This is an optimization exercise on Yosys and OpenROAD, whose aim is a short achievable clock period and few clock cycles, not a production implementation.
At most, simulation tests tie the RTL to the original design; equivalence was not proved.
Not every run is shown, and edits may drop behaviour that the tests do not exercise.
Only the layout flow was run in runs 5 and 7 to 9; the RTL was not checked for function there.

<file path="flow/constraint.sdc">
create_clock -name core_clock -period 15.0 [get_ports {clk}]
set_input_delay 3.0000 -clock core_clock [delete_from_list [all_inputs] [get_ports {clk}]]
set_output_delay 3.0000 -clock core_clock [all_outputs]
set_load 0.01 [all_outputs]
</file>
<file path="flow/run.sh">
#!/bin/bash
# synth_recipe.tcl (not shown) runs the flow's synth.tcl, then flattens the netlist and writes it again
# the make line also repeats each setting of config.mk as NAME=value (left out here)
make -C /OpenROAD-flow-scripts/flow DESIGN_CONFIG=/design/flow/config.mk WORK_HOME=/design/flow/orfs CLKGATE_MAP_FILE= SYNTH_SCRIPT=/design/flow/synth_recipe.tcl finish
</file>
<file path="flow/design.v">
module dflipflop(output reg [31:0] Q, input [31:0] D, input clk, ld);
    always @(posedge clk)
        if(ld)
            Q <= D;
endmodule
module dflipflop_4(output reg [3:0] Q, input [3:0] D, input clk, ld);
    always @(posedge clk)
        if(ld)
            Q <= D;
endmodule
module mux_2x1_32 (output reg [31:0] Y, input S, input [31:0] I0, I1);
    always @*
        if (S) Y <= I1;
        else Y <= I0;
endmodule
module mux_4x1_32 (output reg [31:0] Y, input [1:0]S, input [31:0] I0, I1, I2, I3);
    always @*
        case (S)
            2'b00: Y <= I0;
            2'b01: Y <= I1;
            2'b10: Y <= I2;
            2'b11: Y <= I3;
        endcase
endmodule
module mux_2x1_5 (output reg [4:0] Y, input S, input [4:0] I0, I1);
    always @*
        if (S) Y <= I1;
        else Y <= I0;
endmodule
module mux_4x1_4 (output reg [3:0] Y, input [1:0]S, input [3:0] I0, I1, I2, I3);
    always @*
        case (S)
            2'b00: Y <= I0;
            2'b01: Y <= I1;
            2'b10: Y <= I2;
            2'b11: Y <= I3;
        endcase
endmodule
module mux_5x1_4 (output reg [3:0] Y, input [2:0]S, input [3:0] I0, I1, I2, I3, I4);
    always @*
        case (S)
            3'b000: Y <= I0;
            3'b001: Y <= I1;
            3'b010: Y <= I2;
            3'b011: Y <= I3;
            3'b100: Y <= I4;
            default: Y <= 4'b0000;
        endcase
endmodule
module mux_16x1_32(Y, I0, I1, I2, I3, I4, I5, I6, I7, I8, I9, I10, I11, I12, I13, I14, I15, S);
    output reg [31:0] Y;
    input [31:0] I0, I1, I2, I3, I4, I5, I6, I7, I8, I9, I10, I11, I12, I13, I14, I15;
    input [3:0] S;
    always @*
    case (S)
        4'b0000: Y <= I0;
        4'b0001: Y <= I1;
        4'b0010: Y <= I2;
        4'b0011: Y <= I3;
        4'b0100: Y <= I4;
        4'b0101: Y <= I5;
        4'b0110: Y <= I6;
        4'b0111: Y <= I7;
        4'b1000: Y <= I8;
        4'b1001: Y <= I9;
        4'b1010: Y <= I10;
        4'b1011: Y <= I11;
        4'b1100: Y <= I12;
        4'b1101: Y <= I13;
        4'b1110: Y <= I14;
        4'b1111: Y <= I15;
    endcase
endmodule
module decoder_4to16 (output reg [15:0]E, input [3:0]D, input L);
    always @*
        if(!L) E <= 16'b0000000000000000;
        else
            case(D)
                4'b0000: E <= 16'b0000000000000001;
                4'b0001: E <= 16'b0000000000000010;
                4'b0010: E <= 16'b0000000000000100;
                4'b0011: E <= 16'b0000000000001000;
                4'b0100: E <= 16'b0000000000010000;
                4'b0101: E <= 16'b0000000000100000;
                4'b0110: E <= 16'b0000000001000000;
                4'b0111: E <= 16'b0000000010000000;
                4'b1000: E <= 16'b0000000100000000;
                4'b1001: E <= 16'b0000001000000000;
                4'b1010: E <= 16'b0000010000000000;
                4'b1011: E <= 16'b0000100000000000;
                4'b1100: E <= 16'b0001000000000000;
                4'b1101: E <= 16'b0010000000000000;
                4'b1110: E <= 16'b0100000000000000;
                4'b1111: E <= 16'b1000000000000000;
            endcase
endmodule
module register_file (output [31:0] OutA, OutB, input [31:0] IntA, input [3:0] SA, SB, Dec, input Clk, Ld);
    wire [31:0] Q0, Q1, Q2, Q3, Q4, Q5, Q6, Q7, Q8, Q9, Q10, Q11, Q12, Q13, Q14, Q15;
    wire [15:0] E;
    decoder_4to16 decoder (E, Dec, Ld);
    dflipflop R0 (Q0, IntA, Clk, E[0]);
    dflipflop R1 (Q1, IntA, Clk, E[1]);
    dflipflop R2 (Q2, IntA, Clk, E[2]);
    dflipflop R3 (Q3, IntA, Clk, E[3]);
    dflipflop R4 (Q4, IntA, Clk, E[4]);
    dflipflop R5 (Q5, IntA, Clk, E[5]);
    dflipflop R6 (Q6, IntA, Clk, E[6]);
    dflipflop R7 (Q7, IntA, Clk, E[7]);
    dflipflop R8 (Q8, IntA, Clk, E[8]);
    dflipflop R9 (Q9, IntA, Clk, E[9]);
    dflipflop R10 (Q10, IntA, Clk, E[10]);
    dflipflop R11 (Q11, IntA, Clk, E[11]);
    dflipflop R12 (Q12, IntA, Clk, E[12]);
    dflipflop R13 (Q13, IntA, Clk, E[13]);
    dflipflop R14 (Q14, IntA, Clk, E[14]);
    dflipflop R15 (Q15, IntA, Clk, E[15]);
    mux_16x1_32 muxA (OutA, Q0, Q1, Q2, Q3, Q4, Q5, Q6, Q7, Q8, Q9, Q10, Q11, Q12, Q13, Q14, Q15, SA);
    mux_16x1_32 muxB (OutB, Q0, Q1, Q2, Q3, Q4, Q5, Q6, Q7, Q8, Q9, Q10, Q11, Q12, Q13, Q14, Q15, SB);
endmodule
module alu (output reg [31:0] O, output reg [3:0] Flags, input [31:0] A, B, input [4:0] OP, input C_in, shifter_carry_out, V_in);
    always @* begin
        O = 32'b0;
        Flags = {1'b0, 1'b0, C_in, V_in};
        case(OP)
            5'b00000: begin                              
                      O = A & B;                         
                      Flags[3] = O[31];                  
                      Flags[2] = !O;                     
                      Flags[1] = shifter_carry_out;      
                    end
            5'b00001: begin                              
                      O = A ^ B;                         
                      Flags[3] = O[31];                  
                      Flags[2] = !O;                     
                      Flags[1] = shifter_carry_out;      
                    end
            5'b00010: begin                              
                      {Flags[1], O} = A - B;             
                      Flags[0] = (A[31] != B[31])        
                                  && (O[31] == B[31]);
                      Flags[3] = O[31];                  
                      Flags[2] = !O;                     
                    end
            5'b00011: begin                              
                      {Flags[1], O} = B - A;             
                      Flags[0] = (A[31] != B[31])        
                                  && (O[31] == A[31]);
                      Flags[3] = O[31];                  
                      Flags[2] = !O;                     
                    end
            5'b00100: begin                              
                      {Flags[1], O} = A + B;             
                      Flags[0] = (A[31] == B[31])        
                                && (A[31] != O[31]);
                      Flags[3] = O[31];                  
                      Flags[2] = !O;                     
                    end
            5'b00101: begin                              
                      {Flags[1], O} = A + B + C_in;      
                      Flags[0] = ((A[31] == B[31])       
                                && A[31] != O[31]);
                      Flags[3] = O[31];                  
                      Flags[2] = !O;                     
                    end
            5'b00110: begin                              
                      {Flags[1], O} = A - B - ~C_in;     
                      Flags[0] = (A[31] != B[31])        
                                  && (O[31] == B[31]);
                      Flags[3] = O[31];                  
                      Flags[2] = !O;                     
                    end
            5'b00111: begin                              
                      {Flags[1], O} = B - A - ~C_in;     
                      Flags[0] = (A[31] != B[31])        
                                  && (O[31] == A[31]);
                      Flags[3] = O[31];                  
                      Flags[2] = !O;                     
                    end
            5'b01000: begin                              
                      O = A & B;
                      Flags[3] = O[31];                  
                      Flags[2] = !O;                     
                      Flags[1] = shifter_carry_out;      
                    end
            5'b01001: begin                              
                      O = A ^ B;
                      Flags[3] = O[31];                  
                      Flags[2] = !O;                     
                      Flags[1] = shifter_carry_out;      
                    end
            5'b01010: begin                              
                      {Flags[1], O} = A - B;             
                      Flags[0] = (A[31] != B[31])        
                                  && (O[31] == B[31]);
                      Flags[3] = O[31];                  
                      Flags[2] = !O;                     
                    end
            5'b01011: begin                              
                      {Flags[1], O} = A + B;             
                      Flags[0] = (A[31] == B[31])        
                                && (A[31] != O[31]);
                      Flags[3] = O[31];                  
                      Flags[2] = !O;                     
                    end
            5'b01100: begin                              
                      O = A | B;                         
                      Flags[3] = O[31];                  
                      Flags[2] = !O;                     
                      Flags[1] = shifter_carry_out;      
                    end
            5'b01101: begin                              
                      O = B;                             
                      Flags[3] = O[31];                  
                      Flags[2] = !O;                     
                      Flags[1] = shifter_carry_out;      
                    end
            5'b01110: begin                              
                      O = A & ~B;                        
                      Flags[3] = O[31];                  
                      Flags[2] = !O;                     
                      Flags[1] = shifter_carry_out;      
                    end
            5'b01111: begin                              
                      O = ~B;                            
                      Flags[3] = O[31];                  
                      Flags[2] = !O;                     
                      Flags[1] = shifter_carry_out;      
                    end
            5'b10000: O = A;                             
            5'b10001: O = A + 3'b100;                    
            5'b10010: O = A + B + 3'b100;                
            5'b10011: O = A - B + 3'b100;                
            default: O = 32'b0;
        endcase
    end
endmodule
module condition_tester (output reg Cond, input [3:0] Code, input N, ZF, C, V);
    parameter EQ = 4'b0000;
    parameter NE = 4'b0001;
    parameter CS = 4'b0010;  
    parameter CC = 4'b0011;  
    parameter MI = 4'b0100;
    parameter PL = 4'b0101;
    parameter VS = 4'b0110;
    parameter VC = 4'b0111;
    parameter HI = 4'b1000;
    parameter LS = 4'b1001;
    parameter GE = 4'b1010;
    parameter LT = 4'b1011;
    parameter GT = 4'b1100;
    parameter LE = 4'b1101;
    parameter AL = 4'b1110;
    always @* begin
        case(Code)
            EQ:
                Cond <= ZF == 1;
            NE:
                Cond <= ZF == 0;
            CS:
                Cond <= C == 1;
            CC:
                Cond <= C == 0;
            MI:
                Cond <= N == 1;
            PL:
                Cond <= N == 0;
            VS:
                Cond <= V == 1;
            VC:
                Cond <= V == 0;
            HI:
                Cond <= (C == 1 && ZF == 0);
            LS:
                Cond <= (C == 0 && ZF == 1);
            GE:
                Cond <= N == V;
            LT:
                Cond <= N != V;
            GT:
                Cond <= (ZF == 0 && N == V);
            LE:  
                Cond <= (ZF == 1 || N != V);
            AL:	 
                Cond <= 1;
            default:
                Cond <= 0;
        endcase
    end
endmodule
module sign_extender (output reg [31:0] ext, input [31:0] unext, input size, en);
    parameter BYTE = 1'b0;
    parameter HALF = 1'b1;
    always @* begin
        if(en)
            case(size)
                BYTE: ext <= {{24{unext[7]}},unext[7:0]};
                HALF: ext <= {{16{unext[15]}},unext[15:0]};
            endcase
        else
            ext <= unext;
    end
endmodule
module shifter (output reg[31:0] OUT, output reg shifter_carry_out, input [31:0] IR, RM, input C_in);
    reg [31:0] temp;
    always @* begin
        temp = 32'b0;
        OUT = 32'b0;
        shifter_carry_out = C_in;
        if((IR[27:25] == 3'b001) || (IR[27:25] == 3'b000 && IR[4] == 1'b0))
            if(IR[25] == 1'b1)
                begin
                    {temp} = IR[7:0];
                    {OUT} = {temp, temp} >> (2 * IR[11:8]);
                    if(IR[11:8] == 4'b0000)  
                        shifter_carry_out = C_in;
                    else
                        shifter_carry_out = OUT[31];
                end
            else if(IR[25] == 1'b0 && IR[4] == 1'b0)
                case(IR[6:5])
                    2'b00:  if(IR[11:7] == 5'b00000)
                                begin
                                    {OUT} = RM;
                                    shifter_carry_out = C_in;
                                end
                            else
                                begin
                                    {OUT} = RM << IR[11:7];
                                    shifter_carry_out = RM[32-{IR[11:7]}];
                                end
                    2'b01:  if(IR[11:7] == 5'b00000)
                                begin
                                    {OUT} = 32'b0;
                                    shifter_carry_out = RM[31];
                                end
                            else
                                begin
                                    {OUT} = RM >> IR[11:7];
                                    shifter_carry_out = RM[{IR[11:7]}-1];
                                end
                    2'b10:  if(IR[11:7] == 5'b00000)
                                if(RM[31] == 1'b0)
                                    begin
                                        {OUT} = 32'b0;
                                        shifter_carry_out = RM[31];
                                    end
                                else
                                    begin
                                        {OUT} = 32'hFFFFFFFF;
                                        shifter_carry_out = RM[31];
                                    end
                            else
                                begin
                                    {OUT} = $signed(RM) >>> IR[11:7];
                                    shifter_carry_out = RM[{IR[11:7]}-1];
                                end
                    2'b11:  if(IR[11:7] == 5'b00000)  
                                begin
                                    {OUT} = (C_in << 31) | (RM >> 1);
                                    shifter_carry_out = RM[0];
                                end
                            else
                                begin
                                    {OUT} = {RM, RM} >> IR[11:7];
                                    shifter_carry_out = RM[{IR[11:7]}-1];
                                end
                endcase
        else if(IR[27:26] == 2'b01)
            if(IR[25] == 1'b0)
                {OUT} = IR[11:0];
            else
                {OUT} = RM;
        else if(IR[27:25] == 3'b000 && IR[4] == 1'b1)
            if(IR[22] == 1'b1)
                {OUT} = {IR[11:8], IR[3:0]};
            else
                {OUT} = RM;
        else if(IR[27:25] == 3'b101)
            {OUT} = {{8{IR[23]}},IR[23:0]} << 2;
    end
endmodule
module data_path(
    output [31:0] IR_OUT,
    output MOC,
    output Cond,
    input SE,
    input [1:0] size,
    input FR_ld,
    input RF_ld,
    input IR_ld,
    input MAR_ld,
    input MDR_ld,
    input R_W,
    input MOV,
    input MA_1, MA_0, MB_1, MB_0, MC_2, MC_1, MC_0, MD, ME,
    input [4:0] OP,
    input clk, clr,
    output [7:0] mem_addr,
    output [31:0] mem_wdata,
    input [31:0] mem_rdata,
    input mem_ack
    );
    parameter PC = 4'b1111;
    parameter LR = 4'b1110;
    parameter NPI_32 = 32'b00000000000000000000000000000000;  
    parameter ZERO = 32'b00000000000000000000000000000000;
    wire [3:0] mux_A_to_RF, mux_C_to_RF;
    wire [4:0] mux_D_to_ALU;
    wire [31:0] mux_B_to_ALU, mux_E_to_MDR;
    wire [31:0] current_IR, current_MAR, current_MDR;
    wire [3:0] current_flags;
    wire [31:0] shifter_to_mux_B;
    wire shifter_carry_out;
    wire [31:0] rf_PA_to_ALU, rf_PB_to_shifter;
    wire [31:0] mem_data_out_to_sign_extender;
    wire [3:0] alu_flags;
    wire [31:0] data_out;
    wire [31:0] alu_out;
    dflipflop IR (current_IR, data_out, clk, IR_ld);
    dflipflop MAR (current_MAR, alu_out, clk, MAR_ld);
    dflipflop MDR (current_MDR, mux_E_to_MDR, clk, MDR_ld);
    dflipflop_4 FR (current_flags, alu_flags, clk, FR_ld);
    mux_4x1_4 mux_A (mux_A_to_RF, {MA_1, MA_0}, current_IR[19:16], current_IR[15:12], PC, (current_IR[15:12] + 1'b1));  
    mux_5x1_4 mux_C (mux_C_to_RF, {MC_2, MC_1, MC_0}, current_IR[15:12], PC, current_IR[19:16], (current_IR[15:12] + 1'b1), LR);  
    mux_2x1_5 mux_D (mux_D_to_ALU, MD, {1'b0, current_IR[24:21]}, OP );
    mux_4x1_32 mux_B (mux_B_to_ALU, {MB_1, MB_0}, NPI_32, shifter_to_mux_B, current_MDR, ZERO);
    mux_2x1_32 mux_E (mux_E_to_MDR, ME, data_out, alu_out);
    alu mega_alu(alu_out, alu_flags, rf_PA_to_ALU, mux_B_to_ALU, mux_D_to_ALU, current_flags[1], shifter_carry_out, current_flags[0]);
    condition_tester cond_test(Cond, current_IR[31:28], current_flags[3], current_flags[2], current_flags[1], current_flags[0]);
    shifter mega_shifter (shifter_to_mux_B, shifter_carry_out, current_IR, rf_PB_to_shifter, current_flags[1]);
    assign mem_data_out_to_sign_extender = mem_rdata;
    assign MOC = mem_ack;
    assign mem_addr = current_MAR[7:0];
    assign mem_wdata = current_MDR;
    sign_extender sign_extend (data_out , mem_data_out_to_sign_extender, size[0], SE);
    register_file RF (rf_PA_to_ALU, rf_PB_to_shifter, alu_out, mux_A_to_RF, current_IR[3:0], mux_C_to_RF, clk, RF_ld);
    assign IR_OUT = current_IR;
endmodule
module next_state_decoder (
    output reg[5:0] NS,
    input [5:0] S,
    input [31:0] IR,
    input Cond, MOC
    );
    always @* begin
        case (S)
            6'b000000: NS <= 6'b000001;
            6'b000001: NS <= 6'b000010;
            6'b000010: NS <= 6'b000011;
            6'b000011:
                if (!MOC)
                    NS <= 6'b000011;
                else
                    NS <= 6'b000100;
            6'b000100:
                begin
                if (!Cond)
                    NS <= 6'b000001;
                else
                    begin
                        if ((IR[27:25] == 3'b001) || (IR[27:25] == 3'b000 && IR[4] == 1'b0))
                            if (IR[24:23] == 2'b10)
                                NS <= 6'b000101;        
                            else
                                if (IR[20] == 1'b1)
                                    NS <= 6'b000110;
                                else
                                    NS <= 6'b000111;
                        else if (IR[27:25] == 3'b101)
                            if(IR[24] == 1'b0)
                                NS <= 6'b001000;
                            else
                                NS <= 6'b001001;
                        else if(IR[27:26] == 2'b01)
                            if(IR[24] == 1'b0)
                                NS <= 6'b001010;
                            else
                                if(IR[23] == 1'b1)
                                  	NS <= 6'b001011;
                                else
                                  	NS <= 6'b001100;
                        else if(IR[27:25] == 3'b000 && IR[4] == 1'b1)
                            if(IR[24] == 1'b0)
                                NS <= 6'b011001;
                            else
                                if(IR[23] == 1'b1)
                                    NS <= 6'b011010;
                                else
                                    NS <= 6'b011011;
                        else
                            begin
                                                NS <= 6'b000001;
                            end
                    end
                end
            6'b000101: NS <= 6'b000001;
            6'b000110: NS <= 6'b000001;
            6'b000111: NS <= 6'b000001;
            6'b001000: NS <= 6'b000001;
            6'b001001: NS <= 6'b001000;
            6'b001010:
                if(IR[20] == 1'b1)
                    if(IR[22] == 1'b1)
                        NS <= 6'b001101;
                    else
                        NS <= 6'b001111;
                else
                    NS <= 6'b010010;
            6'b001011:
                if(IR[20] == 1'b1)
                    if(IR[22] == 1'b1)
                        NS <= 6'b001101;
                    else
                        NS <= 6'b001111;
                else
                    NS <= 6'b010010;
            6'b001100:
                if(IR[20] == 1'b1)
                    if(IR[22] == 1'b1)
                        NS <= 6'b001101;
                    else
                        NS <= 6'b001111;
                else
                    NS <= 6'b010010;
            6'b001101: NS <= 6'b001110;
            6'b001110:
                if(!MOC)
                    NS <= 6'b001110;
                else
                    NS <= 6'b010001;
            6'b001111: NS <= 6'b010000;
            6'b010000:
                if(!MOC)
                    NS <= 6'b010000;
                else
                    NS <= 6'b010001;
            6'b010001:
                if(IR[24] == 1'b1 && IR[21]==1'b0)
                    NS <= 6'b000001;
                else
                    if(IR[23] == 1'b1)
                        NS <= 6'b010111;
                    else
                        NS <= 6'b011000;
            6'b010010:
                if(IR[22] == 1'b1)
                    NS <= 6'b010011;
                else
                    NS <= 6'b010101;
            6'b010011: NS <= 6'b010100;
            6'b010100:
                if(!MOC)
                    NS <= 6'b010100;
                else
                    if(IR[24] == 1'b1 && IR[21]==1'b0)
                        NS <= 6'b000001;
                    else
                        if(IR[23] == 1'b1)
                            NS <= 6'b010111;
                        else
                            NS <= 6'b011000;
            6'b010101: NS <= 6'b010110;
            6'b010110:
                if(!MOC)
                    NS <= 6'b010110;
                else
                    if(IR[24] == 1'b1 && IR[21]==1'b0)
                        NS <= 6'b000001;
                    else
                        if(IR[23] == 1'b1)
                            NS <= 6'b010111;
                        else
                            NS <= 6'b011000;
            6'b010111: NS <= 6'b000001;
            6'b011000: NS <= 6'b000001;
            6'b011001:
                if (!(IR[5] == 1'b1 && IR[20] == 1'b0))
                    if (IR[20] == 1'b1)
                        if (IR[6] == 1'b1)
                            if (IR[5] == 1'b1)
                                NS <= 6'b011100;
                            else
                                NS <= 6'b011110;
                        else
                            NS <= 6'b100000;
                    else
                        NS <= 6'b100011;
                else
                    NS <= 6'b100110;
            6'b011010:
                if (!(IR[5] == 1'b1 && IR[20] == 1'b0))
                    if (IR[20] == 1'b1)
                        if (IR[6] == 1'b1)
                            if (IR[5] == 1'b1)
                                NS <= 6'b011100;
                            else
                                NS <= 6'b011110;
                        else
                            NS <= 6'b100000;
                    else
                        NS <= 6'b100011;
                else
                    NS <= 6'b100110;
            6'b011011:
                if (!(IR[5] == 1'b1 && IR[20] == 1'b0))
                    if (IR[20] == 1'b1)
                        if (IR[6] == 1'b1)
                            if (IR[5] == 1'b1)
                                NS <= 6'b011100;
                            else
                                NS <= 6'b011110;
                        else
                            NS <= 6'b100000;
                    else
                        NS <= 6'b100011;
                else
                    NS <= 6'b100110;
            6'b011100: NS <= 6'b011101;
            6'b011101:
                if(MOC)
                    NS <= 6'b100010;
                else
                    NS <= 6'b011101;
            6'b011110: NS <= 6'b011111;
            6'b011111:
                if(MOC)
                    NS <= 6'b100010;
                else
                    NS <= 6'b011111;
            6'b100000: NS <= 6'b100001;
            6'b100001:
                if(MOC)
                    NS <= 6'b100010;
                else
                    NS <= 6'b100001;
            6'b100010:
                if(IR[24] == 1'b1 && IR[21]==1'b0)
                    NS <= 6'b000001;
                    else
                    if(IR[23] == 1'b1)
                        NS <= 6'b010111;
                    else
                        NS <= 6'b011000;
            6'b100011: NS <= 6'b100100;
            6'b100100:
                if(MOC)
                    NS <= 6'b100101;
                else
                    NS <= 6'b100100;
            6'b100101:
                if(IR[24] == 1'b0)
                    NS <= 6'b101010;
                else
                    if(IR[23] == 1'b1)
                        NS <= 6'b101011;
                    else
                        NS <= 6'b101100;
            6'b100110:
                if(IR[6] == 1'b1)
                    NS <= 6'b100111;
                else
                    NS <= 6'b110010;
            6'b100111: NS <= 6'b101000;
            6'b101000:
                if(MOC)
                    NS <= 6'b101001;
                else
                    NS <= 6'b101000;
            6'b101001:
                if(IR[24] == 1'b0)
                    NS <= 6'b101010;
                else
                    if(IR[23] == 1'b1)
                        NS <= 6'b101011;
                    else
                        NS <= 6'b101100;
            6'b101010:
                if (!(IR[5] == 1'b1 && IR[20] == 1'b0))
                    NS <= 6'b101101;
                else
                    NS <= 6'b110000;
            6'b101011:
                if (!(IR[5] == 1'b1 && IR[20] == 1'b0))
                    NS <= 6'b101101;
                else
                    NS <= 6'b110000;
            6'b101100:
                if (!(IR[5] == 1'b1 && IR[20] == 1'b0))
                    NS <= 6'b101101;
                else
                    NS <= 6'b110000;
            6'b101101: NS <= 6'b101110;
            6'b101110:
                if(MOC)
                    NS <= 6'b101111;
                else
                    NS <= 6'b101110;
            6'b101111:
                if(IR[24] == 1'b1 && IR[21]==1'b0)
                    NS <= 6'b000001;
                else
                    if(IR[23] == 1'b1)
                        NS <= 6'b010111;
                    else
                        NS <= 6'b011000;
            6'b110000: NS <= 6'b110001;
            6'b110001:
                if(MOC)
                    if(IR[24] == 1'b1 && IR[21]==1'b0)
                        NS <= 6'b000001;
                    else
                        if(IR[23] == 1'b1)
                            NS <= 6'b010111;
                        else
                            NS <= 6'b011000;
                else
                    NS <= 6'b110001;
            6'b110010: NS <= 6'b110011;
            6'b110011:
                if(MOC)
                    if(IR[24] == 1'b1 && IR[21]==1'b0)
                        NS <= 6'b000001;
                    else
                        if(IR[23] == 1'b1)
                            NS <= 6'b010111;
                        else
                            NS <= 6'b011000;
                else
                    NS <= 6'b110011;
            default:
              begin
                NS <= 6'b000000;
              end
        endcase
    end
endmodule
module state_register (
    output reg[5:0] Q,
    input [5:0] D,
    input clk, clr
    );
    always @(posedge clk or negedge clr)
        if(clr == 1'b0)
            Q <= 6'b000000;
        else
            Q <= D;
endmodule
module control_signals_encoder (
    input [5:0] S,
    output reg SE,
    output reg[1:0] size,
    output reg FR_ld,
    output reg RF_ld,
    output reg IR,
    output reg MAR_ld,
    output reg MDR_ld,
    output reg R_W,
    output reg MOV,
    output reg MA_1, MA_0, MB_1, MB_0, MC_2, MC_1, MC_0, MD, ME,
    output reg[4:0] OP
    );
    always @* begin
        case (S)
            6'b000000:
            begin
                SE <= 0;
                size <= 2'b00;
                FR_ld <= 0;
                RF_ld <= 1;
                IR <= 0;
                MAR_ld <= 0;
                MDR_ld <= 0;
                R_W <= 0;
                MOV <= 0;
                MA_1 <= 0;
                MA_0 <= 0;
                MB_1 <= 1;
                MB_0 <= 1;
                MC_2 <= 0;
                MC_1 <= 0;
                MC_0 <= 1;
                MD <= 1;
                ME <= 0;
                OP <= 5'b01101;
            end
            6'b000001:
            begin
                SE <= 0;
                size <= 2'b00;
                FR_ld <= 0;
                RF_ld <= 0;
                IR <= 0;
                MAR_ld <= 1;
                MDR_ld <= 0;
                R_W <= 0;
                MOV <= 0;
                MA_1 <= 1;
                MA_0 <= 0;
                MB_1 <= 0;
                MB_0 <= 0;
                MC_2 <= 0;
                MC_1 <= 0;
                MC_0 <= 0;
                MD <= 1;
                ME <= 0;
                OP <= 5'b10000;
            end
            6'b000010:
            begin
                SE <= 0;
                size <= 2'b10;
                FR_ld <= 0;
                RF_ld <= 1;
                IR <= 0;
                MAR_ld <= 0;
                MDR_ld <= 0;
                R_W <= 1;
                MOV <= 1;
                MA_1 <= 1;
                MA_0 <= 0;
                MB_1 <= 0;
                MB_0 <= 0;
                MC_2 <= 0;
                MC_1 <= 0;
                MC_0 <= 1;
                MD <= 1;
                ME <= 0;
                OP <= 5'b10001;
            end
            6'b000011:
            begin
                SE <= 0;
                size <= 2'b10;
                FR_ld <= 0;
                RF_ld <= 0;
                IR <= 1;
                MAR_ld <= 0;
                MDR_ld <= 0;
                R_W <= 1;
                MOV <= 1;
                MA_1 <= 0;
                MA_0 <= 0;
                MB_1 <= 0;
                MB_0 <= 0;
                MC_2 <= 0;
                MC_1 <= 0;
                MC_0 <= 0;
                MD <= 0;
                ME <= 0;
                OP <= 5'b00000;
            end
            6'b000100:
            begin
                SE <= 0;
                size <= 2'b00;
                FR_ld <= 0;
                RF_ld <= 0;
                IR <= 0;
                MAR_ld <= 0;
                MDR_ld <= 0;
                R_W <= 0;
                MOV <= 0;
                MA_1 <= 0;
                MA_0 <= 0;
                MB_1 <= 0;
                MB_0 <= 0;
                MC_2 <= 0;
                MC_1 <= 0;
                MC_0 <= 0;
                MD <= 0;
                ME <= 0;
                OP <= 5'b00000;
            end
            6'b000101:
            begin
                SE <= 0;
                size <= 2'b01;
                FR_ld <= 1;
                RF_ld <= 0;
                IR <= 0;
                MAR_ld <= 0;
                MDR_ld <= 0;
                R_W <= 0;
                MOV <= 0;
                MA_1 <= 0;
                MA_0 <= 0;
                MB_1 <= 0;
                MB_0 <= 1;
                MC_2 <= 0;
                MC_1 <= 0;
                MC_0 <= 0;
                MD <= 0;
                ME <= 0;
                OP <= 5'b00000;
            end
            6'b000110:
            begin
                SE <= 0;
                size <= 2'b01;
                FR_ld <= 1;
                RF_ld <= 1;
                IR <= 0;
                MAR_ld <= 0;
                MDR_ld <= 0;
                R_W <= 0;
                MOV <= 0;
                MA_1 <= 0;
                MA_0 <= 0;
                MB_1 <= 0;
                MB_0 <= 1;
                MC_2 <= 0;
                MC_1 <= 0;
                MC_0 <= 0;
                MD <= 0;
                ME <= 0;
                OP <= 5'b00000;
            end
            6'b000111:
            begin
                SE <= 0;
                size <= 2'b01;
                FR_ld <= 0;
                RF_ld <= 1;
                IR <= 0;
                MAR_ld <= 0;
                MDR_ld <= 0;
                R_W <= 0;
                MOV <= 0;
                MA_1 <= 0;
                MA_0 <= 0;
                MB_1 <= 0;
                MB_0 <= 1;
                MC_2 <= 0;
                MC_1 <= 0;
                MC_0 <= 0;
                MD <= 0;
                ME <= 0;
                OP <= 5'b00000;
            end
            6'b001000:
            begin
                SE <= 0;
                size <= 2'b00;
                FR_ld <= 0;
                RF_ld <= 1;
                IR <= 0;
                MAR_ld <= 0;
                MDR_ld <= 0;
                R_W <= 0;
                MOV <= 0;
                MA_1 <= 1;
                MA_0 <= 0;
                MB_1 <= 0;
                MB_0 <= 1;
                MC_2 <= 0;
                MC_1 <= 0;
                MC_0 <= 1;
                MD <= 1;
                ME <= 0;
                OP <= 5'b00100;
            end
            6'b001001:
            begin
                SE <= 0;
                size <= 2'b00;
                FR_ld <= 0;
                RF_ld <= 1;
                IR <= 0;
                MAR_ld <= 0;
                MDR_ld <= 0;
                R_W <= 0;
                MOV <= 0;
                MA_1 <= 1;
                MA_0 <= 0;
                MB_1 <= 0;
                MB_0 <= 0;
                MC_2 <= 1;
                MC_1 <= 0;
                MC_0 <= 0;
                MD <= 1;
                ME <= 0;
                OP <= 5'b10000;
            end
            6'b001010:
            begin
                SE <= 0;
                size <= 2'b00;
                FR_ld <= 0;
                RF_ld <= 0;
                IR <= 0;
                MAR_ld <= 1;
                MDR_ld <= 0;
                R_W <= 0;
                MOV <= 0;
                MA_1 <= 0;
                MA_0 <= 0;
                MB_1 <= 0;
                MB_0 <= 0;
                MC_2 <= 0;
                MC_1 <= 0;
                MC_0 <= 0;
                MD <= 1;
                ME <= 0;
                OP <= 5'b10000;
            end
            6'b001011:
            begin
                SE <= 0;
                size <= 2'b00;
                FR_ld <= 0;
                RF_ld <= 0;
                IR <= 0;
                MAR_ld <= 1;
                MDR_ld <= 0;
                R_W <= 0;
                MOV <= 0;
                MA_1 <= 0;
                MA_0 <= 0;
                MB_1 <= 0;
                MB_0 <= 1;
                MC_2 <= 0;
                MC_1 <= 0;
                MC_0 <= 0;
                MD <= 1;
                ME <= 0;
                OP <= 5'b00100;
            end
            6'b001100:
            begin
                SE <= 0;
                size <= 2'b00;
                FR_ld <= 0;
                RF_ld <= 0;
                IR <= 0;
                MAR_ld <= 1;
                MDR_ld <= 0;
                R_W <= 0;
                MOV <= 0;
                MA_1 <= 0;
                MA_0 <= 0;
                MB_1 <= 0;
                MB_0 <= 1;
                MC_2 <= 0;
                MC_1 <= 0;
                MC_0 <= 0;
                MD <= 1;
                ME <= 0;
                OP <= 5'b00010;
            end
            6'b001101:
            begin
                SE <= 0;
                size <= 2'b00;
                FR_ld <= 0;
                RF_ld <= 0;
                IR <= 0;
                MAR_ld <= 0;
                MDR_ld <= 0;
                R_W <= 1;
                MOV <= 1;
                MA_1 <= 0;
                MA_0 <= 0;
                MB_1 <= 0;
                MB_0 <= 0;
                MC_2 <= 0;
                MC_1 <= 0;
                MC_0 <= 0;
                MD <= 0;
                ME <= 0;
                OP <= 5'b00000;
            end
            6'b001110:
            begin
                SE <= 0;
                size <= 2'b00;
                FR_ld <= 0;
                RF_ld <= 0;
                IR <= 0;
                MAR_ld <= 0;
                MDR_ld <= 1;
                R_W <= 1;
                MOV <= 1;
                MA_1 <= 0;
                MA_0 <= 0;
                MB_1 <= 0;
                MB_0 <= 0;
                MC_2 <= 0;
                MC_1 <= 0;
                MC_0 <= 0;
                MD <= 0;
                ME <= 0;
                OP <= 5'b00000;
            end
            6'b001111:
            begin
                SE <= 0;
                size <= 2'b10;
                FR_ld <= 0;
                RF_ld <= 0;
                IR <= 0;
                MAR_ld <= 0;
                MDR_ld <= 0;
                R_W <= 1;
                MOV <= 1;
                MA_1 <= 0;
                MA_0 <= 0;
                MB_1 <= 0;
                MB_0 <= 0;
                MC_2 <= 0;
                MC_1 <= 0;
                MC_0 <= 0;
                MD <= 0;
                ME <= 0;
                OP <= 5'b00000;
            end
            6'b010000:
            begin
                SE <= 0;
                size <= 2'b10;
                FR_ld <= 0;
                RF_ld <= 0;
                IR <= 0;
                MAR_ld <= 0;
                MDR_ld <= 1;
                R_W <= 1;
                MOV <= 1;
                MA_1 <= 0;
                MA_0 <= 0;
                MB_1 <= 0;
                MB_0 <= 0;
                MC_2 <= 0;
                MC_1 <= 0;
                MC_0 <= 0;
                MD <= 0;
                ME <= 0;
                OP <= 5'b00000;
            end
            6'b010001:
            begin
                SE <= 0;
                size <= 2'b00;
                FR_ld <= 0;
                RF_ld <= 1;
                IR <= 0;
                MAR_ld <= 0;
                MDR_ld <= 0;
                R_W <= 0;
                MOV <= 0;
                MA_1 <= 0;
                MA_0 <= 0;
                MB_1 <= 1;
                MB_0 <= 0;
                MC_2 <= 0;
                MC_1 <= 0;
                MC_0 <= 0;
                MD <= 1;
                ME <= 0;
                OP <= 5'b01101;
            end
            6'b010010:
            begin
                SE <= 0;
                size <= 2'b00;
                FR_ld <= 0;
                RF_ld <= 0;
                IR <= 0;
                MAR_ld <= 0;
                MDR_ld <= 1;
                R_W <= 0;
                MOV <= 0;
                MA_1 <= 0;
                MA_0 <= 1;
                MB_1 <= 0;
                MB_0 <= 0;
                MC_2 <= 0;
                MC_1 <= 0;
                MC_0 <= 0;
                MD <= 1;
                ME <= 1;
                OP <= 5'b10000;
            end
            6'b010011:
            begin
                SE <= 0;
                size <= 2'b00;
                FR_ld <= 0;
                RF_ld <= 0;
                IR <= 0;
                MAR_ld <= 0;
                MDR_ld <= 0;
                R_W <= 0;
                MOV <= 1;
                MA_1 <= 0;
                MA_0 <= 0;
                MB_1 <= 0;
                MB_0 <= 0;
                MC_2 <= 0;
                MC_1 <= 0;
                MC_0 <= 0;
                MD <= 0;
                ME <= 0;
                OP <= 5'b00000;
            end
            6'b010100:
            begin
                SE <= 0;
                size <= 2'b00;
                FR_ld <= 0;
                RF_ld <= 0;
                IR <= 0;
                MAR_ld <= 0;
                MDR_ld <= 0;
                R_W <= 0;
                MOV <= 1;
                MA_1 <= 0;
                MA_0 <= 0;
                MB_1 <= 0;
                MB_0 <= 0;
                MC_2 <= 0;
                MC_1 <= 0;
                MC_0 <= 0;
                MD <= 0;
                ME <= 0;
                OP <= 5'b00000;
            end
            6'b010101:
            begin
                SE <= 0;
                size <= 2'b10;
                FR_ld <= 0;
                RF_ld <= 0;
                IR <= 0;
                MAR_ld <= 0;
                MDR_ld <= 0;
                R_W <= 0;
                MOV <= 1;
                MA_1 <= 0;
                MA_0 <= 0;
                MB_1 <= 0;
                MB_0 <= 0;
                MC_2 <= 0;
                MC_1 <= 0;
                MC_0 <= 0;
                MD <= 0;
                ME <= 0;
                OP <= 5'b00000;
            end
            6'b010110:
            begin
                SE <= 0;
                size <= 2'b10;
                FR_ld <= 0;
                RF_ld <= 0;
                IR <= 0;
                MAR_ld <= 0;
                MDR_ld <= 0;
                R_W <= 0;
                MOV <= 1;
                MA_1 <= 0;
                MA_0 <= 0;
                MB_1 <= 0;
                MB_0 <= 0;
                MC_2 <= 0;
                MC_1 <= 0;
                MC_0 <= 0;
                MD <= 0;
                ME <= 0;
                OP <= 5'b00000;
            end
            6'b010111:
            begin
                SE <= 0;
                size <= 2'b00;
                FR_ld <= 0;
                RF_ld <= 1;
                IR <= 0;
                MAR_ld <= 0;
                MDR_ld <= 0;
                R_W <= 0;
                MOV <= 0;
                MA_1 <= 0;
                MA_0 <= 0;
                MB_1 <= 0;
                MB_0 <= 1;
                MC_2 <= 0;
                MC_1 <= 1;
                MC_0 <= 0;
                MD <= 1;
                ME <= 0;
                OP <= 5'b00100;
            end
            6'b011000:
            begin
                SE <= 0;
                size <= 2'b00;
                FR_ld <= 0;
                RF_ld <= 1;
                IR <= 0;
                MAR_ld <= 0;
                MDR_ld <= 0;
                R_W <= 0;
                MOV <= 0;
                MA_1 <= 0;
                MA_0 <= 0;
                MB_1 <= 0;
                MB_0 <= 1;
                MC_2 <= 0;
                MC_1 <= 1;
                MC_0 <= 0;
                MD <= 1;
                ME <= 0;
                OP <= 5'b00010;
            end
            6'b011001:
            begin
                SE <= 0;
                size <= 2'b00;
                FR_ld <= 0;
                RF_ld <= 0;
                IR <= 0;
                MAR_ld <= 1;
                MDR_ld <= 0;
                R_W <= 0;
                MOV <= 0;
                MA_1 <= 0;
                MA_0 <= 0;
                MB_1 <= 0;
                MB_0 <= 0;
                MC_2 <= 0;
                MC_1 <= 0;
                MC_0 <= 0;
                MD <= 1;
                ME <= 0;
                OP <= 5'b10000;
            end
            6'b011010:
            begin
                SE <= 0;
                size <= 2'b00;
                FR_ld <= 0;
                RF_ld <= 0;
                IR <= 0;
                MAR_ld <= 1;
                MDR_ld <= 0;
                R_W <= 0;
                MOV <= 0;
                MA_1 <= 0;
                MA_0 <= 0;
                MB_1 <= 0;
                MB_0 <= 1;
                MC_2 <= 0;
                MC_1 <= 0;
                MC_0 <= 0;
                MD <= 1;
                ME <= 0;
                OP <= 5'b00100;
            end
            6'b011011:
            begin
                SE <= 0;
                size <= 2'b00;
                FR_ld <= 0;
                RF_ld <= 0;
                IR <= 0;
                MAR_ld <= 1;
                MDR_ld <= 0;
                R_W <= 0;
                MOV <= 0;
                MA_1 <= 0;
                MA_0 <= 0;
                MB_1 <= 0;
                MB_0 <= 1;
                MC_2 <= 0;
                MC_1 <= 0;
                MC_0 <= 0;
                MD <= 1;
                ME <= 0;
                OP <= 5'b00010;
            end
            6'b011100:
            begin
                SE <= 0;
                size <= 2'b01;
                FR_ld <= 0;
                RF_ld <= 0;
                IR <= 0;
                MAR_ld <= 0;
                MDR_ld <= 0;
                R_W <= 1;
                MOV <= 1;
                MA_1 <= 0;
                MA_0 <= 0;
                MB_1 <= 0;
                MB_0 <= 0;
                MC_2 <= 0;
                MC_1 <= 0;
                MC_0 <= 0;
                MD <= 0;
                ME <= 0;
                OP <= 5'b00000;
            end
            6'b011101:
            begin
                SE <= 1;
                size <= 2'b01;
                FR_ld <= 0;
                RF_ld <= 0;
                IR <= 0;
                MAR_ld <= 0;
                MDR_ld <= 1;
                R_W <= 1;
                MOV <= 1;
                MA_1 <= 0;
                MA_0 <= 0;
                MB_1 <= 0;
                MB_0 <= 0;
                MC_2 <= 0;
                MC_1 <= 0;
                MC_0 <= 0;
                MD <= 0;
                ME <= 0;
                OP <= 5'b00000;
            end
            6'b011110:
            begin
                SE <= 0;
                size <= 2'b00;
                FR_ld <= 0;
                RF_ld <= 0;
                IR <= 0;
                MAR_ld <= 0;
                MDR_ld <= 0;
                R_W <= 1;
                MOV <= 1;
                MA_1 <= 0;
                MA_0 <= 0;
                MB_1 <= 0;
                MB_0 <= 0;
                MC_2 <= 0;
                MC_1 <= 0;
                MC_0 <= 0;
                MD <= 0;
                ME <= 0;
                OP <= 5'b00000;
            end
            6'b011111:
            begin
                SE <= 1;
                size <= 2'b00;
                FR_ld <= 0;
                RF_ld <= 0;
                IR <= 0;
                MAR_ld <= 0;
                MDR_ld <= 1;
                R_W <= 1;
                MOV <= 1;
                MA_1 <= 0;
                MA_0 <= 0;
                MB_1 <= 0;
                MB_0 <= 0;
                MC_2 <= 0;
                MC_1 <= 0;
                MC_0 <= 0;
                MD <= 0;
                ME <= 0;
                OP <= 5'b00000;
            end
            6'b100000:
            begin
                SE <= 0;
                size <= 2'b01;
                FR_ld <= 0;
                RF_ld <= 0;
                IR <= 0;
                MAR_ld <= 0;
                MDR_ld <= 0;
                R_W <= 1;
                MOV <= 1;
                MA_1 <= 0;
                MA_0 <= 0;
                MB_1 <= 0;
                MB_0 <= 0;
                MC_2 <= 0;
                MC_1 <= 0;
                MC_0 <= 0;
                MD <= 0;
                ME <= 0;
                OP <= 5'b00000;
            end
            6'b100001:
            begin
                SE <= 0;
                size <= 2'b01;
                FR_ld <= 0;
                RF_ld <= 0;
                IR <= 0;
                MAR_ld <= 0;
                MDR_ld <= 1;
                R_W <= 1;
                MOV <= 1;
                MA_1 <= 0;
                MA_0 <= 0;
                MB_1 <= 0;
                MB_0 <= 0;
                MC_2 <= 0;
                MC_1 <= 0;
                MC_0 <= 0;
                MD <= 0;
                ME <= 0;
                OP <= 5'b00000;
            end
            6'b100010:
            begin
                SE <= 0;
                size <= 2'b00;
                FR_ld <= 0;
                RF_ld <= 1;
                IR <= 0;
                MAR_ld <= 0;
                MDR_ld <= 0;
                R_W <= 0;
                MOV <= 0;
                MA_1 <= 0;
                MA_0 <= 0;
                MB_1 <= 1;
                MB_0 <= 0;
                MC_2 <= 0;
                MC_1 <= 0;
                MC_0 <= 0;
                MD <= 1;
                ME <= 0;
                OP <= 5'b01101;
            end
            6'b100011:
            begin
                SE <= 0;
                size <= 2'b10;
                FR_ld <= 0;
                RF_ld <= 0;
                IR <= 0;
                MAR_ld <= 0;
                MDR_ld <= 0;
                R_W <= 1;
                MOV <= 1;
                MA_1 <= 0;
                MA_0 <= 0;
                MB_1 <= 0;
                MB_0 <= 0;
                MC_2 <= 0;
                MC_1 <= 0;
                MC_0 <= 0;
                MD <= 0;
                ME <= 0;
                OP <= 5'b00000;
            end
            6'b100100:
            begin
                SE <= 0;
                size <= 2'b10;
                FR_ld <= 0;
                RF_ld <= 0;
                IR <= 0;
                MAR_ld <= 0;
                MDR_ld <= 1;
                R_W <= 1;
                MOV <= 1;
                MA_1 <= 0;
                MA_0 <= 0;
                MB_1 <= 0;
                MB_0 <= 0;
                MC_2 <= 0;
                MC_1 <= 0;
                MC_0 <= 0;
                MD <= 0;
                ME <= 0;
                OP <= 5'b00000;
            end
            6'b100101:
            begin
                SE <= 0;
                size <= 2'b00;
                FR_ld <= 0;
                RF_ld <= 1;
                IR <= 0;
                MAR_ld <= 0;
                MDR_ld <= 0;
                R_W <= 0;
                MOV <= 0;
                MA_1 <= 0;
                MA_0 <= 0;
                MB_1 <= 1;
                MB_0 <= 0;
                MC_2 <= 0;
                MC_1 <= 0;
                MC_0 <= 0;
                MD <= 1;
                ME <= 0;
                OP <= 5'b01101;
            end
            6'b100110:
            begin
                SE <= 0;
                size <= 2'b00;
                FR_ld <= 0;
                RF_ld <= 0;
                IR <= 0;
                MAR_ld <= 0;
                MDR_ld <= 1;
                R_W <= 0;
                MOV <= 0;
                MA_1 <= 0;
                MA_0 <= 1;
                MB_1 <= 0;
                MB_0 <= 0;
                MC_2 <= 0;
                MC_1 <= 0;
                MC_0 <= 0;
                MD <= 1;
                ME <= 1;
                OP <= 5'b10000;
            end
            6'b100111:
            begin
                SE <= 0;
                size <= 2'b10;
                FR_ld <= 0;
                RF_ld <= 0;
                IR <= 0;
                MAR_ld <= 0;
                MDR_ld <= 0;
                R_W <= 0;
                MOV <= 1;
                MA_1 <= 0;
                MA_0 <= 0;
                MB_1 <= 0;
                MB_0 <= 0;
                MC_2 <= 0;
                MC_1 <= 0;
                MC_0 <= 0;
                MD <= 0;
                ME <= 0;
                OP <= 5'b00000;
            end
            6'b101000:
            begin
                SE <= 0;
                size <= 2'b10;
                FR_ld <= 0;
                RF_ld <= 0;
                IR <= 0;
                MAR_ld <= 0;
                MDR_ld <= 0;
                R_W <= 0;
                MOV <= 1;
                MA_1 <= 0;
                MA_0 <= 0;
                MB_1 <= 0;
                MB_0 <= 0;
                MC_2 <= 0;
                MC_1 <= 0;
                MC_0 <= 0;
                MD <= 0;
                ME <= 0;
                OP <= 5'b00000;
            end
            6'b101001:
            begin
                SE <= 0;
                size <= 2'b00;
                FR_ld <= 0;
                RF_ld <= 0;
                IR <= 0;
                MAR_ld <= 0;
                MDR_ld <= 1;
                R_W <= 0;
                MOV <= 0;
                MA_1 <= 1;
                MA_0 <= 1;
                MB_1 <= 0;
                MB_0 <= 0;
                MC_2 <= 0;
                MC_1 <= 0;
                MC_0 <= 0;
                MD <= 1;
                ME <= 1;
                OP <= 5'b10000;
            end
            6'b101010:
            begin
                SE <= 0;
                size <= 2'b00;
                FR_ld <= 0;
                RF_ld <= 0;
                IR <= 0;
                MAR_ld <= 1;
                MDR_ld <= 0;
                R_W <= 0;
                MOV <= 0;
                MA_1 <= 0;
                MA_0 <= 0;
                MB_1 <= 0;
                MB_0 <= 0;
                MC_2 <= 0;
                MC_1 <= 0;
                MC_0 <= 0;
                MD <= 1;
                ME <= 0;
                OP <= 5'b10001;
            end
            6'b101011:
            begin
                SE <= 0;
                size <= 2'b00;
                FR_ld <= 0;
                RF_ld <= 0;
                IR <= 0;
                MAR_ld <= 1;
                MDR_ld <= 0;
                R_W <= 0;
                MOV <= 0;
                MA_1 <= 0;
                MA_0 <= 0;
                MB_1 <= 0;
                MB_0 <= 1;
                MC_1 <= 0;
                MC_2 <= 0;
                MC_0 <= 0;
                MD <= 1;
                ME <= 0;
                OP <= 5'b10010;
            end
            6'b101100:
            begin
                SE <= 0;
                size <= 2'b00;
                FR_ld <= 0;
                RF_ld <= 0;
                IR <= 0;
                MAR_ld <= 1;
                MDR_ld <= 0;
                R_W <= 0;
                MOV <= 0;
                MA_1 <= 0;
                MA_0 <= 0;
                MB_1 <= 0;
                MB_0 <= 1;
                MC_2 <= 0;
                MC_1 <= 0;
                MC_0 <= 0;
                MD <= 1;
                ME <= 0;
                OP <= 5'b10011;
            end
            6'b101101:
            begin
                SE <= 0;
                size <= 2'b10;
                FR_ld <= 0;
                RF_ld <= 0;
                IR <= 0;
                MAR_ld <= 0;
                MDR_ld <= 0;
                R_W <= 1;
                MOV <= 1;
                MA_1 <= 0;
                MA_0 <= 0;
                MB_1 <= 0;
                MB_0 <= 0;
                MC_2 <= 0;
                MC_1 <= 0;
                MC_0 <= 0;
                MD <= 0;
                ME <= 0;
                OP <= 5'b00000;
            end
            6'b101110:
            begin
                SE <= 0;
                size <= 2'b10;
                FR_ld <= 0;
                RF_ld <= 0;
                IR <= 0;
                MAR_ld <= 0;
                MDR_ld <= 1;
                R_W <= 1;
                MOV <= 1;
                MA_1 <= 0;
                MA_0 <= 0;
                MB_1 <= 0;
                MB_0 <= 0;
                MC_2 <= 0;
                MC_1 <= 0;
                MC_0 <= 0;
                MD <= 0;
                ME <= 0;
                OP <= 5'b00000;
            end
            6'b101111:
            begin
                SE <= 0;
                size <= 2'b00;
                FR_ld <= 0;
                RF_ld <= 1;
                IR <= 0;
                MAR_ld <= 0;
                MDR_ld <= 0;
                R_W <= 0;
                MOV <= 0;
                MA_1 <= 0;
                MA_0 <= 0;
                MB_1 <= 1;
                MB_0 <= 0;
                MC_2 <= 0;
                MC_1 <= 1;
                MC_0 <= 1;
                MD <= 1;
                ME <= 0;
                OP <= 5'b01101;
            end
            6'b110000:
            begin
                SE <= 0;
                size <= 2'b10;
                FR_ld <= 0;
                RF_ld <= 0;
                IR <= 0;
                MAR_ld <= 0;
                MDR_ld <= 0;
                R_W <= 0;
                MOV <= 1;
                MA_1 <= 0;
                MA_0 <= 0;
                MB_1 <= 1;
                MB_0 <= 0;
                MC_2 <= 0;
                MC_1 <= 0;
                MC_0 <= 0;
                MD <= 0;
                ME <= 0;
                OP <= 5'b00000;
            end
            6'b110001:
            begin
                SE <= 0;
                size <= 2'b10;
                FR_ld <= 0;
                RF_ld <= 0;
                IR <= 0;
                MAR_ld <= 0;
                MDR_ld <= 0;
                R_W <= 0;
                MOV <= 1;
                MA_1 <= 0;
                MA_0 <= 0;
                MB_1 <= 1;
                MB_0 <= 0;
                MC_2 <= 0;
                MC_1 <= 0;
                MC_0 <= 0;
                MD <= 0;
                ME <= 0;
                OP <= 5'b00000;
            end
            6'b110010:
            begin
                SE <= 0;
                size <= 2'b01;
                FR_ld <= 0;
                RF_ld <= 0;
                IR <= 0;
                MAR_ld <= 0;
                MDR_ld <= 0;
                R_W <= 0;
                MOV <= 1;
                MA_1 <= 0;
                MA_0 <= 0;
                MB_1 <= 1;
                MB_0 <= 0;
                MC_2 <= 0;
                MC_1 <= 0;
                MC_0 <= 0;
                MD <= 0;
                ME <= 0;
                OP <= 5'b00000;
            end
            6'b110011:
            begin
                SE <= 0;
                size <= 2'b01;
                FR_ld <= 0;
                RF_ld <= 0;
                IR <= 0;
                MAR_ld <= 0;
                MDR_ld <= 0;
                R_W <= 0;
                MOV <= 1;
                MA_1 <= 0;
                MA_0 <= 0;
                MB_1 <= 1;
                MB_0 <= 0;
                MC_2 <= 0;
                MC_1 <= 0;
                MC_0 <= 0;
                MD <= 0;
                ME <= 0;
                OP <= 5'b00000;
            end
            default:
            begin
                SE <= 0;
                size <= 2'b00;
                FR_ld <= 0;
                RF_ld <= 0;
                IR <= 0;
                MAR_ld <= 0;
                MDR_ld <= 0;
                R_W <= 0;
                MOV <= 0;
                MA_1 <= 0;
                MA_0 <= 0;
                MB_1 <= 0;
                MB_0 <= 0;
                MC_2 <= 0;
                MC_1 <= 0;
                MC_0 <= 0;
                MD <= 0;
                ME <= 0;
                OP <= 5'b00000;
            end
        endcase
    end
endmodule
module control_unit (
    input [31:0] IR,
    output SE,
    output [1:0] size,
    output FR_ld,
    output RF_ld,
    output IR_ld,
    output MAR_ld,
    output MDR_ld,
    output R_W,
    output MOV,
    input MOC,
    input ZF, N, C, V,  
    input COND,
    output MA_1, MA_0, MB_1, MB_0, MC_2, MC_1, MC_0, MD, ME,
    output [4:0] OP,
    input clk, clr
    );
    wire [5:0] current_state_w, next_state_w;
    next_state_decoder NSD (next_state_w, current_state_w, IR, COND, MOC);
    state_register SR (current_state_w, next_state_w, clk, clr);
    control_signals_encoder CSE (current_state_w, SE, size, FR_ld, RF_ld, IR_ld, MAR_ld, MDR_ld, R_W, MOV, MA_1, MA_0, MB_1, MB_0, MC_2, MC_1, MC_0, MD, ME, OP);
endmodule
module arm_cpu (
    input clk,
    input rst_n,
    output mem_req,
    output mem_rw,
    output [1:0] mem_size,
    output [7:0] mem_addr,
    output [31:0] mem_wdata,
    input [31:0] mem_rdata,
    input mem_ack
    );
    wire [31:0] IR;
    wire SE;
    wire [1:0] size;
    wire FR_ld;
    wire RF_ld;
    wire IR_ld;
    wire MAR_ld;
    wire MDR_ld;
    wire R_W;
    wire MOV;
    wire MOC;
    wire Cond;
    wire MA_1, MA_0, MB_1, MB_0, MC_2, MC_1, MC_0, MD, ME;
    wire [4:0] OP;
    control_unit CU (IR, SE, size, FR_ld, RF_ld, IR_ld, MAR_ld, MDR_ld, R_W, MOV, MOC, 1'b0, 1'b0, 1'b0, 1'b0, Cond, MA_1, MA_0, MB_1, MB_0, MC_2, MC_1, MC_0, MD, ME, OP, clk, rst_n);
    data_path DP (IR, MOC, Cond, SE, size, FR_ld, RF_ld, IR_ld, MAR_ld, MDR_ld, R_W, MOV, MA_1, MA_0, MB_1, MB_0, MC_2, MC_1, MC_0, MD, ME, OP, clk, rst_n,
                  mem_addr, mem_wdata, mem_rdata, mem_ack);
    assign mem_req = MOV;
    assign mem_rw = R_W;
    assign mem_size = size;
endmodule
</file>
<file path="flow/config.mk">
export PLATFORM = sky130hd
export DESIGN_NAME = arm_cpu
export DESIGN_NICKNAME = arm_cpu
export VERILOG_FILES = /design/flow/design.v
export SDC_FILE = /design/flow/constraint.sdc
export NUM_CORES = 4
export LEC_CHECK = 0
export CAP_MARGIN = 40
export CORE_MARGIN = 2
export CORE_UTILIZATION = 25
export PLACE_DENSITY = 0.45
export SLEW_MARGIN = 30
</file>
Run 1, supply network:
Bar = 100 um. Pins as bars on the die edge.
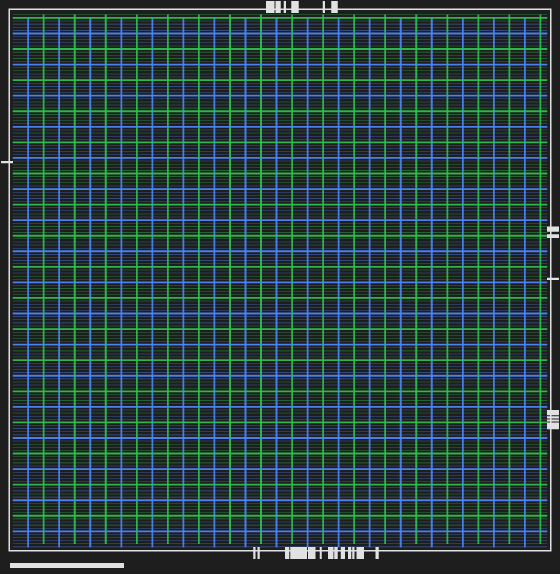
- VSS: blue
- VDD: green
- met1 rails: 172
- signal pins: 79
- met5 straps: 34
- met4 straps: 34
- rows: 171
chip width: 472 um
total core area: 217000 um2

Run 1, critical path on the layout:
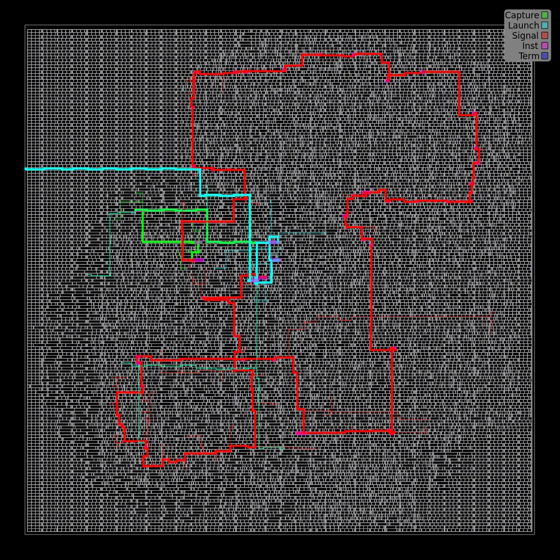
non-filler instance count after layout: 9213
final worst slack: 0.515 ns
share of the core filled with cells: 29.3%
Sum Neg Setup Slack: 0 ns

==> flow_metrics.env, run 1 <==
export IMPL_timing_worst_slew_pin_value_ns=1.08
export IMPL_vias=61400
export IMPL_met2WireLength_um=161000
export IMPL_placement_setup_worst_slack_ns=1.30
export IMPL_met3_length_um=45700
export IMPL_count_of_placed_standard_cells_including_taps=9062
export IMPL_worst_r2r_setup_slack_ns=0.51
export IMPL_r2r_start="DP.IR.Q[3]"
export IMPL_timing_rr_end="DP.RF.R11.Q[31]"
export IMPL_synth_ff_type="edfxtp_1"
export IMPL_fin_hold_ws_ns=0.920
export IMPL_timing_setup_critical_path_class="flip-flop to flip-flop"
export IMPL_signal_buffers=520
export IMPL_floorplan_tapcells=2854
export IMPL_multi_input_area_um2=34900
export IMPL_timing_critical_path_required_ns=15.25
export IMPL_synth_seq_cells=594
export IMPL_drive_gt1_share_pct=14.2
export IMPL_grt_pass1_wl_um=526000
export IMPL_vias_per_cell=6.67
export IMPL_clkbuf_count=80
export IMPL_final_period_minus_worst_setup_slack_ns=14.49
export IMPL_final_nonclk_buf_share_pct=6.77
export IMPL_synthTopCellsByArea="edfxtp_1 32%, ha_1 4.2%, nand2_1 3.9%"
export IMPL_register_area_um2=17800
export IMPL_setup_worst_path_start="DP.IR.Q[3]"
export IMPL_synth_top_cells_by_count="588 x edfxtp_1, 564 x nand2_1, 479 x nor2_1"
export IMPL_setup_viol_count_final=0
export IMPL_fill_cells=23100
export IMPL_critical_path_depth=38
export IMPL_biggestCellCategory="multi-input gates"
export IMPL_dpl_cell_area_um2=61300
export IMPL_starting_density_of_the_core_pct=25.2
export IMPL_groute_layer_met2_usage_pct=48.8
export IMPL_crit_top_cell="buf_4"
export IMPL_synthDominantCellAreaShare_pct=32.2
export IMPL_antenna_found_initial=27
export IMPL_ff2ff_path_depth=38
export IMPL_syn_area_per_cell_um2=8.91
export IMPL_cell_area_after_layout_um2=63700
export IMPL_clock_latency_ns=0.72
export IMPL_detail_route_wirelength_met1_um=162000
export IMPL_first_iter_violations=10800
export IMPL_run_status="complete, no violations"
export IMPL_origin_of_the_worst_min_delay_path="DP.IR.Q[24]"
export IMPL_met1_usage_pct=46.3
export IMPL_final_setup_skew_ns=0.0812
export IMPL_cp_top_family="compound AO/OA/AOI/OAI gates"
export IMPL_count_of_pins_over_their_slew_limit=0
export IMPL_post_synth_top_count_cell="edfxtp_1"
export IMPL_timing_max_cap_violations=0
export IMPL_clk_path_buf_depth=3
export IMPL_cts_hold_buffers_added=0
export IMPL_synth_area_leader="edfxtp_1"
export IMPL_min_period_over_period_pct=96.6
export IMPL_asyncSetResetFlopFracSynth_pct=1.01
export IMPL_clock_sinks=594
export IMPL_grt_use_met3_pct=8.58
export IMPL_flops_and_latches=594
export IMPL_signed_area_change_from_the_synthesized_netlist_to_the_final_layout_pct=16.3
export IMPL_maximum_clock_frequency_mhz=69.0
export IMPL_setup_repair_after_global_routing_missed_its_margin="false"
export IMPL_yosys_area_share_xor_xnor_pct=4.15
export IMPL_gr_usage_all_layers_pct=34.3
export IMPL_timing_critical_path_slowest_stage_cell="a222oi_1"
export IMPL_postCtsSetupBuffers=0
export IMPL_seq_cell_share_pct=27.9
export IMPL_cell_chosen_for_the_clock_root="clkbuf_16"
export IMPL_number_of_enable_flip_flop_cells_after_synthesis=588
export IMPL_buffers_plus_inverters_on_the_worst_setup_path=7
export IMPL_largest_net_degree_at_the_start_of_global_routing=81
export IMPL_yosys_cell_types_count=126
export IMPL_most_frequent_standard_cell_in_the_layout_excluding_fill_and_tap_cells="edfxtp_1"
export IMPL_cpPeakStageDelay_ns=0.80
export IMPL_cts_made_buffers=68
export IMPL_synth_warning_count=16
export IMPL_antenna_cells_inserted=12
export IMPL_layout_common_cells="588 x edfxtp_1, 561 x nand2_1, 452 x nor2_1"
export IMPL_globalRouteOverflowTotal=0
export IMPL_synth_compound_area_share_pct=27.5
export IMPL_drcViolationCount=0
export IMPL_hp_class="flip-flop to flip-flop"
export IMPL_post_synth_mux_area_share_pct=5.94
export IMPL_cts_clk_slew_worst_paths_ns=0.08
export IMPL_synth_sequential_area_ratio_pct=32.5
export IMPL_gp_congestion=1.05
export IMPL_setup_worst_path_start_class="flip-flop"
export IMPL_critical_path_endpoint_type="flip-flop"
export IMPL_max_slew_margin_pct=28.1
export IMPL_worstPathMaxFanout=45
export IMPL_route_final_wire_length_um=398000
export IMPL_first_global_vias=56300
export IMPL_busiest_layer="met2"
export IMPL_row_count=171
export IMPL_final_hold_violation_count=0
export IMPL_top_signal_layer_used="met5"
export IMPL_hold_path_end="CU.SR.Q[0]"
export IMPL_mappedNetlistNets=6415
export IMPL_layout_non_clock_inverters=217
export IMPL_critical_path_arrival_ns=14.74
export IMPL_multi_input_area_share_pct=54.7
export IMPL_drtAntennaViolNets=0
export IMPL_multi_input_comb_cells=4893
export IMPL_synth_top_family_by_area="compound AO/OA/AOI/OAI gates"
export IMPL_clk_share_pct=3.60
export IMPL_detail_route_wl_per_cell_um=43.2
export IMPL_synth_simple_gate_area_share_pct=18.8
export IMPL_die_area_um2=223000
export IMPL_cts_repair_resize_count=0
export IMPL_dp_hpwl_um=303000
export IMPL_firstDrtPassIters=7
export IMPL_min_path_cells=3
export IMPL_cts_tree="done"
export IMPL_crit_path_end="DP.RF.R11.Q[31]"
export IMPL_netlist_instances=6146
export IMPL_htree_num_levels=3
export IMPL_final_nets=6563
export IMPL_syn_area_um2=54800
export IMPL_post_synth_fa_ha_maj_area_fraction_pct=6.06
Testbench counts for the RTL of run 1, summed over its fixed seeds: cycles 118,881.
Run 1, wires at chosen ports, followed through buffers:
Bar = 100 um.
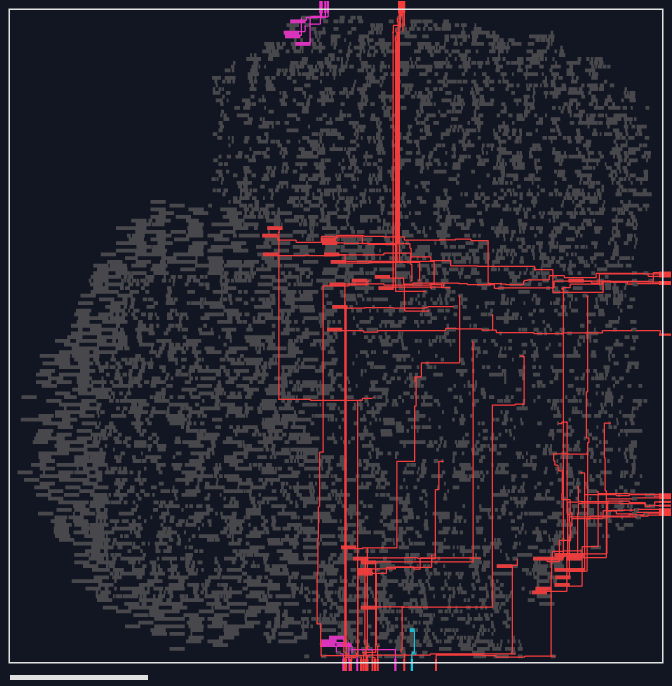
- mem_addr: magenta (bits 8; direction output; edge 4 top, 4 bottom; end cells 8; wire 202 um)
- mem_req: cyan (bits 1; direction output; edge bottom; end cells 1; wire 26.0 um)
- mem_wdata: red (bits 32; direction output; edge 15 right, 12 bottom, 5 top; end cells 32; wire 7550 um)
number of port buffers: 78
IO Pins: 79

Run 1, I/O pins on the die edge:
Pins as bars across the die edge, other pins in gray.
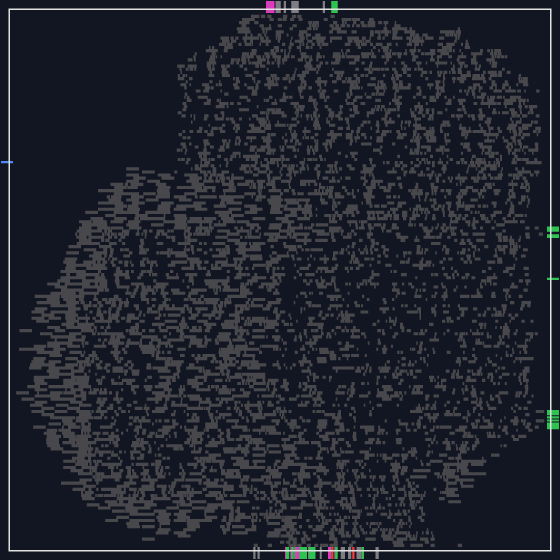
- clk: blue (pins 1; direction input; edge left)
- mem_addr: magenta (pins 8; direction output; edge 4 top, 4 bottom)
- mem_wdata: green (pins 32; direction output; edge 15 right, 12 bottom, 5 top)
- mem_size: red (pins 2; direction output; edge bottom)

--- run 2 (changed files replaced; the others as in run 1) ---
==> flow/design.v <==
module alu_prep (
    output [32:0] X, Y,      
    output ci,
    output arith,            
    output vpre, vbit,       
    input [3:0] op,
    input [31:0] A, B,
    input C_in
    );
    wire add = (op == 4'b0100) || (op == 4'b0101) || (op == 4'b1011);    
    wire sub = (op == 4'b0010) || (op == 4'b0110) || (op == 4'b1010);    
    wire rev = (op == 4'b0011) || (op == 4'b0111);                       
    wire wc  = (op == 4'b0101) || (op == 4'b0110) || (op == 4'b0111);    
    wire [32:0] A2 = {1'b0, A} + 33'd2;
    wire [32:0] nA2 = {1'b1, ~A} + 33'd2;
    assign X = rev ? {1'b0, B} : ((op == 4'b0110) ? A2 : {1'b0, A});
    assign Y = add ? {1'b0, B} : (sub ? {1'b1, ~B} : ((op == 4'b0111) ? nA2 : {1'b1, ~A}));
    assign ci = wc ? C_in : (sub || rev);
    assign arith = add || sub || rev;
    assign vpre = add ? (A[31] == B[31]) : (A[31] != B[31]);
    assign vbit = add ? !A[31] : (sub ? B[31] : A[31]);
endmodule
module alu (
    output [31:0] O,
    output [3:0] Flags,      
    input [3:0] op,
    input [31:0] A, B,
    input [32:0] X, Y,
    input ci, arith, vpre, vbit,
    input shc, V_in
    );
    wire [32:0] s = X + Y + {32'd0, ci};
    wire [31:0] hs = X[31:0] ^ Y[31:0];
    wire [31:0] cz = {X[30:0] | Y[30:0], ci};
    wire z_arith = (hs == cz);
    reg [31:0] L;
    always @* begin
        case (op)
            4'b0000, 4'b1000: L = A & B;
            4'b0001, 4'b1001: L = A ^ B;
            4'b1100:          L = A | B;
            4'b1101:          L = B;
            4'b1110:          L = A & ~B;
            default:          L = ~B;
        endcase
    end
    assign O = arith ? s[31:0] : L;
    wire Zf = arith ? z_arith : (L == 32'd0);
    wire Vf = arith ? (vpre && (s[31] == vbit)) : V_in;
    wire Cf = arith ? s[32] : shc;
    assign Flags = {O[31], Zf, Cf, Vf};
endmodule
module shifter (output [31:0] OUT, output shifter_carry_out, input [31:0] IR, RM, input C_in);
    wire [3:0]  rot = IR[11:8];
    wire [63:0] imm_rr = {24'd0, IR[7:0], 24'd0, IR[7:0]} >> {rot, 1'b0};
    wire [31:0] imm_out = imm_rr[31:0];
    wire imm_c = (rot == 4'd0) ? C_in : imm_out[31];
    wire [4:0] amt = IR[11:7];
    wire [1:0] sh  = IR[6:5];
    wire [31:0] lsl = RM << amt;
    wire [31:0] lsr = RM >> amt;
    wire [31:0] asr = $signed(RM) >>> amt;
    wire [63:0] rr  = {RM, RM} >> amt;
    wire [32:0] lslc = {1'b0, RM} << amt;           
    wire [32:0] rsc  = {RM, 1'b0} >> amt;           
    reg  [31:0] reg_out;
    reg         reg_c;
    always @* begin
        case (sh)
            2'b00: begin reg_out = lsl; reg_c = (amt == 5'd0) ? C_in : lslc[32]; end
            2'b01: begin reg_out = (amt == 5'd0) ? 32'd0 : lsr; reg_c = (amt == 5'd0) ? RM[31] : rsc[0]; end
            2'b10: begin reg_out = (amt == 5'd0) ? {32{RM[31]}} : asr; reg_c = (amt == 5'd0) ? RM[31] : rsc[0]; end
            default: begin
                reg_out = (amt == 5'd0) ? {C_in, RM[31:1]} : rr[31:0];
                reg_c = (amt == 5'd0) ? RM[0] : rsc[0];
            end
        endcase
    end
    assign OUT = IR[25] ? imm_out : reg_out;
    assign shifter_carry_out = IR[25] ? imm_c : reg_c;
endmodule
module arm_cpu (
    input clk,
    input rst_n,
    output mem_req,
    output mem_rw,
    output [1:0] mem_size,
    output [7:0] mem_addr,
    output [31:0] mem_wdata,
    input [31:0] mem_rdata,
    input mem_ack
    );
    reg        req;
    reg        phF, phD1, phD2, phB;   
    reg        rw;
    reg [1:0]  sz;
    reg [7:0]  fa;           
    reg [31:0] r15v;         
    reg        fetched;      
    reg [31:0] ir;
    reg [7:0]  rn8;          
    reg [31:0] wd;           
    reg        fwdA, fwdD;   
    reg [31:0] wd2;          
    reg [7:0]  a2;           
    reg [31:0] ld_q;         
    reg        ld_w;         
    reg [3:0]  ld_dst_q;
    reg [3:0]  flg;          
    reg [31:0] rf [0:14];
    reg        x1_dp, x1_bl;
    reg        x2_we, x2_flg, x2_link;
    reg [3:0]  x2_rd, x2_op;
    reg [31:0] x2_A, x2_B;
    reg [32:0] x2_X, x2_Y;
    reg        x2_ci, x2_arith, x2_vpre, x2_vbit, x2_shc;
    reg [31:0] res_q;        
    wire ack = mem_ack && req;
    function [31:0] rdreg(input [3:0] n);
        rdreg = (n == 4'd15) ? r15v : rf[n];
    endfunction
    wire [31:0] alu_o;
    wire [3:0]  alu_f;
    alu ex_alu (alu_o, alu_f, x2_op, x2_A, x2_B, x2_X, x2_Y, x2_ci, x2_arith, x2_vpre, x2_vbit,
                x2_shc, flg[0]);
    wire [31:0] x2_res = x2_link ? x2_A : alu_o;
    wire [3:0] fl = x2_flg ? alu_f : flg;
    wire [31:0] fi = mem_rdata;
    wire N = fl[3], Z = fl[2], C = fl[1], V = fl[0];
    wire [15:0] cv = {1'b0, 1'b1, Z || (N != V), !Z && (N == V), N != V, N == V, !C && Z, C && !Z,
                      !V, V, !N, N, !C, C, !Z, Z};
    wire f_cond = cv[fi[31:28]];
    wire f_dp   = (fi[27:25] == 3'b001) || (fi[27:25] == 3'b000 && fi[4] == 1'b0);
    wire f_br   = (fi[27:25] == 3'b101);
    wire f_ls   = (fi[27:26] == 2'b01);
    wire f_misc = (fi[27:25] == 3'b000 && fi[4] == 1'b1);
    wire f_mem  = f_cond && (f_ls || f_misc);
    wire f_L = fi[20], f_S = fi[6], f_H = fi[5];
    wire       f_drw = f_ls ? f_L : !(f_H && !f_L);
    wire [1:0] f_dsz = f_ls ? (fi[22] ? 2'b00 : 2'b10)
                            : (f_L ? (f_S ? (f_H ? 2'b01 : 2'b00) : 2'b01)
                                   : (f_H ? (f_S ? 2'b10 : 2'b01) : 2'b10));
    wire i_ls   = (ir[27:26] == 2'b01);
    wire i_misc = !i_ls;                      
    wire i_L = ir[20], i_S = ir[6], i_H = ir[5];
    wire i_dbl  = i_misc && !i_L && (!i_H || i_S);
    wire i_sext = i_misc && i_L && i_S;
    wire [3:0] rd0 = ir[15:12];
    wire [3:0] rd1 = ir[15:12] + 4'd1;
    wire i_fwd  = i_dbl && rw && (ir[19:16] == rd0);
    wire [7:0]  rn8e = fwdA ? res_q[7:0] : rn8;
    wire [31:0] ldv = !i_sext ? mem_rdata
                    : (i_H ? {{16{mem_rdata[15]}}, mem_rdata[15:0]} : {{24{mem_rdata[7]}}, mem_rdata[7:0]});
    wire [31:0] x1_A = rdreg(ir[19:16]);
    wire [31:0] x1_M = rdreg(ir[3:0]);
    wire [31:0] sh_out;
    wire        sh_c;
    shifter ex_sh (sh_out, sh_c, ir, x1_M, flg[1]);
    wire [32:0] p_X, p_Y;
    wire        p_ci, p_arith, p_vpre, p_vbit;
    alu_prep ex_prep (p_X, p_Y, p_ci, p_arith, p_vpre, p_vbit, ir[24:21], x1_A, sh_out, flg[1]);
    wire dp_cmp = (ir[24:23] == 2'b10);
    assign mem_req   = req;
    assign mem_rw    = rw;
    assign mem_size  = sz;
    assign mem_addr  = phF ? fa : (phD1 ? rn8e : a2);
    assign mem_wdata = phD2 ? wd2 : (fwdD ? res_q : wd);
    always @(posedge clk or negedge rst_n) begin
        if (!rst_n) begin
            req <= 1'b0;
            phF <= 1'b1;
            phD1 <= 1'b0;
            phD2 <= 1'b0;
            phB <= 1'b0;
            rw <= 1'b1;
            sz <= 2'b10;
            fa <= 8'd0;
            r15v <= 32'd4;
            fetched <= 1'b0;
            x1_dp <= 1'b0;
            x1_bl <= 1'b0;
            x2_we <= 1'b0;
            x2_flg <= 1'b0;
            ld_w <= 1'b0;
        end else begin
            fetched <= ack && phF;
            x1_dp <= ack && phF && f_cond && f_dp;
            x1_bl <= ack && phF && f_cond && f_br && fi[24];
            x2_we <= (x1_dp && !dp_cmp) || x1_bl;
            x2_flg <= x1_dp && (dp_cmp || ir[20]);
            ld_w <= ack && (phD1 || phD2) && rw;
            if (fetched)
                r15v <= r15v + 32'd4;
            if (ack && phF)
                fa <= fa + 8'd4;
            req <= !(ack && phD1 && i_fwd);
            if (phB) begin
                phB <= 1'b0;
                phD2 <= 1'b1;
            end
            if (ack) begin
                if (phF && f_mem) begin
                    phF <= 1'b0;
                    phD1 <= 1'b1;
                    rw <= f_drw;
                    sz <= f_dsz;
                end
                if (phD1) begin
                    phD1 <= 1'b0;
                    if (i_dbl) begin
                        if (i_fwd) phB <= 1'b1;
                        else phD2 <= 1'b1;
                    end else begin
                        phF <= 1'b1;
                        rw <= 1'b1;
                        sz <= 2'b10;
                    end
                end
                if (phD2) begin
                    phD2 <= 1'b0;
                    phF <= 1'b1;
                    rw <= 1'b1;
                    sz <= 2'b10;
                end
            end
        end
    end
    integer k;
    always @(posedge clk) begin
        if (phF) begin
            ir   <= fi;
            rn8  <= rdreg(fi[19:16]);
            wd   <= rdreg(fi[15:12]);
            fwdA <= x2_we && (fi[19:16] == x2_rd);
            fwdD <= x2_we && (fi[15:12] == x2_rd);
        end
        if (fetched)
            wd2 <= rdreg(rd1);
        if (phD1)
            a2 <= rn8e + 8'd4;
        if (phB)
            a2 <= ld_q[7:0] + 8'd4;
        ld_q <= ldv;
        ld_dst_q <= phD2 ? rd1 : rd0;
        x2_rd    <= x1_bl ? 4'd14 : rd0;
        x2_link  <= x1_bl;
        x2_op    <= ir[24:21];
        x2_A     <= x1_bl ? r15v : x1_A;
        x2_B     <= sh_out;
        x2_shc   <= sh_c;
        x2_X     <= p_X;
        x2_Y     <= p_Y;
        x2_ci    <= p_ci;
        x2_arith <= p_arith;
        x2_vpre  <= p_vpre;
        x2_vbit  <= p_vbit;
        if (x2_we)
            res_q <= x2_res;
        if (x2_flg)
            flg <= alu_f;
        for (k = 0; k < 15; k = k + 1)
            if (ld_w && ld_dst_q == k)
                rf[k] <= ld_q;
            else if (x2_we && x2_rd == k)
                rf[k] <= x2_res;
    end
endmodule
Run 2, wires at chosen ports, followed through buffers:
Bar = 200 um.
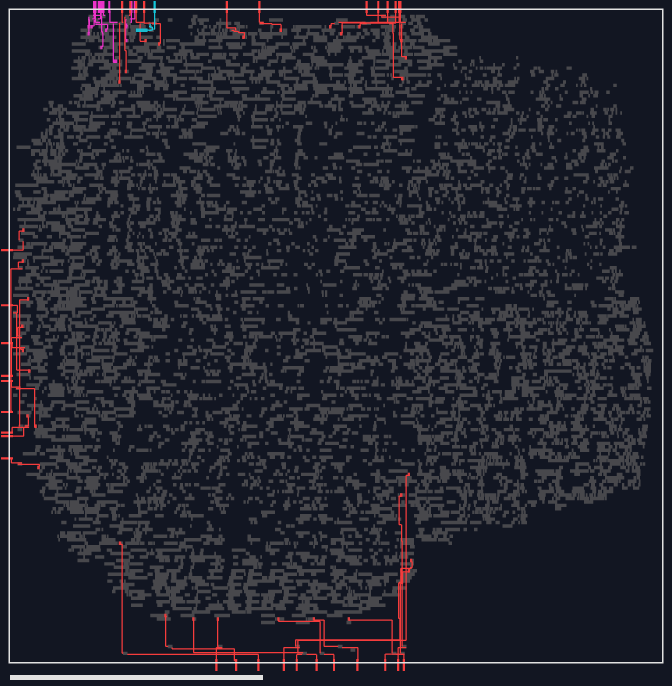
- mem_req: cyan (bits 1; direction output; edge top; end cells 1; wire 28.1 um)
- mem_wdata: red (bits 32; direction output; edge 12 top, 11 bottom, 9 left; end cells 32; wire 2420 um)
- mem_addr: magenta (bits 8; direction output; edge top; end cells 8; wire 199 um)

Run 2, sequential cells grouped by signal name:
Bar = 200 um. Other sequential cells in the stronger gray, the rest of the logic in the fainter gray.
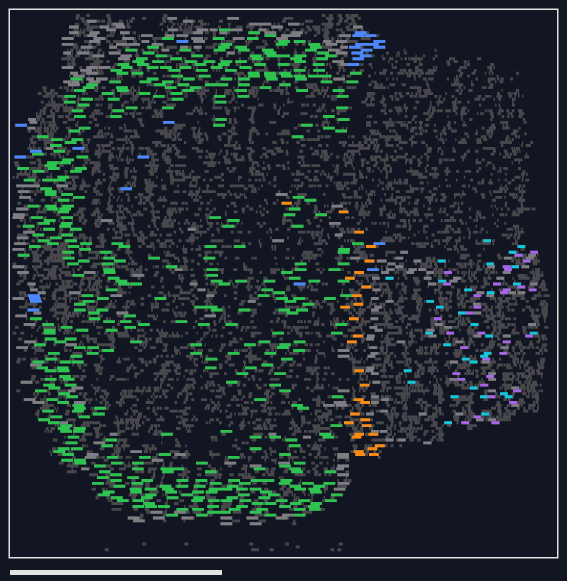
- x2_B: cyan (placed flops 32; where middle right)
- rf: green (placed flops 480)
- ir: blue (placed flops 28)
- r15v: orange (placed flops 30)
- x2_X: purple (placed flops 33; where middle right)

==> run 2 against run 1 <==
Compared with the run above: register-to-register slack better by 7.5 ns; die area up 19%; highest routed layer unchanged; flip-flop and latch count is 262 higher; synthesized area increased by 19%.
==> flow_metrics.env, run 2 <==
export IMPL_hold_path_end="fa[7]"
export IMPL_gr_usage_all_layers_pct=37.3
export IMPL_die_height_um=515
export IMPL_setup_worst_path_start_class="flip-flop"
export IMPL_synth_compound_area_share_pct=25.6
export IMPL_count_of_placed_standard_cells_including_taps=10900
export IMPL_vias=74200
export IMPL_dpl_cell_area_um2=71800
export IMPL_synth_top_family_by_area="compound AO/OA/AOI/OAI gates"
export IMPL_synth_sequential_area_ratio_pct=36.2
export IMPL_signal_buffers=525
export IMPL_cts_tree="done"
export IMPL_layout_non_clock_inverters=241
export IMPL_place_port_buffers=78
export IMPL_post_synth_fa_ha_maj_area_fraction_pct=2.13
export IMPL_timing_rr_end="x2_Y[12]"
export IMPL_flops_and_latches=856
export IMPL_timing_worst_slew_pin_value_ns=1.04
export IMPL_met3_length_um=65700
export IMPL_timing_max_cap_violations=0
export IMPL_timing_critical_path_required_ns=15.66
export IMPL_final_setup_skew_ns=0.0747
export IMPL_yosys_area_share_xor_xnor_pct=2.29
export IMPL_min_path_cells=1
export IMPL_cts_made_buffers=108
export IMPL_critical_path_depth=17
export IMPL_critical_path_endpoint_type="flip-flop"
export IMPL_final_hold_violation_count=0
export IMPL_placement_setup_worst_slack_ns=8.15
export IMPL_syn_area_um2=65300
export IMPL_drcViolationCount=0
export IMPL_timing_critical_path_slowest_stage_cell="buf_4"
export IMPL_clock_latency_ns=0.84
export IMPL_clock_sinks=856
export IMPL_post_synth_mux_area_share_pct=8.15
export IMPL_register_area_um2=23600
export IMPL_post_synth_top_count_cell="nand2_1"
export IMPL_synth_seq_cells=856
export IMPL_detail_route_wirelength_met1_um=199000
export IMPL_asyncSetResetFlopFracSynth_pct=5.84
export IMPL_htree_num_levels=3
export IMPL_clk_path_buf_depth=3
export IMPL_hp_class="flip-flop to flip-flop"
export IMPL_multi_input_comb_cells=5915
export IMPL_max_slew_margin_pct=30.1
export IMPL_seq_cell_share_pct=31.1
export IMPL_run_status="complete, no violations"
export IMPL_clkbuf_count=158
export IMPL_fin_hold_ws_ns=0.477
export IMPL_starting_density_of_the_core_pct=25.2
export IMPL_drtAntennaViolNets=0
export IMPL_final_nets=7792
export IMPL_crit_top_cell="buf_4"
export IMPL_row_count=187
export IMPL_coreArea_um2=260000
export IMPL_postCtsSetupBuffers=0
export IMPL_synthTopCellsByArea="edfxtp_1 29%, nand2_1 6.8%, dfxtp_1 5.6%"
export IMPL_firstDrtPassIters=9
export IMPL_synth_warning_count=4
export IMPL_top_signal_layer_used="met5"
export IMPL_min_period_over_period_pct=46.5
export IMPL_cp_top_family="simple AND/OR/NAND/NOR gates"
export IMPL_maximum_clock_frequency_mhz=143
export IMPL_detail_route_wl_per_cell_um=45.9
export IMPL_num_io_pins=79
export IMPL_worstPathMaxFanout=54
export IMPL_die_area_um2=265000
export IMPL_fill_cells=27500
export IMPL_route_final_wire_length_um=514000
export IMPL_antenna_found_initial=68
export IMPL_met1_usage_pct=47.3
export IMPL_cpPeakStageDelay_ns=0.66
export IMPL_timing_setup_critical_path_class="flip-flop to flip-flop"
export IMPL_globalRouteOverflowTotal=0
export IMPL_cell_chosen_for_the_clock_root="clkbuf_16"
export IMPL_dp_hpwl_um=361000
export IMPL_netlist_instances=7739
export IMPL_largest_net_degree_at_the_start_of_global_routing=111
export IMPL_clk_share_pct=5.12
export IMPL_count_of_pins_over_their_slew_limit=0
export IMPL_cts_clk_slew_worst_paths_ns=0.07
export IMPL_first_iter_violations=14200
export IMPL_grt_use_met3_pct=13.4
export IMPL_setup_viol_count_final=0
export IMPL_floorplan_tapcells=3402
export IMPL_multi_input_area_um2=38500
export IMPL_biggestCellCategory="multi-input gates"
export IMPL_most_frequent_standard_cell_in_the_layout_excluding_fill_and_tap_cells="nand2_1"
export IMPL_grt_pass1_wl_um=667000
export IMPL_yosys_cell_types_count=126
export IMPL_drive_gt1_share_pct=14.6
export IMPL_setup_repair_after_global_routing_missed_its_margin="false"
export IMPL_setup_worst_path_start="ir[2]"
export IMPL_cts_repair_resize_count=0
export IMPL_antenna_cells_inserted=46
export IMPL_final_nonclk_buf_share_pct=6.20
export IMPL_r2r_start="ir[2]"
export IMPL_worst_r2r_setup_slack_ns=8.02
export IMPL_critical_path_arrival_ns=7.63
export IMPL_first_global_vias=67300
export IMPL_synth_area_leader="edfxtp_1"
export IMPL_origin_of_the_worst_min_delay_path="fa[7]"
export IMPL_mappedNetlistNets=7884
export IMPL_number_of_enable_flip_flop_cells_after_synthesis=622
export IMPL_syn_area_per_cell_um2=8.44
export IMPL_busiest_layer="met2"
export IMPL_fin_setup_tns_ns=0
export IMPL_synthDominantCellAreaShare_pct=28.6
export IMPL_synth_top_cells_by_count="1178 x nand2_1, 640 x nor2_1, 622 x edfxtp_1"
export IMPL_synth_simple_gate_area_share_pct=19.4
export IMPL_met2WireLength_um=207000
export IMPL_cell_area_after_layout_um2=76100
export IMPL_buffers_plus_inverters_on_the_worst_setup_path=5
export IMPL_signed_area_change_from_the_synthesized_netlist_to_the_final_layout_pct=16.5
export IMPL_vias_per_cell=6.63
export IMPL_synth_ff_type="edfxtp_1"
export IMPL_cells_along_the_critical_path="buf_4, buf_4, buf_4, or3b_2, nor2_1, a211oi_2, a21oi_2, buf_4, o21ai_1, buf_4, nand2_1, nand2_1, nor3_1, a211o_1, nand3_1, mux2i_1, o31ai_1"
export IMPL_die_width_um=515
export IMPL_gp_congestion=1.09
export IMPL_layout_common_cells="1172 x nand2_1, 622 x edfxtp_1, 610 x nor2_1"
export IMPL_multi_input_area_share_pct=50.7
Testbench counts for the RTL of run 2, summed over its fixed seeds: cycles 59,889.
Run 2, critical path on the layout:
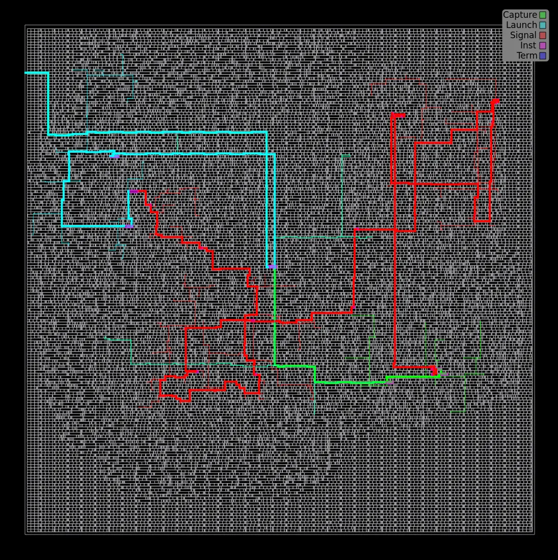
share of the core filled with cells: 29.3%
non-filler instance count after layout: 11200
min cycle time layout: 6.98 ns
final worst slack: 8.02 ns

==> run 3, diff against run 2 <==
--- a/flow/design.v
+++ b/flow/design.v
@@ -95,12 +95,11 @@
     reg        rw;
     reg [1:0]  sz;
     reg [7:0]  fa;           
+    reg [7:0]  maddr;        
+    reg [31:0] wdo;          
     reg [31:0] r15v;         
     reg        fetched;      
     reg [31:0] ir;
-    reg [7:0]  rn8;          
-    reg [31:0] wd;           
-    reg        fwdA, fwdD;   
     reg [31:0] wd2;          
     reg [7:0]  a2;           
     reg [31:0] ld_q;         
@@ -114,10 +113,12 @@
     reg [31:0] x2_A, x2_B;
     reg [32:0] x2_X, x2_Y;
     reg        x2_ci, x2_arith, x2_vpre, x2_vbit, x2_shc;
-    reg [31:0] res_q;        
     wire ack = mem_ack && req;
     function [31:0] rdreg(input [3:0] n);
         rdreg = (n == 4'd15) ? r15v : rf[n];
+    endfunction
+    function [7:0] rdreg8(input [3:0] n);
+        rdreg8 = (n == 4'd15) ? r15v[7:0] : rf[n][7:0];
     endfunction
     wire [31:0] alu_o;
     wire [3:0]  alu_f;
@@ -148,7 +149,8 @@
     wire [3:0] rd0 = ir[15:12];
     wire [3:0] rd1 = ir[15:12] + 4'd1;
     wire i_fwd  = i_dbl && rw && (ir[19:16] == rd0);
-    wire [7:0]  rn8e = fwdA ? res_q[7:0] : rn8;
+    wire [7:0]  f_rn8 = (x2_we && fi[19:16] == x2_rd) ? x2_res[7:0] : rdreg8(fi[19:16]);
+    wire [31:0] f_rd  = (x2_we && fi[15:12] == x2_rd) ? x2_res : rdreg(fi[15:12]);
     wire [31:0] ldv = !i_sext ? mem_rdata
                     : (i_H ? {{16{mem_rdata[15]}}, mem_rdata[15:0]} : {{24{mem_rdata[7]}}, mem_rdata[7:0]});
     wire [31:0] x1_A = rdreg(ir[19:16]);
@@ -163,8 +165,8 @@
     assign mem_req   = req;
     assign mem_rw    = rw;
     assign mem_size  = sz;
-    assign mem_addr  = phF ? fa : (phD1 ? rn8e : a2);
-    assign mem_wdata = phD2 ? wd2 : (fwdD ? res_q : wd);
+    assign mem_addr  = maddr;
+    assign mem_wdata = wdo;
     always @(posedge clk or negedge rst_n) begin
         if (!rst_n) begin
             req <= 1'b0;
@@ -175,6 +177,7 @@
             rw <= 1'b1;
             sz <= 2'b10;
             fa <= 8'd0;
+            maddr <= 8'd0;
             r15v <= 32'd4;
             fetched <= 1'b0;
             x1_dp <= 1'b0;
@@ -193,30 +196,40 @@
                 r15v <= r15v + 32'd4;
             if (ack && phF)
                 fa <= fa + 8'd4;
+            if (phB)
+                maddr <= ld_q[7:0] + 8'd4;
             req <= !(ack && phD1 && i_fwd);
             if (phB) begin
                 phB <= 1'b0;
                 phD2 <= 1'b1;
             end
             if (ack) begin
-                if (phF && f_mem) begin
-                    phF <= 1'b0;
-                    phD1 <= 1'b1;
-                    rw <= f_drw;
-                    sz <= f_dsz;
+                if (phF) begin
+                    if (f_mem) begin
+                        phF <= 1'b0;
+                        phD1 <= 1'b1;
+                        rw <= f_drw;
+                        sz <= f_dsz;
+                        maddr <= f_rn8;
+                    end else begin
+                        maddr <= fa + 8'd4;
+                    end
                 end
                 if (phD1) begin
                     phD1 <= 1'b0;
                     if (i_dbl) begin
                         if (i_fwd) phB <= 1'b1;
                         else phD2 <= 1'b1;
+                        maddr <= a2;
                     end else begin
+                        maddr <= fa;
                         phF <= 1'b1;
                         rw <= 1'b1;
                         sz <= 2'b10;
                     end
                 end
                 if (phD2) begin
+                    maddr <= fa;
                     phD2 <= 1'b0;
                     phF <= 1'b1;
                     rw <= 1'b1;
@@ -228,18 +241,15 @@
     integer k;
     always @(posedge clk) begin
         if (phF) begin
-            ir   <= fi;
-            rn8  <= rdreg(fi[19:16]);
-            wd   <= rdreg(fi[15:12]);
-            fwdA <= x2_we && (fi[19:16] == x2_rd);
-            fwdD <= x2_we && (fi[15:12] == x2_rd);
+            ir  <= fi;
+            wdo <= f_rd;
         end
+        if (ack && phD1)
+            wdo <= wd2;
         if (fetched)
             wd2 <= rdreg(rd1);
         if (phD1)
-            a2 <= rn8e + 8'd4;
-        if (phB)
-            a2 <= ld_q[7:0] + 8'd4;
+            a2 <= maddr + 8'd4;
         ld_q <= ldv;
         ld_dst_q <= phD2 ? rd1 : rd0;
         x2_rd    <= x1_bl ? 4'd14 : rd0;
@@ -254,8 +264,6 @@
         x2_arith <= p_arith;
         x2_vpre  <= p_vpre;
         x2_vbit  <= p_vbit;
-        if (x2_we)
-            res_q <= x2_res;
         if (x2_flg)
             flg <= alu_f;
         for (k = 0; k < 15; k = k + 1)
==> flow/flow/run.sh (new file) <==
#!/bin/bash
# Standard layout (standard.sh, unchanged synthesis), with ORFS's
# repair_timing asked to keep a setup slack margin well beyond the clock
# constraint, so that it shortens paths the 15 ns constraint alone leaves alone.
export SETUP_SLACK_MARGIN=10.5
bash standard.sh > standard.log 2>&1
==> flow/standard.sh (new file) <==
#!/bin/bash
# synth_recipe.tcl (not shown) runs the flow's synth.tcl, then flattens the netlist and writes it again
# the make line also repeats each setting of config.mk as NAME=value (left out here)
make -C /OpenROAD-flow-scripts/flow DESIGN_CONFIG=/design/flow/config.mk WORK_HOME=/design/flow/orfs CLKGATE_MAP_FILE= SYNTH_SCRIPT=/design/flow/synth_recipe.tcl "${@:-finish}"
--- a/flow/config.mk
+++ b/flow/config.mk
@@ -7,6 +7,6 @@
 export LEC_CHECK = 0
 export CAP_MARGIN = 40
 export CORE_MARGIN = 2
-export CORE_UTILIZATION = 25
-export PLACE_DENSITY = 0.45
+export CORE_UTILIZATION = 55
+export PLACE_DENSITY = 0.65
 export SLEW_MARGIN = 30
removed: flow/run.sh
==> run 3 against run 2 <==
Compared with the run above: the flow now stops in global routing (5_1_grt); synthesized cell count rose by 1.9%; synthesized area fell by 0.62%.
==> flow_metrics.env, run 3 <==
export IMPL_run_status="did not finish"
export IMPL_lastStage="global routing (5_1_grt)"
export IMPL_toolErrorMsg="[ERROR GRT-0232] Routing congestion too high. Check the congestion heatmap in the GUI."
export IMPL_cts_repair_resize_count=639
export IMPL_asyncSetResetFlopFracSynth_pct=7.06
export IMPL_synth_sequential_area_ratio_pct=34.7
export IMPL_met1_usage_pct=79.4
export IMPL_synth_top_family_by_area="compound AO/OA/AOI/OAI gates"
export IMPL_post_synth_mux_area_share_pct=5.55
export IMPL_netlist_instances=7885
export IMPL_syn_area_per_cell_um2=8.23
export IMPL_post_synth_fa_ha_maj_area_fraction_pct=2.16
export IMPL_die_width_um=348
export IMPL_synthTopCellsByArea="edfxtp_1 27%, nand2_1 7.2%, dfxtp_1 5.7%"
export IMPL_yosys_cell_types_count=117
export IMPL_grt_use_met3_pct=58.8
export IMPL_cts_made_buffers=93
export IMPL_dpl_cell_area_um2=68400
export IMPL_globalRouteOverflowTotal=4
export IMPL_synthDominantCellAreaShare_pct=26.8
export IMPL_synth_simple_gate_area_share_pct=20.6
export IMPL_number_of_enable_flip_flop_cells_after_synthesis=580
export IMPL_clk_path_buf_depth=3
export IMPL_starting_density_of_the_core_pct=55.2
export IMPL_synth_compound_area_share_pct=28.4
export IMPL_row_count=126
export IMPL_count_of_placed_standard_cells_including_taps=9116
export IMPL_htree_num_levels=3
export IMPL_clock_sinks=822
export IMPL_mappedNetlistNets=8031
export IMPL_largest_net_degree_at_the_start_of_global_routing=91
export IMPL_place_port_buffers=78
export IMPL_gr_usage_all_layers_pct=75.7
export IMPL_cell_chosen_for_the_clock_root="clkbuf_16"
export IMPL_dp_hpwl_um=298000
export IMPL_synth_ff_type="edfxtp_1"
export IMPL_postCtsSetupBuffers=96
export IMPL_synth_seq_cells=822
export IMPL_synth_warning_count=4
export IMPL_synth_area_leader="edfxtp_1"
export IMPL_busiest_layer="met2"
export IMPL_placement_setup_worst_slack_ns=8.46
export IMPL_die_height_um=348
export IMPL_synth_top_cells_by_count="1251 x nand2_1, 580 x edfxtp_1, 555 x clkbuf_1"
export IMPL_post_synth_top_count_cell="nand2_1"
export IMPL_gp_congestion=1.28
export IMPL_yosys_area_share_xor_xnor_pct=2.33
export IMPL_syn_area_um2=64900
export IMPL_cts_hold_buffers_added=0
export IMPL_groute_layer_met2_usage_pct=90.5
export IMPL_num_io_pins=79
Testbench counts for the RTL of run 3, summed over its fixed seeds: cycles 59,889.
==> run 4, diff against run 3 <==
--- a/flow/config.mk
+++ b/flow/config.mk
@@ -7,6 +7,6 @@
 export LEC_CHECK = 0
 export CAP_MARGIN = 40
 export CORE_MARGIN = 2
-export CORE_UTILIZATION = 55
-export PLACE_DENSITY = 0.65
+export CORE_UTILIZATION = 25
+export PLACE_DENSITY = 0.45
 export SLEW_MARGIN = 30
Run 4, sequential cells grouped by signal name:
Bar = 200 um. Other sequential cells in the stronger gray, the rest of the logic in the fainter gray.
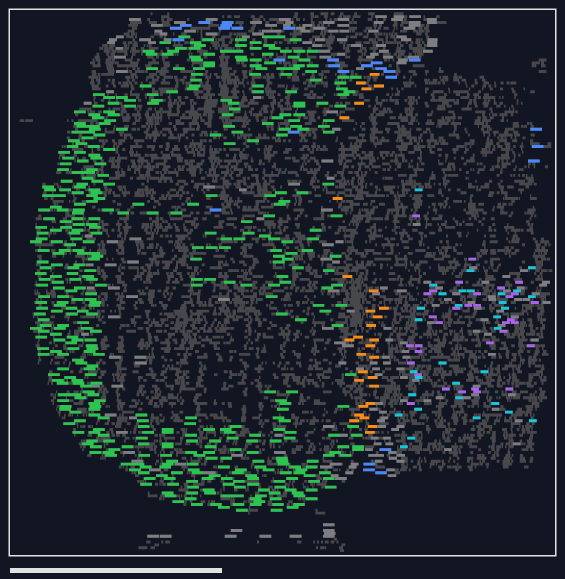
- x2_B: cyan (placed flops 32; where middle right)
- rf: green (placed flops 480)
- x2_X: purple (placed flops 33; where middle right)
- ir: blue (placed flops 28)
- r15v: orange (placed flops 30)
- not colored: 219
flip-flop and latch share of the layout cell area: 27.0%
register area: 22600 um2
share of the core filled with cells: 32.3%

Run 4, wires at chosen ports, followed through buffers:
Bar = 200 um.
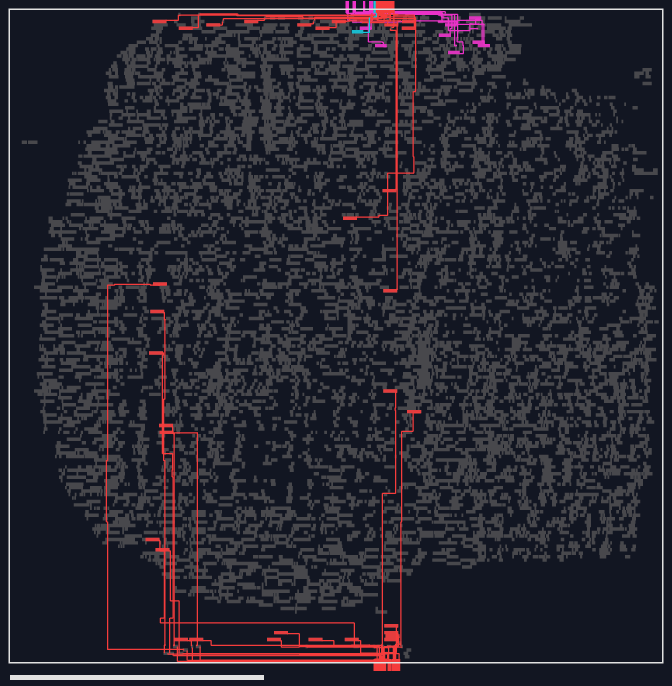
- mem_req: cyan (bits 1; direction output; edge top; end cells 1; wire 25.6 um)
- mem_addr: magenta (bits 8; direction output; edge top; end cells 8; wire 793 um)
- mem_wdata: red (bits 32; direction output; edge 19 bottom, 13 top; end cells 32; wire 5390 um)

Run 4, I/O pins on the die edge:
Pins as bars across the die edge, other pins in gray.
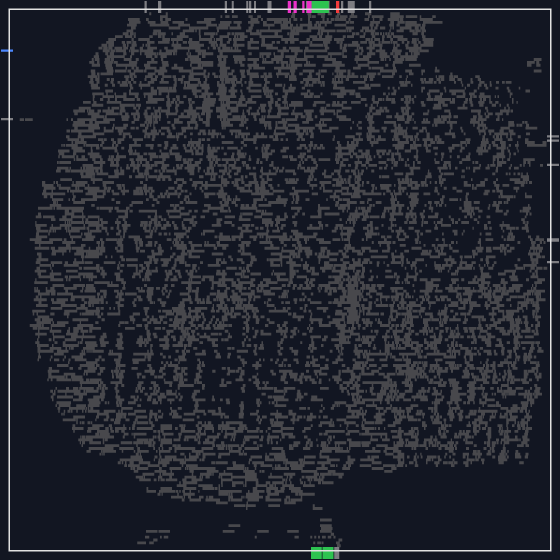
- clk: blue (pins 1; direction input; edge left)
- mem_size: red (pins 2; direction output; edge top)
- mem_wdata: green (pins 32; direction output; edge 19 bottom, 13 top)
- mem_addr: magenta (pins 8; direction output; edge top)
overall die height: 514 um
chip width: 514 um

==> run 4 against run 3 <==
Compared with the run above: now clean on timing, DRC and antenna; synthesized area is the same; synthesized cell count is the same.
==> flow_metrics.env, run 4 <==
export IMPL_fin_setup_tns_ns=0
export IMPL_setup_repair_after_global_routing_missed_its_margin="true"
export IMPL_top_signal_layer_used="met5"
export IMPL_count_of_placed_standard_cells_including_taps=11000
export IMPL_grt_pass1_wl_um=684000
export IMPL_route_final_wire_length_um=530000
export IMPL_netlist_instances=7885
export IMPL_largest_reg_flops=480
export IMPL_row_count=187
export IMPL_crit_path_end="mem_wdata[27]"
export IMPL_timing_critical_path_slowest_stage_cell="edfxtp_1"
export IMPL_hp_class="flip-flop to flip-flop"
export IMPL_setup_worst_path_start_class="flip-flop"
export IMPL_clkbuf_count=148
export IMPL_timing_setup_critical_path_class="flip-flop to output pin"
export IMPL_place_port_buffers=78
export IMPL_setup_viol_count_final=0
export IMPL_synth_top_cells_by_count="1251 x nand2_1, 580 x edfxtp_1, 555 x clkbuf_1"
export IMPL_signed_area_change_from_the_synthesized_netlist_to_the_final_layout_pct=28.8
export IMPL_post_synth_top_count_cell="nand2_1"
export IMPL_placement_setup_worst_slack_ns=8.14
export IMPL_run_status="complete, no violations"
export IMPL_firstDrtPassIters=13
export IMPL_synth_compound_area_share_pct=28.4
export IMPL_flops_and_latches=822
export IMPL_min_period_over_period_pct=32.0
export IMPL_synth_simple_gate_area_share_pct=20.6
export IMPL_antenna_cells_inserted=34
export IMPL_max_slew_margin_pct=29.4
export IMPL_synth_warning_count=4
export IMPL_yosys_cell_types_count=117
export IMPL_worst_r2r_setup_slack_ns=10.25
export IMPL_cell_area_after_layout_um2=83600
export IMPL_r2r_start="ir[17]"
export IMPL_detail_route_wl_per_cell_um=45.7
export IMPL_clock_sinks=822
export IMPL_most_frequent_standard_cell_in_the_layout_excluding_fill_and_tap_cells="nand2_1"
export IMPL_timing_max_cap_violations=0
export IMPL_syn_area_um2=64900
export IMPL_final_hold_violation_count=0
export IMPL_cts_clk_slew_worst_paths_ns=0.07
export IMPL_groute_layer_met2_usage_pct=53.6
export IMPL_mappedNetlistNets=8031
export IMPL_detail_route_wirelength_met1_um=196000
export IMPL_yosys_area_share_xor_xnor_pct=2.33
export IMPL_final_period_minus_worst_setup_slack_ns=4.79
export IMPL_synthDominantCellAreaShare_pct=26.8
export IMPL_timing_worst_slew_pin_value_ns=1.06
export IMPL_postCtsSetupBuffers=139
export IMPL_reg_largest_list="rf: 480 flops, x2_X: 33 flops, x2_Y: 33 flops"
export IMPL_final_nets=8220
export IMPL_worstPathMaxFanout=1
export IMPL_synthTopCellsByArea="edfxtp_1 27%, nand2_1 7.2%, dfxtp_1 5.7%"
export IMPL_cpPeakStageDelay_ns=0.73
export IMPL_cell_chosen_for_the_clock_root="clkbuf_16"
export IMPL_met1_usage_pct=46.4
export IMPL_cts_tree="done"
export IMPL_layout_common_cells="1227 x nand2_1, 580 x edfxtp_1, 497 x buf_4"
export IMPL_setup_ws_ns=10.21
export IMPL_layout_non_clock_inverters=232
export IMPL_origin_of_the_worst_min_delay_path="fa[7]"
export IMPL_count_of_pins_over_their_slew_limit=0
export IMPL_multi_input_area_share_pct=51.7
export IMPL_synth_area_leader="edfxtp_1"
export IMPL_critical_path_depth=1
export IMPL_cts_hold_buffers_added=0
export IMPL_setup_worst_path_start="wdo[27]"
export IMPL_final_setup_skew_ns=0.0739
export IMPL_asyncSetResetFlopFracSynth_pct=7.06
export IMPL_synth_seq_cells=822
export IMPL_first_iter_violations=14300
export IMPL_gr_usage_all_layers_pct=38.2
export IMPL_fin_cells=11600
export IMPL_met2WireLength_um=212000
export IMPL_grt_use_met3_pct=14.3
export IMPL_drtAntennaViolNets=0
export IMPL_ff2ff_path_depth=14
export IMPL_critical_path_arrival_ns=1.79
export IMPL_cp_top_family="flip-flops"
export IMPL_cts_repair_resize_count=762
export IMPL_hold_path_end="fa[7]"
export IMPL_number_of_enable_flip_flop_cells_after_synthesis=580
export IMPL_htree_num_levels=3
export IMPL_drcViolationCount=0
export IMPL_largest_net_degree_at_the_start_of_global_routing=91
export IMPL_clk_path_buf_depth=3
export IMPL_coreArea_um2=259000
export IMPL_synth_top_family_by_area="compound AO/OA/AOI/OAI gates"
export IMPL_signal_buffers=828
export IMPL_vias=78700
export IMPL_dpl_cell_area_um2=71400
export IMPL_buffers_plus_inverters_on_the_worst_setup_path=1
export IMPL_post_synth_mux_area_share_pct=5.55
export IMPL_timing_critical_path_required_ns=12.00
export IMPL_final_nonclk_buf_share_pct=10.8
export IMPL_die_area_um2=264000
export IMPL_biggestCellCategory="multi-input gates"
export IMPL_maximum_clock_frequency_mhz=209
export IMPL_floorplan_tapcells=3402
export IMPL_globalRouteOverflowTotal=0
export IMPL_critical_path_endpoint_type="output pin"
export IMPL_first_global_vias=71500
export IMPL_post_synth_fa_ha_maj_area_fraction_pct=2.16
export IMPL_largest_register="rf"
export IMPL_fin_hold_ws_ns=0.514
export IMPL_min_path_cells=1
export IMPL_drive_gt1_share_pct=23.4
export IMPL_dp_hpwl_um=367000
export IMPL_num_io_pins=79
export IMPL_starting_density_of_the_core_pct=25.1
export IMPL_cells_along_the_critical_path="buf_6"
export IMPL_clk_share_pct=4.25
export IMPL_fill_cells=26800
export IMPL_busiest_layer="met2"
export IMPL_gp_congestion=1.13
export IMPL_syn_area_per_cell_um2=8.23
export IMPL_timing_rr_end="x2_Y[26]"
export IMPL_synth_sequential_area_ratio_pct=34.7
export IMPL_multi_input_comb_cells=6084
export IMPL_met3_length_um=68900
export IMPL_multi_input_area_um2=43300
export IMPL_vias_per_cell=6.78
export IMPL_cts_made_buffers=106
export IMPL_synth_ff_type="edfxtp_1"
export IMPL_clock_latency_ns=0.85
export IMPL_antenna_found_initial=45
Run 4, critical path on the layout:
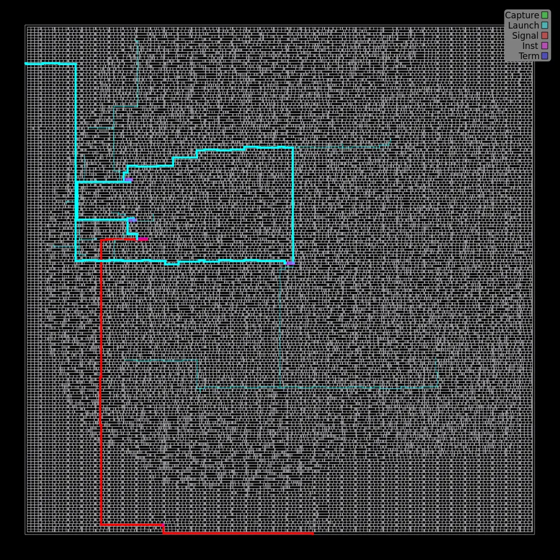

==> run 5, diff against run 4 <==
--- a/flow/design.v
+++ b/flow/design.v
@@ -29,7 +29,29 @@
     input ci, arith, vpre, vbit,
     input shc, V_in
     );
-    wire [32:0] s = X + Y + {32'd0, ci};
+    wire [32:0] s;
+    wire [32:0] p0 = X ^ Y;
+    wire [32:0] g0 = X & Y;
+    wire [33:0] gl0 = {g0, ci}, pl0 = {p0, 1'b0};
+    wire [33:0] gl1, pl1, gl2, pl2, gl3, pl3, gl4, pl4, gl5, pl5, gl6, pl6;
+    genvar i;
+    generate
+        for (i = 0; i < 34; i = i + 1) begin : ks
+            if (i >= 1)  begin : l1 assign gl1[i] = gl0[i] | (pl0[i] & gl0[i-1]);  assign pl1[i] = pl0[i] & pl0[i-1];  end
+            else         begin : c1 assign gl1[i] = gl0[i]; assign pl1[i] = pl0[i]; end
+            if (i >= 2)  begin : l2 assign gl2[i] = gl1[i] | (pl1[i] & gl1[i-2]);  assign pl2[i] = pl1[i] & pl1[i-2];  end
+            else         begin : c2 assign gl2[i] = gl1[i]; assign pl2[i] = pl1[i]; end
+            if (i >= 4)  begin : l3 assign gl3[i] = gl2[i] | (pl2[i] & gl2[i-4]);  assign pl3[i] = pl2[i] & pl2[i-4];  end
+            else         begin : c3 assign gl3[i] = gl2[i]; assign pl3[i] = pl2[i]; end
+            if (i >= 8)  begin : l4 assign gl4[i] = gl3[i] | (pl3[i] & gl3[i-8]);  assign pl4[i] = pl3[i] & pl3[i-8];  end
+            else         begin : c4 assign gl4[i] = gl3[i]; assign pl4[i] = pl3[i]; end
+            if (i >= 16) begin : l5 assign gl5[i] = gl4[i] | (pl4[i] & gl4[i-16]); assign pl5[i] = pl4[i] & pl4[i-16]; end
+            else         begin : c5 assign gl5[i] = gl4[i]; assign pl5[i] = pl4[i]; end
+            if (i >= 32) begin : l6 assign gl6[i] = gl5[i] | (pl5[i] & gl5[i-32]); assign pl6[i] = pl5[i] & pl5[i-32]; end
+            else         begin : c6 assign gl6[i] = gl5[i]; assign pl6[i] = pl5[i]; end
+        end
+    endgenerate
+    assign s = p0 ^ gl6[32:0];
     wire [31:0] hs = X[31:0] ^ Y[31:0];
     wire [31:0] cz = {X[30:0] | Y[30:0], ci};
     wire z_arith = (hs == cz);
@@ -97,6 +119,7 @@
     reg [7:0]  fa;           
     reg [7:0]  maddr;        
     reg [31:0] wdo;          
+    reg [15:0] selA, selM;   
     reg [31:0] r15v;         
     reg        fetched;      
     reg [31:0] ir;
@@ -114,11 +137,16 @@
     reg [32:0] x2_X, x2_Y;
     reg        x2_ci, x2_arith, x2_vpre, x2_vbit, x2_shc;
     wire ack = mem_ack && req;
-    function [31:0] rdreg(input [3:0] n);
-        rdreg = (n == 4'd15) ? r15v : rf[n];
+    function [31:0] rdsel(input [15:0] sel);
+        integer q;
+        begin
+            rdsel = sel[15] ? r15v : 32'd0;
+            for (q = 0; q < 15; q = q + 1)
+                rdsel = rdsel | (sel[q] ? rf[q] : 32'd0);
+        end
     endfunction
-    function [7:0] rdreg8(input [3:0] n);
-        rdreg8 = (n == 4'd15) ? r15v[7:0] : rf[n][7:0];
+    function [15:0] onehot(input [3:0] n);
+        onehot = 16'd1 << n;
     endfunction
     wire [31:0] alu_o;
     wire [3:0]  alu_f;
@@ -149,12 +177,20 @@
     wire [3:0] rd0 = ir[15:12];
     wire [3:0] rd1 = ir[15:12] + 4'd1;
     wire i_fwd  = i_dbl && rw && (ir[19:16] == rd0);
-    wire [7:0]  f_rn8 = (x2_we && fi[19:16] == x2_rd) ? x2_res[7:0] : rdreg8(fi[19:16]);
-    wire [31:0] f_rd  = (x2_we && fi[15:12] == x2_rd) ? x2_res : rdreg(fi[15:12]);
+    wire [511:0] rff;
+    genvar g;
+    generate
+        for (g = 0; g < 15; g = g + 1) begin : fwd
+            assign rff[32*g +: 32] = (x2_we && x2_rd == g) ? x2_res : rf[g];
+        end
+    endgenerate
+    assign rff[511:480] = r15v;
+    wire [7:0]  f_rn8 = rff[32*fi[19:16] +: 8];
+    wire [31:0] f_rd  = rff[32*fi[15:12] +: 32];
     wire [31:0] ldv = !i_sext ? mem_rdata
                     : (i_H ? {{16{mem_rdata[15]}}, mem_rdata[15:0]} : {{24{mem_rdata[7]}}, mem_rdata[7:0]});
-    wire [31:0] x1_A = rdreg(ir[19:16]);
-    wire [31:0] x1_M = rdreg(ir[3:0]);
+    wire [31:0] x1_A = rdsel(selA);
+    wire [31:0] x1_M = rdsel(selM);
     wire [31:0] sh_out;
     wire        sh_c;
     shifter ex_sh (sh_out, sh_c, ir, x1_M, flg[1]);
@@ -174,10 +210,11 @@
             phD1 <= 1'b0;
             phD2 <= 1'b0;
             phB <= 1'b0;
-            rw <= 1'b1;
-            sz <= 2'b10;
+            rw <= 1'b0;          
+            sz <= 2'b00;
             fa <= 8'd0;
             maddr <= 8'd0;
+            wdo <= 32'd0;
             r15v <= 32'd4;
             fetched <= 1'b0;
             x1_dp <= 1'b0;
@@ -198,7 +235,15 @@
                 fa <= fa + 8'd4;
             if (phB)
                 maddr <= ld_q[7:0] + 8'd4;
+            if (phF)
+                wdo <= f_rd;
+            if (ack && phD1)
+                wdo <= wd2;
             req <= !(ack && phD1 && i_fwd);
+            if (!req && phF) begin
+                rw <= 1'b1;
+                sz <= 2'b10;
+            end
             if (phB) begin
                 phB <= 1'b0;
                 phD2 <= 1'b1;
@@ -241,13 +286,12 @@
     integer k;
     always @(posedge clk) begin
         if (phF) begin
-            ir  <= fi;
-            wdo <= f_rd;
-        end
-        if (ack && phD1)
-            wdo <= wd2;
+            ir   <= fi;
+            selA <= onehot(fi[19:16]);
+            selM <= onehot((f_ls || f_misc) ? fi[15:12] + 4'd1 : fi[3:0]);
+        end
         if (fetched)
-            wd2 <= rdreg(rd1);
+            wd2 <= x1_M;
         if (phD1)
             a2 <= maddr + 8'd4;
         ld_q <= ldv;
==> flow/flow/run.sh (replaced) <==
#!/bin/bash
# Standard layout (standard.sh, unchanged synthesis), with two changes
# to how the layout is made:
#  - ORFS's repair_timing is asked to keep a setup slack margin well beyond the
#    clock constraint, so that it shortens paths the 15 ns constraint alone
#    leaves alone;
#  - the port buffers are plain buffers (buf_8) instead of the delay buffers
#    buffer_ports picks by default.
export SETUP_SLACK_MARGIN=11
export BUFFER_PORTS_ARGS="-buffer_cell sky130_fd_sc_hd__buf_8"
bash standard.sh > standard.log 2>&1
Run 5, critical path on the layout:
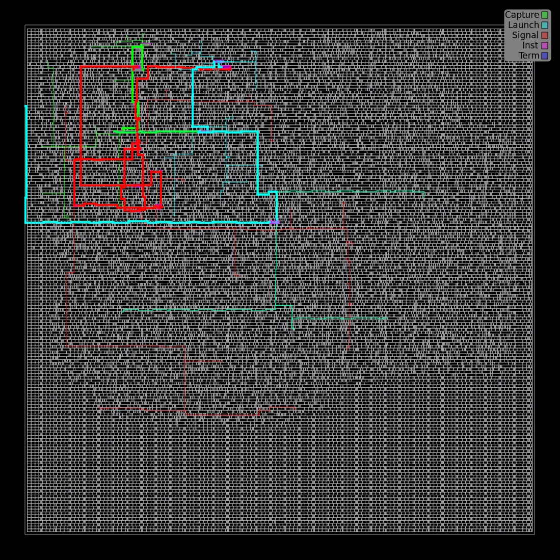
share of the core filled with cells: 33.0%
final worst slack: 10.42 ns
min cycle time layout: 4.58 ns

Run 5, sequential cells grouped by signal name:
Bar = 100 um. Other sequential cells in the stronger gray, the rest of the logic in the fainter gray.
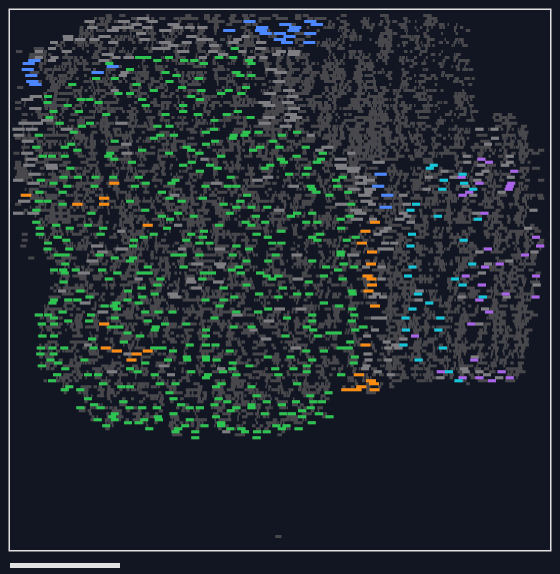
- x2_B: cyan (placed flops 32; where middle right)
- x2_X: purple (placed flops 33; where middle right)
- r15v: orange (placed flops 30)
- ir: blue (placed flops 28)
- rf: green (placed flops 480)
- not colored: 251
register area: 18600 um2
flip-flop and latch share of the layout cell area: 23.9%

==> run 5 against run 4 <==
Compared with the run above: still clean; hold slack worse by 0.071 ns; synthesized area down 8.8%; via count down 8.9%; utilization up 0.76 points; global-route usage down 4.9 points; clock skew down 0.0087 ns; synthesized cell count down 2.9%; non-clock buffer count down 58; worst setup slack better by 0.21 ns; critical endpoint is now maddr[6].
==> flow_metrics.env, run 5 <==
export IMPL_fin_cells=11100
export IMPL_antenna_found_initial=43
export IMPL_final_nets=7985
export IMPL_post_synth_fa_ha_maj_area_fraction_pct=2.30
export IMPL_final_setup_skew_ns=0.0652
export IMPL_max_slew_margin_pct=23.7
export IMPL_worst_r2r_setup_slack_ns=10.42
export IMPL_met1_usage_pct=41.9
export IMPL_timing_rr_end="maddr[6]"
export IMPL_synth_sequential_area_ratio_pct=31.3
export IMPL_globalRouteOverflowTotal=0
export IMPL_cell_chosen_for_the_clock_root="clkbuf_16"
export IMPL_drive_gt1_share_pct=23.8
export IMPL_critical_path_arrival_ns=5.31
export IMPL_dp_hpwl_um=273000
export IMPL_signal_buffers=770
export IMPL_hp_class="flip-flop to flip-flop"
export IMPL_coreArea_um2=235000
export IMPL_asyncSetResetFlopFracSynth_pct=10.5
export IMPL_layout_common_cells="901 x nor2_1, 876 x nand2_1, 653 x dfxtp_1"
export IMPL_first_iter_violations=13600
export IMPL_worstPathMaxFanout=35
export IMPL_critical_path_depth=12
export IMPL_flops_and_latches=854
export IMPL_cell_area_after_layout_um2=77800
export IMPL_largest_register="rf"
export IMPL_netlist_instances=7657
export IMPL_fin_setup_tns_ns=0
export IMPL_drcViolationCount=0
export IMPL_row_count=178
export IMPL_num_io_pins=79
export IMPL_final_nonclk_buf_share_pct=12.3
export IMPL_clkbuf_count=135
export IMPL_die_width_um=491
export IMPL_cts_made_buffers=102
export IMPL_starting_density_of_the_core_pct=25.1
export IMPL_timing_worst_slew_pin_value_ns=1.14
export IMPL_min_period_over_period_pct=30.5
export IMPL_first_global_vias=63000
export IMPL_count_of_pins_over_their_slew_limit=0
export IMPL_grt_use_met3_pct=14.2
export IMPL_synth_area_leader="dfxtp_1"
export IMPL_signed_area_change_from_the_synthesized_netlist_to_the_final_layout_pct=31.4
export IMPL_synthTopCellsByArea="dfxtp_1 22%, nor2_1 6.3%, nand2_1 6.0%"
export IMPL_cells_along_the_critical_path="nand2_1, nor2_1, nand3_2, buf_4, o211ai_1, o211ai_1, a21oi_1, nor3_1, o21ai_0, o41ai_4, mux2i_1, o21a_1"
export IMPL_r2r_start="x2_we"
export IMPL_setup_worst_path_start="x2_we"
export IMPL_layout_non_clock_inverters=272
export IMPL_setup_worst_path_start_class="flip-flop"
export IMPL_detail_route_wl_per_cell_um=38.8
export IMPL_run_status="complete, no violations"
export IMPL_final_hold_violation_count=0
export IMPL_clk_path_buf_depth=3
export IMPL_critical_path_endpoint_type="flip-flop"
export IMPL_met2WireLength_um=164000
export IMPL_multi_input_area_um2=40900
export IMPL_post_synth_mux_area_share_pct=10.2
export IMPL_largest_net_degree_at_the_start_of_global_routing=74
export IMPL_busiest_layer="met2"
export IMPL_cpPeakStageDelay_ns=0.69
export IMPL_most_frequent_standard_cell_in_the_layout_excluding_fill_and_tap_cells="nor2_1"
export IMPL_synthDominantCellAreaShare_pct=22.5
export IMPL_timing_max_cap_violations=0
export IMPL_syn_area_per_cell_um2=7.73
export IMPL_clock_sinks=854
export IMPL_synth_seq_cells=854
export IMPL_vias=71700
export IMPL_timing_critical_path_slowest_stage_cell="dfrtp_1"
export IMPL_setup_viol_count_final=0
export IMPL_detail_route_wirelength_met1_um=160000
export IMPL_multi_input_area_share_pct=52.6
export IMPL_number_of_enable_flip_flop_cells_after_synthesis=100
export IMPL_syn_area_um2=59200
export IMPL_groute_layer_met2_usage_pct=45.1
export IMPL_htree_num_levels=3
export IMPL_multi_input_comb_cells=5842
export IMPL_placement_setup_worst_slack_ns=8.77
export IMPL_grt_pass1_wl_um=559000
export IMPL_vias_per_cell=6.46
export IMPL_dpl_cell_area_um2=64900
export IMPL_floorplan_tapcells=3150
export IMPL_cts_clk_slew_worst_paths_ns=0.06
export IMPL_yosys_area_share_xor_xnor_pct=2.25
export IMPL_synth_top_cells_by_count="990 x nor2_1, 939 x nand2_1, 684 x a21oi_1"
export IMPL_firstDrtPassIters=10
export IMPL_cts_tree="done"
export IMPL_clock_latency_ns=0.79
export IMPL_drtAntennaViolNets=0
export IMPL_gp_congestion=1.04
export IMPL_count_of_placed_standard_cells_including_taps=10500
export IMPL_die_height_um=491
export IMPL_crit_top_cell="o211ai_1"
export IMPL_gr_usage_all_layers_pct=33.3
export IMPL_timing_critical_path_required_ns=15.73
export IMPL_biggestCellCategory="multi-input gates"
export IMPL_synth_simple_gate_area_share_pct=19.4
export IMPL_synth_compound_area_share_pct=28.0
export IMPL_cts_repair_resize_count=632
export IMPL_maximum_clock_frequency_mhz=218
export IMPL_largest_reg_flops=480
export IMPL_synth_ff_type="dfxtp_1"
export IMPL_route_final_wire_length_um=431000
export IMPL_post_synth_top_count_cell="nor2_1"
export IMPL_timing_setup_critical_path_class="flip-flop to flip-flop"
export IMPL_cp_top_family="simple AND/OR/NAND/NOR gates"
export IMPL_min_path_cells=0
export IMPL_fill_cells=24500
export IMPL_antenna_cells_inserted=22
export IMPL_met3_length_um=66700
export IMPL_crit_path_end="maddr[6]"
export IMPL_place_port_buffers=78
export IMPL_postCtsSetupBuffers=212
export IMPL_setup_repair_after_global_routing_missed_its_margin="true"
export IMPL_mappedNetlistNets=7800
export IMPL_cts_hold_buffers_added=0
export IMPL_die_area_um2=241000
export IMPL_ff2ff_path_depth=12
export IMPL_fin_hold_ws_ns=0.443
export IMPL_buffers_plus_inverters_on_the_worst_setup_path=1
export IMPL_synth_top_family_by_area="compound AO/OA/AOI/OAI gates"
export IMPL_origin_of_the_worst_min_delay_path="ir[21]"
export IMPL_yosys_cell_types_count=110
export IMPL_top_signal_layer_used="met5"
Run 5, wires at chosen ports, followed through buffers:
Bar = 100 um.
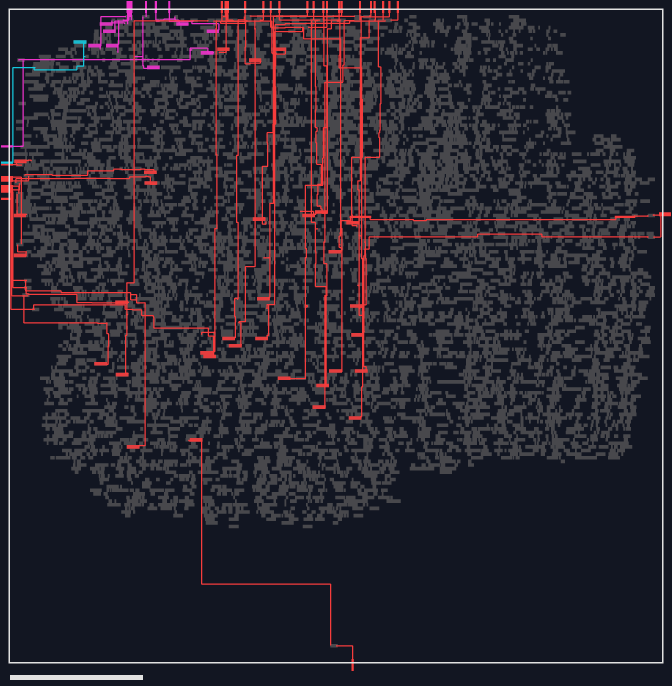
- mem_req: cyan (bits 1; direction output; edge left; end cells 1; wire 152 um)
- mem_wdata: red (bits 32; direction output; edge 20 top, 9 left, 2 right, 1 bottom; end cells 32; wire 7240 um)
- mem_addr: magenta (bits 8; direction output; edge 7 top, 1 left; end cells 8; wire 526 um)

Run 5, I/O pins on the die edge:
Pins as bars across the die edge, other pins in gray.
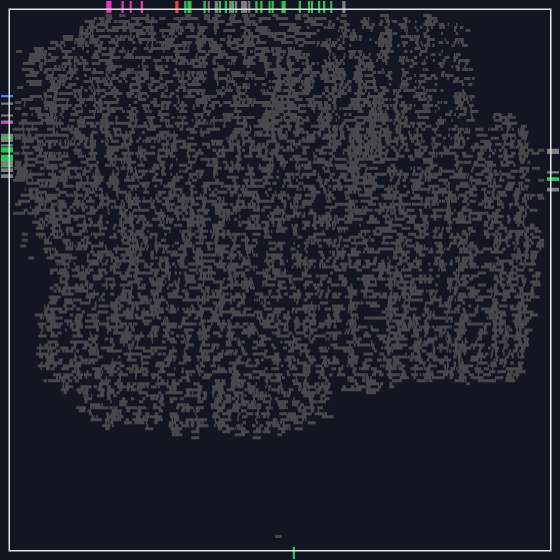

==> run 6, diff against run 5 <==
--- a/flow/design.v
+++ b/flow/design.v
@@ -210,8 +210,8 @@
             phD1 <= 1'b0;
             phD2 <= 1'b0;
             phB <= 1'b0;
-            rw <= 1'b0;          
-            sz <= 2'b00;
+            rw <= 1'b1;
+            sz <= 2'b10;
             fa <= 8'd0;
             maddr <= 8'd0;
             wdo <= 32'd0;
@@ -240,10 +240,6 @@
             if (ack && phD1)
                 wdo <= wd2;
             req <= !(ack && phD1 && i_fwd);
-            if (!req && phF) begin
-                rw <= 1'b1;
-                sz <= 2'b10;
-            end
             if (phB) begin
                 phB <= 1'b0;
                 phD2 <= 1'b1;
Run 6, I/O pins on the die edge:
Pins as bars across the die edge, other pins in gray.
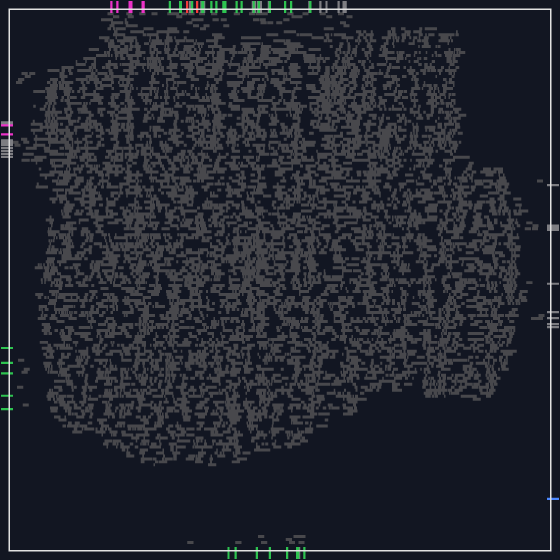
- mem_addr: magenta (pins 8; direction output; edge 6 top, 2 left)
- mem_wdata: green (pins 32; direction output; edge 19 top, 8 bottom, 5 left)
- mem_size: red (pins 2; direction output; edge top)
- clk: blue (pins 1; direction input; edge right)
- all pins by edge: 42 top, 17 left, 11 right, 9 bottom

Run 6, wires at chosen ports, followed through buffers:
Bar = 100 um.
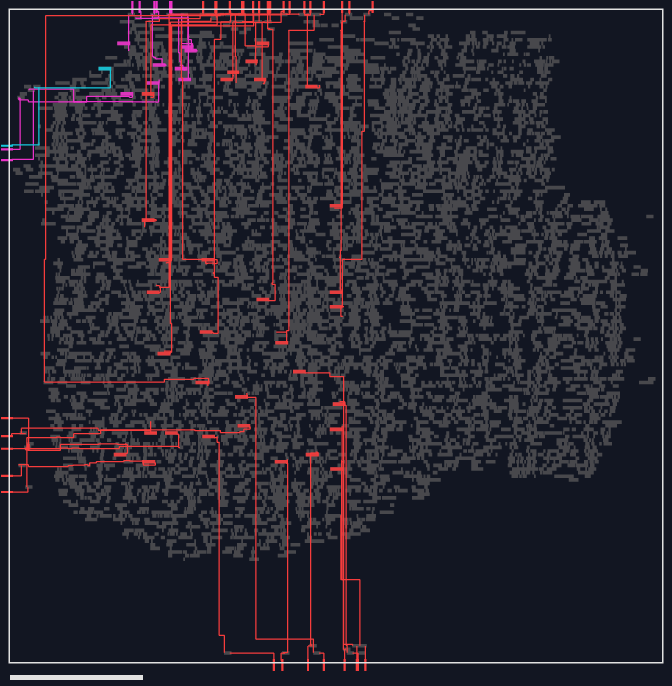
- mem_req: cyan (bits 1; direction output; edge left; end cells 1; wire 137 um)
- mem_addr: magenta (bits 8; direction output; edge 6 top, 2 left; end cells 8; wire 685 um)
- mem_wdata: red (bits 32; direction output; edge 19 top, 8 bottom, 5 left; end cells 32; wire 6300 um)

Run 6, sequential cells grouped by signal name:
Bar = 100 um. Other sequential cells in the stronger gray, the rest of the logic in the fainter gray.
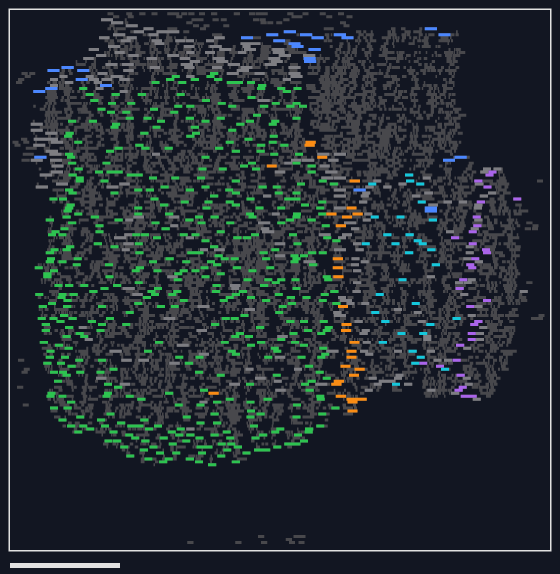
- x2_X: purple (placed flops 33; where middle right)
- ir: blue (placed flops 28)
- r15v: orange (placed flops 30)
- rf: green (placed flops 480)
- x2_B: cyan (placed flops 32; where middle right)

==> run 6 against run 5 <==
Compared with the run above: worst setup slack got worse by 0.024 ns; synthesized area rose by 0.44%; cell area fell by 0.26%; wire length fell by 3.5%; via count fell by 1.3%; sequential share of layout area rose by 0.061 points; global-route usage fell by 1.2 points; critical path depth fell by 11; cell count fell by 0.99%; critical path type is now flip-flop to output pin.
==> flow_metrics.env, run 6 <==
export IMPL_dp_hpwl_um=260000
export IMPL_synth_warning_count=4
export IMPL_firstDrtPassIters=12
export IMPL_final_nonclk_buf_share_pct=12.7
export IMPL_die_height_um=492
export IMPL_synth_seq_cells=854
export IMPL_final_hold_violation_count=0
export IMPL_cp_top_family="flip-flops"
export IMPL_busiest_layer="met2"
export IMPL_detail_route_wl_per_cell_um=37.8
export IMPL_yosys_area_share_xor_xnor_pct=2.31
export IMPL_post_synth_mux_area_share_pct=11.7
export IMPL_setup_worst_path_start="wdo[29]"
export IMPL_yosys_cell_types_count=121
export IMPL_run_status="complete, no violations"
export IMPL_setup_ws_ns=10.39
export IMPL_cts_repair_resize_count=540
export IMPL_maximum_clock_frequency_mhz=217
export IMPL_grt_use_met3_pct=12.8
export IMPL_synth_sequential_area_ratio_pct=31.2
export IMPL_largest_register="rf"
export IMPL_num_io_pins=79
export IMPL_timing_setup_critical_path_class="flip-flop to output pin"
export IMPL_critical_path_depth=1
export IMPL_setup_repair_after_global_routing_missed_its_margin="true"
export IMPL_critical_path_endpoint_type="output pin"
export IMPL_synth_area_leader="dfxtp_1"
export IMPL_route_final_wire_length_um=416000
export IMPL_netlist_instances=7492
export IMPL_final_nets=7849
export IMPL_cells_along_the_critical_path="buf_8"
export IMPL_post_synth_top_count_cell="nand2_1"
export IMPL_grt_pass1_wl_um=543000
export IMPL_clock_sinks=854
export IMPL_cts_made_buffers=105
export IMPL_first_global_vias=62500
export IMPL_seq_cell_share_pct=24.0
export IMPL_clkbuf_count=157
export IMPL_dpl_cell_area_um2=64900
export IMPL_drtAntennaViolNets=0
export IMPL_gp_congestion=1.02
export IMPL_mappedNetlistNets=7635
export IMPL_cts_hold_buffers_added=0
export IMPL_met2WireLength_um=159000
export IMPL_clk_path_buf_depth=3
export IMPL_gr_usage_all_layers_pct=32.1
export IMPL_count_of_placed_standard_cells_including_taps=10300
export IMPL_die_area_um2=242000
export IMPL_groute_layer_met2_usage_pct=43.6
export IMPL_cell_area_after_layout_um2=77600
export IMPL_fin_setup_tns_ns=0
export IMPL_crit_path_end="mem_wdata[29]"
export IMPL_htree_num_levels=3
export IMPL_fin_hold_ws_ns=0.457
export IMPL_final_core_utilization_pct=32.7
export IMPL_clock_latency_ns=0.81
export IMPL_synth_simple_gate_area_share_pct=18.7
export IMPL_cts_tree="done"
export IMPL_layout_non_clock_inverters=258
export IMPL_multi_input_area_share_pct=52.0
Testbench counts for the RTL of run 6, summed over its fixed seeds: cycles 59,889.
Run 6, critical path on the layout:
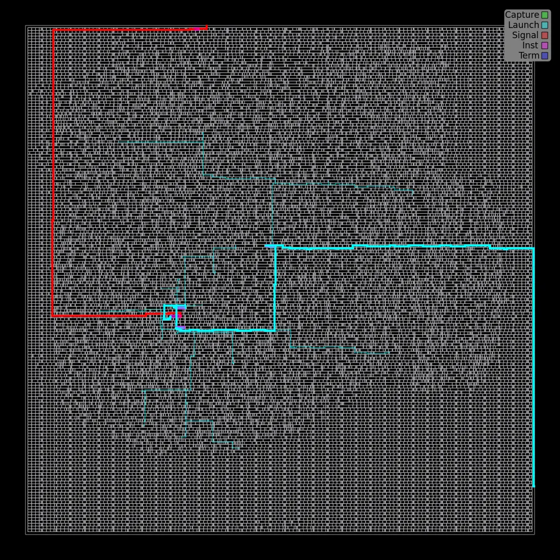

==> run 7, diff against run 6 <==
--- a/flow/design.v
+++ b/flow/design.v
@@ -113,13 +113,13 @@
     input mem_ack
     );
     reg        req;
-    reg        phF, phD1, phD2, phB;   
+    reg        phF, phD0, phD1, phD2, phB;   
     reg        rw;
     reg [1:0]  sz;
     reg [7:0]  fa;           
     reg [7:0]  maddr;        
     reg [31:0] wdo;          
-    reg [15:0] selA, selM;   
+    reg [15:0] selA, selM, selD;   
     reg [31:0] r15v;         
     reg        fetched;      
     reg [31:0] ir;
@@ -131,7 +131,7 @@
     reg [3:0]  flg;          
     reg [31:0] rf [0:14];
     reg        x1_dp, x1_bl;
-    reg        x2_we, x2_flg, x2_link;
+    reg        x2_we, x2_flg;
     reg [3:0]  x2_rd, x2_op;
     reg [31:0] x2_A, x2_B;
     reg [32:0] x2_X, x2_Y;
@@ -148,27 +148,29 @@
     function [15:0] onehot(input [3:0] n);
         onehot = 16'd1 << n;
     endfunction
-    wire [31:0] alu_o;
-    wire [3:0]  alu_f;
-    alu ex_alu (alu_o, alu_f, x2_op, x2_A, x2_B, x2_X, x2_Y, x2_ci, x2_arith, x2_vpre, x2_vbit,
-                x2_shc, flg[0]);
-    wire [31:0] x2_res = x2_link ? x2_A : alu_o;
-    wire [3:0] fl = x2_flg ? alu_f : flg;
-    wire [31:0] fi = mem_rdata;
-    wire N = fl[3], Z = fl[2], C = fl[1], V = fl[0];
+    wire N = flg[3], Z = flg[2], C = flg[1], V = flg[0];
     wire [15:0] cv = {1'b0, 1'b1, Z || (N != V), !Z && (N == V), N != V, N == V, !C && Z, C && !Z,
                       !V, V, !N, N, !C, C, !Z, Z};
-    wire f_cond = cv[fi[31:28]];
+    wire [31:0] fi = mem_rdata;
     wire f_dp   = (fi[27:25] == 3'b001) || (fi[27:25] == 3'b000 && fi[4] == 1'b0);
     wire f_br   = (fi[27:25] == 3'b101);
     wire f_ls   = (fi[27:26] == 2'b01);
     wire f_misc = (fi[27:25] == 3'b000 && fi[4] == 1'b1);
-    wire f_mem  = f_cond && (f_ls || f_misc);
-    wire f_L = fi[20], f_S = fi[6], f_H = fi[5];
-    wire       f_drw = f_ls ? f_L : !(f_H && !f_L);
-    wire [1:0] f_dsz = f_ls ? (fi[22] ? 2'b00 : 2'b10)
-                            : (f_L ? (f_S ? (f_H ? 2'b01 : 2'b00) : 2'b01)
-                                   : (f_H ? (f_S ? 2'b10 : 2'b01) : 2'b10));
+    wire f_lsm  = f_ls || f_misc;
+    wire x2_busy = x2_we || x2_flg;           
+    wire f_wait = f_lsm && x2_busy;
+    wire f_mem  = f_lsm && !x2_busy && cv[fi[31:28]];
+    function drw(input [31:0] w);
+        drw = (w[27:26] == 2'b01) ? w[20] : !(w[5] && !w[20]);
+    endfunction
+    function [1:0] dsz(input [31:0] w);
+        dsz = (w[27:26] == 2'b01) ? (w[22] ? 2'b00 : 2'b10)
+            : (w[20] ? (w[6] ? (w[5] ? 2'b01 : 2'b00) : 2'b01)
+                     : (w[5] ? (w[6] ? 2'b10 : 2'b01) : 2'b10));
+    endfunction
+    wire [7:0]  f_rn8 = (fi[19:16] == 4'd15) ? r15v[7:0] : rf[fi[19:16]][7:0];
+    wire [31:0] f_rd  = (fi[15:12] == 4'd15) ? r15v : rf[fi[15:12]];
+    wire i_cond = cv[ir[31:28]];
     wire i_ls   = (ir[27:26] == 2'b01);
     wire i_misc = !i_ls;                      
     wire i_L = ir[20], i_S = ir[6], i_H = ir[5];
@@ -177,16 +179,6 @@
     wire [3:0] rd0 = ir[15:12];
     wire [3:0] rd1 = ir[15:12] + 4'd1;
     wire i_fwd  = i_dbl && rw && (ir[19:16] == rd0);
-    wire [511:0] rff;
-    genvar g;
-    generate
-        for (g = 0; g < 15; g = g + 1) begin : fwd
-            assign rff[32*g +: 32] = (x2_we && x2_rd == g) ? x2_res : rf[g];
-        end
-    endgenerate
-    assign rff[511:480] = r15v;
-    wire [7:0]  f_rn8 = rff[32*fi[19:16] +: 8];
-    wire [31:0] f_rd  = rff[32*fi[15:12] +: 32];
     wire [31:0] ldv = !i_sext ? mem_rdata
                     : (i_H ? {{16{mem_rdata[15]}}, mem_rdata[15:0]} : {{24{mem_rdata[7]}}, mem_rdata[7:0]});
     wire [31:0] x1_A = rdsel(selA);
@@ -198,6 +190,15 @@
     wire        p_ci, p_arith, p_vpre, p_vbit;
     alu_prep ex_prep (p_X, p_Y, p_ci, p_arith, p_vpre, p_vbit, ir[24:21], x1_A, sh_out, flg[1]);
     wire dp_cmp = (ir[24:23] == 2'b10);
+    wire x1_ex  = x1_dp && i_cond;
+    wire x1_mov = (ir[24:21] == 4'b1101 || ir[24:21] == 4'b1111) && !ir[20];   
+    wire x1_wmov = x1_ex && x1_mov;
+    wire x1_wbl  = x1_bl && i_cond;
+    wire [31:0] x1_res = x1_bl ? r15v : (ir[22] ? ~sh_out : sh_out);
+    wire [31:0] alu_o;
+    wire [3:0]  alu_f;
+    alu ex_alu (alu_o, alu_f, x2_op, x2_A, x2_B, x2_X, x2_Y, x2_ci, x2_arith, x2_vpre, x2_vbit,
+                x2_shc, flg[0]);
     assign mem_req   = req;
     assign mem_rw    = rw;
     assign mem_size  = sz;
@@ -207,11 +208,12 @@
         if (!rst_n) begin
             req <= 1'b0;
             phF <= 1'b1;
+            phD0 <= 1'b0;
             phD1 <= 1'b0;
             phD2 <= 1'b0;
             phB <= 1'b0;
-            rw <= 1'b1;
-            sz <= 2'b10;
+            rw <= 1'b0;          
+            sz <= 2'b00;
             fa <= 8'd0;
             maddr <= 8'd0;
             wdo <= 32'd0;
@@ -224,33 +226,52 @@
             ld_w <= 1'b0;
         end else begin
             fetched <= ack && phF;
-            x1_dp <= ack && phF && f_cond && f_dp;
-            x1_bl <= ack && phF && f_cond && f_br && fi[24];
-            x2_we <= (x1_dp && !dp_cmp) || x1_bl;
-            x2_flg <= x1_dp && (dp_cmp || ir[20]);
+            x1_dp <= ack && phF && f_dp;
+            x1_bl <= ack && phF && f_br && fi[24];
+            x2_we <= x1_ex && !dp_cmp && !x1_mov;
+            x2_flg <= x1_ex && (dp_cmp || ir[20]);
             ld_w <= ack && (phD1 || phD2) && rw;
             if (fetched)
                 r15v <= r15v + 32'd4;
             if (ack && phF)
                 fa <= fa + 8'd4;
-            if (phB)
+            req <= !(ack && phD1 && i_fwd) && !(ack && phF && f_wait);
+            if (!req && phF) begin
+                rw <= 1'b1;
+                sz <= 2'b10;
+            end
+            if (phB) begin
                 maddr <= ld_q[7:0] + 8'd4;
+                phB <= 1'b0;
+                phD2 <= 1'b1;
+            end
             if (phF)
                 wdo <= f_rd;
+            if (phD0) begin
+                phD0 <= 1'b0;
+                if (i_cond) begin
+                    phD1 <= 1'b1;
+                    rw <= drw(ir);
+                    sz <= dsz(ir);
+                    maddr <= x1_A[7:0];
+                    wdo <= rdsel(selD);
+                end else begin
+                    phF <= 1'b1;
+                    maddr <= fa;
+                end
+            end
             if (ack && phD1)
                 wdo <= wd2;
-            req <= !(ack && phD1 && i_fwd);
-            if (phB) begin
-                phB <= 1'b0;
-                phD2 <= 1'b1;
-            end
             if (ack) begin
                 if (phF) begin
-                    if (f_mem) begin
+                    if (f_wait) begin
+                        phF <= 1'b0;
+                        phD0 <= 1'b1;
+                    end else if (f_mem) begin
                         phF <= 1'b0;
                         phD1 <= 1'b1;
-                        rw <= f_drw;
-                        sz <= f_dsz;
+                        rw <= drw(fi);
+                        sz <= dsz(fi);
                         maddr <= f_rn8;
                     end else begin
                         maddr <= fa + 8'd4;
@@ -284,7 +305,8 @@
         if (phF) begin
             ir   <= fi;
             selA <= onehot(fi[19:16]);
-            selM <= onehot((f_ls || f_misc) ? fi[15:12] + 4'd1 : fi[3:0]);
+            selM <= onehot(f_lsm ? fi[15:12] + 4'd1 : fi[3:0]);
+            selD <= onehot(fi[15:12]);
         end
         if (fetched)
             wd2 <= x1_M;
@@ -292,10 +314,9 @@
             a2 <= maddr + 8'd4;
         ld_q <= ldv;
         ld_dst_q <= phD2 ? rd1 : rd0;
-        x2_rd    <= x1_bl ? 4'd14 : rd0;
-        x2_link  <= x1_bl;
+        x2_rd    <= rd0;
         x2_op    <= ir[24:21];
-        x2_A     <= x1_bl ? r15v : x1_A;
+        x2_A     <= x1_A;
         x2_B     <= sh_out;
         x2_shc   <= sh_c;
         x2_X     <= p_X;
@@ -309,7 +330,11 @@
         for (k = 0; k < 15; k = k + 1)
             if (ld_w && ld_dst_q == k)
                 rf[k] <= ld_q;
+            else if (x1_wmov && rd0 == k)
+                rf[k] <= x1_res;
+            else if (x1_wbl && k == 14)
+                rf[k] <= x1_res;
             else if (x2_we && x2_rd == k)
-                rf[k] <= x2_res;
+                rf[k] <= alu_o;
     end
 endmodule
Run 7, critical path on the layout:
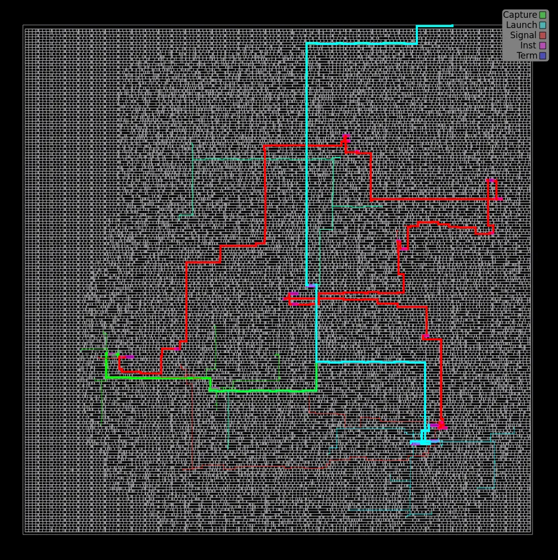
non-filler instance count after layout: 12300
final worst slack: 10.08 ns

Run 7, wires at chosen ports, followed through buffers:
Bar = 200 um.
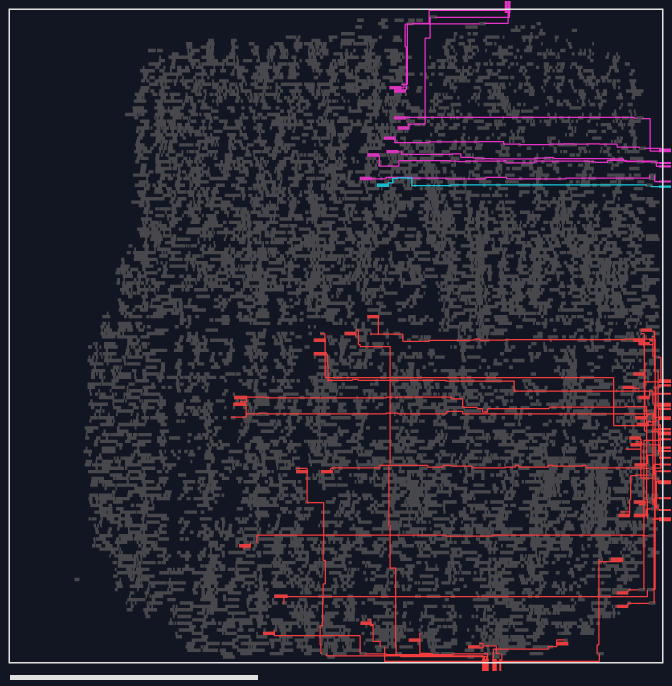
- mem_req: cyan (bits 1; direction output; edge right; end cells 1; wire 232 um)
- mem_wdata: red (bits 32; direction output; edge 24 right, 8 bottom; end cells 32; wire 5290 um)
- mem_addr: magenta (bits 8; direction output; edge 5 right, 3 top; end cells 8; wire 1630 um)

Run 7, I/O pins on the die edge:
Pins as bars across the die edge, other pins in gray.
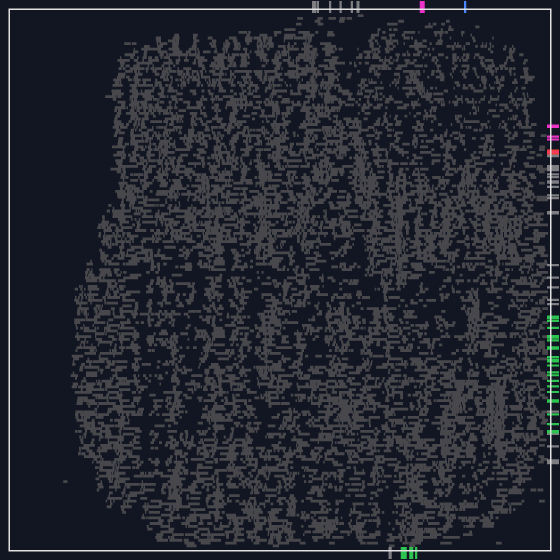
- clk: blue (pins 1; direction input; edge top)
- mem_addr: magenta (pins 8; direction output; edge 5 right, 3 top)
- mem_size: red (pins 2; direction output; edge right)
- mem_wdata: green (pins 32; direction output; edge 24 right, 8 bottom)
- all pins by edge: 57 right, 12 top, 10 bottom

==> run 7 against run 6 <==
Compared with the run above: cell count rose by 12%; hold slack improved by 0.0020 ns; utilization rose by 3.6 points; wire length rose by 53%; worst setup slack got worse by 0.31 ns; count of clock-buffer cells in the layout fell by 14; global-route usage rose by 11 points; sequential share of layout area rose by 0.40 points; die area rose by 15%; non-clock buffer count rose by 615; critical path type is now flip-flop to flip-flop.
==> flow_metrics.env, run 7 <==
export IMPL_met3_length_um=108000
export IMPL_critical_path_depth=16
export IMPL_cell_area_after_layout_um2=98600
export IMPL_worst_r2r_setup_slack_ns=10.08
export IMPL_synth_simple_gate_area_share_pct=15.4
export IMPL_cell_chosen_for_the_clock_root="clkbuf_16"
export IMPL_multi_input_area_um2=48100
export IMPL_final_nets=8757
export IMPL_htree_num_levels=3
export IMPL_clk_path_buf_depth=3
export IMPL_post_synth_top_count_cell="nand2_1"
export IMPL_met1_usage_pct=49.7
export IMPL_detail_route_wl_per_cell_um=51.6
export IMPL_row_count=191
export IMPL_origin_of_the_worst_min_delay_path="wd2[4]"
export IMPL_postCtsSetupBuffers=517
export IMPL_clkbuf_count=143
export IMPL_layout_non_clock_inverters=261
export IMPL_final_core_utilization_pct=36.4
export IMPL_clk_share_pct=3.87
export IMPL_buffers_plus_inverters_on_the_worst_setup_path=7
export IMPL_drcViolationCount=0
export IMPL_multi_input_comb_cells=5950
export IMPL_timing_critical_path_required_ns=15.56
export IMPL_critical_path_endpoint_type="flip-flop"
export IMPL_reg_largest_list="rf: 480 flops, x2_X: 33 flops, x2_Y: 33 flops"
export IMPL_clock_latency_ns=0.84
export IMPL_num_io_pins=79
export IMPL_most_frequent_standard_cell_in_the_layout_excluding_fill_and_tap_cells="nand2_1"
export IMPL_count_of_pins_over_their_slew_limit=0
export IMPL_number_of_enable_flip_flop_cells_after_synthesis=604
export IMPL_synthDominantCellAreaShare_pct=26.6
export IMPL_min_period_over_period_pct=32.8
export IMPL_synthTopCellsByArea="edfxtp_1 27%, a22oi_1 5.7%, dfxtp_1 5.3%"
export IMPL_drive_gt1_share_pct=35.0
export IMPL_cts_clk_slew_worst_paths_ns=0.06
export IMPL_maximum_clock_frequency_mhz=203
export IMPL_die_area_um2=277000
export IMPL_cts_repair_resize_count=1581
export IMPL_timing_rr_end="rf[9][12]"
export IMPL_cts_hold_buffers_added=0
export IMPL_multi_input_area_share_pct=48.8
export IMPL_asyncSetResetFlopFracSynth_pct=10.4
export IMPL_clock_sinks=874
export IMPL_grt_pass1_wl_um=796000
export IMPL_globalRouteOverflowTotal=0
export IMPL_run_status="complete, no violations"
export IMPL_register_area_um2=24100
export IMPL_critical_path_arrival_ns=5.48
export IMPL_top_signal_layer_used="met5"
export IMPL_r2r_start="selM[2]"
export IMPL_final_setup_skew_ns=0.0546
export IMPL_gp_congestion=1.08
export IMPL_signed_area_change_from_the_synthesized_netlist_to_the_final_layout_pct=44.5
export IMPL_worstPathMaxFanout=8
export IMPL_synth_compound_area_share_pct=32.1
export IMPL_fill_cells=27000
export IMPL_die_height_um=526
export IMPL_min_path_cells=2
export IMPL_biggestCellCategory="multi-input gates"
export IMPL_vias_per_cell=7.23
export IMPL_synth_warning_count=4
export IMPL_detail_route_wirelength_met1_um=223000
export IMPL_drtAntennaViolNets=0
export IMPL_groute_layer_met2_usage_pct=56.8
export IMPL_busiest_layer="met2"
export IMPL_setup_viol_count_final=0
export IMPL_gr_usage_all_layers_pct=43.1
export IMPL_hold_path_end="wdo[4]"
export IMPL_largest_net_degree_at_the_start_of_global_routing=86
Run 7, sequential cells grouped by signal name:
Bar = 200 um. Other sequential cells in the stronger gray, the rest of the logic in the fainter gray.
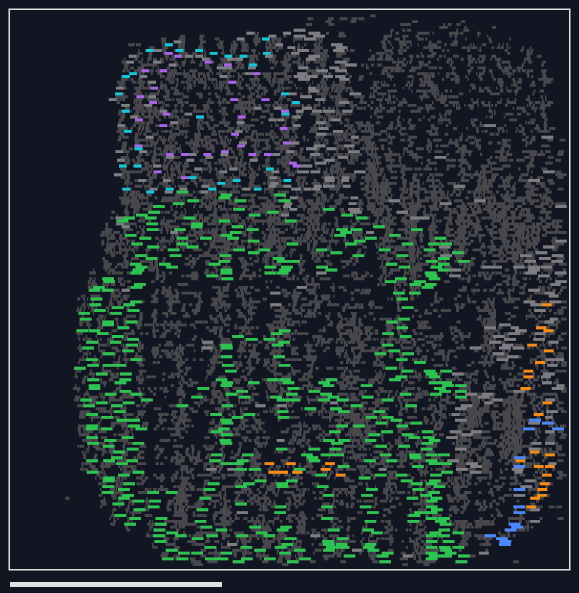

==> run 8, diff against run 7 <==
--- a/flow/design.v
+++ b/flow/design.v
@@ -191,10 +191,11 @@
     alu_prep ex_prep (p_X, p_Y, p_ci, p_arith, p_vpre, p_vbit, ir[24:21], x1_A, sh_out, flg[1]);
     wire dp_cmp = (ir[24:23] == 2'b10);
     wire x1_ex  = x1_dp && i_cond;
-    wire x1_mov = (ir[24:21] == 4'b1101 || ir[24:21] == 4'b1111) && !ir[20];   
+    wire x1_mov = (ir[24:21] == 4'b1101 || ir[24:21] == 4'b1111) && !ir[20] && ir[25];
+    wire [63:0] x1_immr = {24'd0, ir[7:0], 24'd0, ir[7:0]} >> {ir[11:8], 1'b0};
     wire x1_wmov = x1_ex && x1_mov;
     wire x1_wbl  = x1_bl && i_cond;
-    wire [31:0] x1_res = x1_bl ? r15v : (ir[22] ? ~sh_out : sh_out);
+    wire [31:0] x1_res = x1_bl ? r15v : (ir[22] ? ~x1_immr[31:0] : x1_immr[31:0]);
     wire [31:0] alu_o;
     wire [3:0]  alu_f;
     alu ex_alu (alu_o, alu_f, x2_op, x2_A, x2_B, x2_X, x2_Y, x2_ci, x2_arith, x2_vpre, x2_vbit,
Run 8, sequential cells grouped by signal name:
Bar = 200 um. Other sequential cells in the stronger gray, the rest of the logic in the fainter gray.
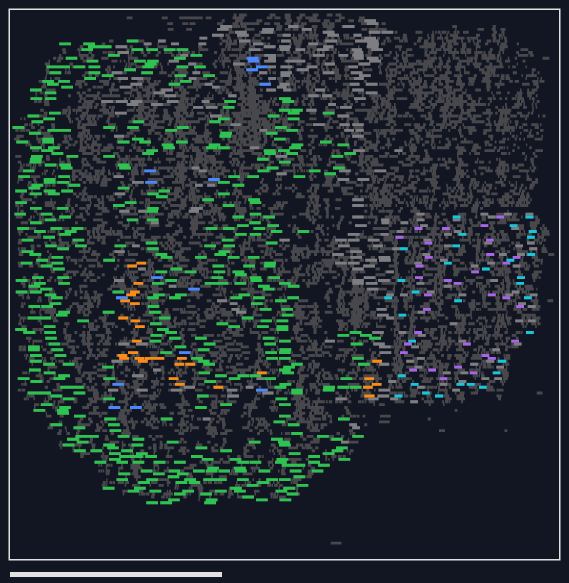
- x2_X: purple (placed flops 33; where middle right)
- selD: blue (placed flops 16)
- rf: green (placed flops 480)
- x2_B: cyan (placed flops 32; where middle right)
- r15v: orange (placed flops 30)
flip-flop and latch share of the layout cell area: 26.8%

Run 8, I/O pins on the die edge:
Pins as bars across the die edge, other pins in gray.
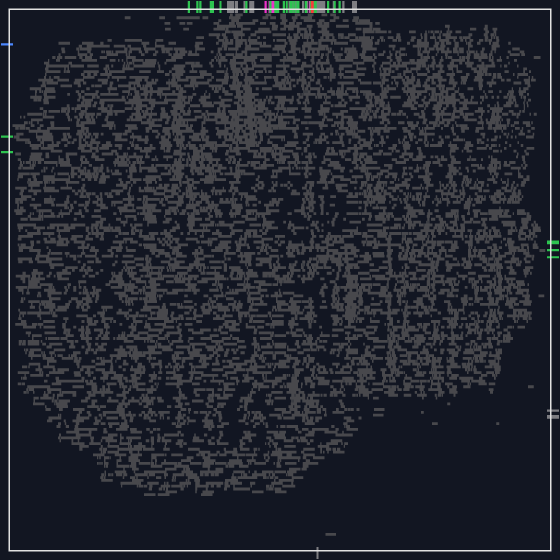
- clk: blue (pins 1; direction input; edge left)
- mem_wdata: green (pins 32; direction output; edge 26 top, 4 right, 2 left)
- mem_addr: magenta (pins 8; direction output; edge top)
- mem_size: red (pins 2; direction output; edge top)
overall die height: 517 um
chip width: 517 um

==> run 8 against run 7 <==
Compared with the run above: critical path depth down 15; worst setup slack better by 0.18 ns; critical path type is now flip-flop to output pin; via count down 7.2%; die area down 3.4%.
==> flow_metrics.env, run 8 <==
export IMPL_min_path_cells=2
export IMPL_hold_path_end="wdo[11]"
export IMPL_detail_route_wl_per_cell_um=46.8
export IMPL_setup_ws_ns=10.27
export IMPL_top_signal_layer_used="met5"
export IMPL_detail_route_wirelength_met1_um=196000
export IMPL_post_synth_mux_area_share_pct=5.74
export IMPL_post_synth_top_count_cell="nand2_1"
export IMPL_grt_use_met3_pct=21.1
export IMPL_cts_repair_resize_count=857
export IMPL_grt_pass1_wl_um=717000
export IMPL_fill_cells=26700
export IMPL_starting_density_of_the_core_pct=25.1
export IMPL_yosys_area_share_xor_xnor_pct=2.75
export IMPL_clk_share_pct=4.15
export IMPL_count_of_pins_over_their_slew_limit=0
export IMPL_final_period_minus_worst_setup_slack_ns=4.73
export IMPL_max_slew_margin_pct=28.8
export IMPL_origin_of_the_worst_min_delay_path="wd2[11]"
export IMPL_reg_largest_list="rf: 480 flops, x2_X: 33 flops, x2_Y: 33 flops"
export IMPL_ff2ff_path_depth=15
export IMPL_clock_sinks=874
export IMPL_die_area_um2=268000
export IMPL_row_count=188
export IMPL_synth_seq_cells=874
export IMPL_buffers_plus_inverters_on_the_worst_setup_path=1
export IMPL_asyncSetResetFlopFracSynth_pct=10.4
export IMPL_timing_max_cap_violations=0
export IMPL_clkbuf_count=147
export IMPL_htree_num_levels=3
export IMPL_yosys_cell_types_count=91
export IMPL_vias=82800
export IMPL_cts_tree="done"
export IMPL_critical_path_depth=1
export IMPL_setup_viol_count_final=0
export IMPL_timing_worst_slew_pin_value_ns=1.07
export IMPL_final_nets=8515
export IMPL_dpl_cell_area_um2=73900
export IMPL_drtAntennaViolNets=0
export IMPL_critical_path_endpoint_type="output pin"
export IMPL_fin_hold_ws_ns=0.475
export IMPL_setup_worst_path_start="wdo[16]"
export IMPL_signed_area_change_from_the_synthesized_netlist_to_the_final_layout_pct=36.2
export IMPL_timing_critical_path_slowest_stage_cell="dfrtp_4"
export IMPL_drcViolationCount=0
export IMPL_worst_r2r_setup_slack_ns=10.48
export IMPL_syn_area_um2=65900
export IMPL_mappedNetlistNets=8097
export IMPL_setup_worst_path_start_class="flip-flop"
export IMPL_dp_hpwl_um=354000
export IMPL_synthDominantCellAreaShare_pct=27.5
export IMPL_run_status="complete, no violations"
export IMPL_layout_non_clock_inverters=261
export IMPL_register_area_um2=24100
export IMPL_globalRouteOverflowTotal=0
export IMPL_r2r_start="selM[0]"
export IMPL_signal_buffers=1077
export IMPL_gr_usage_all_layers_pct=39.8
export IMPL_place_port_buffers=78
export IMPL_multi_input_area_share_pct=47.8
export IMPL_clock_latency_ns=0.87
export IMPL_cp_top_family="flip-flops"
export IMPL_timing_rr_end="x2_Y[22]"
export IMPL_fin_setup_tns_ns=0
export IMPL_syn_area_per_cell_um2=8.29
export IMPL_first_global_vias=73200
export IMPL_hp_class="flip-flop to flip-flop"
Run 8, wires at chosen ports, followed through buffers:
Bar = 200 um.
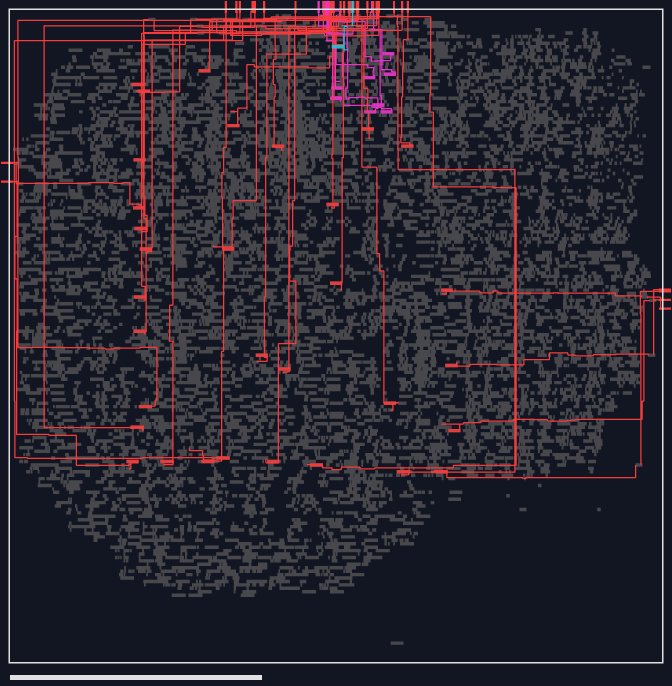
- mem_addr: magenta (bits 8; direction output; edge top; end cells 8; wire 830 um)
- mem_req: cyan (bits 1; direction output; edge top; end cells 1; wire 37.1 um)
- mem_wdata: red (bits 32; direction output; edge 26 top, 4 right, 2 left; end cells 32; wire 10800 um)

Run 8, critical path on the layout:
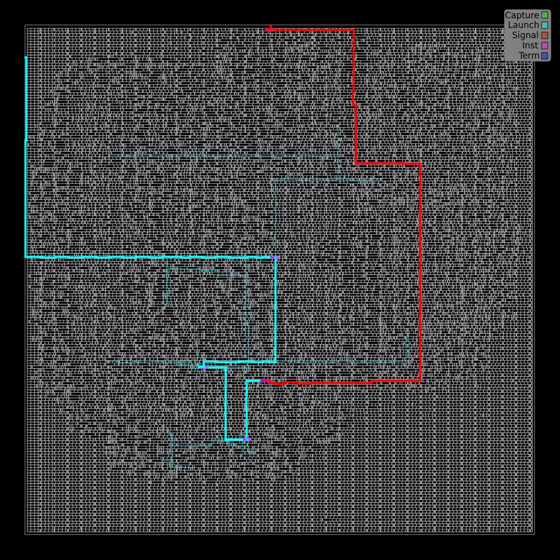

==> run 9, diff against run 8 <==
--- a/flow/config.mk
+++ b/flow/config.mk
@@ -7,6 +7,6 @@
 export LEC_CHECK = 0
 export CAP_MARGIN = 40
 export CORE_MARGIN = 2
-export CORE_UTILIZATION = 25
-export PLACE_DENSITY = 0.45
+export CORE_UTILIZATION = 33
+export PLACE_DENSITY = 0.5
 export SLEW_MARGIN = 30
Run 9, critical path on the layout:
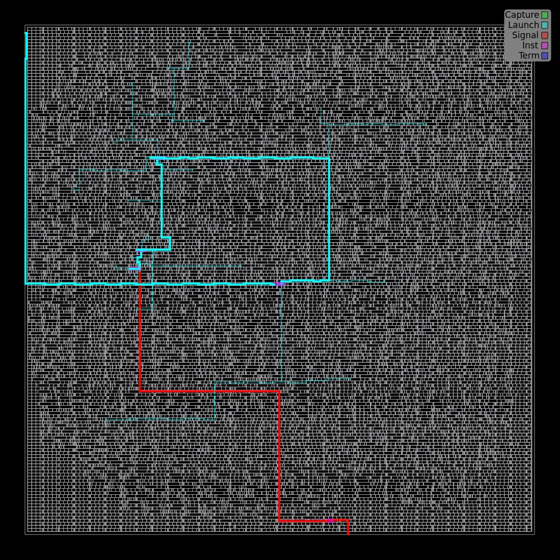
min cycle time layout: 4.64 ns
final worst slack: 10.36 ns
non-filler instance count after layout: 11200

Run 9, sequential cells grouped by signal name:
Bar = 100 um. Other sequential cells in the stronger gray, the rest of the logic in the fainter gray.
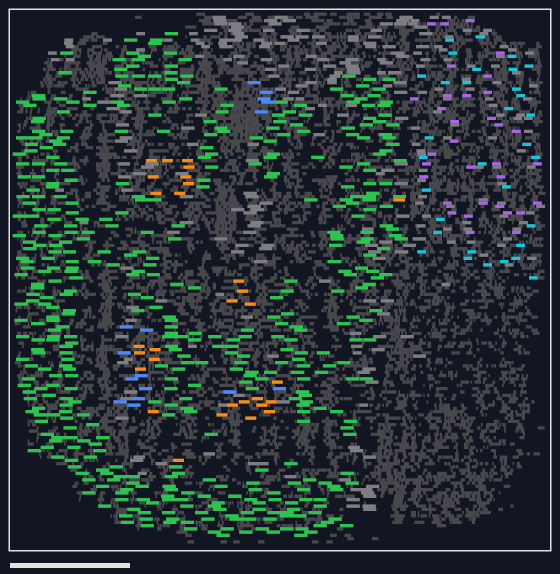
- selD: blue (placed flops 16)
- x2_X: purple (placed flops 33)
- x2_B: cyan (placed flops 32)
- rf: green (placed flops 480)
- r15v: orange (placed flops 30)
- not colored: 283
flip-flop and latch share of the layout cell area: 27.6%
register area: 24100 um2
share of the core filled with cells: 43.8%

Run 9, I/O pins on the die edge:
Pins as bars across the die edge, other pins in gray.
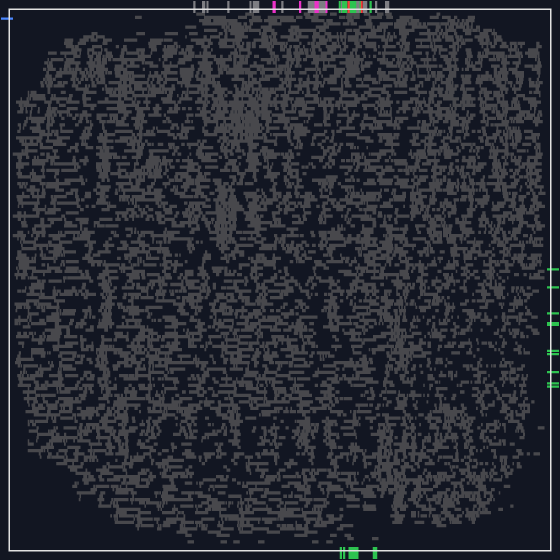
- clk: blue (pins 1; direction input; edge left)
- mem_size: red (pins 2; direction output; edge top)
- mem_addr: magenta (pins 8; direction output; edge top)
- mem_wdata: green (pins 32; direction output; edge 12 bottom, 10 right, 10 top)
- all pins by edge: 56 top, 12 bottom, 10 right, 1 left
overall die height: 451 um
chip width: 451 um

==> run 9 against run 8 <==
Compared with the run above: still clean; sequential share of layout area grew 0.80 points; critical path depth did not move; synthesized area did not move; wire length fell by 4.5%; hold slack got worse by 0.0017 ns; die area down 24%; register-to-register slack improved by 0.24 ns; synthesized cell count unchanged; fmax is 1.9% higher.
==> flow_metrics.env, run 9 <==
export IMPL_drive_gt1_share_pct=25.7
export IMPL_gp_congestion=1.07
export IMPL_signal_buffers=1075
export IMPL_clock_latency_ns=0.86
export IMPL_worstPathMaxFanout=2
export IMPL_netlist_instances=7945
export IMPL_min_path_cells=2
export IMPL_first_global_vias=73300
export IMPL_cpPeakStageDelay_ns=0.60
export IMPL_synth_compound_area_share_pct=30.6
export IMPL_timing_critical_path_required_ns=12.00
export IMPL_detail_route_wirelength_met1_um=181000
export IMPL_globalRouteOverflowTotal=0
export IMPL_drtAntennaViolNets=0
export IMPL_grt_pass1_wl_um=691000
export IMPL_timing_rr_end="x2_Y[7]"
export IMPL_final_hold_violation_count=0
export IMPL_maximum_clock_frequency_mhz=215
export IMPL_met3_length_um=87900
export IMPL_final_nonclk_buf_share_pct=14.4
export IMPL_largest_register="rf"
export IMPL_critical_path_arrival_ns=1.64
export IMPL_setup_worst_path_start_class="flip-flop"
export IMPL_asyncSetResetFlopFracSynth_pct=10.4
export IMPL_cts_made_buffers=111
export IMPL_clk_share_pct=4.23
export IMPL_place_port_buffers=78
export IMPL_reg_largest_list="rf: 480 flops, x2_X: 33 flops, x2_Y: 33 flops"
export IMPL_busiest_layer="met2"
export IMPL_min_period_over_period_pct=31.0
export IMPL_setup_repair_after_global_routing_missed_its_margin="true"
export IMPL_biggestCellCategory="multi-input gates"
export IMPL_cts_hold_buffers_added=0
export IMPL_vias_per_cell=7.42
export IMPL_antenna_found_initial=55
export IMPL_synth_area_leader="edfxtp_1"
export IMPL_coreArea_um2=199000
export IMPL_firstDrtPassIters=10
export IMPL_cell_area_after_layout_um2=87100
export IMPL_synth_simple_gate_area_share_pct=16.1
export IMPL_cp_top_family="flip-flops"
export IMPL_synth_ff_type="edfxtp_1"
export IMPL_synth_top_cells_by_count="1082 x nand2_1, 809 x nor2_1, 684 x a21oi_1"
export IMPL_buffers_plus_inverters_on_the_worst_setup_path=1
export IMPL_num_io_pins=79
export IMPL_r2r_start="selM[10]"
export IMPL_syn_area_um2=65900
export IMPL_crit_path_end="mem_wdata[0]"
export IMPL_die_area_um2=203000
export IMPL_number_of_enable_flip_flop_cells_after_synthesis=604
export IMPL_postCtsSetupBuffers=334
export IMPL_final_setup_skew_ns=0.0848
export IMPL_timing_critical_path_slowest_stage_cell="dfrtp_4"
export IMPL_largest_reg_flops=480
export IMPL_ff2ff_path_depth=16
export IMPL_largest_net_degree_at_the_start_of_global_routing=63
export IMPL_clkbuf_count=144
export IMPL_fin_setup_tns_ns=0
export IMPL_clock_sinks=874
export IMPL_hp_class="flip-flop to flip-flop"
export IMPL_layout_common_cells="1017 x nand2_1, 753 x nor2_1, 646 x a21oi_1"
export IMPL_dp_hpwl_um=337000
export IMPL_clk_path_buf_depth=3
export IMPL_setup_worst_path_start="wdo[0]"
export IMPL_synthDominantCellAreaShare_pct=27.5
export IMPL_syn_area_per_cell_um2=8.29
export IMPL_row_count=164
export IMPL_detail_route_wl_per_cell_um=48.2
export IMPL_cts_clk_slew_worst_paths_ns=0.06
export IMPL_multi_input_comb_cells=6042
export IMPL_groute_layer_met2_usage_pct=66.7
export IMPL_count_of_pins_over_their_slew_limit=0
export IMPL_first_iter_violations=16800
export IMPL_critical_path_depth=1
export IMPL_synth_top_family_by_area="compound AO/OA/AOI/OAI gates"
export IMPL_synth_seq_cells=874
export IMPL_critical_path_endpoint_type="output pin"
export IMPL_synth_sequential_area_ratio_pct=36.4
export IMPL_yosys_area_share_xor_xnor_pct=2.75
export IMPL_synthTopCellsByArea="edfxtp_1 28%, nand2_1 6.2%, dfxtp_1 5.4%"
export IMPL_mappedNetlistNets=8097
export IMPL_top_signal_layer_used="met5"
export IMPL_flops_and_latches=874
export IMPL_origin_of_the_worst_min_delay_path="wd2[11]"
export IMPL_htree_num_levels=3
export IMPL_synth_warning_count=4
export IMPL_multi_input_area_share_pct=48.4
export IMPL_signed_area_change_from_the_synthesized_netlist_to_the_final_layout_pct=32.2
export IMPL_most_frequent_standard_cell_in_the_layout_excluding_fill_and_tap_cells="nand2_1"
export IMPL_fill_cells=19300
export IMPL_route_final_wire_length_um=539000
export IMPL_post_synth_mux_area_share_pct=5.74
export IMPL_antenna_cells_inserted=59
export IMPL_met2WireLength_um=207000
export IMPL_yosys_cell_types_count=91
export IMPL_layout_non_clock_inverters=262
export IMPL_worst_r2r_setup_slack_ns=10.72
export IMPL_grt_use_met3_pct=26.5
export IMPL_drcViolationCount=0
export IMPL_floorplan_tapcells=2656
export IMPL_dpl_cell_area_um2=72600
export IMPL_final_nets=8518
export IMPL_setup_viol_count_final=0
export IMPL_timing_setup_critical_path_class="flip-flop to output pin"
export IMPL_fin_hold_ws_ns=0.473
export IMPL_timing_worst_slew_pin_value_ns=0.978
export IMPL_starting_density_of_the_core_pct=33.1
export IMPL_cells_along_the_critical_path="buf_8"
export IMPL_placement_setup_worst_slack_ns=9.25
export IMPL_cell_chosen_for_the_clock_root="clkbuf_16"
export IMPL_run_status="complete, no violations"
export IMPL_post_synth_top_count_cell="nand2_1"
export IMPL_post_synth_fa_ha_maj_area_fraction_pct=2.23
export IMPL_cts_tree="done"
export IMPL_gr_usage_all_layers_pct=50.0
export IMPL_vias=82900
export IMPL_cts_repair_resize_count=676
export IMPL_hold_path_end="wdo[11]"
export IMPL_multi_input_area_um2=42200
export IMPL_max_slew_margin_pct=34.6
export IMPL_met1_usage_pct=56.7
export IMPL_count_of_placed_standard_cells_including_taps=10300
Run 9, wires at chosen ports, followed through buffers:
Bar = 100 um.
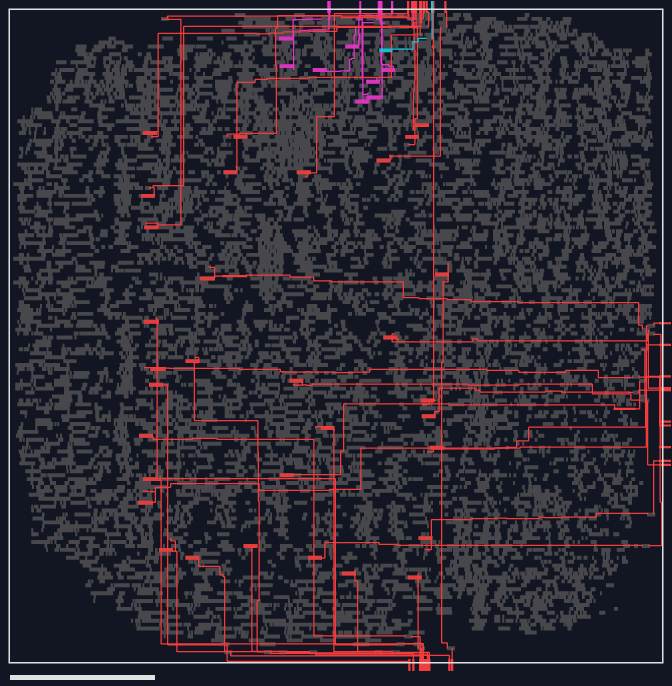

==> run 10, diff against run 9 <==
--- a/flow/design.v
+++ b/flow/design.v
@@ -246,8 +246,6 @@
                 phB <= 1'b0;
                 phD2 <= 1'b1;
             end
-            if (phF)
-                wdo <= f_rd;
             if (phD0) begin
                 phD0 <= 1'b0;
                 if (i_cond) begin
@@ -261,44 +259,43 @@
                     maddr <= fa;
                 end
             end
-            if (ack && phD1)
+            if (ack && phD1) begin
                 wdo <= wd2;
-            if (ack) begin
-                if (phF) begin
-                    if (f_wait) begin
-                        phF <= 1'b0;
-                        phD0 <= 1'b1;
-                    end else if (f_mem) begin
-                        phF <= 1'b0;
-                        phD1 <= 1'b1;
-                        rw <= drw(fi);
-                        sz <= dsz(fi);
-                        maddr <= f_rn8;
-                    end else begin
-                        maddr <= fa + 8'd4;
-                    end
-                end
-                if (phD1) begin
-                    phD1 <= 1'b0;
-                    if (i_dbl) begin
-                        if (i_fwd) phB <= 1'b1;
-                        else phD2 <= 1'b1;
-                        maddr <= a2;
-                    end else begin
-                        maddr <= fa;
-                        phF <= 1'b1;
-                        rw <= 1'b1;
-                        sz <= 2'b10;
-                    end
-                end
-                if (phD2) begin
+                phD1 <= 1'b0;
+                if (i_dbl) begin
+                    if (i_fwd) phB <= 1'b1;
+                    else phD2 <= 1'b1;
+                    maddr <= a2;
+                end else begin
                     maddr <= fa;
-                    phD2 <= 1'b0;
                     phF <= 1'b1;
                     rw <= 1'b1;
                     sz <= 2'b10;
                 end
             end
+            if (ack && phD2) begin
+                maddr <= fa;
+                phD2 <= 1'b0;
+                phF <= 1'b1;
+                rw <= 1'b1;
+                sz <= 2'b10;
+            end
+            if (phF)
+                wdo <= f_rd;
+            if (ack && phF) begin
+                if (f_wait) begin
+                    phF <= 1'b0;
+                    phD0 <= 1'b1;
+                end else if (f_mem) begin
+                    phF <= 1'b0;
+                    phD1 <= 1'b1;
+                    rw <= drw(fi);
+                    sz <= dsz(fi);
+                    maddr <= f_rn8;
+                end else begin
+                    maddr <= fa + 8'd4;
+                end
+            end
         end
     end
     integer k;
--- a/flow/config.mk
+++ b/flow/config.mk
@@ -7,6 +7,6 @@
 export LEC_CHECK = 0
 export CAP_MARGIN = 40
 export CORE_MARGIN = 2
-export CORE_UTILIZATION = 33
-export PLACE_DENSITY = 0.5
+export CORE_UTILIZATION = 25
+export PLACE_DENSITY = 0.45
 export SLEW_MARGIN = 30
Run 10, wires at chosen ports, followed through buffers:
Bar = 200 um.
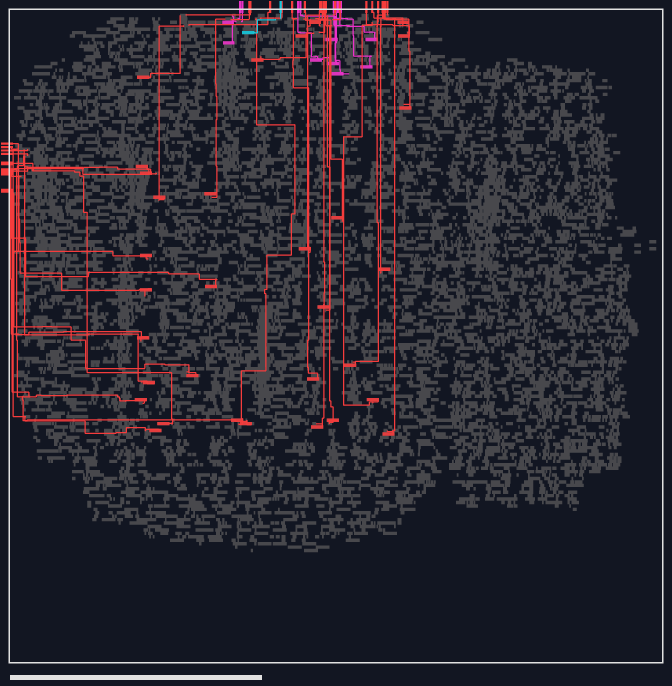
- mem_req: cyan (bits 1; direction output; edge top; end cells 1; wire 35.3 um)
- mem_addr: magenta (bits 8; direction output; edge top; end cells 8; wire 414 um)
- mem_wdata: red (bits 32; direction output; edge 20 top, 12 left; end cells 32; wire 7440 um)

Run 10, I/O pins on the die edge:
Pins as bars across the die edge, other pins in gray.
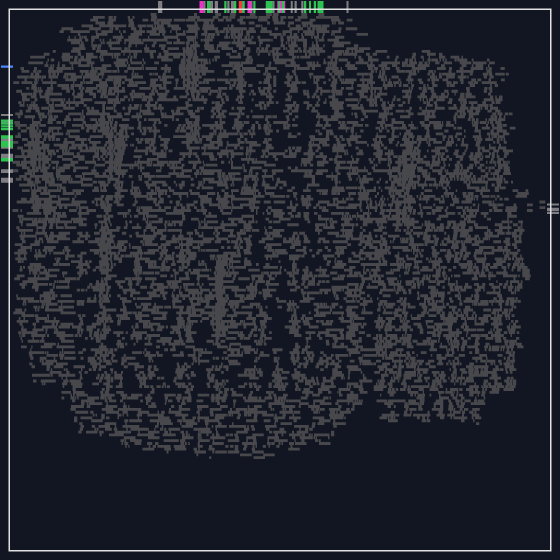
- mem_addr: magenta (pins 8; direction output; edge top)
- mem_wdata: green (pins 32; direction output; edge 20 top, 12 left)
- clk: blue (pins 1; direction input; edge left)
- mem_size: red (pins 2; direction output; edge top)

Run 10, sequential cells grouped by signal name:
Bar = 200 um. Other sequential cells in the stronger gray, the rest of the logic in the fainter gray.
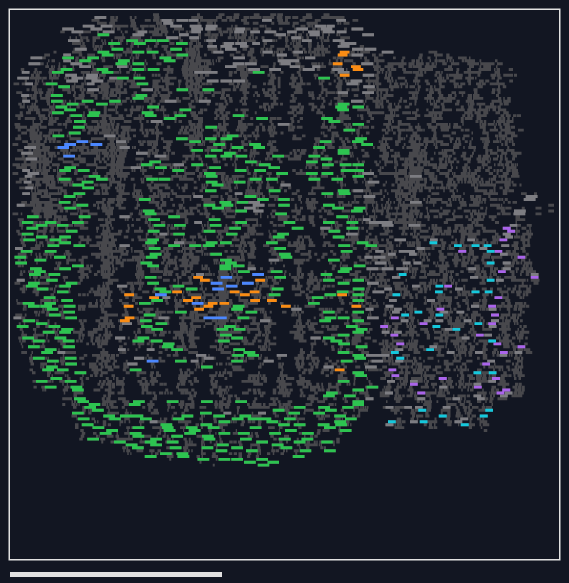
- x2_X: purple (placed flops 33; where middle right)
- x2_B: cyan (placed flops 32; where middle right)
- rf: green (placed flops 480)
- r15v: orange (placed flops 30)
- selD: blue (placed flops 16)
- not colored: 283

==> run 10 against run 9 <==
Compared with the run above: first-iteration DRC count is 2.5% higher; hold slack better by 0.074 ns; global-route usage is 13 points lower; die area is 32% higher; count of clock-buffer cells in the layout is 7 higher; non-clock buffer count is 38 lower; critical endpoint is now mem_wdata[18].
==> flow_metrics.env, run 10 <==
export IMPL_cells_along_the_critical_path="buf_8"
export IMPL_placement_setup_worst_slack_ns=9.27
export IMPL_register_area_um2=24100
export IMPL_mappedNetlistNets=8016
export IMPL_origin_of_the_worst_min_delay_path="fa[7]"
export IMPL_setup_worst_path_start="wdo[18]"
export IMPL_final_period_minus_worst_setup_slack_ns=4.63
export IMPL_synthDominantCellAreaShare_pct=27.6
export IMPL_gr_usage_all_layers_pct=37.1
export IMPL_timing_setup_critical_path_class="flip-flop to output pin"
export IMPL_first_global_vias=71200
export IMPL_hold_path_end="fa[7]"
export IMPL_cell_chosen_for_the_clock_root="clkbuf_16"
export IMPL_largest_net_degree_at_the_start_of_global_routing=117
export IMPL_timing_critical_path_required_ns=12.00
export IMPL_top_signal_layer_used="met5"
export IMPL_antenna_cells_inserted=51
export IMPL_syn_area_per_cell_um2=8.37
export IMPL_synth_top_cells_by_count="885 x nand2_1, 824 x nor2_1, 775 x a21oi_1"
export IMPL_layout_non_clock_inverters=248
export IMPL_largest_reg_flops=480
export IMPL_cts_hold_buffers_added=0
export IMPL_fin_cells=11900
export IMPL_ff2ff_path_depth=17
export IMPL_final_setup_skew_ns=0.0975
export IMPL_met3_length_um=86400
export IMPL_synth_sequential_area_ratio_pct=36.5
export IMPL_groute_layer_met2_usage_pct=49.5
export IMPL_worstPathMaxFanout=2
export IMPL_synth_simple_gate_area_share_pct=16.1
export IMPL_min_period_over_period_pct=30.8
export IMPL_syn_area_um2=65800
export IMPL_synth_top_family_by_area="compound AO/OA/AOI/OAI gates"
export IMPL_multi_input_area_share_pct=47.8
export IMPL_cell_area_after_layout_um2=87900
export IMPL_dp_hpwl_um=325000
export IMPL_dpl_cell_area_um2=73000
export IMPL_final_core_utilization_pct=33.6
export IMPL_met1_usage_pct=43.9
export IMPL_fin_setup_tns_ns=0
export IMPL_met2WireLength_um=198000
export IMPL_starting_density_of_the_core_pct=25.1
export IMPL_synth_area_leader="edfxtp_1"
export IMPL_clk_path_buf_depth=3
export IMPL_count_of_pins_over_their_slew_limit=0
export IMPL_min_path_cells=1
export IMPL_multi_input_comb_cells=5965
export IMPL_num_io_pins=79
export IMPL_clock_sinks=874
export IMPL_cts_tree="done"
export IMPL_most_frequent_standard_cell_in_the_layout_excluding_fill_and_tap_cells="nand2_1"
export IMPL_synth_compound_area_share_pct=30.1
export IMPL_antenna_found_initial=50
export IMPL_firstDrtPassIters=17
export IMPL_setup_ws_ns=10.37
export IMPL_die_area_um2=267000
export IMPL_netlist_instances=7865
export IMPL_gp_congestion=1.04
export IMPL_htree_num_levels=3
export IMPL_run_status="complete, no violations"
export IMPL_vias_per_cell=6.78
export IMPL_layout_common_cells="827 x nand2_1, 751 x nor2_1, 714 x a21oi_1"
export IMPL_count_of_placed_standard_cells_including_taps=11100
export IMPL_synth_seq_cells=874
export IMPL_worst_r2r_setup_slack_ns=10.51
export IMPL_yosys_area_share_xor_xnor_pct=2.66
export IMPL_number_of_enable_flip_flop_cells_after_synthesis=604
export IMPL_synth_ff_type="edfxtp_1"
export IMPL_globalRouteOverflowTotal=0
export IMPL_seq_cell_share_pct=27.4
export IMPL_synth_warning_count=4
export IMPL_largest_register="rf"
export IMPL_final_nonclk_buf_share_pct=14.2
export IMPL_detail_route_wirelength_met1_um=184000
export IMPL_route_final_wire_length_um=523000
export IMPL_setup_viol_count_final=0
export IMPL_post_synth_mux_area_share_pct=5.92
export IMPL_first_iter_violations=17300
export IMPL_critical_path_endpoint_type="output pin"
export IMPL_busiest_layer="met2"
export IMPL_post_synth_fa_ha_maj_area_fraction_pct=2.22
export IMPL_post_synth_top_count_cell="nand2_1"
export IMPL_die_height_um=517
export IMPL_place_port_buffers=78
export IMPL_drcViolationCount=0
export IMPL_crit_path_end="mem_wdata[18]"
export IMPL_clock_latency_ns=0.84
export IMPL_vias=80700
export IMPL_detail_route_wl_per_cell_um=44.0
export IMPL_grt_use_met3_pct=19.9
export IMPL_cts_made_buffers=109
export IMPL_cpPeakStageDelay_ns=0.63
export IMPL_biggestCellCategory="multi-input gates"
export IMPL_fin_hold_ws_ns=0.547
export IMPL_critical_path_depth=1
export IMPL_asyncSetResetFlopFracSynth_pct=10.4
export IMPL_coreArea_um2=262000
export IMPL_clk_share_pct=4.36
export IMPL_timing_worst_slew_pin_value_ns=1.07
export IMPL_signal_buffers=1037
export IMPL_maximum_clock_frequency_mhz=216
export IMPL_drive_gt1_share_pct=25.3
export IMPL_postCtsSetupBuffers=321
export IMPL_cp_top_family="flip-flops"
export IMPL_timing_max_cap_violations=0
Testbench counts for the RTL of run 10, summed over its fixed seeds: cycles 59,889.

-- what the ideal ports hide --
How much do the figures lean on ideal ports? The routed layouts below were timed once more, with nothing changed but the port constraints.
Step 1 sets driving cells, clkbuf_16 on the clock port and buf_2 on the other inputs (assumed; they add their load-dependent delay and slew).
Step 2 times the ports against the registers' clock, not the clock port: input delays grow and output delays shrink by t, the midpoint of the rising clock arrivals with the driver on.
Three values: ideal ports, drivers, drivers and shift; two values: the first two.
| run | t (ns) | setup WS [ns] | clock arrival spread, ns | worst data-port slew with drivers (ns) | pins driven straight from the clock port |
|---|---|---|---|---|---|
| run 1 | 0.750 | 0.515 / 0.515 / 0.515 | 0.081 / 0.081 | 0.08 | 1 |
| run 2 | 0.903 | 8.024 / 8.024 / 8.024 | 0.086 / 0.086 | 0.05 | 1 |
| run 4 | 0.920 | 10.207 / 10.097 / 9.542 | 0.084 / 0.084 | 0.06 | 1 |
| run 5 | 0.853 | 10.418 / 10.399 / 9.709 | 0.070 / 0.069 | 0.43 | 1 |
| run 6 | 0.864 | 10.393 / 10.297 / 9.565 | 0.090 / 0.090 | 0.46 | 1 |
| run 7 | 0.904 | 10.084 / 10.084 / 9.424 | 0.055 / 0.054 | 0.11 | 1 |
| run 8 | 0.919 | 10.268 / 10.163 / 9.659 | 0.114 / 0.114 | 0.25 | 1 |
| run 9 | 0.920 | 10.357 / 10.256 / 9.702 | 0.091 / 0.091 | 0.13 | 1 |
| run 10 | 0.892 | 10.375 / 10.275 / 9.637 | 0.098 / 0.098 | 0.09 | 1 |
After both steps every run listed still meets setup and hold. For run 6, which loses most, drivers alone change the setup slack by -0.096 ns; drivers and shift together by -0.828 ns.
